This is an optimization exercise on Yosys and OpenROAD, whose aim is small area, a short achievable clock period and few clock cycles per item, not a production implementation. At most, simulation tests tie the RTL to the original design; equivalence was not proved. Not every run is shown, and edits may drop behaviour that the tests do not exercise. The RTL of runs 11 and 13 to 20 was laid out without a check of its function.

==> design.v <==
module Mult (MultStart, out_A, out_B, rst, clk, HI, LOW, EndMult);
	input wire MultStart;
	input wire [31:0] out_A;
	input wire [31:0] out_B;
	output wire [31:0] HI;
	output wire [31:0] LOW;
	input wire rst;
	input wire clk;
	output reg EndMult;
	always @(posedge clk) EndMult <= ~rst & MultStart;
	wire [32:0] bs;
	assign bs = {out_B, 1'b0};
	wire [32:0] ax = {out_A[31], out_A};
	wire [32:0] ax1 = {out_A, 1'b0};
	wire one0, two0;
	BoothEnc enc0 (.b(bs[2:0]), .one(one0), .two(two0));
	wire neg0 = bs[2] | ~(bs[1] | bs[0]);
	wire [31:0] pp0;
	wire pn0;
	BoothRowX row0 (.one(one0), .two(two0), .nx(bs[2]), .a(out_A), .p(pp0), .pn(pn0));
	wire one1, two1;
	BoothEnc enc1 (.b(bs[4:2]), .one(one1), .two(two1));
	wire neg1 = bs[4] | ~(bs[3] | bs[2]);
	wire [31:0] pp1;
	wire pn1;
	BoothRowX row1 (.one(one1), .two(two1), .nx(bs[4]), .a(out_A), .p(pp1), .pn(pn1));
	wire one2, two2;
	BoothEnc enc2 (.b(bs[6:4]), .one(one2), .two(two2));
	wire neg2 = bs[6] | ~(bs[5] | bs[4]);
	wire [31:0] pp2;
	wire pn2;
	BoothRowX row2 (.one(one2), .two(two2), .nx(bs[6]), .a(out_A), .p(pp2), .pn(pn2));
	wire one3, two3;
	BoothEnc enc3 (.b(bs[8:6]), .one(one3), .two(two3));
	wire neg3 = bs[8] | ~(bs[7] | bs[6]);
	wire [31:0] pp3;
	wire pn3;
	BoothRowX row3 (.one(one3), .two(two3), .nx(bs[8]), .a(out_A), .p(pp3), .pn(pn3));
	wire one4, two4;
	BoothEnc enc4 (.b(bs[10:8]), .one(one4), .two(two4));
	wire neg4 = bs[10] | ~(bs[9] | bs[8]);
	wire [31:0] pp4;
	wire pn4;
	BoothRowX row4 (.one(one4), .two(two4), .nx(bs[10]), .a(out_A), .p(pp4), .pn(pn4));
	wire one5, two5;
	BoothEnc enc5 (.b(bs[12:10]), .one(one5), .two(two5));
	wire neg5 = bs[12] | ~(bs[11] | bs[10]);
	wire [31:0] pp5;
	wire pn5;
	BoothRowX row5 (.one(one5), .two(two5), .nx(bs[12]), .a(out_A), .p(pp5), .pn(pn5));
	wire one6, two6;
	BoothEnc enc6 (.b(bs[14:12]), .one(one6), .two(two6));
	wire neg6 = bs[14] | ~(bs[13] | bs[12]);
	wire [31:0] pp6;
	wire pn6;
	BoothRowX row6 (.one(one6), .two(two6), .nx(bs[14]), .a(out_A), .p(pp6), .pn(pn6));
	wire one7, two7;
	BoothEnc enc7 (.b(bs[16:14]), .one(one7), .two(two7));
	wire neg7 = bs[16] | ~(bs[15] | bs[14]);
	wire [31:0] pp7;
	wire pn7;
	BoothRowX row7 (.one(one7), .two(two7), .nx(bs[16]), .a(out_A), .p(pp7), .pn(pn7));
	wire one8, two8;
	BoothEnc enc8 (.b(bs[18:16]), .one(one8), .two(two8));
	wire neg8 = bs[18] | ~(bs[17] | bs[16]);
	wire [31:0] pp8;
	wire pn8;
	BoothRowX row8 (.one(one8), .two(two8), .nx(bs[18]), .a(out_A), .p(pp8), .pn(pn8));
	wire one9, two9;
	BoothEnc enc9 (.b(bs[20:18]), .one(one9), .two(two9));
	wire neg9 = bs[20] | ~(bs[19] | bs[18]);
	wire [31:0] pp9;
	wire pn9;
	BoothRowX row9 (.one(one9), .two(two9), .nx(bs[20]), .a(out_A), .p(pp9), .pn(pn9));
	wire one10, two10;
	BoothEnc enc10 (.b(bs[22:20]), .one(one10), .two(two10));
	wire neg10 = bs[22] | ~(bs[21] | bs[20]);
	wire [31:0] pp10;
	wire pn10;
	BoothRowX row10 (.one(one10), .two(two10), .nx(bs[22]), .a(out_A), .p(pp10), .pn(pn10));
	wire one11, two11;
	BoothEnc enc11 (.b(bs[24:22]), .one(one11), .two(two11));
	wire neg11 = bs[24] | ~(bs[23] | bs[22]);
	wire [31:0] pp11;
	wire pn11;
	BoothRowX row11 (.one(one11), .two(two11), .nx(bs[24]), .a(out_A), .p(pp11), .pn(pn11));
	wire one12, two12;
	BoothEnc enc12 (.b(bs[26:24]), .one(one12), .two(two12));
	wire neg12 = bs[26] | ~(bs[25] | bs[24]);
	wire [31:0] pp12;
	wire pn12;
	BoothRowX row12 (.one(one12), .two(two12), .nx(bs[26]), .a(out_A), .p(pp12), .pn(pn12));
	wire one13, two13;
	BoothEnc enc13 (.b(bs[28:26]), .one(one13), .two(two13));
	wire neg13 = bs[28] | ~(bs[27] | bs[26]);
	wire [31:0] pp13;
	wire pn13;
	BoothRowX row13 (.one(one13), .two(two13), .nx(bs[28]), .a(out_A), .p(pp13), .pn(pn13));
	wire one14, two14;
	BoothEnc enc14 (.b(bs[30:28]), .one(one14), .two(two14));
	wire neg14 = bs[30] | ~(bs[29] | bs[28]);
	wire [31:0] pp14;
	wire pn14;
	BoothRowX row14 (.one(one14), .two(two14), .nx(bs[30]), .a(out_A), .p(pp14), .pn(pn14));
	wire one15, two15;
	BoothEnc enc15 (.b(bs[32:30]), .one(one15), .two(two15));
	wire neg15 = bs[32] | ~(bs[31] | bs[30]);
	wire [31:0] pp15;
	wire pn15;
	BoothRowX row15 (.one(one15), .two(two15), .nx(bs[32]), .a(out_A), .p(pp15), .pn(pn15));
	wire s1, c2;
	HA ha_s1 (.a(neg12), .b(pp0[24]), .s(s1), .co(c2));
	wire s3, c4;
	FA fa_s3 (.a(pp0[25]), .b(pp1[23]), .c(pp2[21]), .s(s3), .co(c4));
	wire s5, c6;
	FA fa_s5 (.a(neg13), .b(pp0[26]), .c(pp1[24]), .s(s5), .co(c6));
	wire s7, c8;
	FA fa_s7 (.a(pp2[22]), .b(pp3[20]), .c(pp4[18]), .s(s7), .co(c8));
	wire s9, c10;
	FA fa_s9 (.a(pp0[27]), .b(pp1[25]), .c(pp2[23]), .s(s9), .co(c10));
	wire s11, c12;
	FA fa_s11 (.a(pp3[21]), .b(pp4[19]), .c(pp5[17]), .s(s11), .co(c12));
	wire s13, c14;
	HA ha_s13 (.a(pp6[15]), .b(pp7[13]), .s(s13), .co(c14));
	wire s15, c16;
	FA fa_s15 (.a(neg14), .b(pp0[28]), .c(pp1[26]), .s(s15), .co(c16));
	wire s17, c18;
	FA fa_s17 (.a(pp2[24]), .b(pp3[22]), .c(pp4[20]), .s(s17), .co(c18));
	wire s19, c20;
	FA fa_s19 (.a(pp5[18]), .b(pp6[16]), .c(pp7[14]), .s(s19), .co(c20));
	wire s21, c22;
	FA fa_s21 (.a(pp8[12]), .b(pp9[10]), .c(pp10[8]), .s(s21), .co(c22));
	wire s23, c24;
	HA ha_s23 (.a(pp11[6]), .b(pp12[4]), .s(s23), .co(c24));
	wire s25, c26;
	FA fa_s25 (.a(pp0[29]), .b(pp1[27]), .c(pp2[25]), .s(s25), .co(c26));
	wire s27, c28;
	FA fa_s27 (.a(pp3[23]), .b(pp4[21]), .c(pp5[19]), .s(s27), .co(c28));
	wire s29, c30;
	FA fa_s29 (.a(pp6[17]), .b(pp7[15]), .c(pp8[13]), .s(s29), .co(c30));
	wire s31, c32;
	FA fa_s31 (.a(pp9[11]), .b(pp10[9]), .c(pp11[7]), .s(s31), .co(c32));
	wire s33, c34;
	FA fa_s33 (.a(pp12[5]), .b(pp13[3]), .c(pp14[1]), .s(s33), .co(c34));
	wire s35, c36;
	FA fa_s35 (.a(neg15), .b(pp0[30]), .c(pp1[28]), .s(s35), .co(c36));
	wire s37, c38;
	FA fa_s37 (.a(pp2[26]), .b(pp3[24]), .c(pp4[22]), .s(s37), .co(c38));
	wire s39, c40;
	FA fa_s39 (.a(pp5[20]), .b(pp6[18]), .c(pp7[16]), .s(s39), .co(c40));
	wire s41, c42;
	FA fa_s41 (.a(pp8[14]), .b(pp9[12]), .c(pp10[10]), .s(s41), .co(c42));
	wire s43, c44;
	FA fa_s43 (.a(pp11[8]), .b(pp12[6]), .c(pp13[4]), .s(s43), .co(c44));
	wire s45, c46;
	HA ha_s45 (.a(pp14[2]), .b(pp15[0]), .s(s45), .co(c46));
	wire s47, c48;
	FA fa_s47 (.a(pp0[31]), .b(pp1[29]), .c(pp2[27]), .s(s47), .co(c48));
	wire s49, c50;
	FA fa_s49 (.a(pp3[25]), .b(pp4[23]), .c(pp5[21]), .s(s49), .co(c50));
	wire s51, c52;
	FA fa_s51 (.a(pp6[19]), .b(pp7[17]), .c(pp8[15]), .s(s51), .co(c52));
	wire s53, c54;
	FA fa_s53 (.a(pp9[13]), .b(pp10[11]), .c(pp11[9]), .s(s53), .co(c54));
	wire s55, c56;
	FA fa_s55 (.a(pp12[7]), .b(pp13[5]), .c(pp14[3]), .s(s55), .co(c56));
	wire s57, c58;
	FA fa_s57 (.a(1'b1), .b(pn0), .c(pp1[30]), .s(s57), .co(c58));
	wire s59, c60;
	FA fa_s59 (.a(pp2[28]), .b(pp3[26]), .c(pp4[24]), .s(s59), .co(c60));
	wire s61, c62;
	FA fa_s61 (.a(pp5[22]), .b(pp6[20]), .c(pp7[18]), .s(s61), .co(c62));
	wire s63, c64;
	FA fa_s63 (.a(pp8[16]), .b(pp9[14]), .c(pp10[12]), .s(s63), .co(c64));
	wire s65, c66;
	FA fa_s65 (.a(pp11[10]), .b(pp12[8]), .c(pp13[6]), .s(s65), .co(c66));
	wire s67, c68;
	HA ha_s67 (.a(pp14[4]), .b(pp15[2]), .s(s67), .co(c68));
	wire s69, c70;
	FA fa_s69 (.a(1'b1), .b(pp1[31]), .c(pp2[29]), .s(s69), .co(c70));
	wire s71, c72;
	FA fa_s71 (.a(pp3[27]), .b(pp4[25]), .c(pp5[23]), .s(s71), .co(c72));
	wire s73, c74;
	FA fa_s73 (.a(pp6[21]), .b(pp7[19]), .c(pp8[17]), .s(s73), .co(c74));
	wire s75, c76;
	FA fa_s75 (.a(pp9[15]), .b(pp10[13]), .c(pp11[11]), .s(s75), .co(c76));
	wire s77, c78;
	FA fa_s77 (.a(pp12[9]), .b(pp13[7]), .c(pp14[5]), .s(s77), .co(c78));
	wire s79, c80;
	FA fa_s79 (.a(pn1), .b(pp2[30]), .c(pp3[28]), .s(s79), .co(c80));
	wire s81, c82;
	FA fa_s81 (.a(pp4[26]), .b(pp5[24]), .c(pp6[22]), .s(s81), .co(c82));
	wire s83, c84;
	FA fa_s83 (.a(pp7[20]), .b(pp8[18]), .c(pp9[16]), .s(s83), .co(c84));
	wire s85, c86;
	FA fa_s85 (.a(pp10[14]), .b(pp11[12]), .c(pp12[10]), .s(s85), .co(c86));
	wire s87, c88;
	FA fa_s87 (.a(pp13[8]), .b(pp14[6]), .c(pp15[4]), .s(s87), .co(c88));
	wire s89, c90;
	FA fa_s89 (.a(1'b1), .b(pp2[31]), .c(pp3[29]), .s(s89), .co(c90));
	wire s91, c92;
	FA fa_s91 (.a(pp4[27]), .b(pp5[25]), .c(pp6[23]), .s(s91), .co(c92));
	wire s93, c94;
	FA fa_s93 (.a(pp7[21]), .b(pp8[19]), .c(pp9[17]), .s(s93), .co(c94));
	wire s95, c96;
	FA fa_s95 (.a(pp10[15]), .b(pp11[13]), .c(pp12[11]), .s(s95), .co(c96));
	wire s97, c98;
	FA fa_s97 (.a(pp13[9]), .b(pp14[7]), .c(pp15[5]), .s(s97), .co(c98));
	wire s99, c100;
	FA fa_s99 (.a(pn2), .b(pp3[30]), .c(pp4[28]), .s(s99), .co(c100));
	wire s101, c102;
	FA fa_s101 (.a(pp5[26]), .b(pp6[24]), .c(pp7[22]), .s(s101), .co(c102));
	wire s103, c104;
	FA fa_s103 (.a(pp8[20]), .b(pp9[18]), .c(pp10[16]), .s(s103), .co(c104));
	wire s105, c106;
	FA fa_s105 (.a(pp11[14]), .b(pp12[12]), .c(pp13[10]), .s(s105), .co(c106));
	wire s107, c108;
	HA ha_s107 (.a(pp14[8]), .b(pp15[6]), .s(s107), .co(c108));
	wire s109, c110;
	FA fa_s109 (.a(1'b1), .b(pp3[31]), .c(pp4[29]), .s(s109), .co(c110));
	wire s111, c112;
	FA fa_s111 (.a(pp5[27]), .b(pp6[25]), .c(pp7[23]), .s(s111), .co(c112));
	wire s113, c114;
	FA fa_s113 (.a(pp8[21]), .b(pp9[19]), .c(pp10[17]), .s(s113), .co(c114));
	wire s115, c116;
	FA fa_s115 (.a(pp11[15]), .b(pp12[13]), .c(pp13[11]), .s(s115), .co(c116));
	wire s117, c118;
	HA ha_s117 (.a(pp14[9]), .b(pp15[7]), .s(s117), .co(c118));
	wire s119, c120;
	FA fa_s119 (.a(pn3), .b(pp4[30]), .c(pp5[28]), .s(s119), .co(c120));
	wire s121, c122;
	FA fa_s121 (.a(pp6[26]), .b(pp7[24]), .c(pp8[22]), .s(s121), .co(c122));
	wire s123, c124;
	FA fa_s123 (.a(pp9[20]), .b(pp10[18]), .c(pp11[16]), .s(s123), .co(c124));
	wire s125, c126;
	FA fa_s125 (.a(pp12[14]), .b(pp13[12]), .c(pp14[10]), .s(s125), .co(c126));
	wire s127, c128;
	FA fa_s127 (.a(1'b1), .b(pp4[31]), .c(pp5[29]), .s(s127), .co(c128));
	wire s129, c130;
	FA fa_s129 (.a(pp6[27]), .b(pp7[25]), .c(pp8[23]), .s(s129), .co(c130));
	wire s131, c132;
	FA fa_s131 (.a(pp9[21]), .b(pp10[19]), .c(pp11[17]), .s(s131), .co(c132));
	wire s133, c134;
	FA fa_s133 (.a(pp12[15]), .b(pp13[13]), .c(pp14[11]), .s(s133), .co(c134));
	wire s135, c136;
	FA fa_s135 (.a(pn4), .b(pp5[30]), .c(pp6[28]), .s(s135), .co(c136));
	wire s137, c138;
	FA fa_s137 (.a(pp7[26]), .b(pp8[24]), .c(pp9[22]), .s(s137), .co(c138));
	wire s139, c140;
	FA fa_s139 (.a(pp10[20]), .b(pp11[18]), .c(pp12[16]), .s(s139), .co(c140));
	wire s141, c142;
	HA ha_s141 (.a(pp13[14]), .b(pp14[12]), .s(s141), .co(c142));
	wire s143, c144;
	FA fa_s143 (.a(1'b1), .b(pp5[31]), .c(pp6[29]), .s(s143), .co(c144));
	wire s145, c146;
	FA fa_s145 (.a(pp7[27]), .b(pp8[25]), .c(pp9[23]), .s(s145), .co(c146));
	wire s147, c148;
	FA fa_s147 (.a(pp10[21]), .b(pp11[19]), .c(pp12[17]), .s(s147), .co(c148));
	wire s149, c150;
	HA ha_s149 (.a(pp13[15]), .b(pp14[13]), .s(s149), .co(c150));
	wire s151, c152;
	FA fa_s151 (.a(pn5), .b(pp6[30]), .c(pp7[28]), .s(s151), .co(c152));
	wire s153, c154;
	FA fa_s153 (.a(pp8[26]), .b(pp9[24]), .c(pp10[22]), .s(s153), .co(c154));
	wire s155, c156;
	FA fa_s155 (.a(pp11[20]), .b(pp12[18]), .c(pp13[16]), .s(s155), .co(c156));
	wire s157, c158;
	FA fa_s157 (.a(1'b1), .b(pp6[31]), .c(pp7[29]), .s(s157), .co(c158));
	wire s159, c160;
	FA fa_s159 (.a(pp8[27]), .b(pp9[25]), .c(pp10[23]), .s(s159), .co(c160));
	wire s161, c162;
	HA ha_s161 (.a(pn6), .b(pp7[30]), .s(s161), .co(c162));
	wire s163, c164;
	HA ha_s163 (.a(neg8), .b(pp0[16]), .s(s163), .co(c164));
	wire s165, c166;
	FA fa_s165 (.a(pp0[17]), .b(pp1[15]), .c(pp2[13]), .s(s165), .co(c166));
	wire s167, c168;
	FA fa_s167 (.a(neg9), .b(pp0[18]), .c(pp1[16]), .s(s167), .co(c168));
	wire s169, c170;
	FA fa_s169 (.a(pp2[14]), .b(pp3[12]), .c(pp4[10]), .s(s169), .co(c170));
	wire s171, c172;
	FA fa_s171 (.a(pp0[19]), .b(pp1[17]), .c(pp2[15]), .s(s171), .co(c172));
	wire s173, c174;
	FA fa_s173 (.a(pp3[13]), .b(pp4[11]), .c(pp5[9]), .s(s173), .co(c174));
	wire s175, c176;
	HA ha_s175 (.a(pp6[7]), .b(pp7[5]), .s(s175), .co(c176));
	wire s177, c178;
	FA fa_s177 (.a(neg10), .b(pp0[20]), .c(pp1[18]), .s(s177), .co(c178));
	wire s179, c180;
	FA fa_s179 (.a(pp2[16]), .b(pp3[14]), .c(pp4[12]), .s(s179), .co(c180));
	wire s181, c182;
	FA fa_s181 (.a(pp5[10]), .b(pp6[8]), .c(pp7[6]), .s(s181), .co(c182));
	wire s183, c184;
	FA fa_s183 (.a(pp8[4]), .b(pp9[2]), .c(pp10[0]), .s(s183), .co(c184));
	wire s185, c186;
	FA fa_s185 (.a(pp0[21]), .b(pp1[19]), .c(pp2[17]), .s(s185), .co(c186));
	wire s187, c188;
	FA fa_s187 (.a(pp3[15]), .b(pp4[13]), .c(pp5[11]), .s(s187), .co(c188));
	wire s189, c190;
	FA fa_s189 (.a(pp6[9]), .b(pp7[7]), .c(pp8[5]), .s(s189), .co(c190));
	wire s191, c192;
	HA ha_s191 (.a(pp9[3]), .b(pp10[1]), .s(s191), .co(c192));
	wire s193, c194;
	FA fa_s193 (.a(neg11), .b(pp0[22]), .c(pp1[20]), .s(s193), .co(c194));
	wire s195, c196;
	FA fa_s195 (.a(pp2[18]), .b(pp3[16]), .c(pp4[14]), .s(s195), .co(c196));
	wire s197, c198;
	FA fa_s197 (.a(pp5[12]), .b(pp6[10]), .c(pp7[8]), .s(s197), .co(c198));
	wire s199, c200;
	FA fa_s199 (.a(pp8[6]), .b(pp9[4]), .c(pp10[2]), .s(s199), .co(c200));
	wire s201, c202;
	FA fa_s201 (.a(pp0[23]), .b(pp1[21]), .c(pp2[19]), .s(s201), .co(c202));
	wire s203, c204;
	FA fa_s203 (.a(pp3[17]), .b(pp4[15]), .c(pp5[13]), .s(s203), .co(c204));
	wire s205, c206;
	FA fa_s205 (.a(pp6[11]), .b(pp7[9]), .c(pp8[7]), .s(s205), .co(c206));
	wire s207, c208;
	FA fa_s207 (.a(pp9[5]), .b(pp10[3]), .c(pp11[1]), .s(s207), .co(c208));
	wire s209, c210;
	FA fa_s209 (.a(pp1[22]), .b(pp2[20]), .c(pp3[18]), .s(s209), .co(c210));
	wire s211, c212;
	FA fa_s211 (.a(pp4[16]), .b(pp5[14]), .c(pp6[12]), .s(s211), .co(c212));
	wire s213, c214;
	FA fa_s213 (.a(pp7[10]), .b(pp8[8]), .c(pp9[6]), .s(s213), .co(c214));
	wire s215, c216;
	FA fa_s215 (.a(pp10[4]), .b(pp11[2]), .c(pp12[0]), .s(s215), .co(c216));
	wire s217, c218;
	FA fa_s217 (.a(pp3[19]), .b(pp4[17]), .c(pp5[15]), .s(s217), .co(c218));
	wire s219, c220;
	FA fa_s219 (.a(pp6[13]), .b(pp7[11]), .c(pp8[9]), .s(s219), .co(c220));
	wire s221, c222;
	FA fa_s221 (.a(pp9[7]), .b(pp10[5]), .c(pp11[3]), .s(s221), .co(c222));
	wire s223, c224;
	FA fa_s223 (.a(pp12[1]), .b(c2), .c(s3), .s(s223), .co(c224));
	wire s225, c226;
	FA fa_s225 (.a(pp5[16]), .b(pp6[14]), .c(pp7[12]), .s(s225), .co(c226));
	wire s227, c228;
	FA fa_s227 (.a(pp8[10]), .b(pp9[8]), .c(pp10[6]), .s(s227), .co(c228));
	wire s229, c230;
	FA fa_s229 (.a(pp11[4]), .b(pp12[2]), .c(pp13[0]), .s(s229), .co(c230));
	wire s231, c232;
	FA fa_s231 (.a(c4), .b(s5), .c(s7), .s(s231), .co(c232));
	wire s233, c234;
	FA fa_s233 (.a(pp8[11]), .b(pp9[9]), .c(pp10[7]), .s(s233), .co(c234));
	wire s235, c236;
	FA fa_s235 (.a(pp11[5]), .b(pp12[3]), .c(pp13[1]), .s(s235), .co(c236));
	wire s237, c238;
	FA fa_s237 (.a(s13), .b(c6), .c(c8), .s(s237), .co(c238));
	wire s239, c240;
	HA ha_s239 (.a(s9), .b(s11), .s(s239), .co(c240));
	wire s241, c242;
	FA fa_s241 (.a(pp13[2]), .b(pp14[0]), .c(c14), .s(s241), .co(c242));
	wire s243, c244;
	FA fa_s243 (.a(s23), .b(c10), .c(c12), .s(s243), .co(c244));
	wire s245, c246;
	FA fa_s245 (.a(s15), .b(s17), .c(s19), .s(s245), .co(c246));
	wire s247, c248;
	FA fa_s247 (.a(c24), .b(c16), .c(c18), .s(s247), .co(c248));
	wire s249, c250;
	FA fa_s249 (.a(c20), .b(c22), .c(s25), .s(s249), .co(c250));
	wire s251, c252;
	FA fa_s251 (.a(s27), .b(s29), .c(s31), .s(s251), .co(c252));
	wire s253, c254;
	FA fa_s253 (.a(s45), .b(c26), .c(c28), .s(s253), .co(c254));
	wire s255, c256;
	FA fa_s255 (.a(c30), .b(c32), .c(c34), .s(s255), .co(c256));
	wire s257, c258;
	FA fa_s257 (.a(s35), .b(s37), .c(s39), .s(s257), .co(c258));
	wire s259, c260;
	HA ha_s259 (.a(s41), .b(s43), .s(s259), .co(c260));
	wire s261, c262;
	FA fa_s261 (.a(pp15[1]), .b(c46), .c(c36), .s(s261), .co(c262));
	wire s263, c264;
	FA fa_s263 (.a(c38), .b(c40), .c(c42), .s(s263), .co(c264));
	wire s265, c266;
	FA fa_s265 (.a(c44), .b(s47), .c(s49), .s(s265), .co(c266));
	wire s267, c268;
	FA fa_s267 (.a(s51), .b(s53), .c(s55), .s(s267), .co(c268));
	wire s269, c270;
	FA fa_s269 (.a(s67), .b(c48), .c(c50), .s(s269), .co(c270));
	wire s271, c272;
	FA fa_s271 (.a(c52), .b(c54), .c(c56), .s(s271), .co(c272));
	wire s273, c274;
	FA fa_s273 (.a(s57), .b(s59), .c(s61), .s(s273), .co(c274));
	wire s275, c276;
	HA ha_s275 (.a(s63), .b(s65), .s(s275), .co(c276));
	wire s277, c278;
	FA fa_s277 (.a(pp15[3]), .b(c68), .c(c58), .s(s277), .co(c278));
	wire s279, c280;
	FA fa_s279 (.a(c60), .b(c62), .c(c64), .s(s279), .co(c280));
	wire s281, c282;
	FA fa_s281 (.a(c66), .b(s69), .c(s71), .s(s281), .co(c282));
	wire s283, c284;
	FA fa_s283 (.a(s73), .b(s75), .c(s77), .s(s283), .co(c284));
	wire s285, c286;
	FA fa_s285 (.a(c70), .b(c72), .c(c74), .s(s285), .co(c286));
	wire s287, c288;
	FA fa_s287 (.a(c76), .b(c78), .c(s79), .s(s287), .co(c288));
	wire s289, c290;
	FA fa_s289 (.a(s81), .b(s83), .c(s85), .s(s289), .co(c290));
	wire s291, c292;
	FA fa_s291 (.a(c80), .b(c82), .c(c84), .s(s291), .co(c292));
	wire s293, c294;
	FA fa_s293 (.a(c86), .b(c88), .c(s89), .s(s293), .co(c294));
	wire s295, c296;
	FA fa_s295 (.a(s91), .b(s93), .c(s95), .s(s295), .co(c296));
	wire s297, c298;
	FA fa_s297 (.a(s107), .b(c90), .c(c92), .s(s297), .co(c298));
	wire s299, c300;
	FA fa_s299 (.a(c94), .b(c96), .c(c98), .s(s299), .co(c300));
	wire s301, c302;
	FA fa_s301 (.a(s99), .b(s101), .c(s103), .s(s301), .co(c302));
	wire s303, c304;
	FA fa_s303 (.a(c108), .b(s117), .c(c100), .s(s303), .co(c304));
	wire s305, c306;
	FA fa_s305 (.a(c102), .b(c104), .c(c106), .s(s305), .co(c306));
	wire s307, c308;
	FA fa_s307 (.a(s109), .b(s111), .c(s113), .s(s307), .co(c308));
	wire s309, c310;
	FA fa_s309 (.a(pp15[8]), .b(c118), .c(c110), .s(s309), .co(c310));
	wire s311, c312;
	FA fa_s311 (.a(c112), .b(c114), .c(c116), .s(s311), .co(c312));
	wire s313, c314;
	FA fa_s313 (.a(s119), .b(s121), .c(s123), .s(s313), .co(c314));
	wire s315, c316;
	FA fa_s315 (.a(pp15[9]), .b(c120), .c(c122), .s(s315), .co(c316));
	wire s317, c318;
	FA fa_s317 (.a(c124), .b(c126), .c(s127), .s(s317), .co(c318));
	wire s319, c320;
	FA fa_s319 (.a(s129), .b(s131), .c(s133), .s(s319), .co(c320));
	wire s321, c322;
	FA fa_s321 (.a(pp15[10]), .b(s141), .c(c128), .s(s321), .co(c322));
	wire s323, c324;
	FA fa_s323 (.a(c130), .b(c132), .c(c134), .s(s323), .co(c324));
	wire s325, c326;
	FA fa_s325 (.a(s135), .b(s137), .c(s139), .s(s325), .co(c326));
	wire s327, c328;
	FA fa_s327 (.a(pp15[11]), .b(c142), .c(s149), .s(s327), .co(c328));
	wire s329, c330;
	FA fa_s329 (.a(c136), .b(c138), .c(c140), .s(s329), .co(c330));
	wire s331, c332;
	FA fa_s331 (.a(s143), .b(s145), .c(s147), .s(s331), .co(c332));
	wire s333, c334;
	FA fa_s333 (.a(pp14[14]), .b(pp15[12]), .c(c150), .s(s333), .co(c334));
	wire s335, c336;
	FA fa_s335 (.a(c144), .b(c146), .c(c148), .s(s335), .co(c336));
	wire s337, c338;
	FA fa_s337 (.a(s151), .b(s153), .c(s155), .s(s337), .co(c338));
	wire s339, c340;
	FA fa_s339 (.a(pp11[21]), .b(pp12[19]), .c(pp13[17]), .s(s339), .co(c340));
	wire s341, c342;
	FA fa_s341 (.a(pp14[15]), .b(pp15[13]), .c(c152), .s(s341), .co(c342));
	wire s343, c344;
	FA fa_s343 (.a(c154), .b(c156), .c(s157), .s(s343), .co(c344));
	wire s345, c346;
	FA fa_s345 (.a(pp8[28]), .b(pp9[26]), .c(pp10[24]), .s(s345), .co(c346));
	wire s347, c348;
	FA fa_s347 (.a(pp11[22]), .b(pp12[20]), .c(pp13[18]), .s(s347), .co(c348));
	wire s349, c350;
	FA fa_s349 (.a(pp14[16]), .b(pp15[14]), .c(s161), .s(s349), .co(c350));
	wire s351, c352;
	HA ha_s351 (.a(c158), .b(c160), .s(s351), .co(c352));
	wire s353, c354;
	FA fa_s353 (.a(1'b1), .b(pp7[31]), .c(pp8[29]), .s(s353), .co(c354));
	wire s355, c356;
	FA fa_s355 (.a(pp9[27]), .b(pp10[25]), .c(pp11[23]), .s(s355), .co(c356));
	wire s357, c358;
	FA fa_s357 (.a(pp12[21]), .b(pp13[19]), .c(pp14[17]), .s(s357), .co(c358));
	wire s359, c360;
	HA ha_s359 (.a(pp15[15]), .b(c162), .s(s359), .co(c360));
	wire s361, c362;
	FA fa_s361 (.a(pn7), .b(pp8[30]), .c(pp9[28]), .s(s361), .co(c362));
	wire s363, c364;
	FA fa_s363 (.a(pp10[26]), .b(pp11[24]), .c(pp12[22]), .s(s363), .co(c364));
	wire s365, c366;
	FA fa_s365 (.a(pp13[20]), .b(pp14[18]), .c(pp15[16]), .s(s365), .co(c366));
	wire s367, c368;
	FA fa_s367 (.a(1'b1), .b(pp8[31]), .c(pp9[29]), .s(s367), .co(c368));
	wire s369, c370;
	FA fa_s369 (.a(pp10[27]), .b(pp11[25]), .c(pp12[23]), .s(s369), .co(c370));
	wire s371, c372;
	FA fa_s371 (.a(pp13[21]), .b(pp14[19]), .c(pp15[17]), .s(s371), .co(c372));
	wire s373, c374;
	FA fa_s373 (.a(pn8), .b(pp9[30]), .c(pp10[28]), .s(s373), .co(c374));
	wire s375, c376;
	FA fa_s375 (.a(pp11[26]), .b(pp12[24]), .c(pp13[22]), .s(s375), .co(c376));
	wire s377, c378;
	HA ha_s377 (.a(pp14[20]), .b(pp15[18]), .s(s377), .co(c378));
	wire s379, c380;
	FA fa_s379 (.a(1'b1), .b(pp9[31]), .c(pp10[29]), .s(s379), .co(c380));
	wire s381, c382;
	FA fa_s381 (.a(pp11[27]), .b(pp12[25]), .c(pp13[23]), .s(s381), .co(c382));
	wire s383, c384;
	HA ha_s383 (.a(pp14[21]), .b(pp15[19]), .s(s383), .co(c384));
	wire s385, c386;
	FA fa_s385 (.a(pn9), .b(pp10[30]), .c(pp11[28]), .s(s385), .co(c386));
	wire s387, c388;
	FA fa_s387 (.a(pp12[26]), .b(pp13[24]), .c(pp14[22]), .s(s387), .co(c388));
	wire s389, c390;
	FA fa_s389 (.a(1'b1), .b(pp10[31]), .c(pp11[29]), .s(s389), .co(c390));
	wire s391, c392;
	HA ha_s391 (.a(neg5), .b(pp0[10]), .s(s391), .co(c392));
	wire s393, c394;
	FA fa_s393 (.a(pp0[11]), .b(pp1[9]), .c(pp2[7]), .s(s393), .co(c394));
	wire s395, c396;
	FA fa_s395 (.a(neg6), .b(pp0[12]), .c(pp1[10]), .s(s395), .co(c396));
	wire s397, c398;
	FA fa_s397 (.a(pp2[8]), .b(pp3[6]), .c(pp4[4]), .s(s397), .co(c398));
	wire s399, c400;
	FA fa_s399 (.a(pp0[13]), .b(pp1[11]), .c(pp2[9]), .s(s399), .co(c400));
	wire s401, c402;
	FA fa_s401 (.a(pp3[7]), .b(pp4[5]), .c(pp5[3]), .s(s401), .co(c402));
	wire s403, c404;
	FA fa_s403 (.a(neg7), .b(pp0[14]), .c(pp1[12]), .s(s403), .co(c404));
	wire s405, c406;
	FA fa_s405 (.a(pp2[10]), .b(pp3[8]), .c(pp4[6]), .s(s405), .co(c406));
	wire s407, c408;
	FA fa_s407 (.a(pp5[4]), .b(pp6[2]), .c(pp7[0]), .s(s407), .co(c408));
	wire s409, c410;
	FA fa_s409 (.a(pp0[15]), .b(pp1[13]), .c(pp2[11]), .s(s409), .co(c410));
	wire s411, c412;
	FA fa_s411 (.a(pp3[9]), .b(pp4[7]), .c(pp5[5]), .s(s411), .co(c412));
	wire s413, c414;
	HA ha_s413 (.a(pp6[3]), .b(pp7[1]), .s(s413), .co(c414));
	wire s415, c416;
	FA fa_s415 (.a(pp1[14]), .b(pp2[12]), .c(pp3[10]), .s(s415), .co(c416));
	wire s417, c418;
	FA fa_s417 (.a(pp4[8]), .b(pp5[6]), .c(pp6[4]), .s(s417), .co(c418));
	wire s419, c420;
	FA fa_s419 (.a(pp7[2]), .b(pp8[0]), .c(s163), .s(s419), .co(c420));
	wire s421, c422;
	FA fa_s421 (.a(pp3[11]), .b(pp4[9]), .c(pp5[7]), .s(s421), .co(c422));
	wire s423, c424;
	FA fa_s423 (.a(pp6[5]), .b(pp7[3]), .c(pp8[1]), .s(s423), .co(c424));
	wire s425, c426;
	HA ha_s425 (.a(c164), .b(s165), .s(s425), .co(c426));
	wire s427, c428;
	FA fa_s427 (.a(pp5[8]), .b(pp6[6]), .c(pp7[4]), .s(s427), .co(c428));
	wire s429, c430;
	FA fa_s429 (.a(pp8[2]), .b(pp9[0]), .c(c166), .s(s429), .co(c430));
	wire s431, c432;
	HA ha_s431 (.a(s167), .b(s169), .s(s431), .co(c432));
	wire s433, c434;
	FA fa_s433 (.a(pp8[3]), .b(pp9[1]), .c(s175), .s(s433), .co(c434));
	wire s435, c436;
	FA fa_s435 (.a(c168), .b(c170), .c(s171), .s(s435), .co(c436));
	wire s437, c438;
	FA fa_s437 (.a(c176), .b(c172), .c(c174), .s(s437), .co(c438));
	wire s439, c440;
	FA fa_s439 (.a(s177), .b(s179), .c(s181), .s(s439), .co(c440));
	wire s441, c442;
	FA fa_s441 (.a(s191), .b(c178), .c(c180), .s(s441), .co(c442));
	wire s443, c444;
	FA fa_s443 (.a(c182), .b(c184), .c(s185), .s(s443), .co(c444));
	wire s445, c446;
	HA ha_s445 (.a(s187), .b(s189), .s(s445), .co(c446));
	wire s447, c448;
	FA fa_s447 (.a(pp11[0]), .b(c192), .c(c186), .s(s447), .co(c448));
	wire s449, c450;
	FA fa_s449 (.a(c188), .b(c190), .c(s193), .s(s449), .co(c450));
	wire s451, c452;
	FA fa_s451 (.a(s195), .b(s197), .c(s199), .s(s451), .co(c452));
	wire s453, c454;
	FA fa_s453 (.a(c194), .b(c196), .c(c198), .s(s453), .co(c454));
	wire s455, c456;
	FA fa_s455 (.a(c200), .b(s201), .c(s203), .s(s455), .co(c456));
	wire s457, c458;
	HA ha_s457 (.a(s205), .b(s207), .s(s457), .co(c458));
	wire s459, c460;
	FA fa_s459 (.a(s1), .b(c202), .c(c204), .s(s459), .co(c460));
	wire s461, c462;
	FA fa_s461 (.a(c206), .b(c208), .c(s209), .s(s461), .co(c462));
	wire s463, c464;
	FA fa_s463 (.a(s211), .b(s213), .c(s215), .s(s463), .co(c464));
	wire s465, c466;
	FA fa_s465 (.a(c210), .b(c212), .c(c214), .s(s465), .co(c466));
	wire s467, c468;
	FA fa_s467 (.a(c216), .b(s217), .c(s219), .s(s467), .co(c468));
	wire s469, c470;
	HA ha_s469 (.a(s221), .b(s223), .s(s469), .co(c470));
	wire s471, c472;
	FA fa_s471 (.a(c218), .b(c220), .c(c222), .s(s471), .co(c472));
	wire s473, c474;
	FA fa_s473 (.a(s225), .b(s227), .c(s229), .s(s473), .co(c474));
	wire s475, c476;
	HA ha_s475 (.a(c224), .b(s231), .s(s475), .co(c476));
	wire s477, c478;
	FA fa_s477 (.a(c226), .b(c228), .c(c230), .s(s477), .co(c478));
	wire s479, c480;
	FA fa_s479 (.a(s233), .b(s235), .c(s239), .s(s479), .co(c480));
	wire s481, c482;
	HA ha_s481 (.a(c232), .b(s237), .s(s481), .co(c482));
	wire s483, c484;
	FA fa_s483 (.a(c234), .b(c236), .c(s21), .s(s483), .co(c484));
	wire s485, c486;
	FA fa_s485 (.a(c240), .b(s241), .c(c238), .s(s485), .co(c486));
	wire s487, c488;
	HA ha_s487 (.a(s243), .b(s245), .s(s487), .co(c488));
	wire s489, c490;
	FA fa_s489 (.a(s33), .b(c242), .c(c244), .s(s489), .co(c490));
	wire s491, c492;
	FA fa_s491 (.a(c246), .b(s247), .c(s249), .s(s491), .co(c492));
	wire s493, c494;
	FA fa_s493 (.a(s259), .b(c248), .c(c250), .s(s493), .co(c494));
	wire s495, c496;
	FA fa_s495 (.a(c252), .b(s253), .c(s255), .s(s495), .co(c496));
	wire s497, c498;
	FA fa_s497 (.a(c260), .b(c254), .c(c256), .s(s497), .co(c498));
	wire s499, c500;
	FA fa_s499 (.a(c258), .b(s261), .c(s263), .s(s499), .co(c500));
	wire s501, c502;
	HA ha_s501 (.a(s265), .b(s267), .s(s501), .co(c502));
	wire s503, c504;
	FA fa_s503 (.a(s275), .b(c262), .c(c264), .s(s503), .co(c504));
	wire s505, c506;
	FA fa_s505 (.a(c266), .b(c268), .c(s269), .s(s505), .co(c506));
	wire s507, c508;
	HA ha_s507 (.a(s271), .b(s273), .s(s507), .co(c508));
	wire s509, c510;
	FA fa_s509 (.a(c276), .b(c270), .c(c272), .s(s509), .co(c510));
	wire s511, c512;
	FA fa_s511 (.a(c274), .b(s277), .c(s279), .s(s511), .co(c512));
	wire s513, c514;
	HA ha_s513 (.a(s281), .b(s283), .s(s513), .co(c514));
	wire s515, c516;
	FA fa_s515 (.a(s87), .b(c278), .c(c280), .s(s515), .co(c516));
	wire s517, c518;
	FA fa_s517 (.a(c282), .b(c284), .c(s285), .s(s517), .co(c518));
	wire s519, c520;
	HA ha_s519 (.a(s287), .b(s289), .s(s519), .co(c520));
	wire s521, c522;
	FA fa_s521 (.a(s97), .b(c286), .c(c288), .s(s521), .co(c522));
	wire s523, c524;
	FA fa_s523 (.a(c290), .b(s291), .c(s293), .s(s523), .co(c524));
	wire s525, c526;
	FA fa_s525 (.a(s105), .b(c292), .c(c294), .s(s525), .co(c526));
	wire s527, c528;
	FA fa_s527 (.a(c296), .b(s297), .c(s299), .s(s527), .co(c528));
	wire s529, c530;
	FA fa_s529 (.a(s115), .b(c298), .c(c300), .s(s529), .co(c530));
	wire s531, c532;
	FA fa_s531 (.a(c302), .b(s303), .c(s305), .s(s531), .co(c532));
	wire s533, c534;
	FA fa_s533 (.a(s125), .b(c304), .c(c306), .s(s533), .co(c534));
	wire s535, c536;
	FA fa_s535 (.a(c308), .b(s309), .c(s311), .s(s535), .co(c536));
	wire s537, c538;
	FA fa_s537 (.a(c310), .b(c312), .c(c314), .s(s537), .co(c538));
	wire s539, c540;
	FA fa_s539 (.a(s315), .b(s317), .c(s319), .s(s539), .co(c540));
	wire s541, c542;
	FA fa_s541 (.a(c316), .b(c318), .c(c320), .s(s541), .co(c542));
	wire s543, c544;
	FA fa_s543 (.a(s321), .b(s323), .c(s325), .s(s543), .co(c544));
	wire s545, c546;
	FA fa_s545 (.a(s327), .b(c322), .c(c324), .s(s545), .co(c546));
	wire s547, c548;
	FA fa_s547 (.a(c326), .b(s329), .c(s331), .s(s547), .co(c548));
	wire s549, c550;
	FA fa_s549 (.a(c328), .b(s333), .c(c330), .s(s549), .co(c550));
	wire s551, c552;
	FA fa_s551 (.a(c332), .b(s335), .c(s337), .s(s551), .co(c552));
	wire s553, c554;
	FA fa_s553 (.a(s339), .b(s159), .c(c334), .s(s553), .co(c554));
	wire s555, c556;
	FA fa_s555 (.a(c336), .b(c338), .c(s341), .s(s555), .co(c556));
	wire s557, c558;
	FA fa_s557 (.a(c340), .b(s345), .c(s347), .s(s557), .co(c558));
	wire s559, c560;
	FA fa_s559 (.a(s349), .b(s351), .c(c342), .s(s559), .co(c560));
	wire s561, c562;
	FA fa_s561 (.a(c346), .b(c348), .c(s353), .s(s561), .co(c562));
	wire s563, c564;
	FA fa_s563 (.a(s355), .b(s357), .c(s359), .s(s563), .co(c564));
	wire s565, c566;
	HA ha_s565 (.a(c350), .b(c352), .s(s565), .co(c566));
	wire s567, c568;
	FA fa_s567 (.a(c354), .b(c356), .c(c358), .s(s567), .co(c568));
	wire s569, c570;
	FA fa_s569 (.a(s361), .b(s363), .c(s365), .s(s569), .co(c570));
	wire s571, c572;
	FA fa_s571 (.a(c362), .b(c364), .c(c366), .s(s571), .co(c572));
	wire s573, c574;
	FA fa_s573 (.a(s367), .b(s369), .c(s371), .s(s573), .co(c574));
	wire s575, c576;
	FA fa_s575 (.a(s377), .b(c368), .c(c370), .s(s575), .co(c576));
	wire s577, c578;
	FA fa_s577 (.a(c372), .b(s373), .c(s375), .s(s577), .co(c578));
	wire s579, c580;
	FA fa_s579 (.a(c378), .b(s383), .c(c374), .s(s579), .co(c580));
	wire s581, c582;
	FA fa_s581 (.a(c376), .b(s379), .c(s381), .s(s581), .co(c582));
	wire s583, c584;
	FA fa_s583 (.a(pp15[20]), .b(c384), .c(c380), .s(s583), .co(c584));
	wire s585, c586;
	FA fa_s585 (.a(c382), .b(s385), .c(s387), .s(s585), .co(c586));
	wire s587, c588;
	FA fa_s587 (.a(pp12[27]), .b(pp13[25]), .c(pp14[23]), .s(s587), .co(c588));
	wire s589, c590;
	FA fa_s589 (.a(pp15[21]), .b(c386), .c(c388), .s(s589), .co(c590));
	wire s591, c592;
	FA fa_s591 (.a(pn10), .b(pp11[30]), .c(pp12[28]), .s(s591), .co(c592));
	wire s593, c594;
	FA fa_s593 (.a(pp13[26]), .b(pp14[24]), .c(pp15[22]), .s(s593), .co(c594));
	wire s595, c596;
	FA fa_s595 (.a(1'b1), .b(pp11[31]), .c(pp12[29]), .s(s595), .co(c596));
	wire s597, c598;
	FA fa_s597 (.a(pp13[27]), .b(pp14[25]), .c(pp15[23]), .s(s597), .co(c598));
	wire s599, c600;
	FA fa_s599 (.a(pn11), .b(pp12[30]), .c(pp13[28]), .s(s599), .co(c600));
	wire s601, c602;
	HA ha_s601 (.a(pp14[26]), .b(pp15[24]), .s(s601), .co(c602));
	wire s603, c604;
	FA fa_s603 (.a(1'b1), .b(pp12[31]), .c(pp13[29]), .s(s603), .co(c604));
	wire s605, c606;
	HA ha_s605 (.a(pp14[27]), .b(pp15[25]), .s(s605), .co(c606));
	wire s607, c608;
	FA fa_s607 (.a(pn12), .b(pp13[30]), .c(pp14[28]), .s(s607), .co(c608));
	wire s609, c610;
	HA ha_s609 (.a(neg3), .b(pp0[6]), .s(s609), .co(c610));
	wire s611, c612;
	FA fa_s611 (.a(pp0[7]), .b(pp1[5]), .c(pp2[3]), .s(s611), .co(c612));
	wire s613, c614;
	FA fa_s613 (.a(neg4), .b(pp0[8]), .c(pp1[6]), .s(s613), .co(c614));
	wire s615, c616;
	FA fa_s615 (.a(pp2[4]), .b(pp3[2]), .c(pp4[0]), .s(s615), .co(c616));
	wire s617, c618;
	FA fa_s617 (.a(pp0[9]), .b(pp1[7]), .c(pp2[5]), .s(s617), .co(c618));
	wire s619, c620;
	HA ha_s619 (.a(pp3[3]), .b(pp4[1]), .s(s619), .co(c620));
	wire s621, c622;
	FA fa_s621 (.a(pp1[8]), .b(pp2[6]), .c(pp3[4]), .s(s621), .co(c622));
	wire s623, c624;
	FA fa_s623 (.a(pp4[2]), .b(pp5[0]), .c(s391), .s(s623), .co(c624));
	wire s625, c626;
	FA fa_s625 (.a(pp3[5]), .b(pp4[3]), .c(pp5[1]), .s(s625), .co(c626));
	wire s627, c628;
	HA ha_s627 (.a(c392), .b(s393), .s(s627), .co(c628));
	wire s629, c630;
	FA fa_s629 (.a(pp5[2]), .b(pp6[0]), .c(c394), .s(s629), .co(c630));
	wire s631, c632;
	HA ha_s631 (.a(s395), .b(s397), .s(s631), .co(c632));
	wire s633, c634;
	FA fa_s633 (.a(pp6[1]), .b(c396), .c(c398), .s(s633), .co(c634));
	wire s635, c636;
	HA ha_s635 (.a(s399), .b(s401), .s(s635), .co(c636));
	wire s637, c638;
	FA fa_s637 (.a(c400), .b(c402), .c(s403), .s(s637), .co(c638));
	wire s639, c640;
	HA ha_s639 (.a(s405), .b(s407), .s(s639), .co(c640));
	wire s641, c642;
	FA fa_s641 (.a(s413), .b(c404), .c(c406), .s(s641), .co(c642));
	wire s643, c644;
	FA fa_s643 (.a(c408), .b(s409), .c(s411), .s(s643), .co(c644));
	wire s645, c646;
	FA fa_s645 (.a(c414), .b(c410), .c(c412), .s(s645), .co(c646));
	wire s647, c648;
	FA fa_s647 (.a(s415), .b(s417), .c(s419), .s(s647), .co(c648));
	wire s649, c650;
	FA fa_s649 (.a(c416), .b(c418), .c(s421), .s(s649), .co(c650));
	wire s651, c652;
	FA fa_s651 (.a(s423), .b(c420), .c(s425), .s(s651), .co(c652));
	wire s653, c654;
	FA fa_s653 (.a(c422), .b(c424), .c(s427), .s(s653), .co(c654));
	wire s655, c656;
	FA fa_s655 (.a(c426), .b(s431), .c(s429), .s(s655), .co(c656));
	wire s657, c658;
	FA fa_s657 (.a(c428), .b(s173), .c(c432), .s(s657), .co(c658));
	wire s659, c660;
	FA fa_s659 (.a(s433), .b(c430), .c(s435), .s(s659), .co(c660));
	wire s661, c662;
	FA fa_s661 (.a(s183), .b(c434), .c(c436), .s(s661), .co(c662));
	wire s663, c664;
	HA ha_s663 (.a(s437), .b(s439), .s(s663), .co(c664));
	wire s665, c666;
	FA fa_s665 (.a(s445), .b(c438), .c(c440), .s(s665), .co(c666));
	wire s667, c668;
	HA ha_s667 (.a(s441), .b(s443), .s(s667), .co(c668));
	wire s669, c670;
	FA fa_s669 (.a(c446), .b(c442), .c(c444), .s(s669), .co(c670));
	wire s671, c672;
	FA fa_s671 (.a(s447), .b(s449), .c(s451), .s(s671), .co(c672));
	wire s673, c674;
	FA fa_s673 (.a(s457), .b(c448), .c(c450), .s(s673), .co(c674));
	wire s675, c676;
	FA fa_s675 (.a(c452), .b(s453), .c(s455), .s(s675), .co(c676));
	wire s677, c678;
	FA fa_s677 (.a(c458), .b(c454), .c(c456), .s(s677), .co(c678));
	wire s679, c680;
	FA fa_s679 (.a(s459), .b(s461), .c(s463), .s(s679), .co(c680));
	wire s681, c682;
	FA fa_s681 (.a(c460), .b(c462), .c(c464), .s(s681), .co(c682));
	wire s683, c684;
	FA fa_s683 (.a(s465), .b(s467), .c(s469), .s(s683), .co(c684));
	wire s685, c686;
	FA fa_s685 (.a(c466), .b(c468), .c(s471), .s(s685), .co(c686));
	wire s687, c688;
	FA fa_s687 (.a(s473), .b(c470), .c(s475), .s(s687), .co(c688));
	wire s689, c690;
	FA fa_s689 (.a(c472), .b(c474), .c(s477), .s(s689), .co(c690));
	wire s691, c692;
	FA fa_s691 (.a(c476), .b(s479), .c(s481), .s(s691), .co(c692));
	wire s693, c694;
	FA fa_s693 (.a(c478), .b(s483), .c(c480), .s(s693), .co(c694));
	wire s695, c696;
	FA fa_s695 (.a(c482), .b(s487), .c(s485), .s(s695), .co(c696));
	wire s697, c698;
	FA fa_s697 (.a(c484), .b(s251), .c(c488), .s(s697), .co(c698));
	wire s699, c700;
	FA fa_s699 (.a(c486), .b(s489), .c(s491), .s(s699), .co(c700));
	wire s701, c702;
	FA fa_s701 (.a(s257), .b(c490), .c(c492), .s(s701), .co(c702));
	wire s703, c704;
	HA ha_s703 (.a(s493), .b(s495), .s(s703), .co(c704));
	wire s705, c706;
	FA fa_s705 (.a(s501), .b(c494), .c(c496), .s(s705), .co(c706));
	wire s707, c708;
	HA ha_s707 (.a(s497), .b(s499), .s(s707), .co(c708));
	wire s709, c710;
	FA fa_s709 (.a(c502), .b(s507), .c(c498), .s(s709), .co(c710));
	wire s711, c712;
	FA fa_s711 (.a(c500), .b(s503), .c(s505), .s(s711), .co(c712));
	wire s713, c714;
	FA fa_s713 (.a(c508), .b(s513), .c(c504), .s(s713), .co(c714));
	wire s715, c716;
	FA fa_s715 (.a(c506), .b(s509), .c(s511), .s(s715), .co(c716));
	wire s717, c718;
	FA fa_s717 (.a(c514), .b(s519), .c(c510), .s(s717), .co(c718));
	wire s719, c720;
	FA fa_s719 (.a(c512), .b(s515), .c(s517), .s(s719), .co(c720));
	wire s721, c722;
	FA fa_s721 (.a(s295), .b(c520), .c(c516), .s(s721), .co(c722));
	wire s723, c724;
	FA fa_s723 (.a(c518), .b(s521), .c(s523), .s(s723), .co(c724));
	wire s725, c726;
	FA fa_s725 (.a(s301), .b(c522), .c(c524), .s(s725), .co(c726));
	wire s727, c728;
	HA ha_s727 (.a(s525), .b(s527), .s(s727), .co(c728));
	wire s729, c730;
	FA fa_s729 (.a(s307), .b(c526), .c(c528), .s(s729), .co(c730));
	wire s731, c732;
	HA ha_s731 (.a(s529), .b(s531), .s(s731), .co(c732));
	wire s733, c734;
	FA fa_s733 (.a(s313), .b(c530), .c(c532), .s(s733), .co(c734));
	wire s735, c736;
	HA ha_s735 (.a(s533), .b(s535), .s(s735), .co(c736));
	wire s737, c738;
	FA fa_s737 (.a(c534), .b(c536), .c(s537), .s(s737), .co(c738));
	wire s739, c740;
	FA fa_s739 (.a(c538), .b(c540), .c(s541), .s(s739), .co(c740));
	wire s741, c742;
	FA fa_s741 (.a(c542), .b(c544), .c(s545), .s(s741), .co(c742));
	wire s743, c744;
	FA fa_s743 (.a(c546), .b(c548), .c(s549), .s(s743), .co(c744));
	wire s745, c746;
	FA fa_s745 (.a(s343), .b(s553), .c(c550), .s(s745), .co(c746));
	wire s747, c748;
	HA ha_s747 (.a(c552), .b(s555), .s(s747), .co(c748));
	wire s749, c750;
	FA fa_s749 (.a(s557), .b(c344), .c(c554), .s(s749), .co(c750));
	wire s751, c752;
	HA ha_s751 (.a(c556), .b(s559), .s(s751), .co(c752));
	wire s753, c754;
	FA fa_s753 (.a(c558), .b(s561), .c(s563), .s(s753), .co(c754));
	wire s755, c756;
	HA ha_s755 (.a(s565), .b(c560), .s(s755), .co(c756));
	wire s757, c758;
	FA fa_s757 (.a(c360), .b(c562), .c(s567), .s(s757), .co(c758));
	wire s759, c760;
	FA fa_s759 (.a(s569), .b(c564), .c(c566), .s(s759), .co(c760));
	wire s761, c762;
	FA fa_s761 (.a(c568), .b(c570), .c(s571), .s(s761), .co(c762));
	wire s763, c764;
	FA fa_s763 (.a(c572), .b(c574), .c(s575), .s(s763), .co(c764));
	wire s765, c766;
	FA fa_s765 (.a(c576), .b(c578), .c(s579), .s(s765), .co(c766));
	wire s767, c768;
	FA fa_s767 (.a(c580), .b(c582), .c(s583), .s(s767), .co(c768));
	wire s769, c770;
	FA fa_s769 (.a(s587), .b(s389), .c(c584), .s(s769), .co(c770));
	wire s771, c772;
	HA ha_s771 (.a(c586), .b(s589), .s(s771), .co(c772));
	wire s773, c774;
	FA fa_s773 (.a(c588), .b(s591), .c(s593), .s(s773), .co(c774));
	wire s775, c776;
	HA ha_s775 (.a(c390), .b(c590), .s(s775), .co(c776));
	wire s777, c778;
	FA fa_s777 (.a(c592), .b(c594), .c(s595), .s(s777), .co(c778));
	wire s779, c780;
	FA fa_s779 (.a(s601), .b(c596), .c(c598), .s(s779), .co(c780));
	wire s781, c782;
	FA fa_s781 (.a(c602), .b(s605), .c(c600), .s(s781), .co(c782));
	wire s783, c784;
	FA fa_s783 (.a(pp15[26]), .b(c606), .c(c604), .s(s783), .co(c784));
	wire s785, c786;
	FA fa_s785 (.a(1'b1), .b(pp13[31]), .c(pp14[29]), .s(s785), .co(c786));
	wire s787, c788;
	HA ha_s787 (.a(pp15[27]), .b(c608), .s(s787), .co(c788));
	wire s789, c790;
	FA fa_s789 (.a(pn13), .b(pp14[30]), .c(pp15[28]), .s(s789), .co(c790));
	wire s791, c792;
	HA ha_s791 (.a(1'b1), .b(pp14[31]), .s(s791), .co(c792));
	wire s793, c794;
	HA ha_s793 (.a(neg2), .b(pp0[4]), .s(s793), .co(c794));
	wire s795, c796;
	FA fa_s795 (.a(pp0[5]), .b(pp1[3]), .c(pp2[1]), .s(s795), .co(c796));
	wire s797, c798;
	FA fa_s797 (.a(pp1[4]), .b(pp2[2]), .c(pp3[0]), .s(s797), .co(c798));
	wire s799, c800;
	FA fa_s799 (.a(pp3[1]), .b(c610), .c(s611), .s(s799), .co(c800));
	wire s801, c802;
	FA fa_s801 (.a(c612), .b(s613), .c(s615), .s(s801), .co(c802));
	wire s803, c804;
	FA fa_s803 (.a(s619), .b(c614), .c(c616), .s(s803), .co(c804));
	wire s805, c806;
	FA fa_s805 (.a(c620), .b(c618), .c(s621), .s(s805), .co(c806));
	wire s807, c808;
	FA fa_s807 (.a(c622), .b(s625), .c(c624), .s(s807), .co(c808));
	wire s809, c810;
	FA fa_s809 (.a(c626), .b(c628), .c(s631), .s(s809), .co(c810));
	wire s811, c812;
	FA fa_s811 (.a(c632), .b(s635), .c(c630), .s(s811), .co(c812));
	wire s813, c814;
	FA fa_s813 (.a(c636), .b(s639), .c(c634), .s(s813), .co(c814));
	wire s815, c816;
	FA fa_s815 (.a(c640), .b(c638), .c(s641), .s(s815), .co(c816));
	wire s817, c818;
	FA fa_s817 (.a(c642), .b(c644), .c(s645), .s(s817), .co(c818));
	wire s819, c820;
	FA fa_s819 (.a(c646), .b(s649), .c(c648), .s(s819), .co(c820));
	wire s821, c822;
	FA fa_s821 (.a(c650), .b(s653), .c(c652), .s(s821), .co(c822));
	wire s823, c824;
	FA fa_s823 (.a(c654), .b(s657), .c(c656), .s(s823), .co(c824));
	wire s825, c826;
	FA fa_s825 (.a(c658), .b(s663), .c(c660), .s(s825), .co(c826));
	wire s827, c828;
	FA fa_s827 (.a(c664), .b(s667), .c(c662), .s(s827), .co(c828));
	wire s829, c830;
	FA fa_s829 (.a(c668), .b(c666), .c(s669), .s(s829), .co(c830));
	wire s831, c832;
	FA fa_s831 (.a(c670), .b(c672), .c(s673), .s(s831), .co(c832));
	wire s833, c834;
	FA fa_s833 (.a(c674), .b(c676), .c(s677), .s(s833), .co(c834));
	wire s835, c836;
	FA fa_s835 (.a(c678), .b(c680), .c(s681), .s(s835), .co(c836));
	wire s837, c838;
	FA fa_s837 (.a(c682), .b(s685), .c(c684), .s(s837), .co(c838));
	wire s839, c840;
	FA fa_s839 (.a(c686), .b(s689), .c(c688), .s(s839), .co(c840));
	wire s841, c842;
	FA fa_s841 (.a(c690), .b(c692), .c(s693), .s(s841), .co(c842));
	wire s843, c844;
	FA fa_s843 (.a(c694), .b(s697), .c(c696), .s(s843), .co(c844));
	wire s845, c846;
	FA fa_s845 (.a(c698), .b(s703), .c(c700), .s(s845), .co(c846));
	wire s847, c848;
	FA fa_s847 (.a(c704), .b(s707), .c(c702), .s(s847), .co(c848));
	wire s849, c850;
	FA fa_s849 (.a(c708), .b(c706), .c(s709), .s(s849), .co(c850));
	wire s851, c852;
	FA fa_s851 (.a(c710), .b(c712), .c(s713), .s(s851), .co(c852));
	wire s853, c854;
	FA fa_s853 (.a(c714), .b(c716), .c(s717), .s(s853), .co(c854));
	wire s855, c856;
	FA fa_s855 (.a(c718), .b(c720), .c(s721), .s(s855), .co(c856));
	wire s857, c858;
	FA fa_s857 (.a(s727), .b(c722), .c(c724), .s(s857), .co(c858));
	wire s859, c860;
	FA fa_s859 (.a(c728), .b(s731), .c(c726), .s(s859), .co(c860));
	wire s861, c862;
	FA fa_s861 (.a(c732), .b(s735), .c(c730), .s(s861), .co(c862));
	wire s863, c864;
	FA fa_s863 (.a(s539), .b(c736), .c(c734), .s(s863), .co(c864));
	wire s865, c866;
	FA fa_s865 (.a(s543), .b(c738), .c(s739), .s(s865), .co(c866));
	wire s867, c868;
	FA fa_s867 (.a(s547), .b(c740), .c(s741), .s(s867), .co(c868));
	wire s869, c870;
	FA fa_s869 (.a(s551), .b(c742), .c(s743), .s(s869), .co(c870));
	wire s871, c872;
	FA fa_s871 (.a(s747), .b(c744), .c(s745), .s(s871), .co(c872));
	wire s873, c874;
	FA fa_s873 (.a(c748), .b(s749), .c(s751), .s(s873), .co(c874));
	wire s875, c876;
	FA fa_s875 (.a(s753), .b(c750), .c(c752), .s(s875), .co(c876));
	wire s877, c878;
	FA fa_s877 (.a(s757), .b(c754), .c(s759), .s(s877), .co(c878));
	wire s879, c880;
	FA fa_s879 (.a(s573), .b(c758), .c(s761), .s(s879), .co(c880));
	wire s881, c882;
	FA fa_s881 (.a(s577), .b(c762), .c(s763), .s(s881), .co(c882));
	wire s883, c884;
	FA fa_s883 (.a(s581), .b(c764), .c(s765), .s(s883), .co(c884));
	wire s885, c886;
	FA fa_s885 (.a(s585), .b(c766), .c(s767), .s(s885), .co(c886));
	wire s887, c888;
	FA fa_s887 (.a(s771), .b(c768), .c(s769), .s(s887), .co(c888));
	wire s889, c890;
	FA fa_s889 (.a(s773), .b(c772), .c(s775), .s(s889), .co(c890));
	wire s891, c892;
	FA fa_s891 (.a(s597), .b(c774), .c(s777), .s(s891), .co(c892));
	wire s893, c894;
	FA fa_s893 (.a(s599), .b(c778), .c(s779), .s(s893), .co(c894));
	wire s895, c896;
	FA fa_s895 (.a(s603), .b(c780), .c(s781), .s(s895), .co(c896));
	wire s897, c898;
	FA fa_s897 (.a(s607), .b(c782), .c(s783), .s(s897), .co(c898));
	wire s899, c900;
	FA fa_s899 (.a(s785), .b(s787), .c(c784), .s(s899), .co(c900));
	wire s901, c902;
	FA fa_s901 (.a(c786), .b(s789), .c(c788), .s(s901), .co(c902));
	wire s903, c904;
	FA fa_s903 (.a(pp15[29]), .b(s791), .c(c790), .s(s903), .co(c904));
	wire s905, c906;
	FA fa_s905 (.a(pn14), .b(pp15[30]), .c(c792), .s(s905), .co(c906));
	wire s907, c908;
	HA ha_s907 (.a(1'b1), .b(pp15[31]), .s(s907), .co(c908));
	wire s909, c910;
	HA ha_s909 (.a(neg1), .b(pp0[2]), .s(s909), .co(c910));
	wire s911, c912;
	HA ha_s911 (.a(pp0[3]), .b(pp1[1]), .s(s911), .co(c912));
	wire s913, c914;
	FA fa_s913 (.a(pp1[2]), .b(pp2[0]), .c(s793), .s(s913), .co(c914));
	wire s915, c916;
	HA ha_s915 (.a(c794), .b(s795), .s(s915), .co(c916));
	wire s917, c918;
	FA fa_s917 (.a(s609), .b(c796), .c(s797), .s(s917), .co(c918));
	wire s919, c920;
	HA ha_s919 (.a(c798), .b(s799), .s(s919), .co(c920));
	wire s921, c922;
	HA ha_s921 (.a(c800), .b(s801), .s(s921), .co(c922));
	wire s923, c924;
	FA fa_s923 (.a(s617), .b(c802), .c(s803), .s(s923), .co(c924));
	wire s925, c926;
	FA fa_s925 (.a(s623), .b(c804), .c(s805), .s(s925), .co(c926));
	wire s927, c928;
	FA fa_s927 (.a(s627), .b(c806), .c(s807), .s(s927), .co(c928));
	wire s929, c930;
	FA fa_s929 (.a(s629), .b(c808), .c(s809), .s(s929), .co(c930));
	wire s931, c932;
	FA fa_s931 (.a(s633), .b(c810), .c(s811), .s(s931), .co(c932));
	wire s933, c934;
	FA fa_s933 (.a(s637), .b(c812), .c(s813), .s(s933), .co(c934));
	wire s935, c936;
	FA fa_s935 (.a(s643), .b(c814), .c(s815), .s(s935), .co(c936));
	wire s937, c938;
	FA fa_s937 (.a(s647), .b(c816), .c(s817), .s(s937), .co(c938));
	wire s939, c940;
	FA fa_s939 (.a(s651), .b(c818), .c(s819), .s(s939), .co(c940));
	wire s941, c942;
	FA fa_s941 (.a(s655), .b(c820), .c(s821), .s(s941), .co(c942));
	wire s943, c944;
	FA fa_s943 (.a(s659), .b(c822), .c(s823), .s(s943), .co(c944));
	wire s945, c946;
	FA fa_s945 (.a(s661), .b(c824), .c(s825), .s(s945), .co(c946));
	wire s947, c948;
	FA fa_s947 (.a(s665), .b(c826), .c(s827), .s(s947), .co(c948));
	wire s949, c950;
	FA fa_s949 (.a(s671), .b(c828), .c(s829), .s(s949), .co(c950));
	wire s951, c952;
	FA fa_s951 (.a(s675), .b(c830), .c(s831), .s(s951), .co(c952));
	wire s953, c954;
	FA fa_s953 (.a(s679), .b(c832), .c(s833), .s(s953), .co(c954));
	wire s955, c956;
	FA fa_s955 (.a(s683), .b(c834), .c(s835), .s(s955), .co(c956));
	wire s957, c958;
	FA fa_s957 (.a(s687), .b(c836), .c(s837), .s(s957), .co(c958));
	wire s959, c960;
	FA fa_s959 (.a(s691), .b(c838), .c(s839), .s(s959), .co(c960));
	wire s961, c962;
	FA fa_s961 (.a(s695), .b(c840), .c(s841), .s(s961), .co(c962));
	wire s963, c964;
	FA fa_s963 (.a(s699), .b(c842), .c(s843), .s(s963), .co(c964));
	wire s965, c966;
	FA fa_s965 (.a(s701), .b(c844), .c(s845), .s(s965), .co(c966));
	wire s967, c968;
	FA fa_s967 (.a(s705), .b(c846), .c(s847), .s(s967), .co(c968));
	wire s969, c970;
	FA fa_s969 (.a(s711), .b(c848), .c(s849), .s(s969), .co(c970));
	wire s971, c972;
	FA fa_s971 (.a(s715), .b(c850), .c(s851), .s(s971), .co(c972));
	wire s973, c974;
	FA fa_s973 (.a(s719), .b(c852), .c(s853), .s(s973), .co(c974));
	wire s975, c976;
	FA fa_s975 (.a(s723), .b(c854), .c(s855), .s(s975), .co(c976));
	wire s977, c978;
	FA fa_s977 (.a(s725), .b(c856), .c(s857), .s(s977), .co(c978));
	wire s979, c980;
	FA fa_s979 (.a(s729), .b(c858), .c(s859), .s(s979), .co(c980));
	wire s981, c982;
	FA fa_s981 (.a(s733), .b(c860), .c(s861), .s(s981), .co(c982));
	wire s983, c984;
	FA fa_s983 (.a(s737), .b(c862), .c(s863), .s(s983), .co(c984));
	wire s985, c986;
	HA ha_s985 (.a(c864), .b(s865), .s(s985), .co(c986));
	wire s987, c988;
	HA ha_s987 (.a(c866), .b(s867), .s(s987), .co(c988));
	wire s989, c990;
	HA ha_s989 (.a(c868), .b(s869), .s(s989), .co(c990));
	wire s991, c992;
	HA ha_s991 (.a(c870), .b(s871), .s(s991), .co(c992));
	wire s993, c994;
	FA fa_s993 (.a(c746), .b(s873), .c(c872), .s(s993), .co(c994));
	wire s995, c996;
	FA fa_s995 (.a(s755), .b(c874), .c(s875), .s(s995), .co(c996));
	wire s997, c998;
	FA fa_s997 (.a(c756), .b(s877), .c(c876), .s(s997), .co(c998));
	wire s999, c1000;
	FA fa_s999 (.a(c760), .b(s879), .c(c878), .s(s999), .co(c1000));
	wire s1001, c1002;
	HA ha_s1001 (.a(c880), .b(s881), .s(s1001), .co(c1002));
	wire s1003, c1004;
	HA ha_s1003 (.a(c882), .b(s883), .s(s1003), .co(c1004));
	wire s1005, c1006;
	HA ha_s1005 (.a(c884), .b(s885), .s(s1005), .co(c1006));
	wire s1007, c1008;
	HA ha_s1007 (.a(c886), .b(s887), .s(s1007), .co(c1008));
	wire s1009, c1010;
	FA fa_s1009 (.a(c770), .b(s889), .c(c888), .s(s1009), .co(c1010));
	wire s1011, c1012;
	FA fa_s1011 (.a(c776), .b(s891), .c(c890), .s(s1011), .co(c1012));
	wire s1013, c1014;
	HA ha_s1013 (.a(c892), .b(s893), .s(s1013), .co(c1014));
	wire s1015, c1016;
	HA ha_s1015 (.a(c894), .b(s895), .s(s1015), .co(c1016));
	wire s1017, c1018;
	HA ha_s1017 (.a(c896), .b(s897), .s(s1017), .co(c1018));
	wire s1019, c1020;
	HA ha_s1019 (.a(c898), .b(s899), .s(s1019), .co(c1020));
	wire s1021, c1022;
	HA ha_s1021 (.a(s901), .b(c900), .s(s1021), .co(c1022));
	wire s1023, c1024;
	HA ha_s1023 (.a(s903), .b(c902), .s(s1023), .co(c1024));
	wire s1025, c1026;
	HA ha_s1025 (.a(s905), .b(c904), .s(s1025), .co(c1026));
	wire s1027, c1028;
	HA ha_s1027 (.a(s907), .b(c906), .s(s1027), .co(c1028));
	wire s1029, c1030;
	HA ha_s1029 (.a(pn15), .b(c908), .s(s1029), .co(c1030));
	wire [7:0] lb;
	wire rc1031;
	HA ha_rc1031 (.a(neg0), .b(pp0[0]), .s(lb[0]), .co(rc1031));
	wire rc1032;
	HA ha_rc1032 (.a(pp0[1]), .b(rc1031), .s(lb[1]), .co(rc1032));
	wire rc1033;
	FA fa_rc1033 (.a(s909), .b(pp1[0]), .c(rc1032), .s(lb[2]), .co(rc1033));
	wire rc1034;
	FA fa_rc1034 (.a(c910), .b(s911), .c(rc1033), .s(lb[3]), .co(rc1034));
	wire rc1035;
	FA fa_rc1035 (.a(c912), .b(s913), .c(rc1034), .s(lb[4]), .co(rc1035));
	wire rc1036;
	FA fa_rc1036 (.a(c914), .b(s915), .c(rc1035), .s(lb[5]), .co(rc1036));
	wire rc1037;
	FA fa_rc1037 (.a(c916), .b(s917), .c(rc1036), .s(lb[6]), .co(rc1037));
	wire rc1038;
	FA fa_rc1038 (.a(c918), .b(s919), .c(rc1037), .s(lb[7]), .co(rc1038));
	reg [7:0] LB;
	reg CI;
	reg [55:0] S;
	reg [55:0] C;
	always @(posedge clk) begin
		LB <= lb;
		CI <= rc1038;
		S[0] <= c920;
		C[0] <= s921;
		S[1] <= c922;
		C[1] <= s923;
		S[2] <= c924;
		C[2] <= s925;
		S[3] <= c926;
		C[3] <= s927;
		S[4] <= c928;
		C[4] <= s929;
		S[5] <= c930;
		C[5] <= s931;
		S[6] <= c932;
		C[6] <= s933;
		S[7] <= c934;
		C[7] <= s935;
		S[8] <= c936;
		C[8] <= s937;
		S[9] <= c938;
		C[9] <= s939;
		S[10] <= c940;
		C[10] <= s941;
		S[11] <= c942;
		C[11] <= s943;
		S[12] <= c944;
		C[12] <= s945;
		S[13] <= c946;
		C[13] <= s947;
		S[14] <= c948;
		C[14] <= s949;
		S[15] <= c950;
		C[15] <= s951;
		S[16] <= c952;
		C[16] <= s953;
		S[17] <= c954;
		C[17] <= s955;
		S[18] <= c956;
		C[18] <= s957;
		S[19] <= c958;
		C[19] <= s959;
		S[20] <= c960;
		C[20] <= s961;
		S[21] <= c962;
		C[21] <= s963;
		S[22] <= c964;
		C[22] <= s965;
		S[23] <= c966;
		C[23] <= s967;
		S[24] <= c968;
		C[24] <= s969;
		S[25] <= c970;
		C[25] <= s971;
		S[26] <= c972;
		C[26] <= s973;
		S[27] <= c974;
		C[27] <= s975;
		S[28] <= c976;
		C[28] <= s977;
		S[29] <= c978;
		C[29] <= s979;
		S[30] <= c980;
		C[30] <= s981;
		S[31] <= c982;
		C[31] <= s983;
		S[32] <= c984;
		C[32] <= s985;
		S[33] <= c986;
		C[33] <= s987;
		S[34] <= c988;
		C[34] <= s989;
		S[35] <= c990;
		C[35] <= s991;
		S[36] <= c992;
		C[36] <= s993;
		S[37] <= c994;
		C[37] <= s995;
		S[38] <= c996;
		C[38] <= s997;
		S[39] <= c998;
		C[39] <= s999;
		S[40] <= c1000;
		C[40] <= s1001;
		S[41] <= c1002;
		C[41] <= s1003;
		S[42] <= c1004;
		C[42] <= s1005;
		S[43] <= c1006;
		C[43] <= s1007;
		S[44] <= c1008;
		C[44] <= s1009;
		S[45] <= c1010;
		C[45] <= s1011;
		S[46] <= c1012;
		C[46] <= s1013;
		S[47] <= c1014;
		C[47] <= s1015;
		S[48] <= c1016;
		C[48] <= s1017;
		S[49] <= c1018;
		C[49] <= s1019;
		S[50] <= c1020;
		C[50] <= s1021;
		S[51] <= c1022;
		C[51] <= s1023;
		S[52] <= c1024;
		C[52] <= s1025;
		S[53] <= c1026;
		C[53] <= s1027;
		S[54] <= c1028;
		C[54] <= s1029;
		S[55] <= c1030;
		C[55] <= 1'b1;
	end
	wire [55:0] G = S & C;
	wire [55:0] P = S ^ C;
	wire [55:0] hs;
	PrefixAdd padd (.g(G), .p(P), .ci(CI), .s(hs));
	assign {HI, LOW} = {hs, LB};
endmodule
module BoothEnc (b, one, two);
	input wire [2:0] b;
	output wire one, two;
	assign one = b[1] ^ b[0];
	assign two = (b[2] ^ b[1]) & ~(b[1] ^ b[0]);
endmodule
module BoothRowX (one, two, nx, a, p, pn);
	input wire one, two, nx;
	input wire [31:0] a;
	output wire [31:0] p;
	output wire pn;
	wire [31:0] q = ~(a ^ {32{nx}});
	wire [31:0] q1 = {q[30:0], ~nx};
	assign p = ~(({32{one}} & q) | ({32{two}} & q1));
	assign pn = (one | two) & q[31];
endmodule
module PrefixAdd (g, p, ci, s);
	input wire [55:0] g;
	input wire [55:0] p;
	input wire ci;
	output wire [55:0] s;
	wire G1 = g[0] | (p[0] & ci);
	wire G2 = g[2] | (p[2] & g[1]);
	wire P2 = p[2] & p[1];
	wire G3 = g[4] | (p[4] & g[3]);
	wire P3 = p[4] & p[3];
	wire G4 = g[6] | (p[6] & g[5]);
	wire P4 = p[6] & p[5];
	wire G5 = g[8] | (p[8] & g[7]);
	wire P5 = p[8] & p[7];
	wire G6 = g[10] | (p[10] & g[9]);
	wire P6 = p[10] & p[9];
	wire G7 = g[12] | (p[12] & g[11]);
	wire P7 = p[12] & p[11];
	wire G8 = g[14] | (p[14] & g[13]);
	wire P8 = p[14] & p[13];
	wire G9 = g[16] | (p[16] & g[15]);
	wire P9 = p[16] & p[15];
	wire G10 = g[18] | (p[18] & g[17]);
	wire P10 = p[18] & p[17];
	wire G11 = g[20] | (p[20] & g[19]);
	wire P11 = p[20] & p[19];
	wire G12 = g[22] | (p[22] & g[21]);
	wire P12 = p[22] & p[21];
	wire G13 = g[24] | (p[24] & g[23]);
	wire P13 = p[24] & p[23];
	wire G14 = g[26] | (p[26] & g[25]);
	wire P14 = p[26] & p[25];
	wire G15 = g[28] | (p[28] & g[27]);
	wire P15 = p[28] & p[27];
	wire G16 = g[30] | (p[30] & g[29]);
	wire P16 = p[30] & p[29];
	wire G17 = g[32] | (p[32] & g[31]);
	wire P17 = p[32] & p[31];
	wire G18 = g[34] | (p[34] & g[33]);
	wire P18 = p[34] & p[33];
	wire G19 = g[36] | (p[36] & g[35]);
	wire P19 = p[36] & p[35];
	wire G20 = g[38] | (p[38] & g[37]);
	wire P20 = p[38] & p[37];
	wire G21 = g[40] | (p[40] & g[39]);
	wire P21 = p[40] & p[39];
	wire G22 = g[42] | (p[42] & g[41]);
	wire P22 = p[42] & p[41];
	wire G23 = g[44] | (p[44] & g[43]);
	wire P23 = p[44] & p[43];
	wire G24 = g[46] | (p[46] & g[45]);
	wire P24 = p[46] & p[45];
	wire G25 = g[48] | (p[48] & g[47]);
	wire P25 = p[48] & p[47];
	wire G26 = g[50] | (p[50] & g[49]);
	wire P26 = p[50] & p[49];
	wire G27 = g[52] | (p[52] & g[51]);
	wire P27 = p[52] & p[51];
	wire G28 = g[54] | (p[54] & g[53]);
	wire P28 = p[54] & p[53];
	wire G29 = g[1] | (p[1] & G1);
	wire G30 = G2 | (P2 & G1);
	wire G31 = g[5] | (p[5] & G3);
	wire P31 = p[5] & P3;
	wire G32 = G4 | (P4 & G3);
	wire P32 = P4 & P3;
	wire G33 = g[9] | (p[9] & G5);
	wire P33 = p[9] & P5;
	wire G34 = G6 | (P6 & G5);
	wire P34 = P6 & P5;
	wire G35 = g[13] | (p[13] & G7);
	wire P35 = p[13] & P7;
	wire G36 = G8 | (P8 & G7);
	wire P36 = P8 & P7;
	wire G37 = g[17] | (p[17] & G9);
	wire P37 = p[17] & P9;
	wire G38 = G10 | (P10 & G9);
	wire P38 = P10 & P9;
	wire G39 = g[21] | (p[21] & G11);
	wire P39 = p[21] & P11;
	wire G40 = G12 | (P12 & G11);
	wire P40 = P12 & P11;
	wire G41 = g[25] | (p[25] & G13);
	wire P41 = p[25] & P13;
	wire G42 = G14 | (P14 & G13);
	wire P42 = P14 & P13;
	wire G43 = g[29] | (p[29] & G15);
	wire P43 = p[29] & P15;
	wire G44 = G16 | (P16 & G15);
	wire P44 = P16 & P15;
	wire G45 = g[33] | (p[33] & G17);
	wire P45 = p[33] & P17;
	wire G46 = G18 | (P18 & G17);
	wire P46 = P18 & P17;
	wire G47 = g[37] | (p[37] & G19);
	wire P47 = p[37] & P19;
	wire G48 = G20 | (P20 & G19);
	wire P48 = P20 & P19;
	wire G49 = g[41] | (p[41] & G21);
	wire P49 = p[41] & P21;
	wire G50 = G22 | (P22 & G21);
	wire P50 = P22 & P21;
	wire G51 = g[45] | (p[45] & G23);
	wire P51 = p[45] & P23;
	wire G52 = G24 | (P24 & G23);
	wire P52 = P24 & P23;
	wire G53 = g[49] | (p[49] & G25);
	wire P53 = p[49] & P25;
	wire G54 = G26 | (P26 & G25);
	wire P54 = P26 & P25;
	wire G55 = g[53] | (p[53] & G27);
	wire P55 = p[53] & P27;
	wire G56 = G28 | (P28 & G27);
	wire P56 = P28 & P27;
	wire G57 = g[3] | (p[3] & G30);
	wire G58 = G3 | (P3 & G30);
	wire G59 = G31 | (P31 & G30);
	wire G60 = G32 | (P32 & G30);
	wire G61 = g[11] | (p[11] & G34);
	wire P61 = p[11] & P34;
	wire G62 = G7 | (P7 & G34);
	wire P62 = P7 & P34;
	wire G63 = G35 | (P35 & G34);
	wire P63 = P35 & P34;
	wire G64 = G36 | (P36 & G34);
	wire P64 = P36 & P34;
	wire G65 = g[19] | (p[19] & G38);
	wire P65 = p[19] & P38;
	wire G66 = G11 | (P11 & G38);
	wire P66 = P11 & P38;
	wire G67 = G39 | (P39 & G38);
	wire P67 = P39 & P38;
	wire G68 = G40 | (P40 & G38);
	wire P68 = P40 & P38;
	wire G69 = g[27] | (p[27] & G42);
	wire P69 = p[27] & P42;
	wire G70 = G15 | (P15 & G42);
	wire P70 = P15 & P42;
	wire G71 = G43 | (P43 & G42);
	wire P71 = P43 & P42;
	wire G72 = G44 | (P44 & G42);
	wire P72 = P44 & P42;
	wire G73 = g[35] | (p[35] & G46);
	wire P73 = p[35] & P46;
	wire G74 = G19 | (P19 & G46);
	wire P74 = P19 & P46;
	wire G75 = G47 | (P47 & G46);
	wire P75 = P47 & P46;
	wire G76 = G48 | (P48 & G46);
	wire P76 = P48 & P46;
	wire G77 = g[43] | (p[43] & G50);
	wire P77 = p[43] & P50;
	wire G78 = G23 | (P23 & G50);
	wire P78 = P23 & P50;
	wire G79 = G51 | (P51 & G50);
	wire P79 = P51 & P50;
	wire G80 = G52 | (P52 & G50);
	wire P80 = P52 & P50;
	wire G81 = g[51] | (p[51] & G54);
	wire P81 = p[51] & P54;
	wire G82 = G27 | (P27 & G54);
	wire P82 = P27 & P54;
	wire G83 = G55 | (P55 & G54);
	wire P83 = P55 & P54;
	wire G84 = G56 | (P56 & G54);
	wire P84 = P56 & P54;
	wire G85 = g[7] | (p[7] & G60);
	wire G86 = G5 | (P5 & G60);
	wire G87 = G33 | (P33 & G60);
	wire G88 = G34 | (P34 & G60);
	wire G89 = G61 | (P61 & G60);
	wire G90 = G62 | (P62 & G60);
	wire G91 = G63 | (P63 & G60);
	wire G92 = G64 | (P64 & G60);
	wire G93 = g[23] | (p[23] & G68);
	wire P93 = p[23] & P68;
	wire G94 = G13 | (P13 & G68);
	wire P94 = P13 & P68;
	wire G95 = G41 | (P41 & G68);
	wire P95 = P41 & P68;
	wire G96 = G42 | (P42 & G68);
	wire P96 = P42 & P68;
	wire G97 = G69 | (P69 & G68);
	wire P97 = P69 & P68;
	wire G98 = G70 | (P70 & G68);
	wire P98 = P70 & P68;
	wire G99 = G71 | (P71 & G68);
	wire P99 = P71 & P68;
	wire G100 = G72 | (P72 & G68);
	wire P100 = P72 & P68;
	wire G101 = g[39] | (p[39] & G76);
	wire P101 = p[39] & P76;
	wire G102 = G21 | (P21 & G76);
	wire P102 = P21 & P76;
	wire G103 = G49 | (P49 & G76);
	wire P103 = P49 & P76;
	wire G104 = G50 | (P50 & G76);
	wire P104 = P50 & P76;
	wire G105 = G77 | (P77 & G76);
	wire P105 = P77 & P76;
	wire G106 = G78 | (P78 & G76);
	wire P106 = P78 & P76;
	wire G107 = G79 | (P79 & G76);
	wire P107 = P79 & P76;
	wire G108 = G80 | (P80 & G76);
	wire P108 = P80 & P76;
	wire G109 = g[55] | (p[55] & G84);
	wire P109 = p[55] & P84;
	wire G110 = g[15] | (p[15] & G92);
	wire G111 = G9 | (P9 & G92);
	wire G112 = G37 | (P37 & G92);
	wire G113 = G38 | (P38 & G92);
	wire G114 = G65 | (P65 & G92);
	wire G115 = G66 | (P66 & G92);
	wire G116 = G67 | (P67 & G92);
	wire G117 = G68 | (P68 & G92);
	wire G118 = G93 | (P93 & G92);
	wire G119 = G94 | (P94 & G92);
	wire G120 = G95 | (P95 & G92);
	wire G121 = G96 | (P96 & G92);
	wire G122 = G97 | (P97 & G92);
	wire G123 = G98 | (P98 & G92);
	wire G124 = G99 | (P99 & G92);
	wire G125 = G100 | (P100 & G92);
	wire G126 = g[47] | (p[47] & G108);
	wire P126 = p[47] & P108;
	wire G127 = G25 | (P25 & G108);
	wire P127 = P25 & P108;
	wire G128 = G53 | (P53 & G108);
	wire P128 = P53 & P108;
	wire G129 = G54 | (P54 & G108);
	wire P129 = P54 & P108;
	wire G130 = G81 | (P81 & G108);
	wire P130 = P81 & P108;
	wire G131 = G82 | (P82 & G108);
	wire P131 = P82 & P108;
	wire G132 = G83 | (P83 & G108);
	wire P132 = P83 & P108;
	wire G133 = G84 | (P84 & G108);
	wire P133 = P84 & P108;
	wire G134 = G109 | (P109 & G108);
	wire P134 = P109 & P108;
	wire G135 = g[31] | (p[31] & G125);
	wire G136 = G17 | (P17 & G125);
	wire G137 = G45 | (P45 & G125);
	wire G138 = G46 | (P46 & G125);
	wire G139 = G73 | (P73 & G125);
	wire G140 = G74 | (P74 & G125);
	wire G141 = G75 | (P75 & G125);
	wire G142 = G76 | (P76 & G125);
	wire G143 = G101 | (P101 & G125);
	wire G144 = G102 | (P102 & G125);
	wire G145 = G103 | (P103 & G125);
	wire G146 = G104 | (P104 & G125);
	wire G147 = G105 | (P105 & G125);
	wire G148 = G106 | (P106 & G125);
	wire G149 = G107 | (P107 & G125);
	wire G150 = G108 | (P108 & G125);
	wire G151 = G126 | (P126 & G125);
	wire G152 = G127 | (P127 & G125);
	wire G153 = G128 | (P128 & G125);
	wire G154 = G129 | (P129 & G125);
	wire G155 = G130 | (P130 & G125);
	wire G156 = G131 | (P131 & G125);
	wire G157 = G132 | (P132 & G125);
	wire G158 = G133 | (P133 & G125);
	wire G159 = G134 | (P134 & G125);
	assign s[0] = p[0] ^ ci;
	assign s[1] = p[1] ^ G1;
	assign s[2] = p[2] ^ G29;
	assign s[3] = p[3] ^ G30;
	assign s[4] = p[4] ^ G57;
	assign s[5] = p[5] ^ G58;
	assign s[6] = p[6] ^ G59;
	assign s[7] = p[7] ^ G60;
	assign s[8] = p[8] ^ G85;
	assign s[9] = p[9] ^ G86;
	assign s[10] = p[10] ^ G87;
	assign s[11] = p[11] ^ G88;
	assign s[12] = p[12] ^ G89;
	assign s[13] = p[13] ^ G90;
	assign s[14] = p[14] ^ G91;
	assign s[15] = p[15] ^ G92;
	assign s[16] = p[16] ^ G110;
	assign s[17] = p[17] ^ G111;
	assign s[18] = p[18] ^ G112;
	assign s[19] = p[19] ^ G113;
	assign s[20] = p[20] ^ G114;
	assign s[21] = p[21] ^ G115;
	assign s[22] = p[22] ^ G116;
	assign s[23] = p[23] ^ G117;
	assign s[24] = p[24] ^ G118;
	assign s[25] = p[25] ^ G119;
	assign s[26] = p[26] ^ G120;
	assign s[27] = p[27] ^ G121;
	assign s[28] = p[28] ^ G122;
	assign s[29] = p[29] ^ G123;
	assign s[30] = p[30] ^ G124;
	assign s[31] = p[31] ^ G125;
	assign s[32] = p[32] ^ G135;
	assign s[33] = p[33] ^ G136;
	assign s[34] = p[34] ^ G137;
	assign s[35] = p[35] ^ G138;
	assign s[36] = p[36] ^ G139;
	assign s[37] = p[37] ^ G140;
	assign s[38] = p[38] ^ G141;
	assign s[39] = p[39] ^ G142;
	assign s[40] = p[40] ^ G143;
	assign s[41] = p[41] ^ G144;
	assign s[42] = p[42] ^ G145;
	assign s[43] = p[43] ^ G146;
	assign s[44] = p[44] ^ G147;
	assign s[45] = p[45] ^ G148;
	assign s[46] = p[46] ^ G149;
	assign s[47] = p[47] ^ G150;
	assign s[48] = p[48] ^ G151;
	assign s[49] = p[49] ^ G152;
	assign s[50] = p[50] ^ G153;
	assign s[51] = p[51] ^ G154;
	assign s[52] = p[52] ^ G155;
	assign s[53] = p[53] ^ G156;
	assign s[54] = p[54] ^ G157;
	assign s[55] = p[55] ^ G158;
endmodule
module FA (a, b, c, s, co);
	input wire a, b, c;
	output wire s, co;
	assign s = a ^ b ^ c;
	assign co = (a & b) | (a & c) | (b & c);
endmodule
module HA (a, b, s, co);
	input wire a, b;
	output wire s, co;
	assign s = a ^ b;
	assign co = a & b;
endmodule
==> flow/run.sh <==
#!/bin/bash
# The standard layout (standard.sh: ORFS synthesis to finish), except that
# the port buffers are sky130_fd_sc_hd__buf_4 rather than the delay-cell buffer
# that buffer_ports picks by default. The make output goes to standard.log; ORFS
# keeps each step's own log under orfs/logs/.
set -uo pipefail
bash standard.sh "BUFFER_PORTS_ARGS=-buffer_cell sky130_fd_sc_hd__buf_4" finish > standard.log 2>&1
==> standard.sh <==
#!/bin/bash
# synth_recipe.tcl (not shown) runs the flow's synth.tcl, then flattens the netlist and writes it again
# the make line also repeats each setting of config.mk as NAME=value (left out here)
make -C /OpenROAD-flow-scripts/flow DESIGN_CONFIG=/design/flow/config.mk WORK_HOME=/design/flow/orfs CLKGATE_MAP_FILE= SYNTH_SCRIPT=/design/flow/synth_recipe.tcl "${@:-finish}"
==> config.mk <==
export PLATFORM = sky130hd
export DESIGN_NAME = Mult
export DESIGN_NICKNAME = Mult
export VERILOG_FILES = /design/flow/design.v
export SDC_FILE = /design/flow/constraint.sdc
export NUM_CORES = 4
export LEC_CHECK = 0
export CAP_MARGIN = 20
export CORE_MARGIN = 2
export CORE_UTILIZATION = 40
export SETUP_SLACK_MARGIN = 1.6
export SLEW_MARGIN = 20
export SYNTH_HIERARCHICAL = 1
export SYNTH_MINIMUM_KEEP_SIZE = 0
==> constraint.sdc <==
create_clock -name core_clock -period 6.5 [get_ports {clk}]
set_input_delay 1.3000 -clock core_clock [delete_from_list [all_inputs] [get_ports {clk}]]
set_output_delay 1.3000 -clock core_clock [all_outputs]
set_load 0.01 [all_outputs]
Run 1, logic cells by family:
(2 px per um)
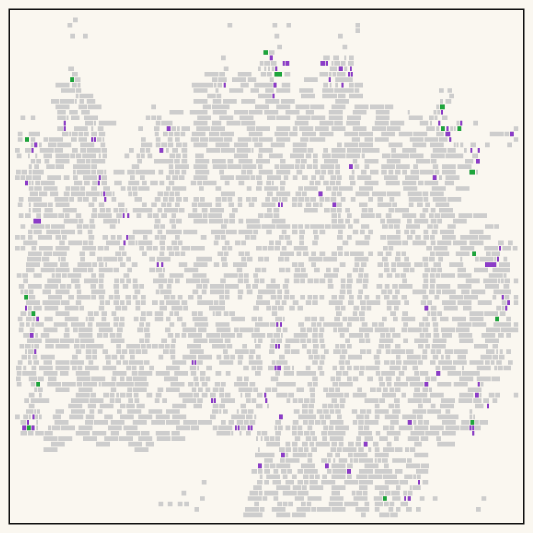
Key: purple = NOR gates [cells 100, where widely spread]; green = AND and OR gates [cells 16, where widely spread]
commonest non-fill, non-tap cell in the layout: xnor2_1
fraction of area in multi-input gates: 78.1%
non-filler cells, final: 3255

Run 1, signal wires on met2:
(1.5 px per um) Cells faint in the background.
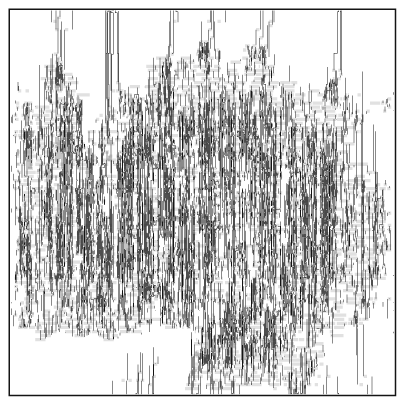
The longest straight run is 82.6 um. The wires run mostly vertical. 2740 nets have wire on it. The layer carries 38.4 mm of wire.

Run 1, register map, names as in the netlist:
(1.5 px per um)
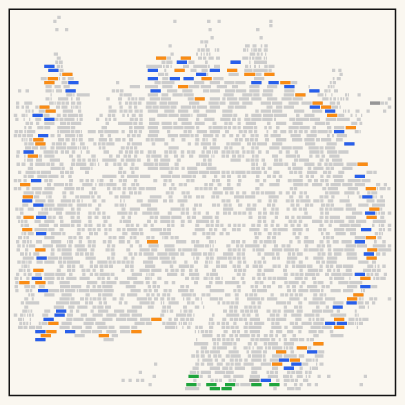
Key: orange = C [sequential cells 55, where widely spread]; blue = S [sequential cells 56, where widely spread]; green = LB [sequential cells 8, where bottom middle]
Another 2 sequential cells are not colored.

Run 1, close-up of the layout:
Window x 116 to 141, y 116 to 141 um. Cells in gray, sequential cells in the stronger gray; small squares are vias.
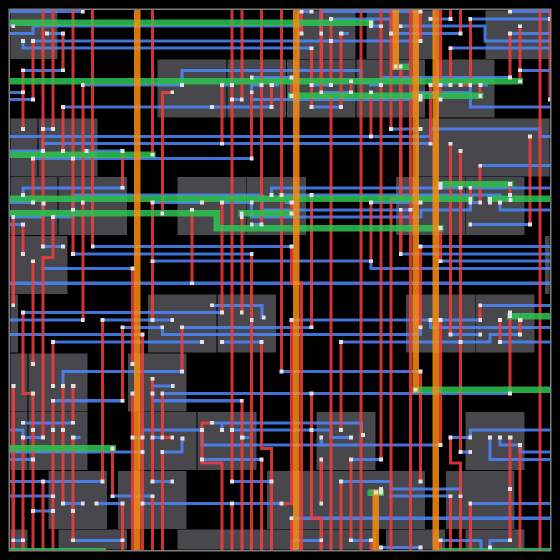
Key: blue = met1; red = met2; orange = met4; green = met3
Sequential cells in the window: 0. Most frequent: a22oi_1 (18), xnor2_1 (12), fa_1 (2). 32 logic cells have their middle in the window.

==> impl_metrics.env, run 1 <==
export IMPL_status="timing/DRC/antenna clean"
export IMPL_hold_ws_ns=0.968
export IMPL_ys_seq_area_share_pct=9.50
export IMPL_seqCellArea_um2=2420
export IMPL_nets=3047
export IMPL_tap_cells=846
export IMPL_max_slew_margin_pct=59.5
export IMPL_worstMarginPinSlew_ns=0.606
export IMPL_timing_final_crit_share_pct=74.6
export IMPL_cpLargestDelayFamily="adder cells"
export IMPL_rsz0062_at_grt="yes"
export IMPL_chipHeight_um=257
export IMPL_routabilityCongestion=0.979
export IMPL_path_cells="buf_4 > nand2b_4 > o21ai_4 > buf_12 > a22oi_1 > fa_1 > fa_1 > fa_1 > fa_1 > fa_1 > fa_1"
export IMPL_io_buffers=131
export IMPL_ys_types=65
export IMPL_synth_area_leaders="fa_1 35%, xnor2_1 18%, a22oi_1 14%"
export IMPL_synth_ff_type="dfxtp_1"
export IMPL_dr_wl_met3_um=6410
export IMPL_tritoncts="done"
export IMPL_slowest_stage="fa_1"
export IMPL_htreeDepth=4
export IMPL_crit_type="primary input to flop"
export IMPL_ys_seq_elements=121
export IMPL_drt_initial_drc_count=1772
export IMPL_wl_per_cell_um=25.4
export IMPL_syn_area_um2=25500
export IMPL_slowest_delay_ns=0.52
export IMPL_path_max_fanout=17
export IMPL_die_area_um2=65800
export IMPL_sh_seq_area_pct=8.61
export IMPL_fillCellCount=6009
export IMPL_yosys_warnings=7
export IMPL_boundaryPins=132
export IMPL_cts_root_buffer="clkbuf_16"
export IMPL_area_growth_pct=10.4
export IMPL_clockBufferDepth=2
export IMPL_overflow=0
export IMPL_multiInputGateArea_um2=22000
export IMPL_via_per_inst=5.97
export IMPL_num_nonclk_inverters=28
export IMPL_first_pass_iters=6
export IMPL_wl_met1_um=32600
export IMPL_clkbuf_count=24
export IMPL_numCtsBuffers=17
export IMPL_multi_input_gates=2000
export IMPL_grt_pass1_wl_um=125000
export IMPL_seq_cells=121
export IMPL_hold_viol=0
export IMPL_maxCapViolations=0
export IMPL_synth_top_cell_area_share_pct=34.5
export IMPL_dr_max_layer_used="met4"
export IMPL_max_freq_mhz=206
export IMPL_core_area_um2=63100
export IMPL_die_width_um=257
export IMPL_crit_top_cell="fa_1"
export IMPL_synth_edf_count=0
export IMPL_cp_required_ns=6.85
export IMPL_synth_top_area_cell="fa_1"
export IMPL_grt_usage_pct=25.3
export IMPL_cp_start_kind="primary input"
export IMPL_mostFrequentLayoutCells="524 x xnor2_1, 476 x a22oi_1, 435 x fa_1"
export IMPL_fin_crit_ns=4.85
export IMPL_drive_above_1_share_pct=14.0
export IMPL_clkTransAtPathRegs_ns=0.06
export IMPL_end_kind="flop"
export IMPL_routed_via_count=19436
export IMPL_dpl_hpwl_um=64700
export IMPL_setup_violations=0
export IMPL_rows=92
export IMPL_grt_pass1_vias=20671
export IMPL_final_antenna_net_count=0
export IMPL_dominant_cells="multi-input gates"
export IMPL_finalSetupTns_ns=0
export IMPL_initial_core_util_pct=40.4
export IMPL_drc=0
export IMPL_n_antenna_cell=0
export IMPL_wl_met2_um=38400
export IMPL_cp_num_buf_inv=2
export IMPL_clock_sinks=121
export IMPL_arrival_ns=5.20
export IMPL_grt_max_degree=41
export IMPL_synth_async_reset_ratio_pct=0
export IMPL_synth_avg_cell_area_um2=11.1
export IMPL_nonClkBufAreaFrac_pct=7.18
export IMPL_routed_wl_um=82600
export IMPL_hp_class="primary input to flop"
export IMPL_antenna_found_initial=0
export IMPL_drv_slew=0
export IMPL_clkCellAreaFrac_pct=2.01
export IMPL_buffers_excl_clock=228
export IMPL_syn_inst=2307
Testbench counts for the RTL of run 1, summed over its fixed seeds: cycles 960, items 960.
## run 1: cell families after synthesis
group / share of synthesized area (%)
AO/OA/AOI/OAI: 18.9
XOR/XNOR: 19.4
adder cells (fa/ha/maj): 41.6
buffers and inverters: 6.69
flip-flops: 9.50
multiplexers: 0.0392
other: 0.0294
AND/OR/NAND/NOR: 3.83
## run 1: modules after synthesis (local to each module, per instance)
module / area (um2) / cells
BoothEnc: 31.3 / 4
BoothRowX: 638 / 79
FA: 20.0 / 1
HA: 12.5 / 1
Mult: 3250 / 196
PrefixAdd: 1700 / 260
## run 1: cell usage after synthesis, types with 28 or more instances
master    number
buf_12        48
fa_1         440
a22oi_1      480
inv_1         28
clkbuf_1      80
ha_1         144
buf_2         32
nor2_1        66
xor2_1        41
xnor2_1      524
dfxtp_1      121
a21oi_1       47
## run 1: repair_timing
item | in CTS | in global routing
pin swaps | 7 | 22
gates cloned | 0 | 3
buffers inserted | 10 | 17
gates resized for setup | 47 | 70
endpoints found under the setup margin | 79 | 49
hold buffers | 0 | 0
## run 1: per-layer routing
layer | up-vias | GRT usage [%]
met5 | - | 0
met4 | 0 | 14.7
met1 | 9965 | 31.5
met3 | 212 | 4.68
met2 | 911 | 41.0
li1 | 8348 | -
## run 1: registers in the layout, summed over array words and instances (netlist names)
register / count
LB: 8
S: 56
C: 55
CI: 1
EndMult: 1
## run 1: final timing paths
kind,end,slack (ns),startpoint,depth (start not counted)
worst max-delay path,C[29],1.65,out_B[3],11
worst min-delay path,EndMult,0.97,rst,2
## run 1: metrics by stage
step	cells	instance area (um2)	setup WS, ns	util (%)
2_1_floorplan	2324	25600	1.60	-
3_3_place_gp	3193	26600	0.721	42.2
3_5_place_dp	3193	26600	0.656	42.2
4_1_cts	3235	27600	1.59	43.7
5_1_grt	3255	28100	1.53	44.6
6_report	3255	28100	1.65	44.6
Run 1, clock tree branches:
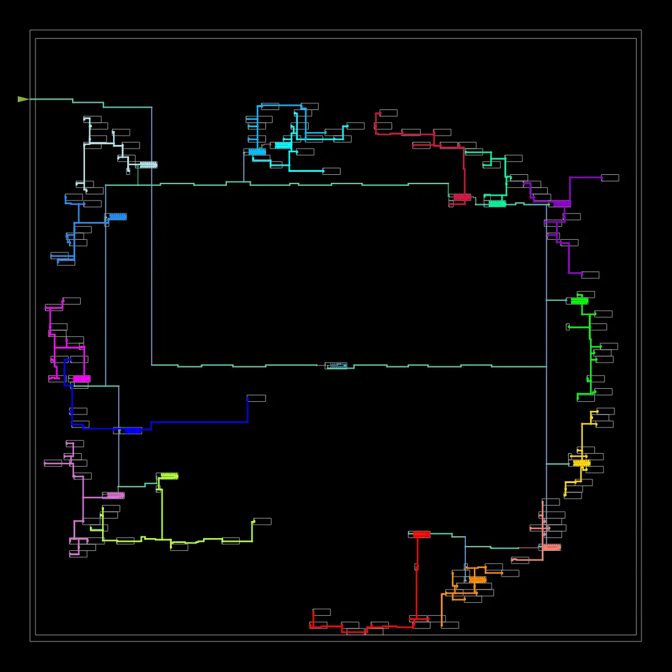

==> run 2, diff against run 1 <==
--- a/config.mk
+++ b/config.mk
@@ -10,3 +10,3 @@
 export CORE_UTILIZATION = 40
-export SETUP_SLACK_MARGIN = 1.6
+export SETUP_SLACK_MARGIN = 1.5
 export SLEW_MARGIN = 20
Run 2, clock tree branches:
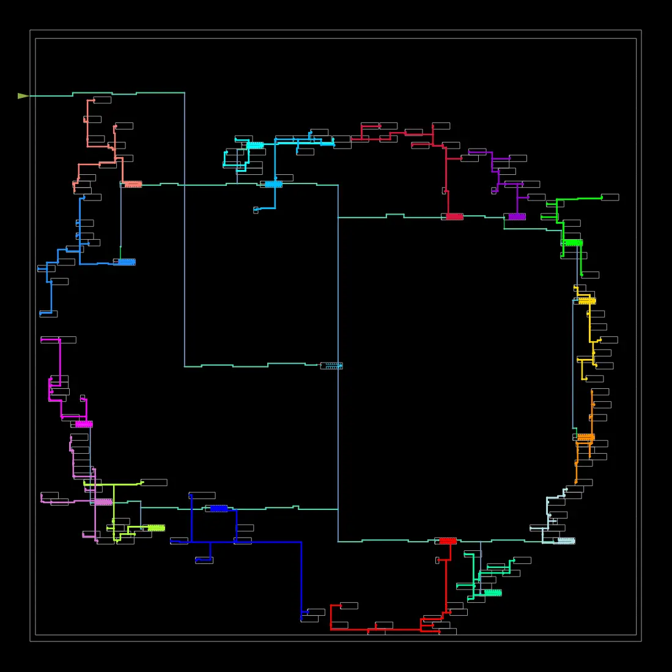
seq_cells: 121
CTS Buf Count: 17
# H-tree levels: 4
CTS Sinks: 121
Root Driver: clkbuf_16

Run 2, close-up of the layout:
Window x 116 to 141, y 116 to 141 um. Cells in gray, sequential cells in the stronger gray; small squares are vias.
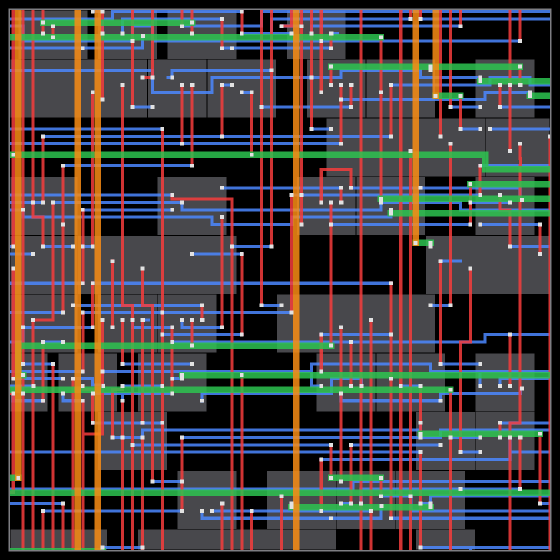
Key: blue = met1; red = met2; orange = met4; green = met3
35 logic cells have their middle in the window. Most frequent: a22oi_1 (16), xnor2_1 (13), fa_1 (5). Sequential cells in the window: 0.

==> impl_metrics.env, run 2 <==
export IMPL_worstHoldPathCells=2
export IMPL_routed_via_count=19268
export IMPL_mostFrequentLayoutCells="524 x xnor2_1, 480 x a22oi_1, 440 x fa_1"
export IMPL_cp_startpoint="out_B[9]"
export IMPL_max_freq_mhz=204
export IMPL_setup_violations=0
export IMPL_io_buffers=131
export IMPL_fin_crit_ns=4.91
export IMPL_yosys_warnings=7
export IMPL_overflow=0
export IMPL_dr_max_layer_used="met4"
export IMPL_final_antenna_net_count=0
export IMPL_finalSetupTns_ns=0
export IMPL_cp_required_ns=6.88
export IMPL_wl_met2_um=38900
export IMPL_fillCellCount=6046
export IMPL_rows=92
export IMPL_wl_met1_um=31700
export IMPL_synth_async_reset_ratio_pct=0
export IMPL_ys_seq_elements=121
export IMPL_syn_inst=2307
export IMPL_synth_area_leaders="fa_1 35%, xnor2_1 18%, a22oi_1 14%"
export IMPL_dp_cells=3192
export IMPL_synth_avg_cell_area_um2=11.1
export IMPL_maxCapViolations=0
export IMPL_n_antenna_cell=0
export IMPL_core_area_um2=63100
export IMPL_clkTransAtPathRegs_ns=0.06
export IMPL_area_growth_pct=8.77
export IMPL_max_slew_margin_pct=44.8
export IMPL_synthMuxAreaShare_pct=0.0392
export IMPL_hp_start="rst"
export IMPL_crit_type="primary input to flop"
export IMPL_top_regs="S: 56 flops, C: 55 flops, LB: 8 flops"
export IMPL_initial_core_util_pct=40.4
export IMPL_seqCellArea_um2=2420
export IMPL_routed_wl_um=80700
export IMPL_boundaryPins=132
export IMPL_synth_compound_area_share_pct=18.9
export IMPL_grt_usage_pct=25.0
export IMPL_synth_xor_area_share_pct=19.4
export IMPL_synth_edf_count=0
export IMPL_yosysMostFrequentCell="xnor2_1"
export IMPL_path_max_fanout=33
export IMPL_routabilityCongestion=0.935
export IMPL_wl_per_cell_um=24.9
export IMPL_die_area_um2=65800
export IMPL_top_register="S"
export IMPL_cp_start_kind="primary input"
export IMPL_grt_pass1_wl_um=125000
export IMPL_synth_top_area_cell="fa_1"
export IMPL_syn_area_um2=25500
export IMPL_drive_above_1_share_pct=12.4
export IMPL_ys_seq_area_share_pct=9.50
export IMPL_via_per_inst=5.95
export IMPL_hold_viol=0
export IMPL_nets=3030
export IMPL_timing_final_crit_share_pct=75.6
export IMPL_ys_types=65
export IMPL_die_width_um=257
export IMPL_synth_top_cell_area_share_pct=34.5
export IMPL_rsz0062_at_grt="no"
export IMPL_drv_slew=0
export IMPL_synthSimpleGateAreaFrac_pct=3.83
export IMPL_synth_ff_type="dfxtp_1"
export IMPL_min_to="EndMult"
export IMPL_dpl_hpwl_um=64300
export IMPL_instances_no_fill=3238
export IMPL_clockBufferDepth=2
export IMPL_first_pass_iters=6
export IMPL_arrival_ns=5.29
export IMPL_status="timing/DRC/antenna clean"
export IMPL_antenna_found_initial=1
export IMPL_worstMarginPinSlew_ns=0.828
export IMPL_hp_class="primary input to flop"
export IMPL_multiInputGateArea_um2=21800
export IMPL_synth_top_family_by_area="adder cells"
run 2: cell counts after synthesis:
No cell type changed its count.
run 2: worst max-delay path by stage:
stage,endpoint
2_1_floorplan,C[25]
3_3_place_gp,C[30]
3_5_place_dp,C[24]
4_1_cts,C[26]
5_1_grt,HI[27]
6_report,C[32]
run 2: area by class of cell:
type | count | share of cell area [%]
multi-input cells | 2000 | 78.5
well taps | 846 | 3.82
inverters | 28 | 0.379
repair buffers | 211 | 6.25
flip-flops and latches | 121 | 8.73
clock buffers | 24 | 1.77
clock inverters | 8 | 0.505
run 2: layer usage:
| layer | vias to the layer above | global-route usage (%) |
|---|---|---|
| met2 | 894 | 42.0 |
| met3 | 236 | 4.80 |
| li1 | 8340 | - |
| met4 | 0 | 13.1 |
| met1 | 9798 | 30.5 |
| met5 | - | 0 |
run 2: timing repair:
action,in CTS,in global routing
setup buffers,5,8
setup endpoints to repair,64,52
resized for setup,19,41
gates cloned,0,1
pin swaps,2,9
run 2: Yosys stat by module, one instance, submodules excluded:
module     cell area [um2]  times used
BoothEnc              31.3          16
FA                    20.0         440
HA                    12.5          83
PrefixAdd             1700           1
BoothRowX              638          16
Mult                  3250           1
run 2: stage by stage:
stage                     instance area (um2)  util (%)  hold slack (ns)  worst slack, ns
after floorplan                         25600         -             1.37             1.59
after global placement                  26600      42.2             1.46            0.758
after detailed placement                26600      42.2             1.46            0.697
after CTS                               27400      43.5            0.936             1.51
after global routing                    27700      44.0            0.950             1.50
final                                   27700      44.0            0.962             1.59
run 2: worst max-delay path: stages:
cell	delay, ns
buf_4	0.29
nand2b_1	0.11
o21ai_2	0.15
buf_8	0.23
o2bb2a_1	0.27
fa_1	0.63
fa_1	0.48
fa_1	0.43
fa_1	0.49
fa_1	0.59
ha_1	0.26
run 2: cell families (layout without fill, tap and decap cells):
logic type,after synthesis,in the layout
other,2,19
buffers and inverters,204,271
DFF,121,121
adders and majority gates,584,584
and+or+nand+nor,188,188
muxes,1,1
AOI/OAI and AO/OA,642,643
xor gates and xnor gates,565,565
Run 2, signal wires on met2:
(1.5 px per um) Cells faint in the background.
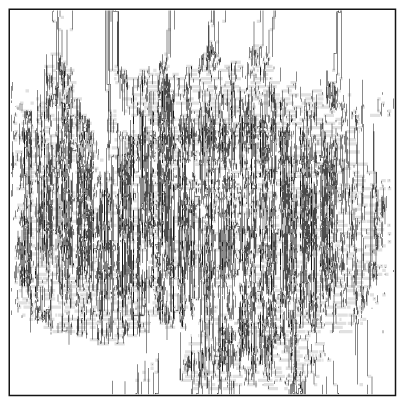

==> run 3, diff against run 2 <==
--- a/config.mk
+++ b/config.mk
@@ -9,3 +9,3 @@
 export CORE_MARGIN = 2
-export CORE_UTILIZATION = 40
+export CORE_UTILIZATION = 60
 export SETUP_SLACK_MARGIN = 1.5
Run 3, signal wires on met2:
(2 px per um) Cells faint in the background.
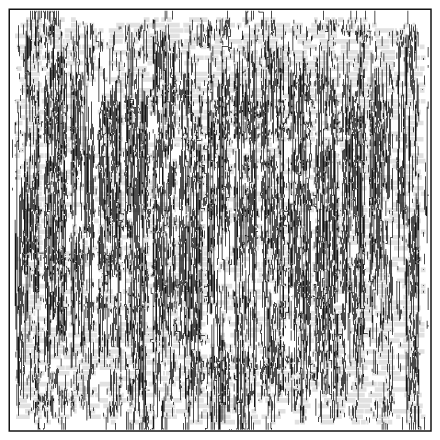
2727 nets have wire on it. The longest straight run is 105 um. The layer carries 37.8 mm of wire. The wires run mostly vertical.
DR vias: 19392
met2 usage: 61.7%

Run 3, close-up of the layout:
Window x 93 to 118, y 93 to 118 um. Cells in gray, sequential cells in the stronger gray; small squares are vias.
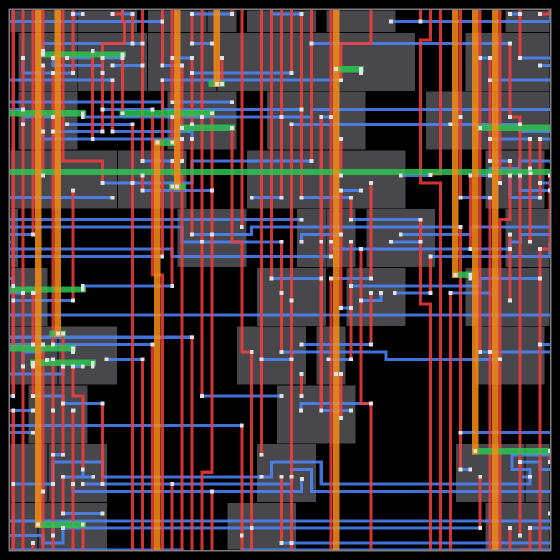
Key: blue = met1; orange = met4; red = met2; green = met3
Most frequent: xnor2_1 (15), a22oi_1 (11), fa_1 (3). 38 logic cells have their middle in the window. Sequential cells in the window: 0.

==> impl_metrics.env, run 3 <==
export IMPL_yosys_warnings=7
export IMPL_max_slew_margin_pct=48.8
export IMPL_drv_slew=0
export IMPL_cp_required_ns=6.85
export IMPL_overflow=0
export IMPL_synth_top_area_cell="fa_1"
export IMPL_numCtsBuffers=17
export IMPL_fin_crit_ns=4.95
export IMPL_io_buffers=131
export IMPL_cp_start_kind="primary input"
export IMPL_drc=0
export IMPL_yosys_top_cells_count="524 x xnor2_1, 480 x a22oi_1, 440 x fa_1"
export IMPL_first_pass_iters=6
export IMPL_slowest_delay_ns=0.53
export IMPL_wl_per_cell_um=26.9
export IMPL_design_area_um2=27200
export IMPL_finalSetupTns_ns=0
export IMPL_path_max_fanout=21
export IMPL_routed_wl_um=78800
export IMPL_arrival_ns=5.30
export IMPL_timing_final_crit_share_pct=76.2
export IMPL_synth_top_cell_area_share_pct=34.5
export IMPL_hold_viol=0
export IMPL_crit_type="primary input to flop"
export IMPL_max_freq_mhz=202
export IMPL_cpLargestDelayFamily="adder cells"
export IMPL_via_per_inst=6.63
export IMPL_yosysMostFrequentCell="xnor2_1"
export IMPL_htreeDepth=4
export IMPL_crit_top_cell="fa_1"
export IMPL_clkTransAtPathRegs_ns=0.06
export IMPL_synth_area_leaders="fa_1 35%, xnor2_1 18%, a22oi_1 14%"
export IMPL_place_area_um2=26300
export IMPL_cp_num_buf_inv=2
export IMPL_synth_async_reset_ratio_pct=0
export IMPL_top_regs="S: 56 flops, C: 55 flops, LB: 8 flops"
export IMPL_syn_area_um2=25500
export IMPL_grt_pass1_vias=20709
export IMPL_hold_ws_ns=0.980
export IMPL_boundaryPins=132
export IMPL_cts_hold_buf=0
export IMPL_drive_above_1_share_pct=12.4
export IMPL_ys_seq_elements=121
export IMPL_syn_inst=2307
export IMPL_maxCapViolations=0
export IMPL_nets=3024
export IMPL_grt_usage_pct=36.9
export IMPL_mostFrequentLayoutCells="524 x xnor2_1, 478 x a22oi_1, 440 x fa_1"
export IMPL_initial_core_util_pct=60.8
export IMPL_dpl_hpwl_um=61300
export IMPL_clock_sinks=121
export IMPL_clockBufferDepth=2
export IMPL_antenna_found_initial=0
export IMPL_area_growth_pct=6.65
export IMPL_setup_violations=0
export IMPL_n_antenna_cell=0
export IMPL_slowest_stage="fa_1"
export IMPL_cts_root_buffer="clkbuf_16"
export IMPL_path_cells="buf_4 > buf_6 > xnor2_1 > a22oi_1 > fa_1 > fa_1 > fa_1 > fa_1 > fa_1 > fa_1"
export IMPL_die_width_um=210
export IMPL_grt_max_degree=35
export IMPL_final_antenna_net_count=0
export IMPL_core_area_um2=41900
export IMPL_synth_avg_cell_area_um2=11.1
export IMPL_final_common_cell="xnor2_1"
export IMPL_synth_ff_type="dfxtp_1"
export IMPL_tritoncts="done"
export IMPL_setup_ws_ns=1.55
export IMPL_ys_types=65
export IMPL_status="timing/DRC/antenna clean"
export IMPL_ys_seq_area_share_pct=9.50
export IMPL_routabilityCongestion=0.963
export IMPL_rows=75
export IMPL_synth_edf_count=0
export IMPL_end_kind="flop"
export IMPL_die_area_um2=44200
export IMPL_largest_register_ffs=56
export IMPL_rsz0062_at_grt="yes"
export IMPL_worstMarginPinSlew_ns=0.767
export IMPL_grt_pass1_wl_um=121000
run 3: worst paths after layout:
path	start	end	slack (ns)	cells after the start
worst max-delay path	out_B[13]	C[24]	1.55	10
worst min-delay path	rst	EndMult	0.98	2
run 3: final cells by class:
cell class / count / area [um2]
multi-input combinational: 1999 / 21700
inverter: 28 / 105
tap: 539 / 674
clock buffer: 20 / 457
clock inverter: 12 / 143
fill: 3474 / 14700
sequential: 121 / 2420
timing repair buffer: 206 / 1660
run 3: through the flow:
step / utilization, % / cells
3_3_place_gp: 62.6 / 2884
5_1_grt: 64.8 / 2925
4_1_cts: 64.2 / 2916
6_report: 64.8 / 2925
2_1_floorplan: - / 2324
3_5_place_dp: 62.6 / 2884
run 3: layer usage:
| metal | share of wire, % | GRT usage, % |
|---|---|---|
| met1 | 38 | 45.0 |
| met2 | 48 | 61.7 |
| met3 | 7.9 | 7.58 |
| met4 | 6.0 | 19.9 |
| met5 | 0 | 0 |
run 3: modules after synthesis, one instance, submodules excluded:
module | area (um2) | flip-flops and latches | cells inside
PrefixAdd | 1700 | 0 | 260
Mult | 3250 | 121 | 196
BoothRowX | 638 | 0 | 79
HA | 12.5 | 0 | 1
BoothEnc | 31.3 | 0 | 4
FA | 20.0 | 0 | 1
run 3: repair_timing:
item	CTS	global route
endpoints found under the setup margin	55	49
pin swaps	2	11
buffers inserted	0	9
resized for setup	12	38
run 3: kinds of logic after synthesis:
| logic type | Yosys count | share of synthesized area, % |
|---|---|---|
| xor gates and xnor gates | 565 | 19.4 |
| AOI/OAI and AO/OA | 642 | 18.9 |
| and+or+nand+nor | 188 | 3.83 |
| adders and majority gates | 584 | 41.6 |
| muxes | 1 | 0.0392 |
| DFF | 121 | 9.50 |
| other | 2 | 0.0294 |
| buffers and inverters | 204 | 6.69 |
Run 3, clock tree branches:
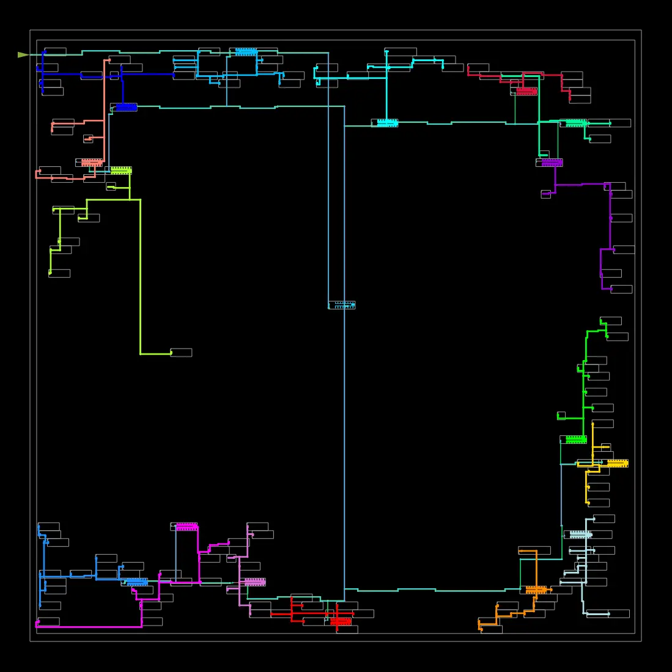

==> run 4, diff against run 3 <==
--- a/config.mk
+++ b/config.mk
@@ -9,3 +9,4 @@
 export CORE_MARGIN = 2
-export CORE_UTILIZATION = 60
+export CORE_UTILIZATION = 40
+export CTS_BUF_LIST = sky130_fd_sc_hd__clkbuf_4 sky130_fd_sc_hd__clkbuf_8
 export SETUP_SLACK_MARGIN = 1.5
Run 4, clock tree branches:
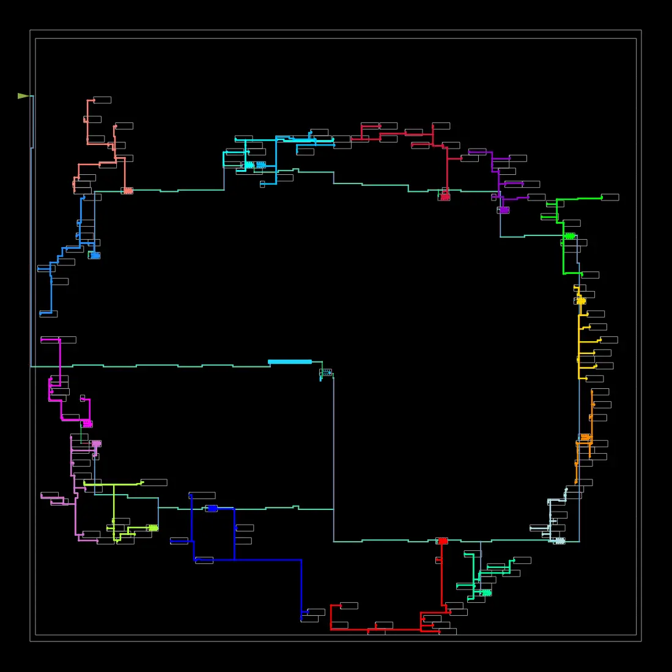
Root Driver: clkbuf_8

Run 4, register map, names as in the netlist:
(1.5 px per um)
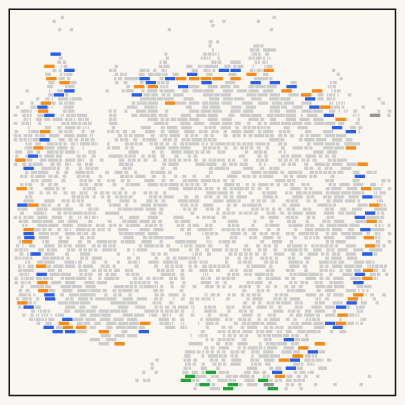
Key: orange = C [sequential cells 55, where widely spread]; green = LB [sequential cells 8, where bottom middle]; blue = S [sequential cells 56, where widely spread]
Another 2 sequential cells are not colored.

==> impl_metrics.env, run 4 <==
export IMPL_status="timing/DRC/antenna clean"
export IMPL_final_antenna_net_count=0
export IMPL_syn_area_um2=25500
export IMPL_core_area_um2=63100
export IMPL_drv_slew=0
export IMPL_antenna_found_initial=2
export IMPL_finalSetupTns_ns=0
export IMPL_synth_ff_type="dfxtp_1"
export IMPL_overflow=0
export IMPL_end_kind="flop"
export IMPL_worstHoldPathCells=2
export IMPL_worstMarginPinSlew_ns=0.846
export IMPL_min_to="EndMult"
export IMPL_dp_slack_ns=0.697
export IMPL_timing_final_crit_share_pct=75.9
export IMPL_drt_initial_drc_count=1753
export IMPL_synth_edf_count=0
export IMPL_tritoncts="done"
export IMPL_synth_async_reset_ratio_pct=0
export IMPL_setup_ws_ns=1.57
export IMPL_top_register="S"
export IMPL_routed_via_count=19204
export IMPL_yosysMostFrequentCell="xnor2_1"
export IMPL_clkTransAtPathRegs_ns=0.07
export IMPL_yosys_warnings=7
export IMPL_numCtsBuffers=17
export IMPL_ys_types=65
export IMPL_ys_seq_area_share_pct=9.50
export IMPL_synth_area_leaders="fa_1 35%, xnor2_1 18%, a22oi_1 14%"
export IMPL_die_area_um2=65800
export IMPL_cp_start_kind="primary input"
export IMPL_arrival_ns=5.37
export IMPL_grt_max_degree=41
export IMPL_synth_avg_cell_area_um2=11.1
export IMPL_largest_register_ffs=56
export IMPL_routabilityCongestion=0.935
export IMPL_syn_inst=2307
export IMPL_maxCapViolations=0
export IMPL_area_growth_pct=7.89
export IMPL_grt_pass1_vias=20774
export IMPL_slowest_delay_ns=0.58
export IMPL_synth_top_cell_area_share_pct=34.5
export IMPL_rows=92
export IMPL_drive_above_1_share_pct=12.7
export IMPL_die_width_um=257
export IMPL_routed_wl_um=80400
export IMPL_initial_core_util_pct=40.4
export IMPL_nets=3024
export IMPL_first_pass_iters=5
export IMPL_top_regs="S: 56 flops, C: 55 flops, LB: 8 flops"
export IMPL_grt_pass1_wl_um=124000
export IMPL_cts_hold_buf=0
export IMPL_dpl_hpwl_um=64300
export IMPL_final_util_pct=43.6
export IMPL_cp_required_ns=6.93
export IMPL_clockBufferDepth=2
export IMPL_yosys_top_cells_count="524 x xnor2_1, 480 x a22oi_1, 440 x fa_1"
export IMPL_clock_sinks=121
export IMPL_path_cells="buf_6 > nand2b_1 > o21ai_2 > o2bb2a_1 > fa_1 > fa_1 > fa_1 > fa_1 > fa_1 > fa_1"
export IMPL_io_buffers=131
export IMPL_instances_no_fill=3233
export IMPL_slowest_stage="fa_1"
export IMPL_max_slew_margin_pct=43.6
export IMPL_rsz0062_at_grt="yes"
export IMPL_chipHeight_um=257
export IMPL_via_per_inst=5.94
export IMPL_htreeDepth=4
export IMPL_hp_class="primary input to flop"
export IMPL_fin_crit_ns=4.93
export IMPL_hold_viol=0
export IMPL_wl_per_cell_um=24.9
export IMPL_boundaryPins=132
## run 4: routing by layer
layer / part of all wire (%) / up-vias / global-route usage (%)
met3: 7.4 / 231 / 5.05
met1: 39 / 9772 / 30.3
met2: 49 / 881 / 41.9
li1: - / 8318 / -
met4: 5.1 / 2 / 12.8
met5: 0.020 / - / 0
## run 4: worst max path at each step
stage / from / cells after the start / endpoint
final: out_B[5] / 10 / C[28]
after global routing: C[32] / 11 / HI[30]
after CTS: C[24] / 11 / HI[30]
after detailed placement: out_B[21] / 11 / C[24]
after global placement: out_B[19] / 11 / C[30]
after floorplan: out_B[3] / 10 / C[25]
## run 4: kinds of logic after synthesis
kind of cell | Yosys count | share of synthesized area [%]
AOI/OAI and AO/OA | 642 | 18.9
adders and majority gates | 584 | 41.6
xor gates and xnor gates | 565 | 19.4
buffers and inverters | 204 | 6.69
and+or+nand+nor | 188 | 3.83
DFF | 121 | 9.50
other | 2 | 0.0294
muxes | 1 | 0.0392
## run 4: per-stage QoR
stage	hold WS, ns	instance area [um2]
2_1_floorplan	1.37	25600
3_3_place_gp	1.46	26600
3_5_place_dp	1.46	26600
4_1_cts	0.837	27200
5_1_grt	0.863	27500
6_report	0.893	27500
## run 4: repair_timing
action,4_1_cts,5_1_grt
gates resized for setup,19,35
pin swaps,2,9
endpoints found under the setup margin,55,52
buffers inserted,2,6
## run 4: critical path, delay by kind of cell
family                     cells  cell delay [ns]
AOI/OAI and AO/OA              2             0.69
adders and majority gates      6             2.85
buffers and inverters          1             0.35
and+or+nand+nor                1             0.13
## run 4: area by class of cell
class                   instances  area [um2]
fillers                      6057       35600
flip-flops and latches        121        2420
clock inverters                 8         140
diodes                          1        2.50
multi-input cells            1999       21900
clock buffers                  24         312
repair buffers                206        1620
inverters                      28         105
well taps                     846        1060
## run 4: Yosys stat by module, one instance, submodules excluded
module	times used	flip-flops and latches
FA	440	0
HA	83	0
BoothEnc	16	0
Mult	1	121
BoothRowX	16	0
PrefixAdd	1	0
Run 4, logic cells by family:
(2 px per um)
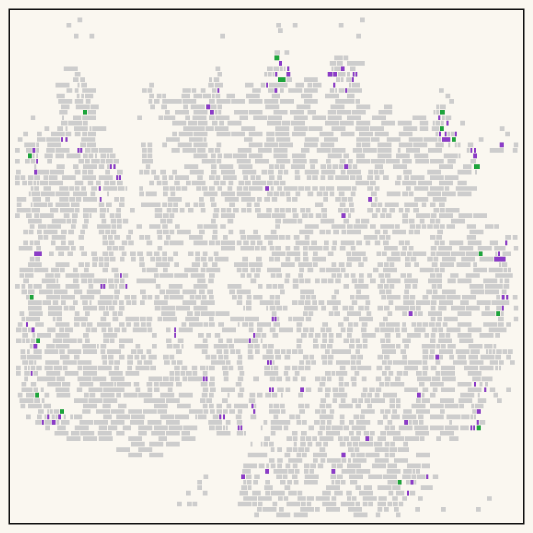

==> run 5, diff against run 4 <==
==> flow/run.sh (replaced) <==
#!/bin/bash
# The standard layout (standard.sh: ORFS synthesis to finish), except that
# the port buffers are sky130_fd_sc_hd__buf_2 rather than the delay-cell buffer
# that buffer_ports picks by default. The make output goes to standard.log; ORFS
# keeps each step's own log under orfs/logs/.
set -uo pipefail
bash standard.sh "BUFFER_PORTS_ARGS=-buffer_cell sky130_fd_sc_hd__buf_2" finish > standard.log 2>&1
--- a/config.mk
+++ b/config.mk
@@ -15 +15,2 @@
 export SYNTH_MINIMUM_KEEP_SIZE = 0
+export TNS_END_PERCENT = 20
Run 5, logic cells by family:
(2 px per um)
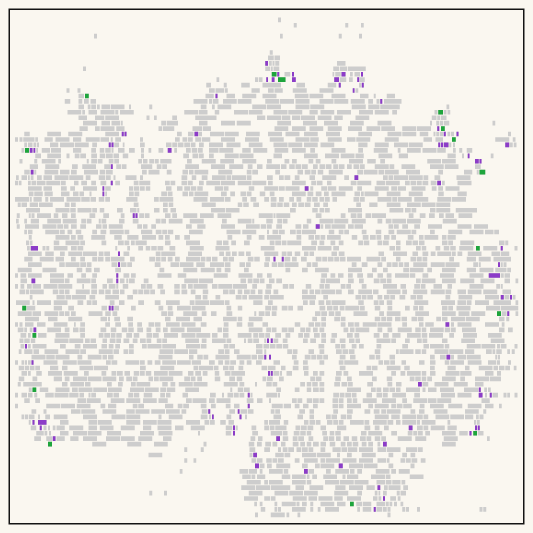
Key: green = AND and OR gates [cells 16, where widely spread]; purple = NOR gates [cells 100, where widely spread]
non-filler cells, final: 3252
fraction of area in multi-input gates: 80.1%

==> impl_metrics.env, run 5 <==
export IMPL_status="timing/DRC/antenna clean"
export IMPL_cp_num_buf_inv=2
export IMPL_slowest_stage="fa_1"
export IMPL_crit_cells=11
export IMPL_dpl_hpwl_um=66200
export IMPL_first_pass_iters=6
export IMPL_dp_slack_ns=0.674
export IMPL_final_common_cell="xnor2_1"
export IMPL_ys_types=65
export IMPL_maxCapViolations=0
export IMPL_fin_crit_ns=4.92
export IMPL_arrival_ns=5.37
export IMPL_place_area_um2=26500
export IMPL_routed_wl_um=81800
export IMPL_synth_top_cell_area_share_pct=34.5
export IMPL_top_register="S"
export IMPL_boundaryPins=132
export IMPL_drt_initial_drc_count=1681
export IMPL_drv_slew=0
export IMPL_die_area_um2=65800
export IMPL_synth_ff_type="dfxtp_1"
export IMPL_overflow=0
export IMPL_cp_required_ns=6.94
export IMPL_initial_core_util_pct=40.4
export IMPL_endpoint="C[27]"
export IMPL_nets=3043
export IMPL_grt_pass1_vias=20960
export IMPL_drive_above_1_share_pct=13.4
export IMPL_path_cells="clkbuf_4 > nand2b_1 > o21ai_2 > buf_4 > a22oi_1 > fa_1 > fa_1 > fa_1 > fa_1 > fa_1 > fa_1"
export IMPL_io_buffers=131
export IMPL_rows=92
export IMPL_syn_inst=2307
export IMPL_synth_avg_cell_area_um2=11.1
export IMPL_htreeDepth=4
export IMPL_die_width_um=257
export IMPL_largest_register_ffs=56
export IMPL_yosysMostFrequentCell="xnor2_1"
export IMPL_setup_ws_ns=1.58
Run 5, signal wires on met2:
(1.5 px per um) Cells faint in the background.
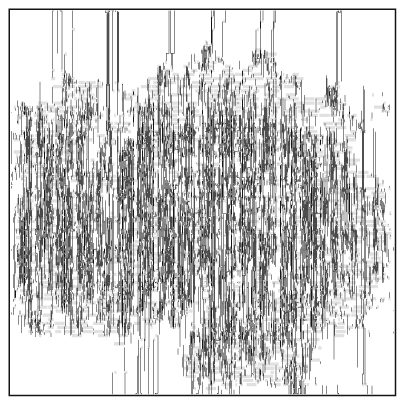
The layer carries 39.9 mm of wire. The wires run mostly vertical. 2741 nets have wire on it.

==> run 5: cell families after synthesis <==
kind of cell             synth area share, %
AO/OA/AOI/OAI                           18.9
XOR/XNOR                                19.4
adder cells (fa/ha/maj)                 41.6
buffers and inverters                   6.69
flip-flops                              9.50
multiplexers                          0.0392
other                                 0.0294
AND/OR/NAND/NOR                         3.83
==> run 5: repair_timing <==
| action | 4_1_cts | 5_1_grt |
|---|---|---|
| setup buffers | 2 | 5 |
| hold endpoints to repair | 0 | 0 |
| endpoints found under the setup margin | 53 | 59 |
| resized for setup | 8 | 41 |
| pin swaps | 2 | 13 |
==> run 5: worst min-delay path by stage <==
| stage | end | slack (ns) | depth (start not counted) |
|---|---|---|---|
| 4_1_cts | EndMult | 0.84 | 2 |
| 3_3_place_gp | EndMult | 1.46 | 2 |
| 6_report | EndMult | 0.89 | 2 |
| 2_1_floorplan | EndMult | 1.37 | 1 |
| 3_5_place_dp | EndMult | 1.47 | 2 |
| 5_1_grt | EndMult | 0.87 | 2 |
==> run 5: through the flow <==
step                      cells  utilization (%)  hold slack [ns]
after floorplan            2324                -             1.37
after global placement     3212             41.9             1.46
after detailed placement   3212             41.9             1.47
after CTS                  3246             42.7            0.835
after global routing       3252             43.1            0.867
final                      3252             43.1            0.891
==> run 5: layer usage <==
metal | GRT usage [%] | part of all wire (%) | vias up
met5 | 0 | 0.043 | -
met4 | 13.5 | 5.6 | 6
met3 | 4.61 | 6.8 | 240
met2 | 43.3 | 49 | 834
met1 | 30.5 | 39 | 9900
li1 | - | - | 8339
==> run 5: area by class of cell <==
| type | count | area, um2 |
|---|---|---|
| inverters | 28 | 105 |
| fillers | 6141 | 35900 |
| multi-input cells | 1999 | 21800 |
| clock inverters | 8 | 95.1 |
| repair buffers | 225 | 1430 |
| flip-flops and latches | 121 | 2420 |
| clock buffers | 24 | 299 |
| diodes | 1 | 2.50 |
| well taps | 846 | 1060 |
Run 5, register map, names as in the netlist:
(1.5 px per um)
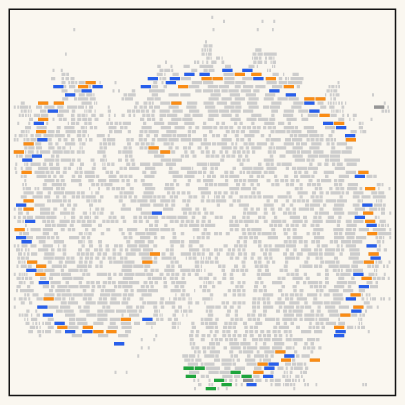

==> run 6, diff against run 5 <==
--- a/config.mk
+++ b/config.mk
@@ -11,2 +11,3 @@
 export CTS_BUF_LIST = sky130_fd_sc_hd__clkbuf_4 sky130_fd_sc_hd__clkbuf_8
+export PLACE_DENSITY = 0.8
 export SETUP_SLACK_MARGIN = 1.5
Run 6, register map, names as in the netlist:
(1.5 px per um)
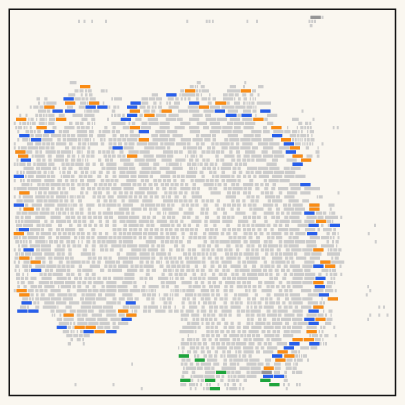
Key: green = LB [sequential cells 8, where bottom middle]; blue = S [sequential cells 56]; orange = C [sequential cells 55, where widely spread]

Run 6, signal wires on met2:
(1.5 px per um) Cells faint in the background.
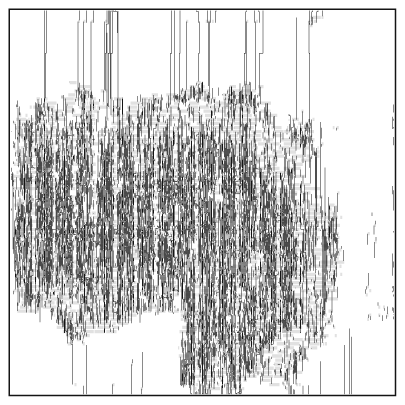
The layer carries 36.0 mm of wire. The wires run mostly vertical. 2771 nets have wire on it. The longest straight run is 117 um.
Total Wirelength: 78600 um
met2 usage: 38.5%
DR vias: 19861

==> impl_metrics.env, run 6 <==
export IMPL_status="timing/DRC/antenna clean"
export IMPL_synth_edf_count=0
export IMPL_drive_above_1_share_pct=14.0
export IMPL_antenna_found_initial=5
export IMPL_clockBufferDepth=2
export IMPL_top_regs="S: 56 flops, C: 55 flops, LB: 8 flops"
export IMPL_final_common_cell="xnor2_1"
export IMPL_synth_avg_cell_area_um2=11.1
export IMPL_largest_register_ffs=56
export IMPL_max_freq_mhz=202
export IMPL_synth_ff_type="dfxtp_1"
export IMPL_syn_area_um2=25500
export IMPL_clkTransAtPathRegs_ns=0.08
export IMPL_via_per_inst=6.07
export IMPL_drv_slew=0
export IMPL_rsz0062_at_grt="yes"
export IMPL_end_kind="flop"
export IMPL_hold_ws_ns=0.876
export IMPL_hp_start="rst"
export IMPL_max_slew_margin_pct=47.2
export IMPL_die_area_um2=65800
export IMPL_fillCellCount=5930
export IMPL_instances_no_fill=3271
export IMPL_fin_crit_ns=4.96
export IMPL_timing_final_crit_share_pct=76.3
export IMPL_cp_required_ns=6.95
export IMPL_wl_per_cell_um=24.0
export IMPL_synth_area_leaders="fa_1 35%, xnor2_1 18%, a22oi_1 14%"
export IMPL_grt_max_degree=39
export IMPL_hold_viol=0
export IMPL_dp_cells=3222
export IMPL_initial_core_util_pct=40.4
export IMPL_path_max_fanout=16
export IMPL_finalSetupTns_ns=0
export IMPL_area_growth_pct=7.64
export IMPL_ys_seq_elements=121
export IMPL_min_to="EndMult"
export IMPL_grt_pass1_vias=20774
export IMPL_maxCapViolations=0
export IMPL_yosys_warnings=7
export IMPL_dpl_hpwl_um=63100
export IMPL_worstHoldPathCells=2
export IMPL_yosys_top_cells_count="524 x xnor2_1, 480 x a22oi_1, 440 x fa_1"
export IMPL_setup_violations=0
export IMPL_ys_seq_area_share_pct=9.50
export IMPL_htreeDepth=4
export IMPL_top_register="S"
export IMPL_die_width_um=257
export IMPL_routabilityCongestion=0.986
export IMPL_multiInputGateArea_um2=21900
export IMPL_nets=3058
export IMPL_yosysMostFrequentCell="xnor2_1"
export IMPL_seqCellArea_um2=2420
export IMPL_synth_async_reset_ratio_pct=0
export IMPL_synth_top_area_cell="fa_1"
export IMPL_mostFrequentLayoutCells="524 x xnor2_1, 480 x a22oi_1, 440 x fa_1"
export IMPL_io_buffers=131
export IMPL_worstMarginPinSlew_ns=0.792
export IMPL_arrival_ns=5.41
export IMPL_tritoncts="done"
export IMPL_final_antenna_net_count=0
export IMPL_crit_type="primary input to flop"
export IMPL_ys_types=65
export IMPL_drc=0
export IMPL_grt_pass1_wl_um=121000
export IMPL_boundaryPins=132
export IMPL_cts_root_buffer="clkbuf_8"
export IMPL_syn_inst=2307
export IMPL_hp_class="primary input to flop"
export IMPL_numCtsBuffers=17
export IMPL_chipHeight_um=257
export IMPL_drt_initial_drc_count=2136
export IMPL_core_area_um2=63100
export IMPL_clock_sinks=121
export IMPL_synth_top_cell_area_share_pct=34.5
export IMPL_rows=92
export IMPL_first_pass_iters=9
export IMPL_cp_start_kind="primary input"
export IMPL_grt_usage_pct=24.2
export IMPL_overflow=0
[run 6: cell counts after synthesis]
Identical to the previous run, type by type.
[run 6: layout make-up]
class                   instances  share of cell area, %
multi-input cells            1999                   79.6
diodes                          5                 0.0456
clock inverters                11                  0.529
inverters                      28                  0.383
flip-flops and latches        121                   8.83
well taps                     846                   3.86
repair buffers                240                   5.71
clock buffers                  21                   1.01
[run 6: cell families after synthesis]
group / Yosys count / synth area share, %
other: 2 / 0.0294
adders and majority gates: 584 / 41.6
xor gates and xnor gates: 565 / 19.4
and+or+nand+nor: 188 / 3.83
AOI/OAI and AO/OA: 642 / 18.9
buffers and inverters: 204 / 6.69
muxes: 1 / 0.0392
DFF: 121 / 9.50
[run 6: Yosys stat by module, one instance, submodules excluded]
module     flops+latches  area (um2)
BoothRowX              0         638
Mult                 121        3250
HA                     0        12.5
FA                     0        20.0
PrefixAdd              0        1700
BoothEnc               0        31.3
[run 6: routing by layer]
metal	GRT usage, %	vias up	routed length [um]
li1	-	8377	-
met1	28.8	9865	28400
met2	38.5	1280	36000
met3	7.53	339	9170
met4	14.2	0	5100
met5	0	-	0
[run 6: worst max path at each step]
stage | from | to | slack (ns) | cells past startpoint
floorplan | out_B[3] | C[25] | 1.59 | 10
global placement | out_B[23] | C[26] | 0.74 | 12
detailed placement | out_B[23] | C[26] | 0.63 | 12
CTS | C[0] | LOW[24] | 1.46 | 15
global route | C[0] | LOW[24] | 1.38 | 15
finish | out_A[24] | C[27] | 1.54 | 9
[run 6: repair_timing]
action / in CTS / in global routing
pin swaps: 3 / 11
endpoints found under the setup margin: 44 / 47
buffers inserted: 3 / 9
hold buffers: 0 / 0
resized for setup: 15 / 52
[run 6: metrics by stage]
stage / worst slack [ns] / area [um2] / utilization, %
after floorplan: 1.59 / 25600 / -
after global placement: 0.743 / 26500 / 42.1
after detailed placement: 0.628 / 26500 / 42.1
after CTS: 1.46 / 27100 / 42.9
after global routing: 1.38 / 27400 / 43.5
final: 1.54 / 27500 / 43.5
[run 6: critical path, stage by stage]
cell     delay (ns)
buf_2          0.58
xnor2_1        0.34
a22oi_1        0.34
fa_1           0.51
fa_1           0.43
fa_1           0.53
fa_1           0.41
fa_1           0.53
fa_1           0.41
Run 6, clock tree branches:
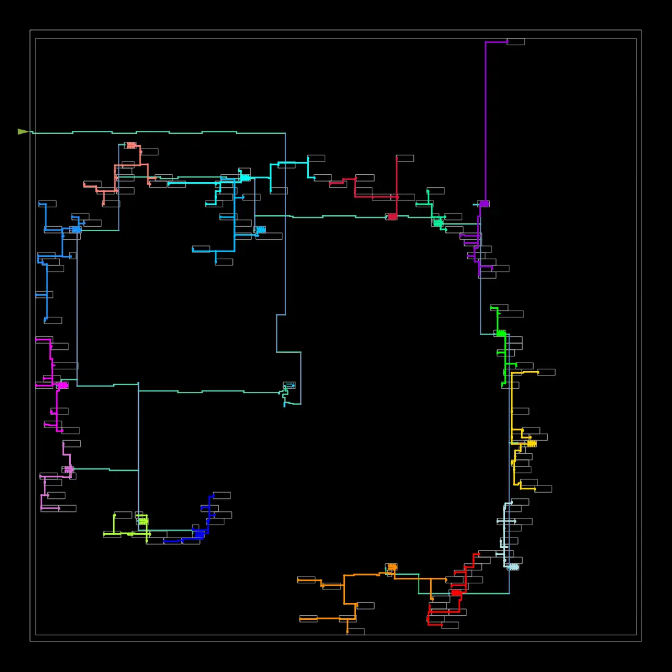

==> run 7, diff against run 6 <==
--- a/config.mk
+++ b/config.mk
@@ -11,4 +11,3 @@
 export CTS_BUF_LIST = sky130_fd_sc_hd__clkbuf_4 sky130_fd_sc_hd__clkbuf_8
-export PLACE_DENSITY = 0.8
-export SETUP_SLACK_MARGIN = 1.5
+export SETUP_SLACK_MARGIN = 1.7
 export SLEW_MARGIN = 20
Run 7, clock tree branches:
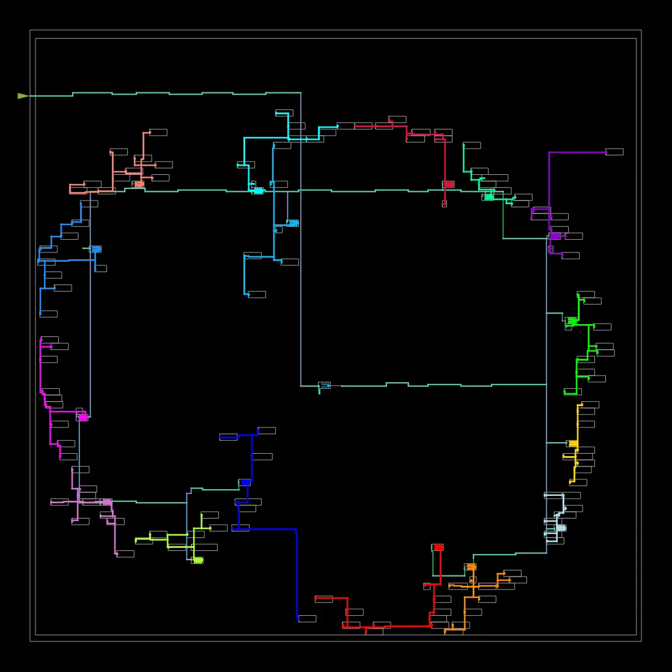

Run 7, close-up of the layout:
Window x 116 to 141, y 116 to 141 um. Cells in gray, sequential cells in the stronger gray; small squares are vias.
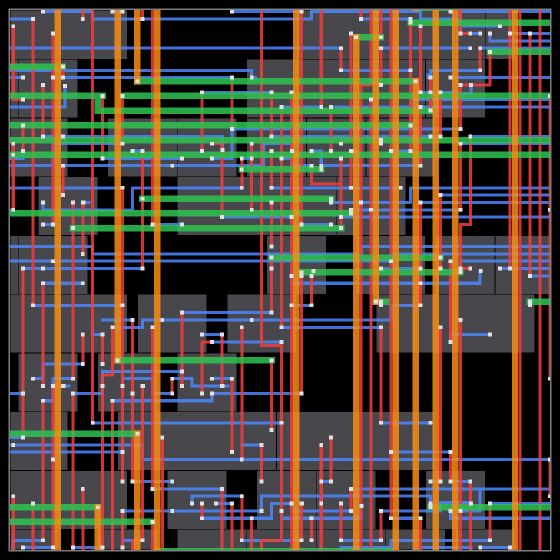
Key: red = met2; green = met3; orange = met4; blue = met1
Most frequent: a22oi_1 (15), xnor2_1 (9), fa_1 (8). 36 logic cells have their middle in the window. Sequential cells in the window: 0.

==> impl_metrics.env, run 7 <==
export IMPL_cp_required_ns=5.20
export IMPL_cts_hold_buf=0
export IMPL_yosys_warnings=7
export IMPL_clkTransAtPathRegs_ns=0.07
export IMPL_cts_setup_buffers=9
export IMPL_htreeDepth=4
export IMPL_slowest_delay_ns=0.44
export IMPL_path_cells="ha_4 > a211oi_2 > nor3b_2 > or4_4 > a221oi_4 > a21oi_4 > o211ai_2 > a21oi_1 > or2_1 > o311ai_2 > buf_2"
export IMPL_synth_top_area_cell="fa_1"
export IMPL_ys_types=65
export IMPL_synth_area_leaders="fa_1 35%, xnor2_1 18%, a22oi_1 14%"
export IMPL_worstMarginPinSlew_ns=0.717
export IMPL_max_slew_margin_pct=52.2
export IMPL_timing_final_crit_share_pct=74.2
export IMPL_hold_viol=0
export IMPL_wl_per_cell_um=25.1
export IMPL_synth_ff_type="dfxtp_1"
export IMPL_antenna_found_initial=2
export IMPL_synth_avg_cell_area_um2=11.1
export IMPL_via_per_inst=5.96
export IMPL_largest_register_ffs=56
export IMPL_synth_edf_count=0
export IMPL_hp_class="primary input to flop"
export IMPL_grt_max_degree=36
export IMPL_routed_wl_um=82700
export IMPL_arrival_ns=3.52
export IMPL_status="timing/DRC/antenna clean"
export IMPL_chipHeight_um=257
export IMPL_grt_pass1_vias=21424
export IMPL_cts_root_buffer="clkbuf_8"
export IMPL_nets=3080
export IMPL_drc=0
export IMPL_rsz0062_at_grt="yes"
export IMPL_rows=92
export IMPL_drt_initial_drc_count=1744
export IMPL_final_common_cell="xnor2_1"
export IMPL_synth_async_reset_ratio_pct=0
export IMPL_routed_via_count=19606
export IMPL_numCtsBuffers=17
export IMPL_postCtsResizedCells=54
export IMPL_syn_inst=2307
export IMPL_boundaryPins=132
export IMPL_maxCapViolations=0
export IMPL_area_growth_pct=10.2
export IMPL_top_regs="S: 56 flops, C: 55 flops, LB: 8 flops"
export IMPL_overflow=0
export IMPL_slowest_stage="or4_4"
export IMPL_die_area_um2=65800
export IMPL_syn_area_um2=25500
export IMPL_path_max_fanout=4
export IMPL_ys_seq_elements=121
export IMPL_routabilityCongestion=0.954
export IMPL_yosys_top_cells_count="524 x xnor2_1, 480 x a22oi_1, 440 x fa_1"
export IMPL_drv_slew=0
export IMPL_first_pass_iters=8
export IMPL_yosysMostFrequentCell="xnor2_1"
export IMPL_clock_sinks=121
export IMPL_finalSetupTns_ns=0
export IMPL_top_register="S"
export IMPL_final_antenna_net_count=0
export IMPL_end_kind="output port"
export IMPL_ys_seq_area_share_pct=9.50
export IMPL_dpl_hpwl_um=66500
export IMPL_fin_crit_ns=4.82
export IMPL_mostFrequentLayoutCells="522 x xnor2_1, 477 x a22oi_1, 438 x fa_1"
export IMPL_crit_type="flop to output port"
export IMPL_core_area_um2=63100
export IMPL_io_buffers=131
export IMPL_die_width_um=257
export IMPL_drive_above_1_share_pct=16.4
export IMPL_grt_usage_pct=25.6
[run 7: final timing paths]
path / from / depth (start not counted) / slack [ns] / to
min: rst / 2 / 0.89 / EndMult
max: C[24] / 11 / 1.68 / HI[27]
[run 7: cell type report]
type                       instances  area (um2)
sequential                       121        2430
inverter                          28         105
timing repair buffer             262        1920
tap                              846        1060
multi-input combinational       1999       22200
clock inverter                     8         118
fill                            5985       35000
antenna                            1        2.50
clock buffer                      24         305
[run 7: per-layer routing]
layer / GRT usage [%] / up-vias / part of all wire, %
met5: 0 / - / 0.016
met2: 42.7 / 908 / 48
met1: 30.4 / 10034 / 39
met3: 6.39 / 234 / 7.7
met4: 13.4 / 2 / 5.9
li1: - / 8428 / -
[run 7: critical path: cells and delay by family, from the launching register on]
| family | cells | cell delay [ns] |
|---|---|---|
| buffers and inverters | 1 | 0.17 |
| AO/OA/AOI/OAI | 6 | 1.42 |
| flip-flops | 1 | 0.33 |
| adder cells (fa/ha/maj) | 1 | 0.24 |
| AND/OR/NAND/NOR | 3 | 0.79 |
[run 7: per-stage QoR]
step | setup WS (ns) | util [%] | cells | cell area (um2) | hold slack [ns]
4_1_cts | 1.62 | 43.4 | 3263 | 27400 | 0.826
3_3_place_gp | 0.788 | 42.1 | 3222 | 26500 | 1.46
2_1_floorplan | 1.70 | - | 2324 | 25600 | 1.37
6_report | 1.68 | 44.6 | 3289 | 28100 | 0.889
5_1_grt | 1.56 | 44.6 | 3289 | 28100 | 0.853
3_5_place_dp | 0.720 | 42.1 | 3222 | 26500 | 1.46
[run 7: cell families after synthesis]
kind of cell,count (synthesis),synth area share [%]
other,2,0.0294
adder cells (fa/ha/maj),584,41.6
buffers and inverters,204,6.69
flip-flops,121,9.50
multiplexers,1,0.0392
XOR/XNOR,565,19.4
AO/OA/AOI/OAI,642,18.9
AND/OR/NAND/NOR,188,3.83
Run 7, signal wires on met2:
(1.5 px per um) Cells faint in the background.
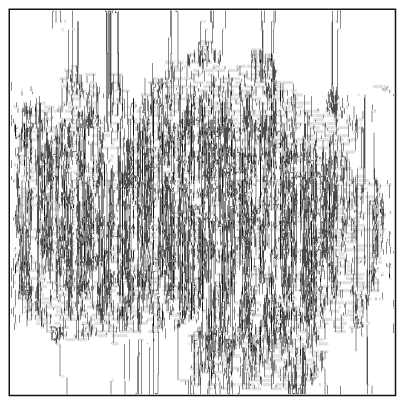

==> run 8, diff against run 7 <==
--- a/config.mk
+++ b/config.mk
@@ -10,4 +10,3 @@
 export CORE_UTILIZATION = 40
-export CTS_BUF_LIST = sky130_fd_sc_hd__clkbuf_4 sky130_fd_sc_hd__clkbuf_8
-export SETUP_SLACK_MARGIN = 1.7
+export SETUP_SLACK_MARGIN = 1.5
 export SLEW_MARGIN = 20
Run 8, signal wires on met2:
(1.5 px per um) Cells faint in the background.
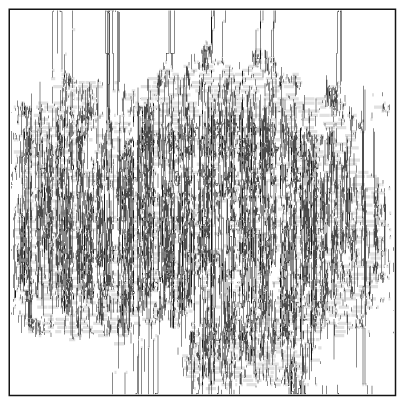
The longest straight run is 98.2 um. The layer holds 49% of the routed length. The wires run mostly vertical. 2735 nets have wire on it.

Run 8, clock tree branches:
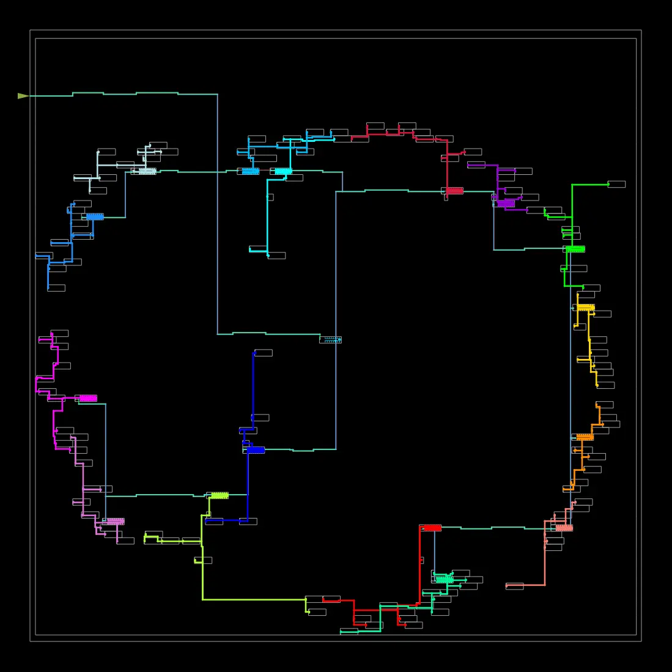
Root Driver: clkbuf_16

==> impl_metrics.env, run 8 <==
export IMPL_first_pass_iters=7
export IMPL_maxCapViolations=0
export IMPL_initial_core_util_pct=40.4
export IMPL_core_area_um2=63100
export IMPL_ys_types=65
export IMPL_die_area_um2=65800
export IMPL_dpl_hpwl_um=66200
export IMPL_htreeDepth=4
export IMPL_cp_num_buf_inv=1
export IMPL_syn_area_um2=25500
export IMPL_clock_sinks=121
export IMPL_path_cells="buf_2 > xnor2_1 > a22oi_1 > fa_1 > fa_1 > fa_1 > fa_1 > fa_1 > fa_1"
export IMPL_finalSetupTns_ns=0
export IMPL_grt_max_degree=36
export IMPL_dp_slack_ns=0.674
export IMPL_synth_top_cell_area_share_pct=34.5
export IMPL_synth_edf_count=0
export IMPL_seqCellArea_um2=2420
export IMPL_top_register="S"
export IMPL_crit_cells=9
export IMPL_antenna_found_initial=3
export IMPL_final_antenna_net_count=0
export IMPL_rsz0062_at_grt="yes"
export IMPL_timing_final_crit_share_pct=76.1
export IMPL_grt_usage_pct=25.4
export IMPL_worstMarginPinSlew_ns=0.778
export IMPL_numCtsBuffers=17
export IMPL_drive_above_1_share_pct=12.7
export IMPL_arrival_ns=5.31
export IMPL_via_per_inst=5.94
export IMPL_synth_top_area_cell="fa_1"
export IMPL_clockBufferDepth=2
export IMPL_final_common_cell="xnor2_1"
export IMPL_setup_ws_ns=1.56
export IMPL_ys_seq_area_share_pct=9.50
export IMPL_rows=92
export IMPL_design_area_um2=27400
export IMPL_routed_wl_um=81700
export IMPL_largest_register_ffs=56
export IMPL_drc=0
export IMPL_end_kind="flop"
export IMPL_worstHoldPathCells=2
export IMPL_mostFrequentLayoutCells="524 x xnor2_1, 479 x a22oi_1, 440 x fa_1"
export IMPL_io_buffers=131
export IMPL_yosys_top_cells_count="524 x xnor2_1, 480 x a22oi_1, 440 x fa_1"
export IMPL_cp_start_kind="primary input"
export IMPL_drt_initial_drc_count=1652
export IMPL_slowest_stage="a22oi_1"
export IMPL_final_util_pct=43.4
export IMPL_drv_slew=0
export IMPL_area_growth_pct=7.31
export IMPL_routabilityCongestion=0.968
export IMPL_yosysMostFrequentCell="xnor2_1"
export IMPL_multiInputGateArea_um2=21700
export IMPL_slowest_delay_ns=0.59
export IMPL_nets=3044
export IMPL_path_max_fanout=9
export IMPL_synth_async_reset_ratio_pct=0
export IMPL_routed_via_count=19322
export IMPL_crit_type="primary input to flop"
export IMPL_max_slew_margin_pct=48.1
export IMPL_grt_pass1_vias=20883
export IMPL_status="timing/DRC/antenna clean"
export IMPL_overflow=0
export IMPL_setup_violations=0
export IMPL_boundaryPins=132
export IMPL_ys_seq_elements=121
export IMPL_cp_startpoint="out_A[29]"
export IMPL_syn_inst=2307
export IMPL_crit_top_cell="fa_1"
export IMPL_n_antenna_cell=0
export IMPL_synth_avg_cell_area_um2=11.1
export IMPL_hold_viol=0
export IMPL_place_area_um2=26500
export IMPL_top_regs="S: 56 flops, C: 55 flops, LB: 8 flops"
export IMPL_cp_required_ns=6.87
export IMPL_synth_area_leaders="fa_1 35%, xnor2_1 18%, a22oi_1 14%"
export IMPL_fin_crit_ns=4.94
export IMPL_tritoncts="done"
export IMPL_grt_pass1_wl_um=126000
export IMPL_clkTransAtPathRegs_ns=0.06
export IMPL_die_width_um=257
export IMPL_hp_class="primary input to flop"
export IMPL_chipHeight_um=257
export IMPL_synth_ff_type="dfxtp_1"
export IMPL_min_to="EndMult"
export IMPL_hp_start="rst"
export IMPL_cpLargestDelayFamily="adder cells"
export IMPL_yosys_warnings=7
export IMPL_wl_per_cell_um=25.1
export IMPL_fillCellCount=6117
export IMPL_max_freq_mhz=202
## run 8: cell counts after synthesis
No cell type changed its count.
## run 8: per-module statistics from Yosys (local to each module, per instance)
module / cells inside / cell area, um2
HA: 1 / 12.5
BoothRowX: 79 / 638
BoothEnc: 4 / 31.3
PrefixAdd: 260 / 1700
Mult: 196 / 3250
FA: 1 / 20.0
## run 8: worst max-delay path by stage
stage / to / slack [ns]
global placement: C[22] / 0.71
finish: C[25] / 1.56
CTS: C[22] / 1.40
detailed placement: C[22] / 0.67
floorplan: C[25] / 1.59
global route: HI[14] / 1.44
## run 8: layout make-up
cell class / count / share of cell area [%]
Clock buffer: 24 / 1.72
Clock inverter: 8 / 0.347
Inverter: 28 / 0.384
Multi-Input combinational cell: 1999 / 79.4
Sequential cell: 121 / 8.85
Tap cell: 846 / 3.87
Timing Repair Buffer: 226 / 5.42
## run 8: metrics by stage
step	hold WS, ns	std cells
2_1_floorplan	1.37	2324
3_3_place_gp	1.46	3212
3_5_place_dp	1.47	3212
4_1_cts	0.932	3246
5_1_grt	0.955	3252
6_report	0.964	3252
## run 8: cells by family after synthesis
group / after synthesis / synth area share [%]
adders and majority gates: 584 / 41.6
buffers and inverters: 204 / 6.69
AOI/OAI and AO/OA: 642 / 18.9
and+or+nand+nor: 188 / 3.83
xor gates and xnor gates: 565 / 19.4
DFF: 121 / 9.50
other: 2 / 0.0294
muxes: 1 / 0.0392
## run 8: timing repair
action,CTS,global route
gates resized for setup,6,46
endpoints found under the hold margin,0,0
setup endpoints to repair,62,62
pin swaps,1,9
buffers inserted,2,6
hold buffers,0,0
## run 8: routing by layer
metal / wire length (um) / up-vias / part of all wire [%] / global-route usage (%)
li1: - / 8349 / - / -
met1: 31600 / 9915 / 39 / 30.7
met2: 40000 / 830 / 49 / 43.7
met3: 5610 / 222 / 6.9 / 4.23
met4: 4400 / 6 / 5.4 / 13.0
met5: 33 / - / 0.040 / 0
Run 8, logic cells by family:
(2 px per um)
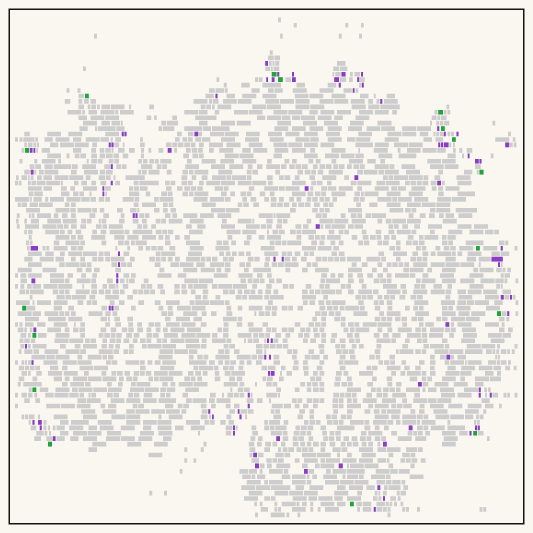

==> run 9, diff against run 8 <==
--- a/config.mk
+++ b/config.mk
@@ -14,2 +14 @@
 export SYNTH_MINIMUM_KEEP_SIZE = 0
-export TNS_END_PERCENT = 20
Run 9, logic cells by family:
(2 px per um)
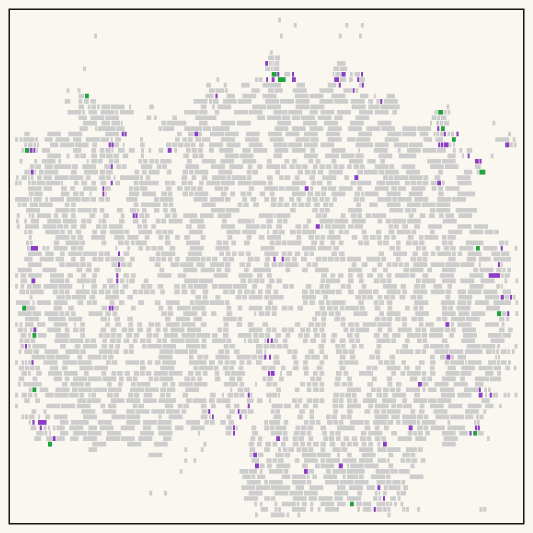
Key: purple = NOR gates [cells 100, where widely spread]; green = AND and OR gates [cells 16, where widely spread]
fraction of area in multi-input gates: 79.4%
non-filler cells, final: 3257

==> impl_metrics.env, run 9 <==
export IMPL_synthMuxAreaShare_pct=0.0392
export IMPL_nets=3049
export IMPL_crit_type="primary input to flop"
export IMPL_synthSimpleGateAreaFrac_pct=3.83
export IMPL_cp_start_kind="primary input"
export IMPL_tritoncts="done"
export IMPL_arrival_ns=5.30
export IMPL_initial_core_util_pct=40.4
export IMPL_rsz0062_at_grt="yes"
export IMPL_synth_area_leaders="fa_1 35%, xnor2_1 18%, a22oi_1 14%"
export IMPL_first_pass_iters=6
export IMPL_clock_sinks=121
export IMPL_grt_pass1_vias=20940
export IMPL_synth_async_reset_ratio_pct=0
export IMPL_die_area_um2=65800
export IMPL_wl_met2_um=39900
export IMPL_io_buffers=131
export IMPL_clkTransAtPathRegs_ns=0.06
export IMPL_hold_ws_ns=0.961
export IMPL_grt_max_degree=36
export IMPL_drive_above_1_share_pct=13.2
export IMPL_synth_avg_cell_area_um2=11.1
export IMPL_syn_inst=2307
export IMPL_wl_met1_um=31600
export IMPL_grt_usage_pct=25.4
export IMPL_core_area_um2=63100
export IMPL_grt_pass1_wl_um=127000
export IMPL_finalSetupTns_ns=0
export IMPL_htreeDepth=4
export IMPL_n_antenna_cell=0
export IMPL_path_max_fanout=9
export IMPL_yosysMostFrequentCell="xnor2_1"
export IMPL_min_to="EndMult"
export IMPL_crit_top_cell="fa_1"
export IMPL_slowest_delay_ns=0.58
export IMPL_max_freq_mhz=202
export IMPL_synth_adder_area_share_pct=41.6
export IMPL_chipHeight_um=257
export IMPL_fillCellCount=6115
export IMPL_maxCapViolations=0
export IMPL_setup_violations=0
export IMPL_hold_viol=0
export IMPL_hp_start="rst"
export IMPL_largest_register_ffs=56
export IMPL_ys_seq_elements=121
export IMPL_hp_class="primary input to flop"
export IMPL_max_slew_margin_pct=48.2
export IMPL_cp_required_ns=6.86
export IMPL_dpl_hpwl_um=66200
export IMPL_routed_via_count=19463
export IMPL_yosys_warnings=7
export IMPL_path_cells="buf_2 > xnor2_1 > a22oi_1 > fa_1 > fa_1 > fa_1 > fa_1 > fa_1 > fa_1"
export IMPL_yosys_top_cells_count="524 x xnor2_1, 480 x a22oi_1, 440 x fa_1"
export IMPL_ys_seq_area_share_pct=9.50
export IMPL_synth_ff_type="dfxtp_1"
export IMPL_cts_root_buffer="clkbuf_16"
export IMPL_synth_top_cell_area_share_pct=34.5
export IMPL_die_width_um=257
export IMPL_slowest_stage="a22oi_1"
export IMPL_mostFrequentLayoutCells="524 x xnor2_1, 479 x a22oi_1, 440 x fa_1"
export IMPL_status="timing/DRC/antenna clean"
export IMPL_overflow=0
export IMPL_boundaryPins=132
export IMPL_final_common_cell="xnor2_1"
export IMPL_synth_xor_area_share_pct=19.4
export IMPL_clockBufferDepth=2
export IMPL_routed_wl_um=81900
export IMPL_final_antenna_net_count=0
export IMPL_antenna_found_initial=3
export IMPL_rows=92
export IMPL_top_register="S"
export IMPL_synth_top_family_by_area="adder cells"
export IMPL_wl_per_cell_um=25.1
export IMPL_top_regs="S: 56 flops, C: 55 flops, LB: 8 flops"
export IMPL_drc=0
export IMPL_ys_types=65
export IMPL_dr_wl_met3_um=5780
export IMPL_drv_slew=0
export IMPL_end_kind="flop"
export IMPL_worstMarginPinSlew_ns=0.777
export IMPL_numCtsBuffers=17
Run 9, clock tree branches:
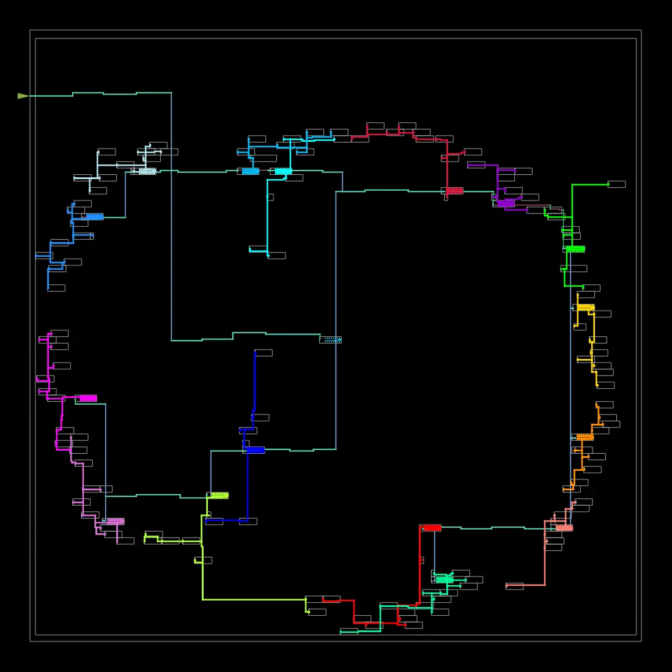

==> run 9: what timing repair did <==
item / CTS / global route
setup endpoints to repair: 62 / 50
gates resized for setup: 12 / 45
buffers inserted: 5 / 8
hold buffers: 0 / 0
pin swaps: 2 / 10
==> run 9: metal layers <==
metal,global-route usage [%],vias to the layer above
li1,-,8351
met1,30.4,9997
met2,43.6,867
met3,4.68,242
met4,13.3,6
met5,0,-
==> run 9: worst max path at each step <==
stage	from	to	slack (ns)	cells after the start
after floorplan	out_B[3]	C[25]	1.59	10
after global placement	out_B[21]	C[22]	0.71	12
after detailed placement	out_B[21]	C[22]	0.67	12
after CTS	out_B[5]	C[24]	1.50	10
after global routing	C[0]	LOW[24]	1.47	15
final	out_A[29]	C[25]	1.56	9
==> run 9: stage by stage <==
stage	util [%]	std cells	instance area (um2)
CTS	43.0	3249	27100
floorplan	-	2324	25600
finish	43.5	3257	27500
global placement	41.9	3212	26500
global route	43.5	3257	27500
detailed placement	41.9	3212	26500
==> run 9: Yosys stat by module, one instance, submodules excluded <==
module | flip-flops and latches | copies in the design | cells
BoothEnc | 0 | 16 | 4
Mult | 121 | 1 | 196
HA | 0 | 83 | 1
BoothRowX | 0 | 16 | 79
PrefixAdd | 0 | 1 | 260
FA | 0 | 440 | 1
==> run 9: cell families after synthesis <==
logic type               count (synthesis)
multiplexers                             1
buffers and inverters                  204
adder cells (fa/ha/maj)                584
other                                    2
AND/OR/NAND/NOR                        188
XOR/XNOR                               565
AO/OA/AOI/OAI                          642
flip-flops                             121
==> run 9: final cells by class <==
cell class,count,area [um2],area share (%)
inverter,28,105,0.383
timing repair buffer,231,1510,5.51
multi-input combinational,1999,21800,79.4
sequential,121,2420,8.82
clock inverter,8,95.1,0.346
tap,846,1060,3.86
clock buffer,24,472,1.72
==> run 9: critical path: cells and delay by family <==
family,cells,cell delay (ns)
AOI/OAI and AO/OA,1,0.58
xor gates and xnor gates,1,0.18
adders and majority gates,6,2.86
buffers and inverters,1,0.36
Run 9, register map, names as in the netlist:
(1.5 px per um)
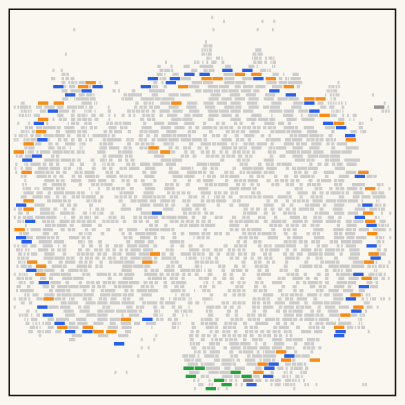

==> run 10, diff against run 9 <==
--- a/config.mk
+++ b/config.mk
@@ -14 +14,2 @@
 export SYNTH_MINIMUM_KEEP_SIZE = 0
+export TNS_END_PERCENT = 0
Run 10, register map, names as in the netlist:
(1.5 px per um)
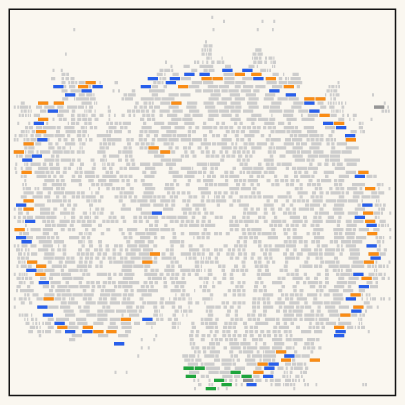
Key: green = LB [sequential cells 8, where bottom middle]; orange = C [sequential cells 55, where widely spread]; blue = S [sequential cells 56, where widely spread]
Another 2 sequential cells are not colored.

==> impl_metrics.env, run 10 <==
export IMPL_status="timing/DRC/antenna clean"
export IMPL_clkTransAtPathRegs_ns=0.06
export IMPL_cp_num_buf_inv=2
export IMPL_grt_usage_pct=25.4
export IMPL_grt_pass1_wl_um=126000
export IMPL_synth_area_leaders="fa_1 35%, xnor2_1 18%, a22oi_1 14%"
export IMPL_initial_core_util_pct=40.4
export IMPL_slowest_delay_ns=0.58
export IMPL_grt_max_degree=36
export IMPL_top_register="S"
export IMPL_antenna_found_initial=3
export IMPL_drt_initial_drc_count=1583
export IMPL_chipHeight_um=257
export IMPL_routed_wl_um=81600
export IMPL_synth_avg_cell_area_um2=11.1
export IMPL_synth_top_area_cell="fa_1"
export IMPL_drive_above_1_share_pct=12.7
export IMPL_final_antenna_net_count=0
export IMPL_hold_viol=0
export IMPL_arrival_ns=5.33
export IMPL_die_width_um=257
export IMPL_timing_final_crit_share_pct=76.5
export IMPL_drc=0
export IMPL_first_pass_iters=6
export IMPL_core_area_um2=63100
export IMPL_instances_no_fill=3252
export IMPL_fillCellCount=6117
export IMPL_path_cells="buf_2 > xor2_2 > buf_4 > a22oi_1 > fa_1 > fa_1 > fa_1 > fa_1 > fa_1"
export IMPL_area_growth_pct=7.18
export IMPL_grt_pass1_vias=20881
export IMPL_largest_register_ffs=56
export IMPL_n_antenna_cell=0
export IMPL_ys_types=65
export IMPL_slowest_stage="fa_1"
export IMPL_cp_required_ns=6.86
export IMPL_tritoncts="done"
export IMPL_yosysMostFrequentCell="xnor2_1"
export IMPL_via_per_inst=5.95
export IMPL_ys_seq_elements=121
export IMPL_yosys_warnings=7
export IMPL_io_buffers=131
export IMPL_max_freq_mhz=201
export IMPL_worstMarginPinSlew_ns=0.762
export IMPL_dpl_hpwl_um=66200
export IMPL_htreeDepth=4
export IMPL_mostFrequentLayoutCells="524 x xnor2_1, 480 x a22oi_1, 440 x fa_1"
export IMPL_routabilityCongestion=0.968
export IMPL_nets=3044
export IMPL_numCtsBuffers=17
export IMPL_fin_crit_ns=4.97
export IMPL_path_max_fanout=23
export IMPL_rows=92
export IMPL_dp_cells=3212
export IMPL_top_regs="S: 56 flops, C: 55 flops, LB: 8 flops"
export IMPL_synth_ff_type="dfxtp_1"
export IMPL_setup_violations=0
export IMPL_cts_setup_buffers=2
export IMPL_hp_class="primary input to flop"
export IMPL_finalSetupTns_ns=0
export IMPL_ys_seq_area_share_pct=9.50
export IMPL_routed_via_count=19355
Run 10, signal wires on met2:
(1.5 px per um) Cells faint in the background.
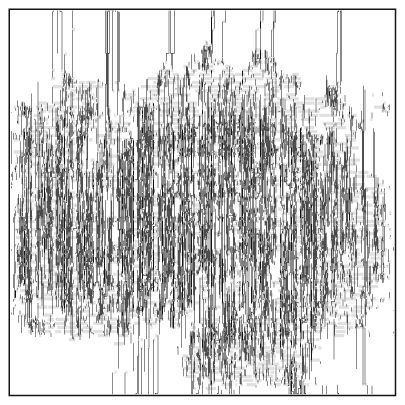
The wires run mostly vertical. The layer carries 40.1 mm of wire. 2735 nets have wire on it. The longest straight run is 91.8 um. The layer holds 49% of the routed length.

[run 10: cell counts after synthesis]
No cell type changed its count.
[run 10: Yosys stat by module (local to each module, per instance)]
module,cells inside,times used,flip-flops and latches,area (um2)
PrefixAdd,260,1,0,1700
BoothRowX,79,16,0,638
Mult,196,1,121,3250
FA,1,440,0,20.0
HA,1,83,0,12.5
BoothEnc,4,16,0,31.3
[run 10: logic make-up (layout without fill, tap and decap cells)]
group                      count (synthesis)  after routing  synth area share, %
DFF                                      121            121                 9.50
other                                      2             19               0.0294
buffers and inverters                    204            286                 6.69
xor gates and xnor gates                 565            565                 19.4
AOI/OAI and AO/OA                        642            642                 18.9
adders and majority gates                584            584                 41.6
muxes                                      1              1               0.0392
and+or+nand+nor                          188            188                 3.83
[run 10: routing by layer]
layer	track usage [%]	vias to the layer above	share of wire (%)
met1	30.7	9950	39
met3	4.23	214	7.0
met5	0	-	0.040
li1	-	8346	-
met2	43.7	839	49
met4	13.0	6	5.3
[run 10: path summary, 6_finish.rpt]
kind / startpoint / to / slack, ns / cells past startpoint
hold / removal: rst / EndMult / 0.96 / 2
setup / recovery: out_B[29] / C[38] / 1.53 / 9
[run 10: cell type report]
| class | instances | area [um2] | area share (%) |
|---|---|---|---|
| Clock buffer | 24 | 472 | 1.73 |
| Inverter | 28 | 105 | 0.384 |
| Tap cell | 846 | 1060 | 3.87 |
| Multi-Input combinational cell | 1999 | 21700 | 79.5 |
| Clock inverter | 8 | 95.1 | 0.348 |
| Timing Repair Buffer | 226 | 1450 | 5.32 |
| Sequential cell | 121 | 2420 | 8.86 |
[run 10: metrics by stage]
stage | hold WS (ns) | worst slack [ns] | utilization (%) | cell area, um2
2_1_floorplan | 1.37 | 1.59 | - | 25600
3_3_place_gp | 1.46 | 0.710 | 41.9 | 26500
3_5_place_dp | 1.47 | 0.674 | 41.9 | 26500
4_1_cts | 0.932 | 1.40 | 42.9 | 27100
5_1_grt | 0.955 | 1.44 | 43.3 | 27300
6_report | 0.963 | 1.53 | 43.3 | 27300
Run 10, close-up of the layout:
Window x 116 to 141, y 116 to 141 um. Cells in gray, sequential cells in the stronger gray; small squares are vias.
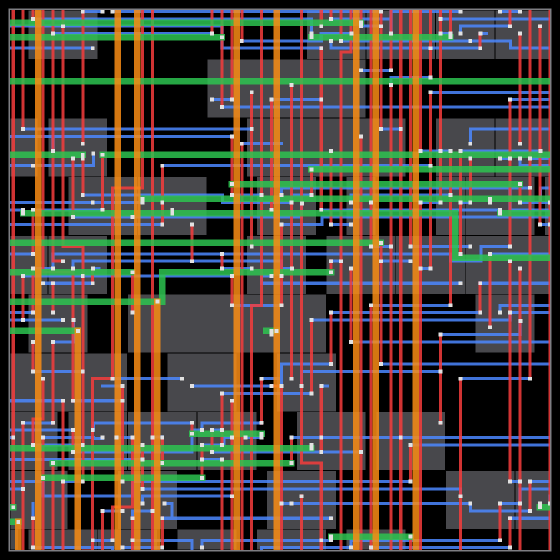

==> run 11, diff against run 10 <==
--- a/design.v
+++ b/design.v
@@ -1626,4 +1626,16 @@
 	output wire s, co;
-	assign s = a ^ b ^ c;
-	assign co = (a & b) | (a & c) | (b & c);
+	wire t;
+	XOR2 x0 (.a(a), .b(b), .y(t));
+	XOR2 x1 (.a(t), .b(c), .y(s));
+	MAJ3 m0 (.a(a), .b(b), .c(c), .y(co));
+endmodule
+module XOR2 (a, b, y);
+	input wire a, b;
+	output wire y;
+	assign y = a ^ b;
+endmodule
+module MAJ3 (a, b, c, y);
+	input wire a, b, c;
+	output wire y;
+	assign y = (a & b) | (a & c) | (b & c);
 endmodule
--- a/config.mk
+++ b/config.mk
@@ -14,2 +14 @@
 export SYNTH_MINIMUM_KEEP_SIZE = 0
-export TNS_END_PERCENT = 0
Run 11, close-up of the layout:
Window x 125 to 150, y 125 to 150 um. Cells in gray, sequential cells in the stronger gray; small squares are vias.
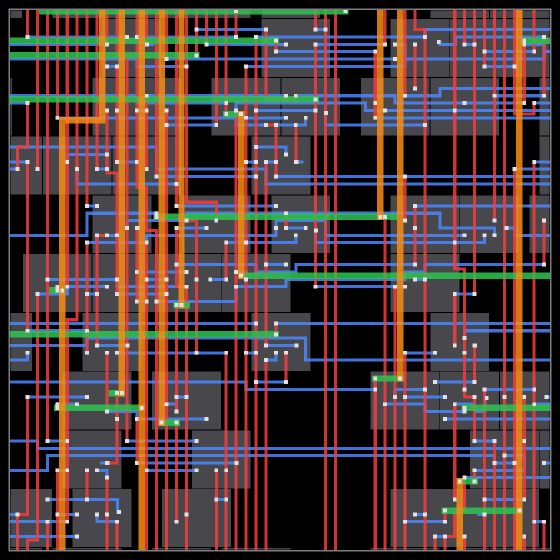
Key: blue = met1; green = met3; orange = met4; red = met2
Most frequent: a22oi_1 (17), xnor2_1 (17), xor2_1 (3). 39 logic cells have their middle in the window. Sequential cells in the window: 0.

Run 11, clock tree branches:
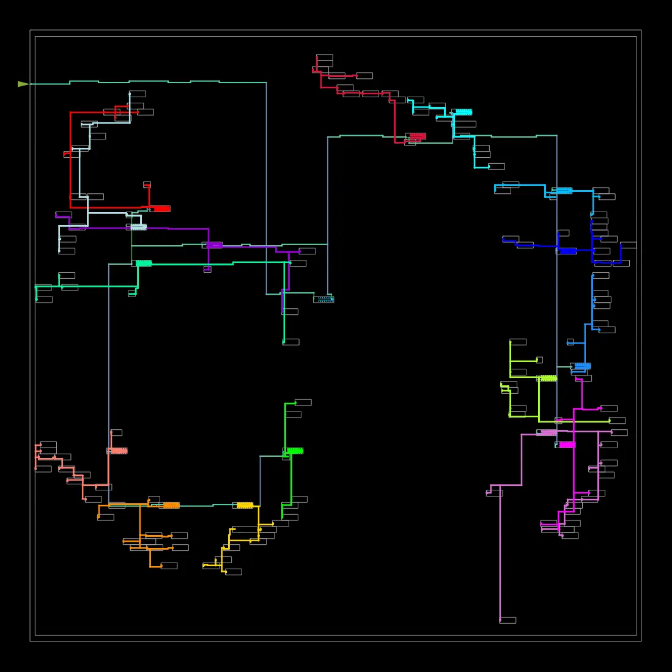

==> impl_metrics.env, run 11 <==
export IMPL_clockBufferDepth=2
export IMPL_worstMarginPinSlew_ns=0.991
export IMPL_nets=3473
export IMPL_hp_start="rst"
export IMPL_clkTransAtPathRegs_ns=0.08
export IMPL_synth_xor_area_share_pct=43.1
export IMPL_cp_required_ns=5.20
export IMPL_top_register="S"
export IMPL_status="timing/DRC/antenna clean"
export IMPL_chipHeight_um=275
export IMPL_synth_compound_area_share_pct=16.4
export IMPL_drive_above_1_share_pct=22.1
export IMPL_rsz0062_at_grt="yes"
export IMPL_timing_final_crit_share_pct=74.9
export IMPL_max_slew_margin_pct=33.9
export IMPL_clock_sinks=121
export IMPL_place_area_um2=30400
export IMPL_syn_inst=3187
export IMPL_htreeDepth=4
export IMPL_io_buffers=131
export IMPL_drt_initial_drc_count=1652
export IMPL_max_freq_mhz=205
export IMPL_synth_top_area_cell="xor2_1"
export IMPL_grt_pass1_wl_um=134000
export IMPL_crit_type="flop to output port"
export IMPL_ys_seq_elements=121
export IMPL_rows=99
export IMPL_slowest_stage="a31o_2"
export IMPL_wl_per_cell_um=20.9
export IMPL_ys_seq_area_share_pct=8.25
export IMPL_path_max_fanout=5
export IMPL_top_regs="S: 56 flops, C: 55 flops, LB: 8 flops"
export IMPL_hold_viol=0
export IMPL_via_per_inst=5.63
export IMPL_synthMuxAreaShare_pct=0.0341
export IMPL_synth_adder_area_share_pct=23.0
export IMPL_ys_types=65
export IMPL_synth_area_leaders="xor2_1 27%, maj3_2 17%, xnor2_1 16%"
export IMPL_synth_top_cell_area_share_pct=27.5
export IMPL_area_growth_pct=5.98
export IMPL_synth_ff_type="dfxtp_1"
export IMPL_synth_avg_cell_area_um2=9.21
export IMPL_arrival_ns=3.57
export IMPL_grt_usage_pct=23.1
export IMPL_yosys_top_cells_count="921 x xor2_1, 524 x xnor2_1, 480 x a22oi_1"
export IMPL_cp_startpoint="C[0]"
export IMPL_first_pass_iters=5
export IMPL_die_width_um=275
export IMPL_grt_max_degree=35
export IMPL_hold_ws_ns=0.938
export IMPL_core_area_um2=72800
export IMPL_tritoncts="done"
export IMPL_routed_via_count=23878
export IMPL_final_antenna_net_count=0
export IMPL_cp_start_kind="flop"
export IMPL_numCtsBuffers=17
export IMPL_synth_async_reset_ratio_pct=0
export IMPL_dpl_hpwl_um=70100
export IMPL_synth_top_family_by_area="XOR/XNOR gates"
export IMPL_path_cells="ha_1 > ha_1 > o21ai_1 > nand2_1 > a31o_2 > a21oi_2 > o21ai_1 > a22o_1 > o21a_1 > o21ai_1 > nand2b_1 > ha_1 > nor2_1 > xnor2_1 > buf_2"
export IMPL_syn_area_um2=29400
export IMPL_drv_slew=0
export IMPL_fin_crit_ns=4.87
export IMPL_setup_violations=0
export IMPL_largest_register_ffs=56
export IMPL_synthSimpleGateAreaFrac_pct=3.33
export IMPL_hp_class="primary input to flop"
export IMPL_mostFrequentLayoutCells="905 x xor2_1, 524 x xnor2_1, 480 x a22oi_1"
export IMPL_maxCapViolations=0
export IMPL_antenna_found_initial=5
export IMPL_dp_cells=4199
export IMPL_finalSetupTns_ns=0
export IMPL_cts_root_buffer="clkbuf_16"
export IMPL_end_kind="output port"
export IMPL_worstHoldPathCells=2
export IMPL_boundaryPins=132
export IMPL_initial_core_util_pct=40.3
export IMPL_overflow=0
run 11: worst max-delay path, delay by kind of cell (launching register included):
| kind | cells | cell delay [ns] |
|---|---|---|
| simple gates | 3 | 0.30 |
| buf+inv | 1 | 0.15 |
| flops | 1 | 0.30 |
| compound gates | 7 | 1.53 |
| xor+xnor | 1 | 0.12 |
| fa+ha+maj | 3 | 0.67 |
run 11: Yosys stat by module (local to each module, per instance), excerpt:
module     cell area, um2  cells  times used
HA                   12.5      1          83
BoothRowX             638     79          16
MAJ3                 11.3      1         440
BoothEnc             31.3      4          16
Mult                 3250    196           1
PrefixAdd            1700    260           1
XOR2                 8.76      1         880
run 11: kinds of logic (layout without fill, tap and decap cells):
family | Yosys count | count (layout)
AOI/OAI and AO/OA | 642 | 642
xor gates and xnor gates | 1445 | 1445
adders and majority gates | 584 | 584
buffers and inverters | 204 | 261
DFF | 121 | 121
muxes | 1 | 1
other | 2 | 37
and+or+nand+nor | 188 | 188
run 11: final timing paths:
kind                  end  slack (ns)
hold / removal    EndMult        0.94
setup / recovery  LOW[24]        1.63
run 11: repair_timing:
item / 4_1_cts / 5_1_grt
pin swaps: 2 / 1
endpoints found under the setup margin: 19 / 29
buffers inserted: 2 / 1
hold endpoints to repair: 0 / 0
cloned: 0 / 0
hold buffers: 0 / 0
resized for setup: 8 / 8
run 11: stage by stage:
step	worst slack (ns)	utilization, %
final	1.63	42.7
after global routing	1.42	42.7
after CTS	1.50	42.6
after detailed placement	1.18	41.7
after global placement	1.23	41.7
after floorplan	2.14	-
run 11: layout make-up:
cell class / instances / area [um2] / share of cell area [%]
antenna: 4 / 10.0 / 0.0322
clock inverter: 11 / 135 / 0.434
sequential: 121 / 2420 / 7.79
inverter: 28 / 105 / 0.338
multi-input combinational: 2893 / 25500 / 82.0
tap: 959 / 1200 / 3.86
clock buffer: 21 / 480 / 1.54
timing repair buffer: 201 / 1230 / 3.97
run 11: per-layer routing:
metal  wire length (um)  global-route usage (%)  up-vias
li1                   -                       -    11453
met1              37400                    28.4    11519
met2              43400                    40.9      714
met3               4760                    2.71      188
met4               3210                    9.53        4
met5                 27                       0        -
Run 11, logic cells by family:
(1.5 px per um)
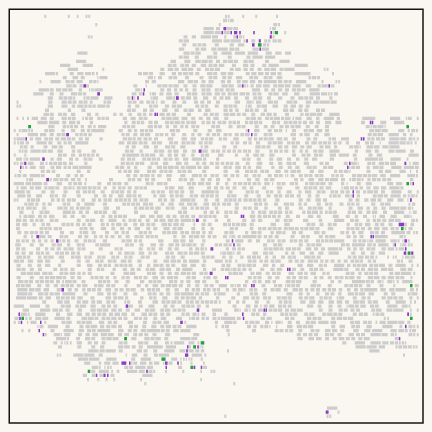

==> run 12, diff against run 11 <==
--- a/design.v
+++ b/design.v
@@ -1626,16 +1626,4 @@
 	output wire s, co;
-	wire t;
-	XOR2 x0 (.a(a), .b(b), .y(t));
-	XOR2 x1 (.a(t), .b(c), .y(s));
-	MAJ3 m0 (.a(a), .b(b), .c(c), .y(co));
-endmodule
-module XOR2 (a, b, y);
-	input wire a, b;
-	output wire y;
-	assign y = a ^ b;
-endmodule
-module MAJ3 (a, b, c, y);
-	input wire a, b, c;
-	output wire y;
-	assign y = (a & b) | (a & c) | (b & c);
+	assign s = a ^ b ^ c;
+	assign co = (a & b) | (a & c) | (b & c);
 endmodule
==> flow/run.sh (replaced) <==
#!/bin/bash
# The standard layout (standard.sh: ORFS synthesis to finish), except that
# the port buffers are sky130_fd_sc_hd__buf_1 rather than the delay-cell buffer
# that buffer_ports picks by default. The make output goes to standard.log; ORFS
# keeps each step's own log under orfs/logs/.
set -uo pipefail
bash standard.sh "BUFFER_PORTS_ARGS=-buffer_cell sky130_fd_sc_hd__buf_1" finish > standard.log 2>&1
Run 12, logic cells by family:
(2 px per um)
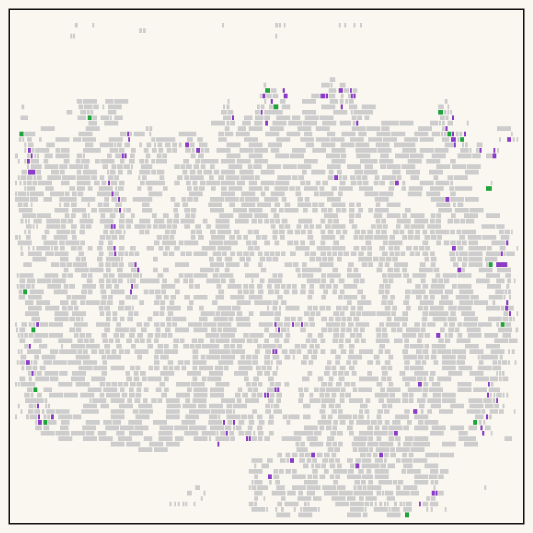
Key: purple = NOR gates [cells 100, where widely spread]; green = AND and OR gates [cells 16, where widely spread]
fraction of area in multi-input gates: 78.4%
non-filler cells, final: 3297

==> impl_metrics.env, run 12 <==
export IMPL_ys_seq_elements=121
export IMPL_setup_violations=0
export IMPL_status="timing/DRC/antenna clean"
export IMPL_fin_crit_ns=4.95
export IMPL_initial_core_util_pct=40.4
export IMPL_synth_top_cell_area_share_pct=34.5
export IMPL_cp_start_kind="primary input"
export IMPL_synth_area_leaders="fa_1 35%, xnor2_1 18%, a22oi_1 14%"
export IMPL_boundaryPins=132
export IMPL_arrival_ns=5.31
export IMPL_clockBufferDepth=2
export IMPL_drc=0
export IMPL_first_pass_iters=6
export IMPL_drt_initial_drc_count=1789
export IMPL_routed_via_count=19776
export IMPL_numCtsBuffers=17
export IMPL_overflow=0
export IMPL_maxCapViolations=0
export IMPL_synth_async_reset_ratio_pct=0
export IMPL_final_common_cell="xnor2_1"
export IMPL_clock_sinks=121
export IMPL_postCtsResizedCells=39
export IMPL_yosys_warnings=7
export IMPL_timing_final_crit_share_pct=76.1
export IMPL_grt_use_met3_pct=5.62
export IMPL_max_freq_mhz=202
export IMPL_core_area_um2=63100
export IMPL_routed_wl_um=83900
export IMPL_top_register="S"
export IMPL_routabilityCongestion=0.992
export IMPL_rsz0062_at_grt="yes"
export IMPL_ys_seq_area_share_pct=9.50
export IMPL_cts_hold_buf=0
export IMPL_die_width_um=257
export IMPL_yosysMostFrequentCell="xnor2_1"
export IMPL_die_area_um2=65800
export IMPL_end_kind="flop"
export IMPL_grt_pass1_wl_um=129000
export IMPL_grt_pass1_vias=21257
export IMPL_grt_max_degree=35
export IMPL_worstMarginPinSlew_ns=0.978
export IMPL_final_antenna_net_count=0
export IMPL_via_per_inst=6.00
export IMPL_htreeDepth=4
export IMPL_fillCellCount=6022
export IMPL_dpl_hpwl_um=67600
export IMPL_mostFrequentLayoutCells="524 x xnor2_1, 479 x a22oi_1, 440 x fa_1"
export IMPL_tritoncts="done"
Testbench counts for the RTL of run 12, summed over its fixed seeds: cycles 960, items 960.
Run 12, signal wires on met2:
(1.5 px per um) Cells faint in the background.
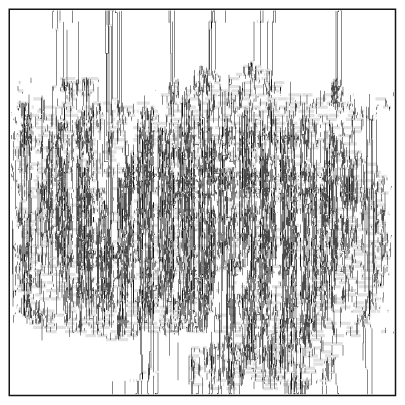
The wires run mostly vertical. 2780 nets have wire on it.

==> run 12: cells by family (layout without fill, tap and decap cells) <==
kind of cell               after synthesis  after routing  share of synthesized area [%]
AOI/OAI and AO/OA                      642            642                           18.9
xor gates and xnor gates               565            565                           19.4
adders and majority gates              584            584                           41.6
buffers and inverters                  204            330                           6.69
DFF                                    121            121                           9.50
muxes                                    1              1                         0.0392
other                                    2             20                         0.0294
and+or+nand+nor                        188            188                           3.83
==> run 12: modules after synthesis (local to each module, per instance) <==
| module | flip-flops and latches | cells inside |
|---|---|---|
| FA | 0 | 1 |
| BoothRowX | 0 | 79 |
| HA | 0 | 1 |
| BoothEnc | 0 | 4 |
| PrefixAdd | 0 | 260 |
| Mult | 121 | 196 |
==> run 12: layout make-up <==
class | count | area, um2 | share of cell area [%]
Sequential cell | 121 | 2420 | 8.70
Clock inverter | 7 | 138 | 0.494
Multi-Input combinational cell | 1999 | 21900 | 78.4
Clock buffer | 25 | 495 | 1.78
Antenna cell | 1 | 2.50 | 0.00897
Tap cell | 846 | 1060 | 3.80
Inverter | 28 | 105 | 0.377
Timing Repair Buffer | 270 | 1810 | 6.48
==> run 12: final timing paths <==
kind | start | cells after the start | slack (ns) | end
setup / recovery | out_B[15] | 10 | 1.55 | C[28]
hold / removal | rst | 2 | 0.97 | EndMult
==> run 12: critical path: stages <==
cell      delay (ns)
clkbuf_4        0.30
xor2_4          0.38
buf_4           0.33
a22oi_1         0.17
fa_1            0.51
fa_1            0.43
fa_1            0.53
fa_1            0.40
fa_1            0.53
fa_1            0.41
==> run 12: per-stage QoR <==
step	setup slack [ns]	std cells	area [um2]	utilization (%)	hold WS (ns)
after floorplan	1.59	2324	25600	-	1.37
after global placement	0.655	3246	26600	42.2	1.46
after global routing	1.42	3296	27900	44.2	0.955
after CTS	1.50	3285	27500	43.6	0.930
after detailed placement	0.653	3246	26600	42.2	1.47
final	1.55	3297	27900	44.2	0.968
==> run 12: layer usage <==
metal | routed length (um) | part of all wire [%]
met1 | 32700 | 39
met2 | 39700 | 47
met5 | 0 | 0
met3 | 6800 | 8.1
met4 | 4660 | 5.6
Run 12, close-up of the layout:
Window x 116 to 141, y 116 to 141 um. Cells in gray, sequential cells in the stronger gray; small squares are vias.
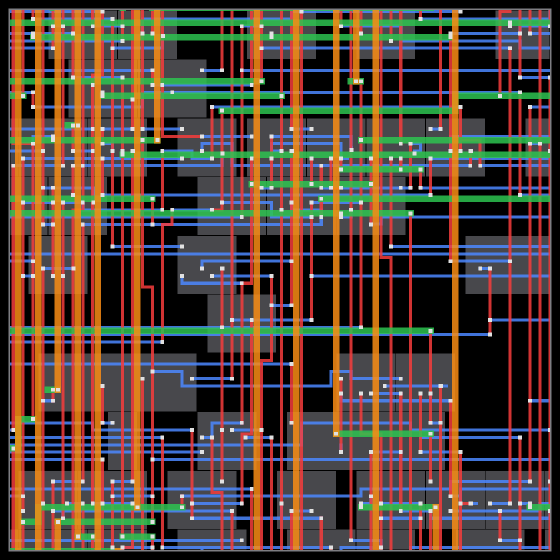

==> run 13, diff against run 12 <==
--- a/design.v
+++ b/design.v
@@ -19,3 +19,6 @@
 	wire pn0;
-	BoothRowX row0 (.one(one0), .two(two0), .nx(bs[2]), .a(out_A), .p(pp0), .pn(pn0));
+	wire oneh0, twoh0;
+	BoothEnc ench0 (.b(bs[2:0]), .one(oneh0), .two(twoh0));
+	BoothHalfLo rowl0 (.one(one0), .two(two0), .nx(bs[2]), .a(out_A[15:0]), .p(pp0[15:0]));
+	BoothHalfHi rowh0 (.one(oneh0), .two(twoh0), .nx(bs[2]), .a(out_A[31:15]), .p(pp0[31:16]), .pn(pn0));
 	wire one1, two1;
@@ -25,3 +28,6 @@
 	wire pn1;
-	BoothRowX row1 (.one(one1), .two(two1), .nx(bs[4]), .a(out_A), .p(pp1), .pn(pn1));
+	wire oneh1, twoh1;
+	BoothEnc ench1 (.b(bs[4:2]), .one(oneh1), .two(twoh1));
+	BoothHalfLo rowl1 (.one(one1), .two(two1), .nx(bs[4]), .a(out_A[15:0]), .p(pp1[15:0]));
+	BoothHalfHi rowh1 (.one(oneh1), .two(twoh1), .nx(bs[4]), .a(out_A[31:15]), .p(pp1[31:16]), .pn(pn1));
 	wire one2, two2;
@@ -31,3 +37,6 @@
 	wire pn2;
-	BoothRowX row2 (.one(one2), .two(two2), .nx(bs[6]), .a(out_A), .p(pp2), .pn(pn2));
+	wire oneh2, twoh2;
+	BoothEnc ench2 (.b(bs[6:4]), .one(oneh2), .two(twoh2));
+	BoothHalfLo rowl2 (.one(one2), .two(two2), .nx(bs[6]), .a(out_A[15:0]), .p(pp2[15:0]));
+	BoothHalfHi rowh2 (.one(oneh2), .two(twoh2), .nx(bs[6]), .a(out_A[31:15]), .p(pp2[31:16]), .pn(pn2));
 	wire one3, two3;
@@ -37,3 +46,6 @@
 	wire pn3;
-	BoothRowX row3 (.one(one3), .two(two3), .nx(bs[8]), .a(out_A), .p(pp3), .pn(pn3));
+	wire oneh3, twoh3;
+	BoothEnc ench3 (.b(bs[8:6]), .one(oneh3), .two(twoh3));
+	BoothHalfLo rowl3 (.one(one3), .two(two3), .nx(bs[8]), .a(out_A[15:0]), .p(pp3[15:0]));
+	BoothHalfHi rowh3 (.one(oneh3), .two(twoh3), .nx(bs[8]), .a(out_A[31:15]), .p(pp3[31:16]), .pn(pn3));
 	wire one4, two4;
@@ -43,3 +55,6 @@
 	wire pn4;
-	BoothRowX row4 (.one(one4), .two(two4), .nx(bs[10]), .a(out_A), .p(pp4), .pn(pn4));
+	wire oneh4, twoh4;
+	BoothEnc ench4 (.b(bs[10:8]), .one(oneh4), .two(twoh4));
+	BoothHalfLo rowl4 (.one(one4), .two(two4), .nx(bs[10]), .a(out_A[15:0]), .p(pp4[15:0]));
+	BoothHalfHi rowh4 (.one(oneh4), .two(twoh4), .nx(bs[10]), .a(out_A[31:15]), .p(pp4[31:16]), .pn(pn4));
 	wire one5, two5;
@@ -49,3 +64,6 @@
 	wire pn5;
-	BoothRowX row5 (.one(one5), .two(two5), .nx(bs[12]), .a(out_A), .p(pp5), .pn(pn5));
+	wire oneh5, twoh5;
+	BoothEnc ench5 (.b(bs[12:10]), .one(oneh5), .two(twoh5));
+	BoothHalfLo rowl5 (.one(one5), .two(two5), .nx(bs[12]), .a(out_A[15:0]), .p(pp5[15:0]));
+	BoothHalfHi rowh5 (.one(oneh5), .two(twoh5), .nx(bs[12]), .a(out_A[31:15]), .p(pp5[31:16]), .pn(pn5));
 	wire one6, two6;
@@ -55,3 +73,6 @@
 	wire pn6;
-	BoothRowX row6 (.one(one6), .two(two6), .nx(bs[14]), .a(out_A), .p(pp6), .pn(pn6));
+	wire oneh6, twoh6;
+	BoothEnc ench6 (.b(bs[14:12]), .one(oneh6), .two(twoh6));
+	BoothHalfLo rowl6 (.one(one6), .two(two6), .nx(bs[14]), .a(out_A[15:0]), .p(pp6[15:0]));
+	BoothHalfHi rowh6 (.one(oneh6), .two(twoh6), .nx(bs[14]), .a(out_A[31:15]), .p(pp6[31:16]), .pn(pn6));
 	wire one7, two7;
@@ -61,3 +82,6 @@
 	wire pn7;
-	BoothRowX row7 (.one(one7), .two(two7), .nx(bs[16]), .a(out_A), .p(pp7), .pn(pn7));
+	wire oneh7, twoh7;
+	BoothEnc ench7 (.b(bs[16:14]), .one(oneh7), .two(twoh7));
+	BoothHalfLo rowl7 (.one(one7), .two(two7), .nx(bs[16]), .a(out_A[15:0]), .p(pp7[15:0]));
+	BoothHalfHi rowh7 (.one(oneh7), .two(twoh7), .nx(bs[16]), .a(out_A[31:15]), .p(pp7[31:16]), .pn(pn7));
 	wire one8, two8;
@@ -67,3 +91,6 @@
 	wire pn8;
-	BoothRowX row8 (.one(one8), .two(two8), .nx(bs[18]), .a(out_A), .p(pp8), .pn(pn8));
+	wire oneh8, twoh8;
+	BoothEnc ench8 (.b(bs[18:16]), .one(oneh8), .two(twoh8));
+	BoothHalfLo rowl8 (.one(one8), .two(two8), .nx(bs[18]), .a(out_A[15:0]), .p(pp8[15:0]));
+	BoothHalfHi rowh8 (.one(oneh8), .two(twoh8), .nx(bs[18]), .a(out_A[31:15]), .p(pp8[31:16]), .pn(pn8));
 	wire one9, two9;
@@ -73,3 +100,6 @@
 	wire pn9;
-	BoothRowX row9 (.one(one9), .two(two9), .nx(bs[20]), .a(out_A), .p(pp9), .pn(pn9));
+	wire oneh9, twoh9;
+	BoothEnc ench9 (.b(bs[20:18]), .one(oneh9), .two(twoh9));
+	BoothHalfLo rowl9 (.one(one9), .two(two9), .nx(bs[20]), .a(out_A[15:0]), .p(pp9[15:0]));
+	BoothHalfHi rowh9 (.one(oneh9), .two(twoh9), .nx(bs[20]), .a(out_A[31:15]), .p(pp9[31:16]), .pn(pn9));
 	wire one10, two10;
@@ -79,3 +109,6 @@
 	wire pn10;
-	BoothRowX row10 (.one(one10), .two(two10), .nx(bs[22]), .a(out_A), .p(pp10), .pn(pn10));
+	wire oneh10, twoh10;
+	BoothEnc ench10 (.b(bs[22:20]), .one(oneh10), .two(twoh10));
+	BoothHalfLo rowl10 (.one(one10), .two(two10), .nx(bs[22]), .a(out_A[15:0]), .p(pp10[15:0]));
+	BoothHalfHi rowh10 (.one(oneh10), .two(twoh10), .nx(bs[22]), .a(out_A[31:15]), .p(pp10[31:16]), .pn(pn10));
 	wire one11, two11;
@@ -85,3 +118,6 @@
 	wire pn11;
-	BoothRowX row11 (.one(one11), .two(two11), .nx(bs[24]), .a(out_A), .p(pp11), .pn(pn11));
+	wire oneh11, twoh11;
+	BoothEnc ench11 (.b(bs[24:22]), .one(oneh11), .two(twoh11));
+	BoothHalfLo rowl11 (.one(one11), .two(two11), .nx(bs[24]), .a(out_A[15:0]), .p(pp11[15:0]));
+	BoothHalfHi rowh11 (.one(oneh11), .two(twoh11), .nx(bs[24]), .a(out_A[31:15]), .p(pp11[31:16]), .pn(pn11));
 	wire one12, two12;
@@ -91,3 +127,6 @@
 	wire pn12;
-	BoothRowX row12 (.one(one12), .two(two12), .nx(bs[26]), .a(out_A), .p(pp12), .pn(pn12));
+	wire oneh12, twoh12;
+	BoothEnc ench12 (.b(bs[26:24]), .one(oneh12), .two(twoh12));
+	BoothHalfLo rowl12 (.one(one12), .two(two12), .nx(bs[26]), .a(out_A[15:0]), .p(pp12[15:0]));
+	BoothHalfHi rowh12 (.one(oneh12), .two(twoh12), .nx(bs[26]), .a(out_A[31:15]), .p(pp12[31:16]), .pn(pn12));
 	wire one13, two13;
@@ -97,3 +136,6 @@
 	wire pn13;
-	BoothRowX row13 (.one(one13), .two(two13), .nx(bs[28]), .a(out_A), .p(pp13), .pn(pn13));
+	wire oneh13, twoh13;
+	BoothEnc ench13 (.b(bs[28:26]), .one(oneh13), .two(twoh13));
+	BoothHalfLo rowl13 (.one(one13), .two(two13), .nx(bs[28]), .a(out_A[15:0]), .p(pp13[15:0]));
+	BoothHalfHi rowh13 (.one(oneh13), .two(twoh13), .nx(bs[28]), .a(out_A[31:15]), .p(pp13[31:16]), .pn(pn13));
 	wire one14, two14;
@@ -103,3 +145,6 @@
 	wire pn14;
-	BoothRowX row14 (.one(one14), .two(two14), .nx(bs[30]), .a(out_A), .p(pp14), .pn(pn14));
+	wire oneh14, twoh14;
+	BoothEnc ench14 (.b(bs[30:28]), .one(oneh14), .two(twoh14));
+	BoothHalfLo rowl14 (.one(one14), .two(two14), .nx(bs[30]), .a(out_A[15:0]), .p(pp14[15:0]));
+	BoothHalfHi rowh14 (.one(oneh14), .two(twoh14), .nx(bs[30]), .a(out_A[31:15]), .p(pp14[31:16]), .pn(pn14));
 	wire one15, two15;
@@ -109,3 +154,6 @@
 	wire pn15;
-	BoothRowX row15 (.one(one15), .two(two15), .nx(bs[32]), .a(out_A), .p(pp15), .pn(pn15));
+	wire oneh15, twoh15;
+	BoothEnc ench15 (.b(bs[32:30]), .one(oneh15), .two(twoh15));
+	BoothHalfLo rowl15 (.one(one15), .two(two15), .nx(bs[32]), .a(out_A[15:0]), .p(pp15[15:0]));
+	BoothHalfHi rowh15 (.one(oneh15), .two(twoh15), .nx(bs[32]), .a(out_A[31:15]), .p(pp15[31:16]), .pn(pn15));
 	wire s1, c2;
@@ -1623,2 +1671,19 @@
 endmodule
+module BoothHalfLo (one, two, nx, a, p);
+	input wire one, two, nx;
+	input wire [15:0] a;
+	output wire [15:0] p;
+	wire [15:0] q = ~(a ^ {16{nx}});
+	wire [15:0] q1 = {q[14:0], ~nx};
+	assign p = ~(({16{one}} & q) | ({16{two}} & q1));
+endmodule
+module BoothHalfHi (one, two, nx, a, p, pn);
+	input wire one, two, nx;
+	input wire [16:0] a;
+	output wire [15:0] p;
+	output wire pn;
+	wire [16:0] q = ~(a ^ {17{nx}});
+	assign p = ~(({16{one}} & q[16:1]) | ({16{two}} & q[15:0]));
+	assign pn = (one | two) & q[16];
+endmodule
 module FA (a, b, c, s, co);
==> flow/run.sh (replaced) <==
#!/bin/bash
# The standard layout (standard.sh: ORFS synthesis to finish), except that
# the port buffers are sky130_fd_sc_hd__buf_2 rather than the delay-cell buffer
# that buffer_ports picks by default. The make output goes to standard.log; ORFS
# keeps each step's own log under orfs/logs/.
set -uo pipefail
bash standard.sh "BUFFER_PORTS_ARGS=-buffer_cell sky130_fd_sc_hd__buf_2" finish > standard.log 2>&1
--- a/config.mk
+++ b/config.mk
@@ -10,2 +10,3 @@
 export CORE_UTILIZATION = 40
+export CTS_BUF_LIST = sky130_fd_sc_hd__clkbuf_4 sky130_fd_sc_hd__clkbuf_8
 export SETUP_SLACK_MARGIN = 1.5
@@ -14 +15,2 @@
 export SYNTH_MINIMUM_KEEP_SIZE = 0
+export TNS_END_PERCENT = 20
Run 13, close-up of the layout:
Window x 117 to 142, y 117 to 142 um. Cells in gray, sequential cells in the stronger gray; small squares are vias.
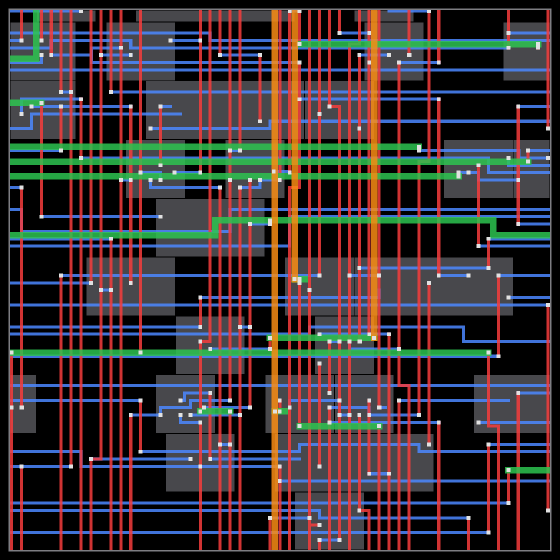
Key: orange = met4; green = met3; blue = met1; red = met2
Most frequent: xnor2_1 (9), a22oi_1 (6), fa_1 (3). 22 logic cells have their middle in the window. Sequential cells in the window: 0.

==> impl_metrics.env, run 13 <==
export IMPL_hold_ws_ns=0.868
export IMPL_clock_sinks=121
export IMPL_synth_avg_cell_area_um2=10.9
export IMPL_worstMarginPinSlew_ns=0.864
export IMPL_yosysMostFrequentCell="xnor2_1"
export IMPL_status="timing/DRC/antenna clean"
export IMPL_use_met1_pct=34.9
export IMPL_cp_required_ns=5.20
export IMPL_routabilityCongestion=0.940
export IMPL_die_width_um=259
export IMPL_fin_crit_ns=5.02
export IMPL_die_area_um2=67200
export IMPL_rows=93
export IMPL_first_pass_iters=5
export IMPL_ys_types=67
export IMPL_grt_pass1_wl_um=128000
export IMPL_boundaryPins=132
export IMPL_routed_wl_um=84200
export IMPL_ys_seq_area_share_pct=9.29
export IMPL_synth_ff_type="dfxtp_1"
export IMPL_synth_async_reset_ratio_pct=0
export IMPL_cp_num_buf_inv=2
export IMPL_final_common_cell="xnor2_1"
export IMPL_hold_viol=0
export IMPL_path_max_fanout=4
export IMPL_antenna_found_initial=1
export IMPL_synth_edf_count=0
export IMPL_tritoncts="done"
export IMPL_top_regs="S: 56 flops, C: 55 flops, LB: 8 flops"
export IMPL_crit_cells=11
export IMPL_via_per_inst=5.93
export IMPL_cpLargestDelayFamily="compound AO/OA/AOI/OAI gates"
export IMPL_end_kind="output port"
export IMPL_drv_slew=0
export IMPL_grt_use_met3_pct=4.74
export IMPL_maxCapViolations=0
export IMPL_top_register="S"
export IMPL_final_antenna_net_count=0
export IMPL_area_growth_pct=7.22
export IMPL_crit_type="flop to output port"
export IMPL_arrival_ns=3.72
export IMPL_hp_class="primary input to flop"
export IMPL_slowest_stage="or4_1"
export IMPL_initial_core_util_pct=40.4
export IMPL_top_usage_layer="met2"
export IMPL_syn_area_um2=26100
export IMPL_drt_initial_drc_count=1744
export IMPL_place_area_um2=27200
export IMPL_drive_above_1_share_pct=14.0
export IMPL_worstHoldPathCells=2
export IMPL_mostFrequentLayoutCells="540 x xnor2_1, 479 x a22oi_1, 440 x fa_1"
export IMPL_ys_seq_elements=121
export IMPL_io_buffers=131
export IMPL_setup_violations=0
export IMPL_nets=3145
export IMPL_path_cells="ha_1 > a211oi_2 > nor3b_1 > or4_1 > a221oi_4 > a21oi_4 > buf_4 > or3_1 > a21oi_1 > xnor2_1 > buf_2"
export IMPL_slowest_delay_ns=0.46
export IMPL_synth_area_leaders="fa_1 34%, xnor2_1 18%, a22oi_1 14%"
export IMPL_core_area_um2=64500
export IMPL_rsz0062_at_grt="yes"
export IMPL_largest_register_ffs=56
export IMPL_grt_pass1_vias=20756
export IMPL_dpl_hpwl_um=68800
export IMPL_grt_usage_pct=25.6
export IMPL_routed_via_count=19924
export IMPL_grt_max_degree=42
Run 13, register map, names as in the netlist:
(1.5 px per um)
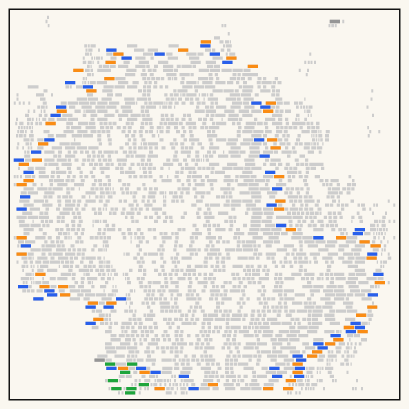
Key: blue = S [sequential cells 56, where widely spread]; green = LB [sequential cells 8]; orange = C [sequential cells 55, where widely spread]

-- run 13: cell types whose count changed after synthesis --
cell      previous run  this run
clkbuf_1            80        48
and2b_2              0        16
buf_1                0        16
buf_12              48        32
buf_2               32        48
buf_6               16        32
nand2b_1            22        38
nand3b_1            17        33
nor2b_1             19         3
o21ai_2             17        33
xnor2_1            524       540
xor2_1              41        57
-- run 13: logic make-up (layout without fill, tap and decap cells) --
group,after synthesis,count (layout),share of synthesized area [%]
AND/OR/NAND/NOR,220,220,4.75
AO/OA/AOI/OAI,658,658,19.0
other,2,23,0.0288
buffers and inverters,204,303,6.09
flip-flops,121,121,9.29
XOR/XNOR,597,597,20.1
multiplexers,1,1,0.0384
adder cells (fa/ha/maj),584,584,40.7
-- run 13: modules after synthesis (local to each module, per instance) --
module / flip-flops and latches / times used / cell area (um2) / cells inside
FA: 0 / 440 / 20.0 / 1
HA: 0 / 83 / 12.5 / 1
PrefixAdd: 0 / 1 / 1700 / 260
BoothEnc: 0 / 32 / 31.3 / 4
Mult: 121 / 1 / 3250 / 196
BoothHalfHi: 0 / 16 / 332 / 42
BoothHalfLo: 0 / 16 / 310 / 38
-- run 13: repair_timing --
action                     4_1_cts  5_1_grt
pin swaps                        5        5
setup endpoints to repair       43       58
hold buffers                     0        0
gates resized for setup         20       38
buffers inserted                 1        7
-- run 13: worst paths after layout --
kind,startpoint,to,slack (ns)
setup / recovery,C[24],HI[11],1.48
hold / removal,rst,EndMult,0.87
-- run 13: cell type report --
| class | count | area (um2) | area share, % |
|---|---|---|---|
| inverters | 28 | 105 | 0.376 |
| clock buffers | 21 | 277 | 0.989 |
| flip-flops and latches | 121 | 2420 | 8.67 |
| multi-input cells | 2082 | 22300 | 79.9 |
| diodes | 1 | 2.50 | 0.00895 |
| repair buffers | 244 | 1590 | 5.68 |
| clock inverters | 10 | 143 | 0.510 |
| well taps | 855 | 1070 | 3.83 |
-- run 13: metrics by stage --
stage                     setup slack (ns)  instances  util [%]
after detailed placement             0.692       3322      42.1
after floorplan                       1.56       2407         -
after CTS                             1.47       3354      43.0
after global routing                  1.37       3362      43.4
final                                 1.48       3362      43.4
after global placement               0.844       3322      42.1
Run 13, logic cells by family:
(2 px per um)
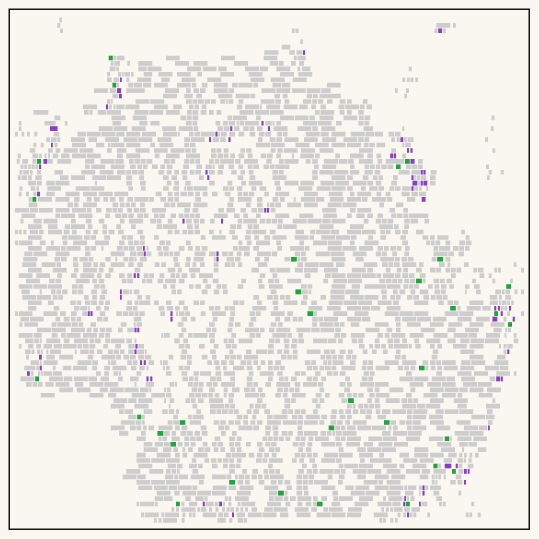

## Run 14: large edit since run 13, in outline
design.v: 1700 -> 1782 lines; modules unchanged: 5
  Mult: edited, 1331 -> 1430 lines
  removed: BoothHalfLo, BoothHalfHi
--- a/config.mk
+++ b/config.mk
@@ -9,8 +9,6 @@
 export CORE_MARGIN = 2
 export CORE_UTILIZATION = 40
-export CTS_BUF_LIST = sky130_fd_sc_hd__clkbuf_4 sky130_fd_sc_hd__clkbuf_8
 export SETUP_SLACK_MARGIN = 1.5
 export SLEW_MARGIN = 20
 export SYNTH_HIERARCHICAL = 1
 export SYNTH_MINIMUM_KEEP_SIZE = 0
-export TNS_END_PERCENT = 20
Run 14, logic cells by family:
(2 px per um)
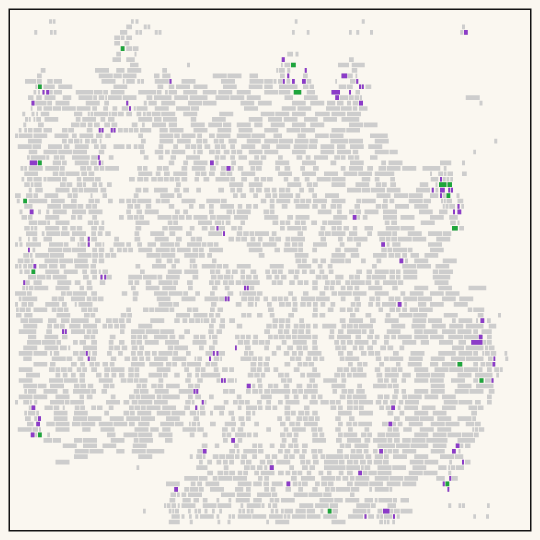
Key: green = AND and OR gates [cells 16, where widely spread]; purple = NOR gates [cells 100, where widely spread]

==> impl_metrics.env, run 14 <==
export IMPL_ys_seq_area_share_pct=12.1
export IMPL_wl_per_cell_um=25.5
export IMPL_yosysMostFrequentCell="xnor2_1"
export IMPL_final_common_cell="xnor2_1"
export IMPL_worstMarginPinSlew_ns=0.989
export IMPL_via_per_inst=5.97
export IMPL_status="timing/DRC/antenna clean"
export IMPL_grt_pass1_wl_um=130000
export IMPL_arrival_ns=3.95
export IMPL_mostFrequentLayoutCells="522 x xnor2_1, 480 x a22oi_1, 440 x fa_1"
export IMPL_yosys_warnings=7
export IMPL_max_slew_margin_pct=34.1
export IMPL_overflow=0
export IMPL_cp_num_buf_inv=1
export IMPL_cp_required_ns=5.20
export IMPL_numCtsBuffers=17
export IMPL_ys_seq_elements=158
export IMPL_grt_pass1_vias=21461
export IMPL_area_growth_pct=8.66
export IMPL_synth_async_reset_ratio_pct=0
export IMPL_chipHeight_um=260
export IMPL_end_kind="output port"
export IMPL_synth_top_cell_area_share_pct=33.6
export IMPL_cts_hold_buf=0
export IMPL_final_antenna_net_count=0
export IMPL_path_max_fanout=4
export IMPL_drt_initial_drc_count=1817
export IMPL_synth_top_area_cell="fa_1"
export IMPL_cpLargestDelayFamily="compound AO/OA/AOI/OAI gates"
export IMPL_grt_max_degree=35
export IMPL_rsz0062_at_grt="yes"
export IMPL_io_buffers=131
export IMPL_max_freq_mhz=190
export IMPL_fin_crit_ns=5.25
export IMPL_slowest_stage="fa_1"
export IMPL_top_register="RB"
export IMPL_min_to="EndMult"
Run 14, signal wires on met2:
(1.5 px per um) Cells faint in the background.
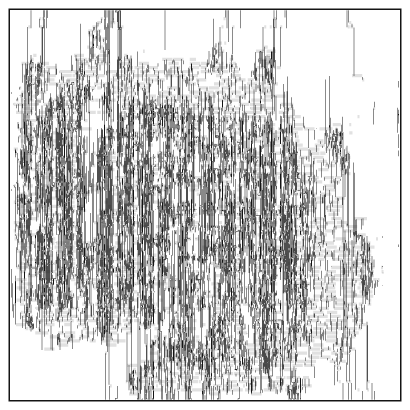
The longest straight run is 87.4 um. The wires run mostly vertical.
DR vias: 19799
met2 usage: 43.8%
Total Wirelength: 84600 um

run 14: cell families after synthesis:
logic type / synth area share, %
simple gates: 3.73
flops: 12.1
fa+ha+maj: 40.4
mux: 0.0382
buf+inv: 6.54
xor+xnor: 18.9
other cells: 0.0286
compound gates: 18.4
run 14: layout make-up:
class / instances / area [um2] / area share (%)
clock inverters: 15 / 198 / 0.694
diodes: 3 / 7.51 / 0.0263
inverters: 30 / 113 / 0.395
flip-flops and latches: 158 / 3170 / 11.1
well taps: 855 / 1070 / 3.75
multi-input cells: 1995 / 22000 / 77.2
repair buffers: 241 / 1530 / 5.35
clock buffers: 17 / 425 / 1.49
run 14: modules after synthesis, one instance, submodules excluded:
module | flip-flops and latches | cells inside
Mult | 158 | 235
BoothEnc | 0 | 4
HA | 0 | 1
BoothRowX | 0 | 79
FA | 0 | 1
PrefixAdd | 0 | 260
run 14: worst max-delay path by stage:
stage,slack [ns],to,start,cells past startpoint
6_report,1.25,HI[14],RB[72],12
5_1_grt,1.10,HI[14],RB[44],14
4_1_cts,1.21,HI[14],RB[72],11
3_5_place_dp,1.07,RB[101],out_B[19],8
3_3_place_gp,1.13,RB[103],out_B[17],10
2_1_floorplan,1.74,LB[7],out_B[0],11
run 14: layer usage:
| layer | vias up | GRT usage (%) | routed length (um) |
|---|---|---|---|
| met1 | 10193 | 31.0 | 32800 |
| li1 | 8508 | - | - |
| met3 | 220 | 4.53 | 6010 |
| met5 | - | 0 | 0 |
| met2 | 878 | 43.8 | 41200 |
| met4 | 0 | 13.8 | 4660 |
run 14: metrics by stage:
step | area [um2] | worst slack [ns] | std cells | hold WS (ns)
floorplan | 26300 | 1.74 | 2359 | 1.37
global placement | 27100 | 1.13 | 3247 | 1.48
detailed placement | 27100 | 1.07 | 3247 | 1.49
CTS | 28200 | 1.21 | 3294 | 0.935
global route | 28500 | 1.10 | 3313 | 0.956
finish | 28500 | 1.25 | 3314 | 0.962
run 14: repair_timing:
action                     in CTS  in global routing
gates resized for setup        60                 41
pin swaps                      32                 49
setup endpoints to repair      36                 36
setup buffers                  15                 17
hold endpoints to repair        0                  0
Run 14, close-up of the layout:
Window x 118 to 143, y 118 to 143 um. Cells in gray, sequential cells in the stronger gray; small squares are vias.
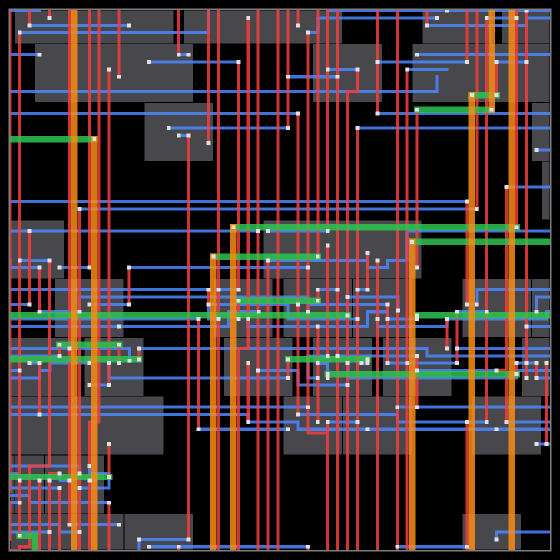

--- run 15: outline of the changes from run 14 ---
design.v: 1782 -> 2054 lines; modules unchanged: 5
  PrefixAdd: edited, 324 -> 586 lines
  AO21: new, 5 lines
  AND2: new, 5 lines
==> module AO21 as of run 15 <==
module AO21 (a, b, c, y);
	input wire a, b, c;
	output wire y;
	assign y = a | (b & c);
endmodule
==> module AND2 as of run 15 <==
module AND2 (a, b, y);
	input wire a, b;
	output wire y;
	assign y = a & b;
endmodule
--- a/config.mk
+++ b/config.mk
@@ -13,2 +13,3 @@
 export SYNTH_HIERARCHICAL = 1
 export SYNTH_MINIMUM_KEEP_SIZE = 0
+export TNS_END_PERCENT = 20
Run 15, close-up of the layout:
Window x 119 to 144, y 119 to 144 um. Cells in gray, sequential cells in the stronger gray; small squares are vias.
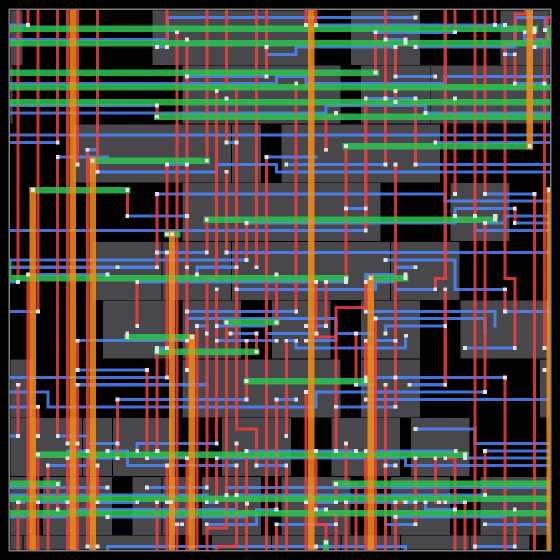
Key: orange = met4; green = met3; blue = met1; red = met2
Sequential cells in the window: 0. Most frequent: a22oi_1 (10), xnor2_1 (10), fa_1 (8). 33 logic cells have their middle in the window.

Run 15, logic cells by family:
(2 px per um)
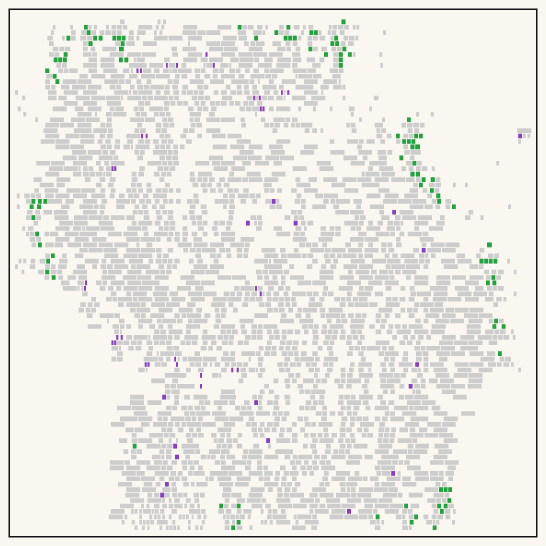
Key: purple = NOR gates [cells 49]; green = AND and OR gates [cells 101, where widely spread]
fraction of area in multi-input gates: 78.5%
non-filler cells, final: 3338

==> impl_metrics.env, run 15 <==
export IMPL_status="timing/DRC/antenna clean"
export IMPL_dp_cells=3306
export IMPL_final_antenna_net_count=0
export IMPL_htreeDepth=4
export IMPL_boundaryPins=132
export IMPL_dp_slack_ns=1.24
export IMPL_hp_start="rst"
export IMPL_cp_start_kind="flop"
export IMPL_timing_final_crit_share_pct=74.4
export IMPL_grt_pass1_vias=21169
export IMPL_cts_root_buffer="clkbuf_16"
export IMPL_synth_area_leaders="fa_1 33%, xnor2_1 16%, a22oi_1 13%"
export IMPL_clock_sinks=158
export IMPL_yosys_warnings=7
export IMPL_clockBufferDepth=2
export IMPL_maxCapViolations=0
export IMPL_synth_top_cell_area_share_pct=32.8
export IMPL_synth_xor_area_share_pct=19.1
export IMPL_die_width_um=263
export IMPL_grt_max_degree=36
export IMPL_ys_types=22
export IMPL_synth_top_family_by_area="adder cells"
export IMPL_synthMuxAreaShare_pct=0
export IMPL_final_util_pct=42.8
export IMPL_mostFrequentLayoutCells="496 x xnor2_1, 480 x a22oi_1, 439 x fa_1"
export IMPL_synthSimpleGateAreaFrac_pct=4.04
export IMPL_top_register="RB"
export IMPL_max_slew_margin_pct=38.7
export IMPL_hp_class="primary input to flop"
export IMPL_fillCellCount=6354
export IMPL_first_pass_iters=6
export IMPL_rsz0062_at_grt="no"
export IMPL_synth_edf_count=0
export IMPL_synth_top_area_cell="fa_1"
export IMPL_routed_wl_um=82700
export IMPL_ys_seq_area_share_pct=11.8
export IMPL_dr_max_layer_used="met4"
export IMPL_wl_met2_um=39100
export IMPL_crit_type="flop to output port"
export IMPL_antenna_found_initial=2
export IMPL_overflow=0
export IMPL_core_area_um2=66100
export IMPL_wl_per_cell_um=24.8
export IMPL_end_kind="output port"
export IMPL_tritoncts="done"
export IMPL_synth_compound_area_share_pct=19.6
export IMPL_routabilityCongestion=0.921
export IMPL_setup_ws_ns=1.66
export IMPL_via_per_inst=5.89
export IMPL_cp_startpoint="RB[7]"
export IMPL_max_freq_mhz=207
export IMPL_top_regs="RB: 148 flops, LB: 8 flops"
export IMPL_worstMarginPinSlew_ns=0.919
export IMPL_setup_violations=0
export IMPL_hold_viol=0
export IMPL_die_area_um2=69100
export IMPL_dr_wl_met3_um=5960
==> run 15: timing repair <==
item,CTS,global route
cloned,2,0
pin swaps,1,1
hold endpoints to repair,0,0
resized for setup,9,6
hold buffers,0,0
setup endpoints to repair,40,25
==> run 15: cell families (layout without fill, tap and decap cells) <==
group,Yosys count,in the layout
fa+ha+maj,576,576
buf+inv,195,253
simple gates,183,183
other cells,2,19
compound gates,699,701
xor+xnor,584,584
flops,158,158
==> run 15: per-module statistics from Yosys (local to each module, per instance) <==
module,times used,cell area (um2)
HA,81,12.5
Mult,1,4000
AND2,101,6.26
AO21,156,7.51
PrefixAdd,1,490
BoothEnc,16,31.3
FA,440,20.0
BoothRowX,16,638
==> run 15: path summary, 6_finish.rpt <==
path              endpoint  cells after the start
setup / recovery    HI[16]                     10
hold / removal     EndMult                      2
==> run 15: layout make-up <==
type	instances	area, um2	area share [%]
multi-input combinational	2061	22200	78.5
tap	864	1080	3.82
timing repair buffer	206	1240	4.39
antenna	2	5.00	0.0177
clock buffer	21	450	1.59
clock inverter	7	68.8	0.243
sequential	158	3160	11.2
inverter	19	71.3	0.252
==> run 15: layer usage <==
metal	track usage, %	up-vias
li1	-	8549
met1	31.4	10028
met2	40.0	912
met3	4.83	179
met4	9.93	0
met5	0	-
==> run 15: worst max-delay path: stages, from the launching register on <==
cell,delay (ns)
dfxtp_1,0.34
fa_2,0.61
ha_4,0.22
and2_1,0.15
a21o_2,0.28
a21o_4,0.28
a21o_4,0.29
a21o_4,0.30
a21o_1,0.19
xor2_1,0.17
buf_2,0.16
==> run 15: through the flow <==
stage,hold WS [ns],instance area [um2]
CTS,0.891,28300
global route,0.951,28300
floorplan,1.37,26900
global placement,1.46,27700
finish,0.947,28300
detailed placement,1.46,27700
Run 15, clock tree branches:
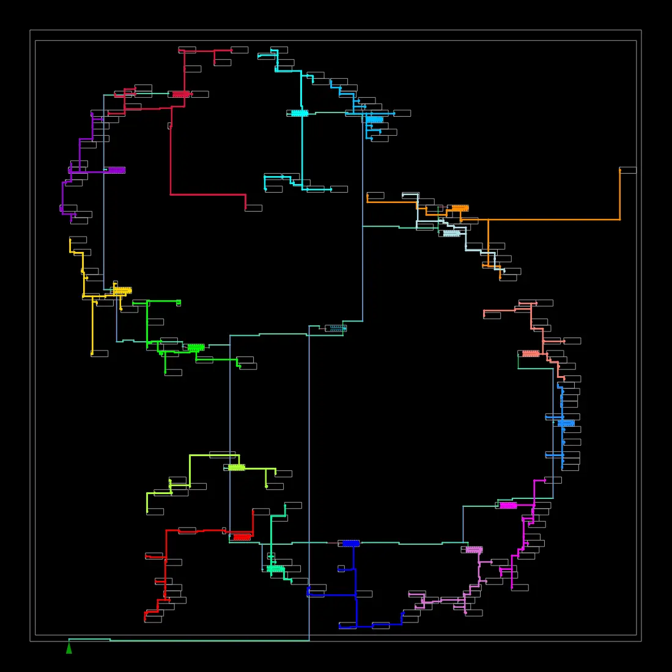

==> run 16, diff against run 15 <==
--- a/config.mk
+++ b/config.mk
@@ -10,3 +10,3 @@
 export CORE_UTILIZATION = 40
-export SETUP_SLACK_MARGIN = 1.5
+export SETUP_SLACK_MARGIN = 1.9
 export SLEW_MARGIN = 20
Run 16, clock tree branches:
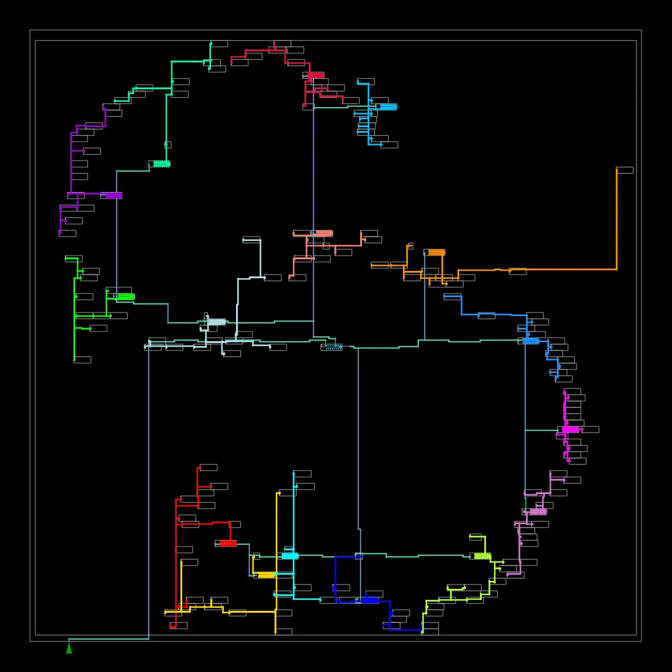
seq_cells: 158
CTS Sinks: 158

==> impl_metrics.env, run 16 <==
export IMPL_io_buffers=131
export IMPL_final_antenna_net_count=0
export IMPL_wl_per_cell_um=25.2
export IMPL_synth_top_cell_area_share_pct=32.8
export IMPL_end_kind="output port"
export IMPL_max_freq_mhz=211
export IMPL_crit_type="flop to output port"
export IMPL_grt_pass1_vias=21478
export IMPL_status="timing/DRC/antenna clean"
export IMPL_final_common_cell="xnor2_1"
export IMPL_fillCellCount=6324
export IMPL_final_util_pct=44.0
export IMPL_syn_inst=2397
export IMPL_routed_wl_um=84900
export IMPL_grt_pass1_wl_um=131000
export IMPL_via_per_inst=5.94
export IMPL_chipHeight_um=263
export IMPL_rsz0062_at_grt="yes"
export IMPL_arrival_ns=3.43
export IMPL_overflow=0
export IMPL_seqCellArea_um2=3170
export IMPL_routabilityCongestion=0.901
export IMPL_synth_avg_cell_area_um2=11.2
export IMPL_htreeDepth=4
export IMPL_area_growth_pct=8.55
export IMPL_multiInputGateArea_um2=22600
export IMPL_ys_seq_area_share_pct=11.8
export IMPL_clkTransAtPathRegs_ns=0.07
export IMPL_hold_viol=0
export IMPL_core_area_um2=66100
export IMPL_worstMarginPinSlew_ns=0.809
export IMPL_largest_register_ffs=148
export IMPL_die_width_um=263
export IMPL_setup_violations=0
export IMPL_synth_top_area_cell="fa_1"
export IMPL_top_register="RB"
export IMPL_max_slew_margin_pct=46.1
export IMPL_hp_class="primary input to flop"
export IMPL_mostFrequentLayoutCells="496 x xnor2_1, 480 x a22oi_1, 436 x fa_1"
export IMPL_yosys_warnings=7
export IMPL_maxCapViolations=0
export IMPL_tritoncts="done"
export IMPL_numCtsBuffers=17
export IMPL_clockBufferDepth=2
export IMPL_nets=3139
export IMPL_fin_crit_ns=4.73
export IMPL_cts_hold_buf=0
export IMPL_drv_slew=0
export IMPL_ys_seq_elements=158
export IMPL_syn_area_um2=26800
export IMPL_path_max_fanout=16
export IMPL_drt_initial_drc_count=1829
export IMPL_finalSetupTns_ns=0
export IMPL_dpl_hpwl_um=66300
export IMPL_cts_root_buffer="clkbuf_16"
export IMPL_first_pass_iters=6
export IMPL_ys_types=22
export IMPL_synth_ff_type="dfxtp_1"
export IMPL_drive_above_1_share_pct=13.2
export IMPL_antenna_found_initial=1
export IMPL_cp_start_kind="flop"
export IMPL_drc=0
export IMPL_timing_final_crit_share_pct=72.8
export IMPL_cp_required_ns=5.20
export IMPL_synth_edf_count=0
export IMPL_boundaryPins=132
export IMPL_rows=94
export IMPL_initial_core_util_pct=40.6
export IMPL_synth_async_reset_ratio_pct=0
export IMPL_yosysMostFrequentCell="xnor2_1"
export IMPL_die_area_um2=69100
export IMPL_grt_usage_pct=24.9
export IMPL_top_regs="RB: 148 flops, LB: 8 flops"
export IMPL_routed_via_count=20035
export IMPL_synth_area_leaders="fa_1 33%, xnor2_1 16%, a22oi_1 13%"
export IMPL_grt_max_degree=37
export IMPL_yosys_top_cells_count="496 x xnor2_1, 480 x a22oi_1, 440 x fa_1"
Run 16, logic cells by family:
(2 px per um)
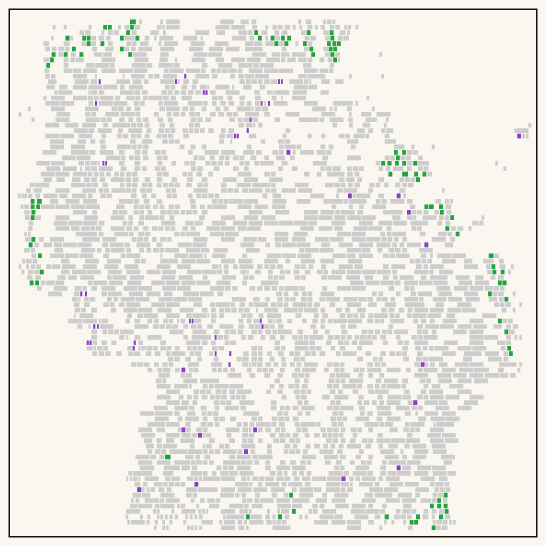
Key: green = AND and OR gates [cells 101, where widely spread]; purple = NOR gates [cells 49]
fraction of area in multi-input gates: 77.5%
non-filler cells, final: 3373

[run 16: worst paths after layout]
kind / start / cells past startpoint / to
worst min-delay path: rst / 2 / EndMult
worst max-delay path: RB[8] / 10 / HI[4]
[run 16: routing by layer]
metal	track usage [%]	up-vias	routed length [um]
li1	-	8625	-
met1	32.0	10278	34300
met4	12.2	0	4220
met2	40.4	910	40300
met5	0	-	0
met3	4.75	222	6110
[run 16: layout make-up]
cell class / count / share of cell area [%]
antenna: 1 / 0.00860
clock buffer: 23 / 1.68
clock inverter: 8 / 0.284
inverter: 19 / 0.245
multi-input combinational: 2061 / 77.5
sequential: 158 / 10.9
tap: 864 / 3.71
timing repair buffer: 239 / 5.71
[run 16: cells by family (layout without fill, tap and decap cells)]
family                     after synthesis  after routing  synth area share, %
AOI/OAI and AO/OA                      699            701                 19.6
xor gates and xnor gates               584            584                 19.1
adders and majority gates              576            576                 39.2
DFF                                    158            158                 11.8
other                                    2             18               0.0280
buffers and inverters                  195            289                 6.24
and+or+nand+nor                        183            183                 4.04
[run 16: modules after synthesis (local to each module, per instance)]
module	cells inside	flops+latches	cell area, um2
BoothRowX	79	0	638
AO21	1	0	7.51
Mult	235	158	4000
FA	1	0	20.0
AND2	1	0	6.26
HA	1	0	12.5
PrefixAdd	56	0	490
BoothEnc	4	0	31.3
[run 16: through the flow]
stage / hold slack [ns] / setup slack [ns] / cell area (um2) / instances
6_report: 0.931 / 1.77 / 29100 / 3373
5_1_grt: 0.940 / 1.69 / 29100 / 3373
4_1_cts: 0.899 / 1.69 / 28500 / 3344
3_5_place_dp: 1.46 / 1.06 / 27700 / 3308
3_3_place_gp: 1.46 / 1.09 / 27700 / 3308
2_1_floorplan: 1.37 / 1.91 / 26900 / 2412
[run 16: worst max-delay path, stage by stage (launching register included)]
cell	delay, ns
dfxtp_2	0.32
fa_2	0.61
ha_4	0.22
a21o_1	0.17
a21o_4	0.21
a21o_4	0.24
a21o_4	0.28
buf_4	0.24
a21o_1	0.19
xor2_1	0.24
buf_2	0.19
[run 16: what timing repair did]
item / in CTS / in global routing
resized for setup: 24 / 66
gates cloned: 2 / 0
setup buffers: 3 / 28
pin swaps: 18 / 19
setup endpoints to repair: 77 / 99
Run 16, signal wires on met2:
(1.5 px per um) Cells faint in the background.
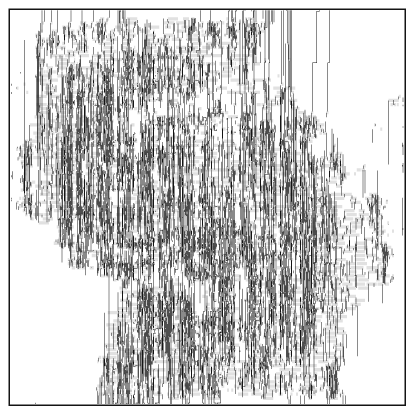

==> run 17, diff against run 16 <==
--- a/config.mk
+++ b/config.mk
@@ -10,3 +10,3 @@
 export CORE_UTILIZATION = 40
-export SETUP_SLACK_MARGIN = 1.9
+export SETUP_SLACK_MARGIN = 2.2
 export SLEW_MARGIN = 20
Run 17, signal wires on met2:
(1.5 px per um) Cells faint in the background.
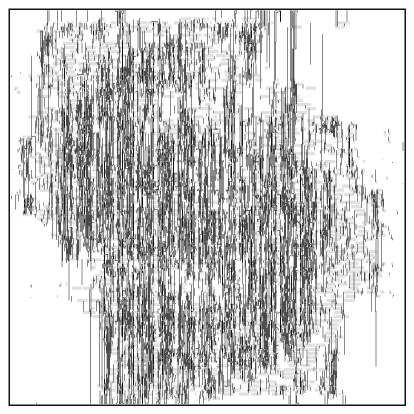
The layer carries 41.6 mm of wire. The wires run mostly vertical. The longest straight run is 88.1 um. 2863 nets have wire on it. The layer holds 46% of the routed length.

Run 17, close-up of the layout:
Window x 119 to 144, y 119 to 144 um. Cells in gray, sequential cells in the stronger gray; small squares are vias.
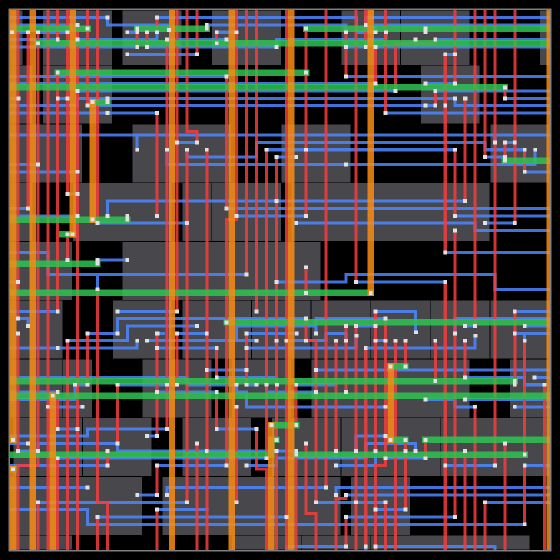
Key: blue = met1; orange = met4; red = met2; green = met3
Most frequent: xnor2_1 (13), a22oi_1 (11). 39 logic cells have their middle in the window. Sequential cells in the window: 0.

==> impl_metrics.env, run 17 <==
export IMPL_dp_slack_ns=0.965
export IMPL_core_area_um2=66100
export IMPL_cp_required_ns=5.20
export IMPL_slowest_stage="fa_1"
export IMPL_routabilityCongestion=0.923
export IMPL_io_buffers=131
export IMPL_maxCapViolations=0
export IMPL_die_width_um=263
export IMPL_grt_usage_pct=24.7
export IMPL_seqCellArea_um2=3160
export IMPL_clkTransAtPathRegs_ns=0.07
export IMPL_via_per_inst=5.95
export IMPL_clockBufferDepth=2
export IMPL_ys_types=22
export IMPL_multiInputGateArea_um2=23000
export IMPL_finalSetupTns_ns=0
export IMPL_timing_final_crit_share_pct=74.4
export IMPL_dp_cells=3304
export IMPL_synth_edf_count=0
export IMPL_yosys_warnings=7
export IMPL_status="timing/DRC/antenna clean"
export IMPL_synth_adder_area_share_pct=39.2
export IMPL_final_common_cell="xnor2_1"
export IMPL_max_freq_mhz=207
export IMPL_ys_seq_area_share_pct=11.8
export IMPL_rows=94
export IMPL_syn_inst=2397
export IMPL_fin_crit_ns=4.83
export IMPL_grt_pass1_vias=21043
export IMPL_path_cells="fa_1 > ha_4 > and2_1 > a21o_4 > a21o_4 > a21o_1 > buf_12 > a21o_1 > buf_12 > a21o_1 > xor2_1 > buf_2"
export IMPL_arrival_ns=3.53
export IMPL_top_regs="RB: 148 flops, LB: 8 flops"
export IMPL_synth_top_family_by_area="adder cells"
export IMPL_hp_class="primary input to flop"
export IMPL_setup_ws_ns=1.67
export IMPL_area_growth_pct=15.4
export IMPL_rsz0062_at_grt="yes"
export IMPL_htreeDepth=4
export IMPL_clock_sinks=158
export IMPL_drv_slew=0
export IMPL_grt_pass1_wl_um=130000
export IMPL_synth_top_cell_area_share_pct=32.8
export IMPL_routed_wl_um=89800
export IMPL_synthMuxAreaShare_pct=0
export IMPL_instances_no_fill=3436
export IMPL_top_register="RB"
export IMPL_syn_area_um2=26800
export IMPL_drc=0
export IMPL_largest_register_ffs=148
export IMPL_synth_avg_cell_area_um2=11.2
export IMPL_nets=3201
export IMPL_endpoint="HI[16]"
export IMPL_wl_per_cell_um=26.1
export IMPL_synth_ff_type="dfxtp_1"
export IMPL_yosys_top_cells_count="496 x xnor2_1, 480 x a22oi_1, 440 x fa_1"
export IMPL_crit_top_cell="a21o_1"
export IMPL_synth_top_area_cell="fa_1"
export IMPL_setup_violations=0
export IMPL_path_max_fanout=25
export IMPL_die_area_um2=69100
export IMPL_mostFrequentLayoutCells="485 x xnor2_1, 445 x a22oi_1, 401 x fa_1"
export IMPL_min_to="EndMult"
export IMPL_chipHeight_um=263
export IMPL_slowest_delay_ns=0.60
export IMPL_dpl_hpwl_um=65600
export IMPL_synth_compound_area_share_pct=19.6
export IMPL_initial_core_util_pct=40.6
export IMPL_crit_type="flop to output port"
export IMPL_drt_initial_drc_count=2217
export IMPL_synth_area_leaders="fa_1 33%, xnor2_1 16%, a22oi_1 13%"
export IMPL_drive_above_1_share_pct=18.7
export IMPL_synth_xor_area_share_pct=19.1
export IMPL_cp_start_kind="flop"
export IMPL_antenna_found_initial=4
run 17: cell counts after synthesis:
Identical to the previous run, type by type.
run 17: modules after synthesis, one instance, submodules excluded:
| module | cells inside | area (um2) |
|---|---|---|
| Mult | 235 | 4000 |
| BoothRowX | 79 | 638 |
| PrefixAdd | 56 | 490 |
| BoothEnc | 4 | 31.3 |
| FA | 1 | 20.0 |
| HA | 1 | 12.5 |
| AO21 | 1 | 7.51 |
| AND2 | 1 | 6.26 |
run 17: per-stage QoR:
stage	hold WS, ns	instance area [um2]
after floorplan	1.37	27000
after global placement	1.45	27800
after detailed placement	1.46	27800
after CTS	0.910	28500
after global routing	0.943	30900
final	0.951	30900
run 17: what timing repair did:
| item | in CTS | in global routing |
|---|---|---|
| endpoints found under the setup margin | 117 | 130 |
| setup buffers | 1 | 74 |
| cloned | 0 | 24 |
| pin swaps | 3 | 56 |
| resized for setup | 16 | 268 |
| hold buffers | 0 | 0 |
| endpoints found under the hold margin | 0 | 0 |
run 17: layout make-up:
cell class	instances	share of cell area (%)
multi-input combinational	2062	74.3
sequential	158	10.2
clock buffer	20	1.51
timing repair buffer	300	9.70
inverter	19	0.230
tap	864	3.49
antenna	1	0.00809
clock inverter	12	0.513
run 17: logic make-up (layout without fill, tap and decap cells):
group	after synthesis	count (layout)
other	2	18
buffers and inverters	195	351
adder cells (fa/ha/maj)	576	576
flip-flops	158	158
AND/OR/NAND/NOR	183	183
AO/OA/AOI/OAI	699	701
XOR/XNOR	584	585
run 17: worst max-delay path: cells and delay by family, from the launching register on:
kind | cells | cell delay (ns)
AO/OA/AOI/OAI | 5 | 1.05
AND/OR/NAND/NOR | 1 | 0.16
flip-flops | 1 | 0.32
XOR/XNOR | 1 | 0.17
adder cells (fa/ha/maj) | 2 | 0.82
buffers and inverters | 3 | 0.47
run 17: per-layer routing:
layer  GRT usage [%]  up-vias  share of wire, %
met5               0        -             0.043
met4            10.9        6               4.7
met3            4.37      228               8.0
met2            39.9     1055                46
met1            32.5    10411                41
li1                -     8750                 -
Run 17, logic cells by family:
(2 px per um)
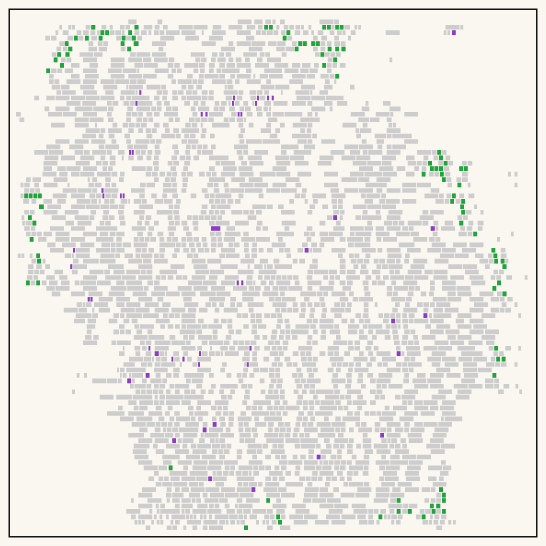

## Run 18: large edit since run 17, in outline
design.v: 2054 -> 1907 lines; modules unchanged: 7
  Mult: edited, 1430 -> 1283 lines
--- a/config.mk
+++ b/config.mk
@@ -9,5 +9,5 @@
 export CORE_MARGIN = 2
 export CORE_UTILIZATION = 40
-export SETUP_SLACK_MARGIN = 2.2
+export SETUP_SLACK_MARGIN = 1.5
 export SLEW_MARGIN = 20
 export SYNTH_HIERARCHICAL = 1
Run 18, logic cells by family:
(2 px per um)
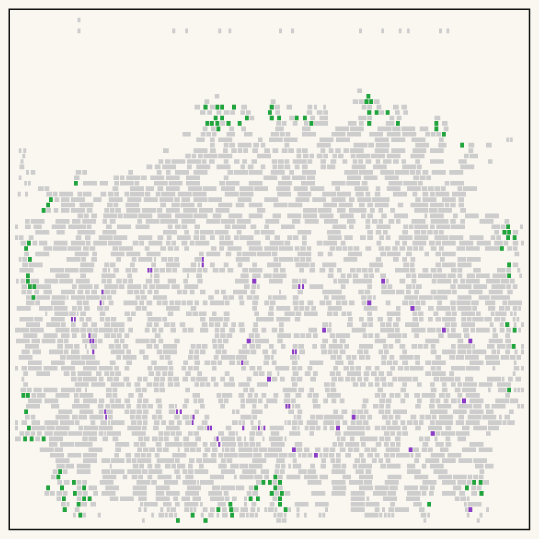
Key: green = AND and OR gates [cells 101, where widely spread]; purple = NOR gates [cells 49]

==> impl_metrics.env, run 18 <==
export IMPL_status="timing/DRC/antenna clean"
export IMPL_dr_max_layer_used="met4"
export IMPL_hold_ws_ns=0.985
export IMPL_boundaryPins=132
export IMPL_synth_area_leaders="fa_1 34%, xnor2_1 17%, a22oi_1 14%"
export IMPL_synth_async_reset_ratio_pct=0
export IMPL_synth_avg_cell_area_um2=11.1
export IMPL_dpl_hpwl_um=65000
export IMPL_routed_via_count=19858
export IMPL_synth_edf_count=0
export IMPL_yosysMostFrequentCell="xnor2_1"
export IMPL_mostFrequentLayoutCells="496 x xnor2_1, 479 x a22oi_1, 440 x fa_1"
export IMPL_numCtsBuffers=17
export IMPL_core_area_um2=64500
export IMPL_hold_viol=0
export IMPL_final_antenna_net_count=0
export IMPL_crit_type="primary input to flop"
export IMPL_drt_initial_drc_count=1786
export IMPL_initial_core_util_pct=40.5
export IMPL_top_register="S"
export IMPL_max_slew_margin_pct=38.5
export IMPL_cp_start_kind="primary input"
export IMPL_maxCapViolations=0
export IMPL_fin_crit_ns=5.06
export IMPL_routabilityCongestion=0.929
export IMPL_hp_class="primary input to flop"
export IMPL_ys_types=22
export IMPL_rows=93
export IMPL_use_met1_pct=30.7
export IMPL_slowest_stage="buf_2"
export IMPL_finalSetupTns_ns=0
export IMPL_top_regs="S: 56 flops, C: 55 flops, LB: 8 flops"
export IMPL_wl_met2_um=40900
export IMPL_ys_seq_area_share_pct=9.29
export IMPL_slowest_delay_ns=0.68
export IMPL_grt_use_met3_pct=4.30
export IMPL_drive_above_1_share_pct=11.8
export IMPL_synth_top_area_cell="fa_1"
export IMPL_htreeDepth=4
export IMPL_wl_per_cell_um=24.9
export IMPL_end_kind="flop"
export IMPL_final_common_cell="xnor2_1"
export IMPL_drv_slew=0
export IMPL_yosys_top_cells_count="496 x xnor2_1, 480 x a22oi_1, 440 x fa_1"
export IMPL_cts_root_buffer="clkbuf_16"
export IMPL_max_freq_mhz=198
export IMPL_ys_seq_elements=121
export IMPL_cp_required_ns=6.83
export IMPL_grt_usage_pct=25.0
export IMPL_path_max_fanout=16
export IMPL_chipHeight_um=259
export IMPL_nets=3087
export IMPL_arrival_ns=5.40
export IMPL_syn_inst=2360
export IMPL_top_usage_layer="met2"
export IMPL_via_per_inst=5.99
export IMPL_grt_pass1_vias=21094
export IMPL_die_area_um2=67300
export IMPL_clkTransAtPathRegs_ns=0.06
export IMPL_yosys_warnings=7
export IMPL_area_growth_pct=7.09
export IMPL_wl_met1_um=32200
export IMPL_antenna_found_initial=2
export IMPL_largest_register_ffs=56
export IMPL_grt_pass1_wl_um=127000
export IMPL_path_cells="buf_2 > xnor2_1 > a22oi_1 > fa_1 > fa_1 > fa_1 > fa_1 > fa_1 > fa_1"
export IMPL_use_met2_pct=43.2
export IMPL_rsz0062_at_grt="yes"
export IMPL_dr_wl_met3_um=5850
export IMPL_synth_top_cell_area_share_pct=33.8
export IMPL_crit_top_cell="fa_1"
export IMPL_worstMarginPinSlew_ns=0.922
export IMPL_setup_violations=0
export IMPL_fillCellCount=6197
export IMPL_syn_area_um2=26100
export IMPL_overflow=0
export IMPL_tritoncts="done"
export IMPL_synth_ff_type="dfxtp_1"
export IMPL_grt_max_degree=36
export IMPL_die_width_um=259
export IMPL_first_pass_iters=9
Run 18, signal wires on met2:
(1.5 px per um) Cells faint in the background.
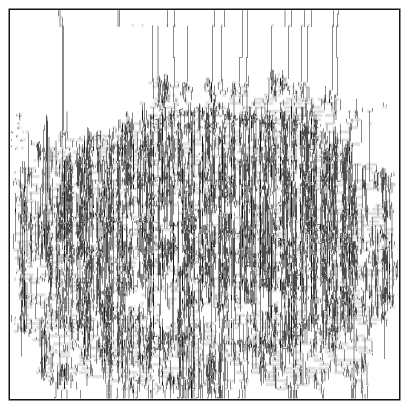
The layer holds 50% of the routed length. The longest straight run is 79.6 um. The wires run mostly vertical. 2789 nets have wire on it. The layer carries 40.9 mm of wire.

==> run 18: changes by cell type in the layout (fill, tap and decap cells not counted), sizes merged <==
| cell | delta |
|---|---|
| buf | -31 |
| bufinv | -2 |
| clkbuf | -47 |
| clkinv | +4 |
| clkinvlp | -2 |
| dfxtp | -37 |
| diode | +1 |
| inv | +3 |
| o21ai | -1 |
| xor2 | -1 |
==> run 18: critical path: cells and delay by family <==
| kind | cells | cell delay [ns] |
|---|---|---|
| XOR/XNOR | 1 | 0.21 |
| AO/OA/AOI/OAI | 1 | 0.33 |
| adder cells (fa/ha/maj) | 6 | 2.86 |
| buffers and inverters | 1 | 0.68 |
==> run 18: final timing paths <==
kind	cells past startpoint	to	slack (ns)	from
max	9	C[28]	1.44	out_A[15]
min	2	EndMult	0.99	rst
==> run 18: metrics by stage <==
step	cells	setup slack [ns]	instance area, um2
2_1_floorplan	2375	1.59	26100
3_3_place_gp	3272	0.843	27000
3_5_place_dp	3272	0.711	27000
4_1_cts	3304	1.44	27700
5_1_grt	3314	1.44	27900
6_report	3314	1.44	27900
==> run 18: cell type report <==
cell class	instances	area (um2)	area share, %
tap	855	1070	3.83
inverter	19	71.3	0.255
multi-input combinational	2060	22300	79.7
clock inverter	15	145	0.520
timing repair buffer	225	1520	5.43
antenna	2	5.00	0.0179
sequential	121	2420	8.67
clock buffer	17	425	1.52
==> run 18: what timing repair did <==
action | in CTS | in global routing
endpoints found under the setup margin | 36 | 30
gates resized for setup | 19 | 31
hold endpoints to repair | 0 | 0
gates cloned | 0 | 1
setup buffers | 0 | 7
pin swaps | 0 | 4
hold buffers | 0 | 0
==> run 18: kinds of logic after synthesis <==
| group | share of synthesized area (%) |
|---|---|
| AOI/OAI and AO/OA | 20.2 |
| DFF | 9.29 |
| buffers and inverters | 6.41 |
| other | 0.0288 |
| and+or+nand+nor | 4.16 |
| adders and majority gates | 40.3 |
| xor gates and xnor gates | 19.6 |
Run 18, register map, names as in the netlist:
(1.5 px per um)
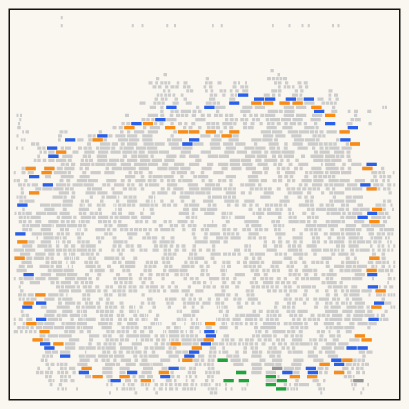

--- run 19: outline of the changes from run 18 ---
design.v: 1907 -> 1619 lines; modules unchanged: 4
  Mult: edited, 1283 -> 1283 lines
  PrefixAdd: edited, 586 -> 308 lines
  removed: AO21, AND2
--- a/config.mk
+++ b/config.mk
@@ -9,4 +9,5 @@
 export CORE_MARGIN = 2
 export CORE_UTILIZATION = 40
+export CTS_BUF_LIST = sky130_fd_sc_hd__clkbuf_4 sky130_fd_sc_hd__clkbuf_8
 export SETUP_SLACK_MARGIN = 1.5
 export SLEW_MARGIN = 20
Run 19, register map, names as in the netlist:
(1.5 px per um)
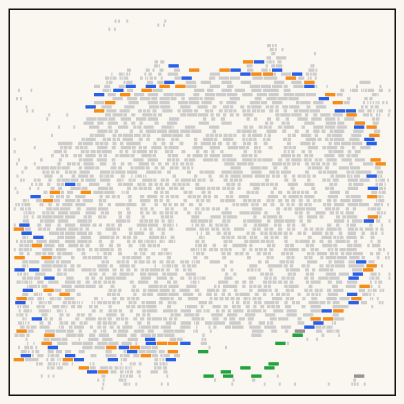
Key: green = LB [sequential cells 10]; orange = C [sequential cells 53, where widely spread]; blue = S [sequential cells 54, where widely spread]
Another 2 sequential cells are not colored.
Finished Core Util: 43.1%
fraction of area in registers: 8.79%

==> impl_metrics.env, run 19 <==
export IMPL_cts_setup_buffers=1
export IMPL_clockBufferDepth=2
export IMPL_cp_startpoint="out_B[1]"
export IMPL_wl_per_cell_um=24.7
export IMPL_grt_max_degree=38
export IMPL_io_buffers=131
export IMPL_hold_ws_ns=0.867
export IMPL_use_met2_pct=39.3
export IMPL_synth_async_reset_ratio_pct=0
export IMPL_die_area_um2=65700
export IMPL_grt_pass1_wl_um=124000
export IMPL_drc=0
export IMPL_initial_core_util_pct=40.4
export IMPL_first_pass_iters=6
export IMPL_ys_seq_area_share_pct=9.36
export IMPL_end_kind="flop"
export IMPL_path_max_fanout=31
export IMPL_syn_area_um2=25500
export IMPL_fin_crit_ns=4.96
export IMPL_place_area_um2=26400
export IMPL_drv_slew=0
export IMPL_arrival_ns=5.40
export IMPL_use_met1_pct=31.5
export IMPL_dp_slack_ns=0.775
export IMPL_grt_pass1_vias=20658
export IMPL_finalSetupTns_ns=0
export IMPL_largest_register_ffs=54
export IMPL_top_register="S"
export IMPL_grt_usage_pct=24.7
export IMPL_mostFrequentLayoutCells="523 x xnor2_1, 480 x a22oi_1, 435 x fa_1"
export IMPL_drt_initial_drc_count=1883
export IMPL_status="timing/DRC/antenna clean"
export IMPL_die_width_um=256
export IMPL_final_antenna_net_count=0
export IMPL_synth_ff_type="dfxtp_1"
export IMPL_rsz0062_at_grt="yes"
export IMPL_chipHeight_um=256
export IMPL_synth_avg_cell_area_um2=11.1
export IMPL_grt_use_met3_pct=6.46
export IMPL_yosysMostFrequentCell="xnor2_1"
export IMPL_synth_top_area_cell="fa_1"
export IMPL_cp_required_ns=6.94
export IMPL_top_regs="S: 54 flops, C: 53 flops, LB: 10 flops"
export IMPL_synth_edf_count=0
export IMPL_postCtsResizedCells=7
export IMPL_area_growth_pct=6.51
export IMPL_boundaryPins=132
export IMPL_setup_violations=0
export IMPL_max_freq_mhz=202
export IMPL_timing_final_crit_share_pct=76.3
export IMPL_clkTransAtPathRegs_ns=0.08
export IMPL_syn_inst=2295
export IMPL_final_common_cell="xnor2_1"
export IMPL_dpl_hpwl_um=64000
export IMPL_tritoncts="done"
export IMPL_design_area_um2=27100
export IMPL_via_per_inst=6.01
export IMPL_antenna_found_initial=4
export IMPL_nets=3018
export IMPL_overflow=0
export IMPL_maxCapViolations=0
export IMPL_hold_viol=0
export IMPL_rows=92
export IMPL_endpoint="LB[9]"
export IMPL_top_usage_layer="met2"
export IMPL_worstHoldPathCells=2
export IMPL_synth_top_cell_area_share_pct=34.8
export IMPL_routed_via_count=19411
export IMPL_numCtsBuffers=17
export IMPL_ys_types=64
export IMPL_routabilityCongestion=0.952
export IMPL_hp_class="primary input to flop"
export IMPL_fillCellCount=6088
export IMPL_routed_wl_um=79900
export IMPL_synth_area_leaders="fa_1 35%, xnor2_1 18%, a22oi_1 14%"
export IMPL_drive_above_1_share_pct=13.0
export IMPL_yosys_warnings=7
export IMPL_ys_seq_elements=119
export IMPL_core_area_um2=63000
Run 19, clock tree branches:
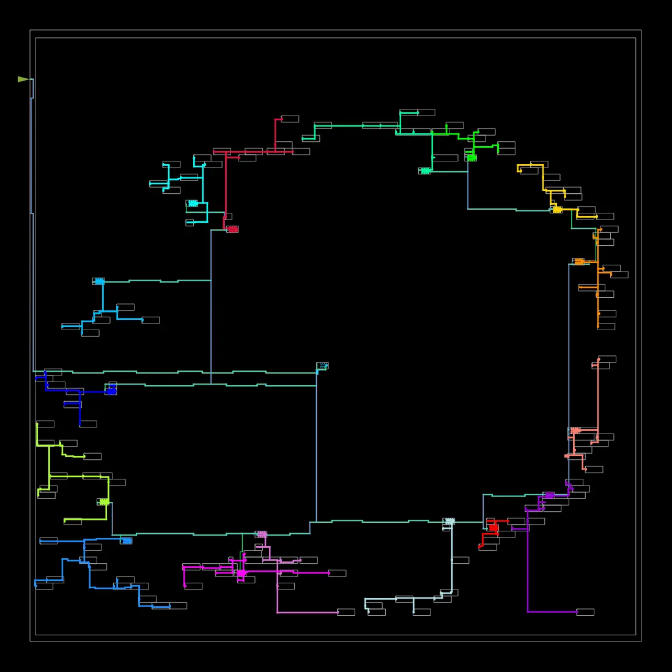
CTS Sinks: 119
Root Driver: clkbuf_8
seq_cells: 119

run 19: cell count changes in the layout (fill, tap and decap cells not counted), sizes merged, moves of 10 or more:
cell	delta
and2	-98
xor2	-42
nand3	+11
a21oi	+35
buf	-11
nor2	+22
a21o	-150
xnor2	+29
inv	+13
nand2	+24
o21ai	+10
run 19: area by class of cell:
class / count / area [um2] / share of cell area (%)
diodes: 4 / 10.0 / 0.0369
clock buffers: 18 / 248 / 0.914
clock inverters: 14 / 198 / 0.729
inverters: 34 / 128 / 0.471
multi-input cells: 1982 / 21700 / 80.1
flip-flops and latches: 119 / 2380 / 8.79
well taps: 846 / 1060 / 3.90
repair buffers: 213 / 1370 / 5.04
run 19: metal layers:
| metal | up-vias | wire (um) |
|---|---|---|
| met5 | - | 23 |
| met4 | 4 | 3560 |
| met3 | 201 | 7520 |
| met2 | 1052 | 36500 |
| met1 | 9893 | 32300 |
| li1 | 8261 | - |
run 19: logic make-up (layout without fill, tap and decap cells):
family                     Yosys count  after routing  share of synthesized area (%)
AOI/OAI and AO/OA                  635            635                           18.9
other                                2             23                         0.0295
and+or+nand+nor                    173            173                           3.53
adders and majority gates          584            584                           41.7
DFF                                119            119                           9.36
xor gates and xnor gates           571            571                           19.6
buffers and inverters              211            279                           6.84
run 19: worst min path at each step:
stage,start,end,slack [ns]
floorplan,rst,EndMult,1.37
global placement,rst,EndMult,1.46
detailed placement,rst,EndMult,1.46
CTS,rst,EndMult,0.81
global route,rst,EndMult,0.84
finish,rst,EndMult,0.87
run 19: metrics by stage:
stage / cells / util (%)
global route: 3227 / 43.1
finish: 3230 / 43.1
detailed placement: 3188 / 41.9
global placement: 3188 / 41.9
CTS: 3221 / 42.7
floorplan: 2312 / -
run 19: critical path, cell delays in order:
cell     delay, ns
buf_2         0.22
buf_6         0.36
xnor2_1       0.19
a22oi_1       0.10
ha_1          0.33
fa_2          0.35
fa_2          0.35
fa_2          0.35
fa_2          0.36
fa_2          0.35
fa_2          0.36
fa_2          0.35
fa_1          0.43
Run 19, close-up of the layout:
Window x 116 to 141, y 116 to 141 um. Cells in gray, sequential cells in the stronger gray; small squares are vias.
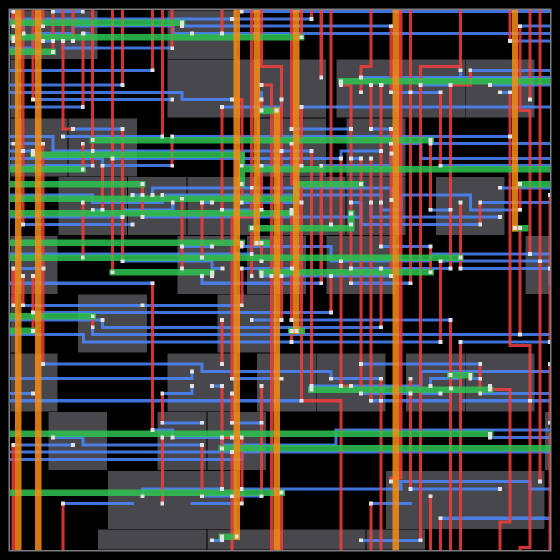

## Run 20: large edit since run 19, in outline
design.v: 1619 -> 1875 lines; modules unchanged: 4
  Mult: edited, 1283 -> 1283 lines
  PrefixAdd: edited, 308 -> 564 lines
==> flow/run.sh (replaced) <==
#!/bin/bash
# The standard layout (standard.sh: ORFS synthesis to finish), except that
# the port buffers are sky130_fd_sc_hd__buf_4 rather than the delay-cell buffer
# that buffer_ports picks by default. The make output goes to standard.log; ORFS
# keeps each step's own log under orfs/logs/.
set -uo pipefail
bash standard.sh "BUFFER_PORTS_ARGS=-buffer_cell sky130_fd_sc_hd__buf_4" finish > standard.log 2>&1
--- a/config.mk
+++ b/config.mk
@@ -9,8 +9,6 @@
 export CORE_MARGIN = 2
 export CORE_UTILIZATION = 40
-export CTS_BUF_LIST = sky130_fd_sc_hd__clkbuf_4 sky130_fd_sc_hd__clkbuf_8
 export SETUP_SLACK_MARGIN = 1.5
 export SLEW_MARGIN = 20
 export SYNTH_HIERARCHICAL = 1
 export SYNTH_MINIMUM_KEEP_SIZE = 0
-export TNS_END_PERCENT = 20
Run 20, close-up of the layout:
Window x 118 to 143, y 118 to 143 um. Cells in gray, sequential cells in the stronger gray; small squares are vias.
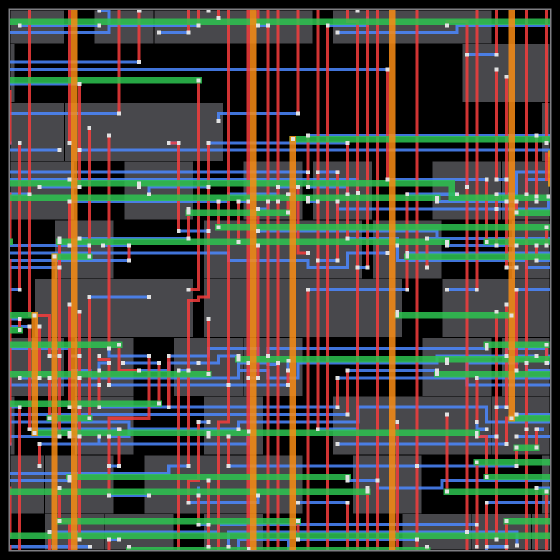
Key: red = met2; blue = met1; orange = met4; green = met3
Most frequent: a22oi_1 (15), xnor2_1 (10), fa_1 (9). Sequential cells in the window: 0. 35 logic cells have their middle in the window.

==> impl_metrics.env, run 20 <==
export IMPL_status="timing/DRC/antenna clean"
export IMPL_synth_top_cell_area_share_pct=33.3
export IMPL_cp_start_kind="flop"
export IMPL_nets=3187
export IMPL_synthMuxAreaShare_pct=0
export IMPL_clockBufferDepth=2
export IMPL_arrival_ns=3.68
export IMPL_routed_wl_um=85300
export IMPL_cp_required_ns=5.20
export IMPL_grt_pass1_wl_um=131000
export IMPL_max_freq_mhz=201
export IMPL_via_per_inst=6.04
export IMPL_drt_initial_drc_count=2183
export IMPL_tritoncts="done"
export IMPL_fin_crit_ns=4.98
export IMPL_grt_max_degree=41
export IMPL_wl_per_cell_um=25.0
export IMPL_htreeDepth=4
export IMPL_yosys_top_cells_count="531 x xnor2_1, 481 x a22oi_1, 440 x fa_1"
export IMPL_dp_cells=3366
export IMPL_yosysMostFrequentCell="xnor2_1"
export IMPL_die_width_um=261
export IMPL_instances_no_fill=3419
export IMPL_final_util_pct=43.7
export IMPL_hold_ws_ns=0.961
export IMPL_hp_start="rst"
export IMPL_synth_avg_cell_area_um2=10.7
export IMPL_ys_seq_area_share_pct=9.17
export IMPL_timing_final_crit_share_pct=76.6
export IMPL_synth_top_family_by_area="adder cells"
export IMPL_hp_class="primary input to flop"
export IMPL_synth_area_leaders="fa_1 33%, xnor2_1 18%, a22oi_1 14%"
export IMPL_ys_types=60
export IMPL_clock_sinks=121
export IMPL_grt_pass1_vias=21512
export IMPL_worstHoldPathCells=2
export IMPL_design_area_um2=28700
export IMPL_first_pass_iters=7
export IMPL_antenna_found_initial=0
export IMPL_maxCapViolations=0
export IMPL_synth_xor_area_share_pct=19.2
export IMPL_overflow=0
export IMPL_top_regs="S: 56 flops, C: 55 flops, LB: 8 flops"
export IMPL_drc=0
export IMPL_use_met2_pct=41.8
export IMPL_final_antenna_net_count=0
export IMPL_drive_above_1_share_pct=12.8
export IMPL_setup_violations=0
export IMPL_rows=94
export IMPL_final_common_cell="xnor2_1"
export IMPL_io_buffers=131
export IMPL_synthSimpleGateAreaFrac_pct=4.26
export IMPL_largest_register_ffs=56
export IMPL_hold_viol=0
export IMPL_rsz0062_at_grt="yes"
export IMPL_synth_adder_area_share_pct=39.9
export IMPL_drv_slew=0
Run 20, logic cells by family:
(2 px per um)
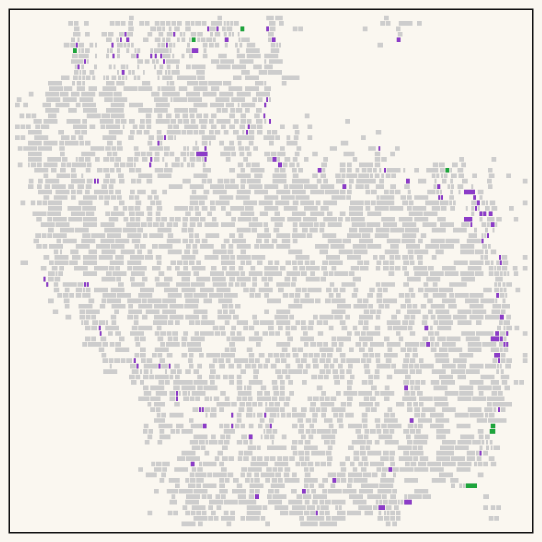
Key: purple = NOR gates [cells 106, where widely spread]; green = AND and OR gates [cells 7, where widely spread]

## run 20: changes by cell type after synthesis, moves of 8 or more
cell      delta
a21oi_1     +36
o21ai_0     +32
a21o_1      +31
nand2_1     +23
clkbuf_1    +18
nor2_1      +13
nand4_1     +12
nor3_1       +8
## run 20: cells by family (layout without fill, tap and decap cells)
kind of cell / after synthesis / count (layout)
buffers and inverters: 229 / 284
AOI/OAI and AO/OA: 745 / 746
xor gates and xnor gates: 580 / 580
other: 2 / 20
DFF: 121 / 121
and+or+nand+nor: 225 / 225
adders and majority gates: 579 / 579
## run 20: how the worst max path moves through the flow
stage / start / end
6_report: C[0] / HI[31]
5_1_grt: C[0] / HI[31]
4_1_cts: S[0] / HI[31]
3_5_place_dp: out_B[13] / C[28]
3_3_place_gp: out_B[13] / C[26]
2_1_floorplan: out_B[3] / C[25]
## run 20: modules after synthesis, one instance, submodules excluded
module     copies in the design  cells inside  area [um2]
Mult                          1           196        3250
BoothEnc                     16             4        31.3
BoothRowX                    16            79         638
FA                          440             1        20.0
PrefixAdd                     1           434        2620
HA                           83             1        12.5
## run 20: timing repair
item                                    CTS  global route
pin swaps                                14            23
gates resized for setup                  37            48
gates cloned                              0             1
setup buffers                             8            11
endpoints found under the setup margin   55            50
## run 20: critical path, stage by stage, from the launching register on
cell,delay [ns]
dfxtp_2,0.33
ha_4,0.25
ha_4,0.15
o211ai_1,0.31
a21oi_2,0.13
and4bb_4,0.41
o21ai_4,0.08
a311o_2,0.47
a2111oi_4,0.38
nor3_2,0.12
a2111o_1,0.39
nand3_2,0.07
buf_6,0.10
## run 20: layer usage
layer | vias up | wire, um
li1 | 8947 | -
met3 | 181 | 6540
met1 | 10465 | 35500
met4 | 0 | 3040
met2 | 1053 | 40300
met5 | - | 0
## run 20: area by class of cell
cell class,instances,share of cell area [%]
tap,864,3.77
clock inverter,11,0.301
inverter,31,0.406
timing repair buffer,221,6.30
clock buffer,21,1.64
sequential,121,8.46
antenna,1,0.00873
multi-input combinational,2149,79.1

static timing again, ports no longer ideal:
Ports are ideal in the flow. The routed layouts listed here were re-timed in OpenROAD.
Step 1: set_driving_cell puts a clkbuf_16 on clk and a buf_2 on each other input, an assumption about the parent block.
Step 2 times the ports against the registers' clock, not the clock port: input delays grow and output delays shrink by t, the midpoint of the rising clock arrivals with the driver on.
Three values: ideal ports, drivers, drivers and shift; two values: the first two.
| run | t (ns) | slack for setup (ns) | latest minus earliest clock arrival (ns) |
|---|---|---|---|
| run 1 | 0.548 | 1.653 / 1.656 / 1.114 | 0.024 / 0.024 |
| run 2 | 0.554 | 1.589 / 1.606 / 1.074 | 0.011 / 0.011 |
| run 3 | 0.529 | 1.550 / 1.545 / 1.024 | 0.014 / 0.014 |
| run 4 | 0.614 | 1.567 / 1.547 / 0.970 | 0.018 / 0.018 |
| run 5 | 0.621 | 1.576 / 1.584 / 0.975 | 0.010 / 0.011 |
| run 6 | 0.621 | 1.538 / 1.538 / 0.946 | 0.026 / 0.027 |
| run 7 | 0.620 | 1.679 / 1.619 / 1.145 | 0.025 / 0.026 |
| run 8 | 0.546 | 1.555 / 1.586 / 1.043 | 0.013 / 0.013 |
| run 9 | 0.548 | 1.559 / 1.597 / 1.049 | 0.019 / 0.020 |
| run 10 | 0.546 | 1.527 / 1.538 / 0.992 | 0.013 / 0.012 |
| run 11 | 0.553 | 1.629 / 1.569 / 1.231 | 0.021 / 0.021 |
| run 12 | 0.550 | 1.550 / 1.573 / 1.023 | 0.014 / 0.014 |
| run 13 | 0.621 | 1.485 / 1.431 / 0.938 | 0.015 / 0.015 |
| run 14 | 0.557 | 1.247 / 1.187 / 1.087 | 0.019 / 0.019 |
| run 15 | 0.554 | 1.661 / 1.602 / 1.168 | 0.020 / 0.020 |
| run 16 | 0.564 | 1.771 / 1.710 / 1.446 | 0.018 / 0.018 |
| run 17 | 0.554 | 1.666 / 1.605 / 1.555 | 0.018 / 0.018 |
| run 18 | 0.518 | 1.438 / 1.466 / 0.948 | 0.008 / 0.009 |
| run 19 | 0.629 | 1.540 / 1.513 / 0.927 | 0.026 / 0.027 |
| run 20 | 0.546 | 1.518 / 1.454 / 1.021 | 0.014 / 0.015 |
After both steps setup and hold are still met in every run listed. The setup slack of run 19, which loses most, moves by -0.027 ns with the drivers and by -0.613 ns with both steps.
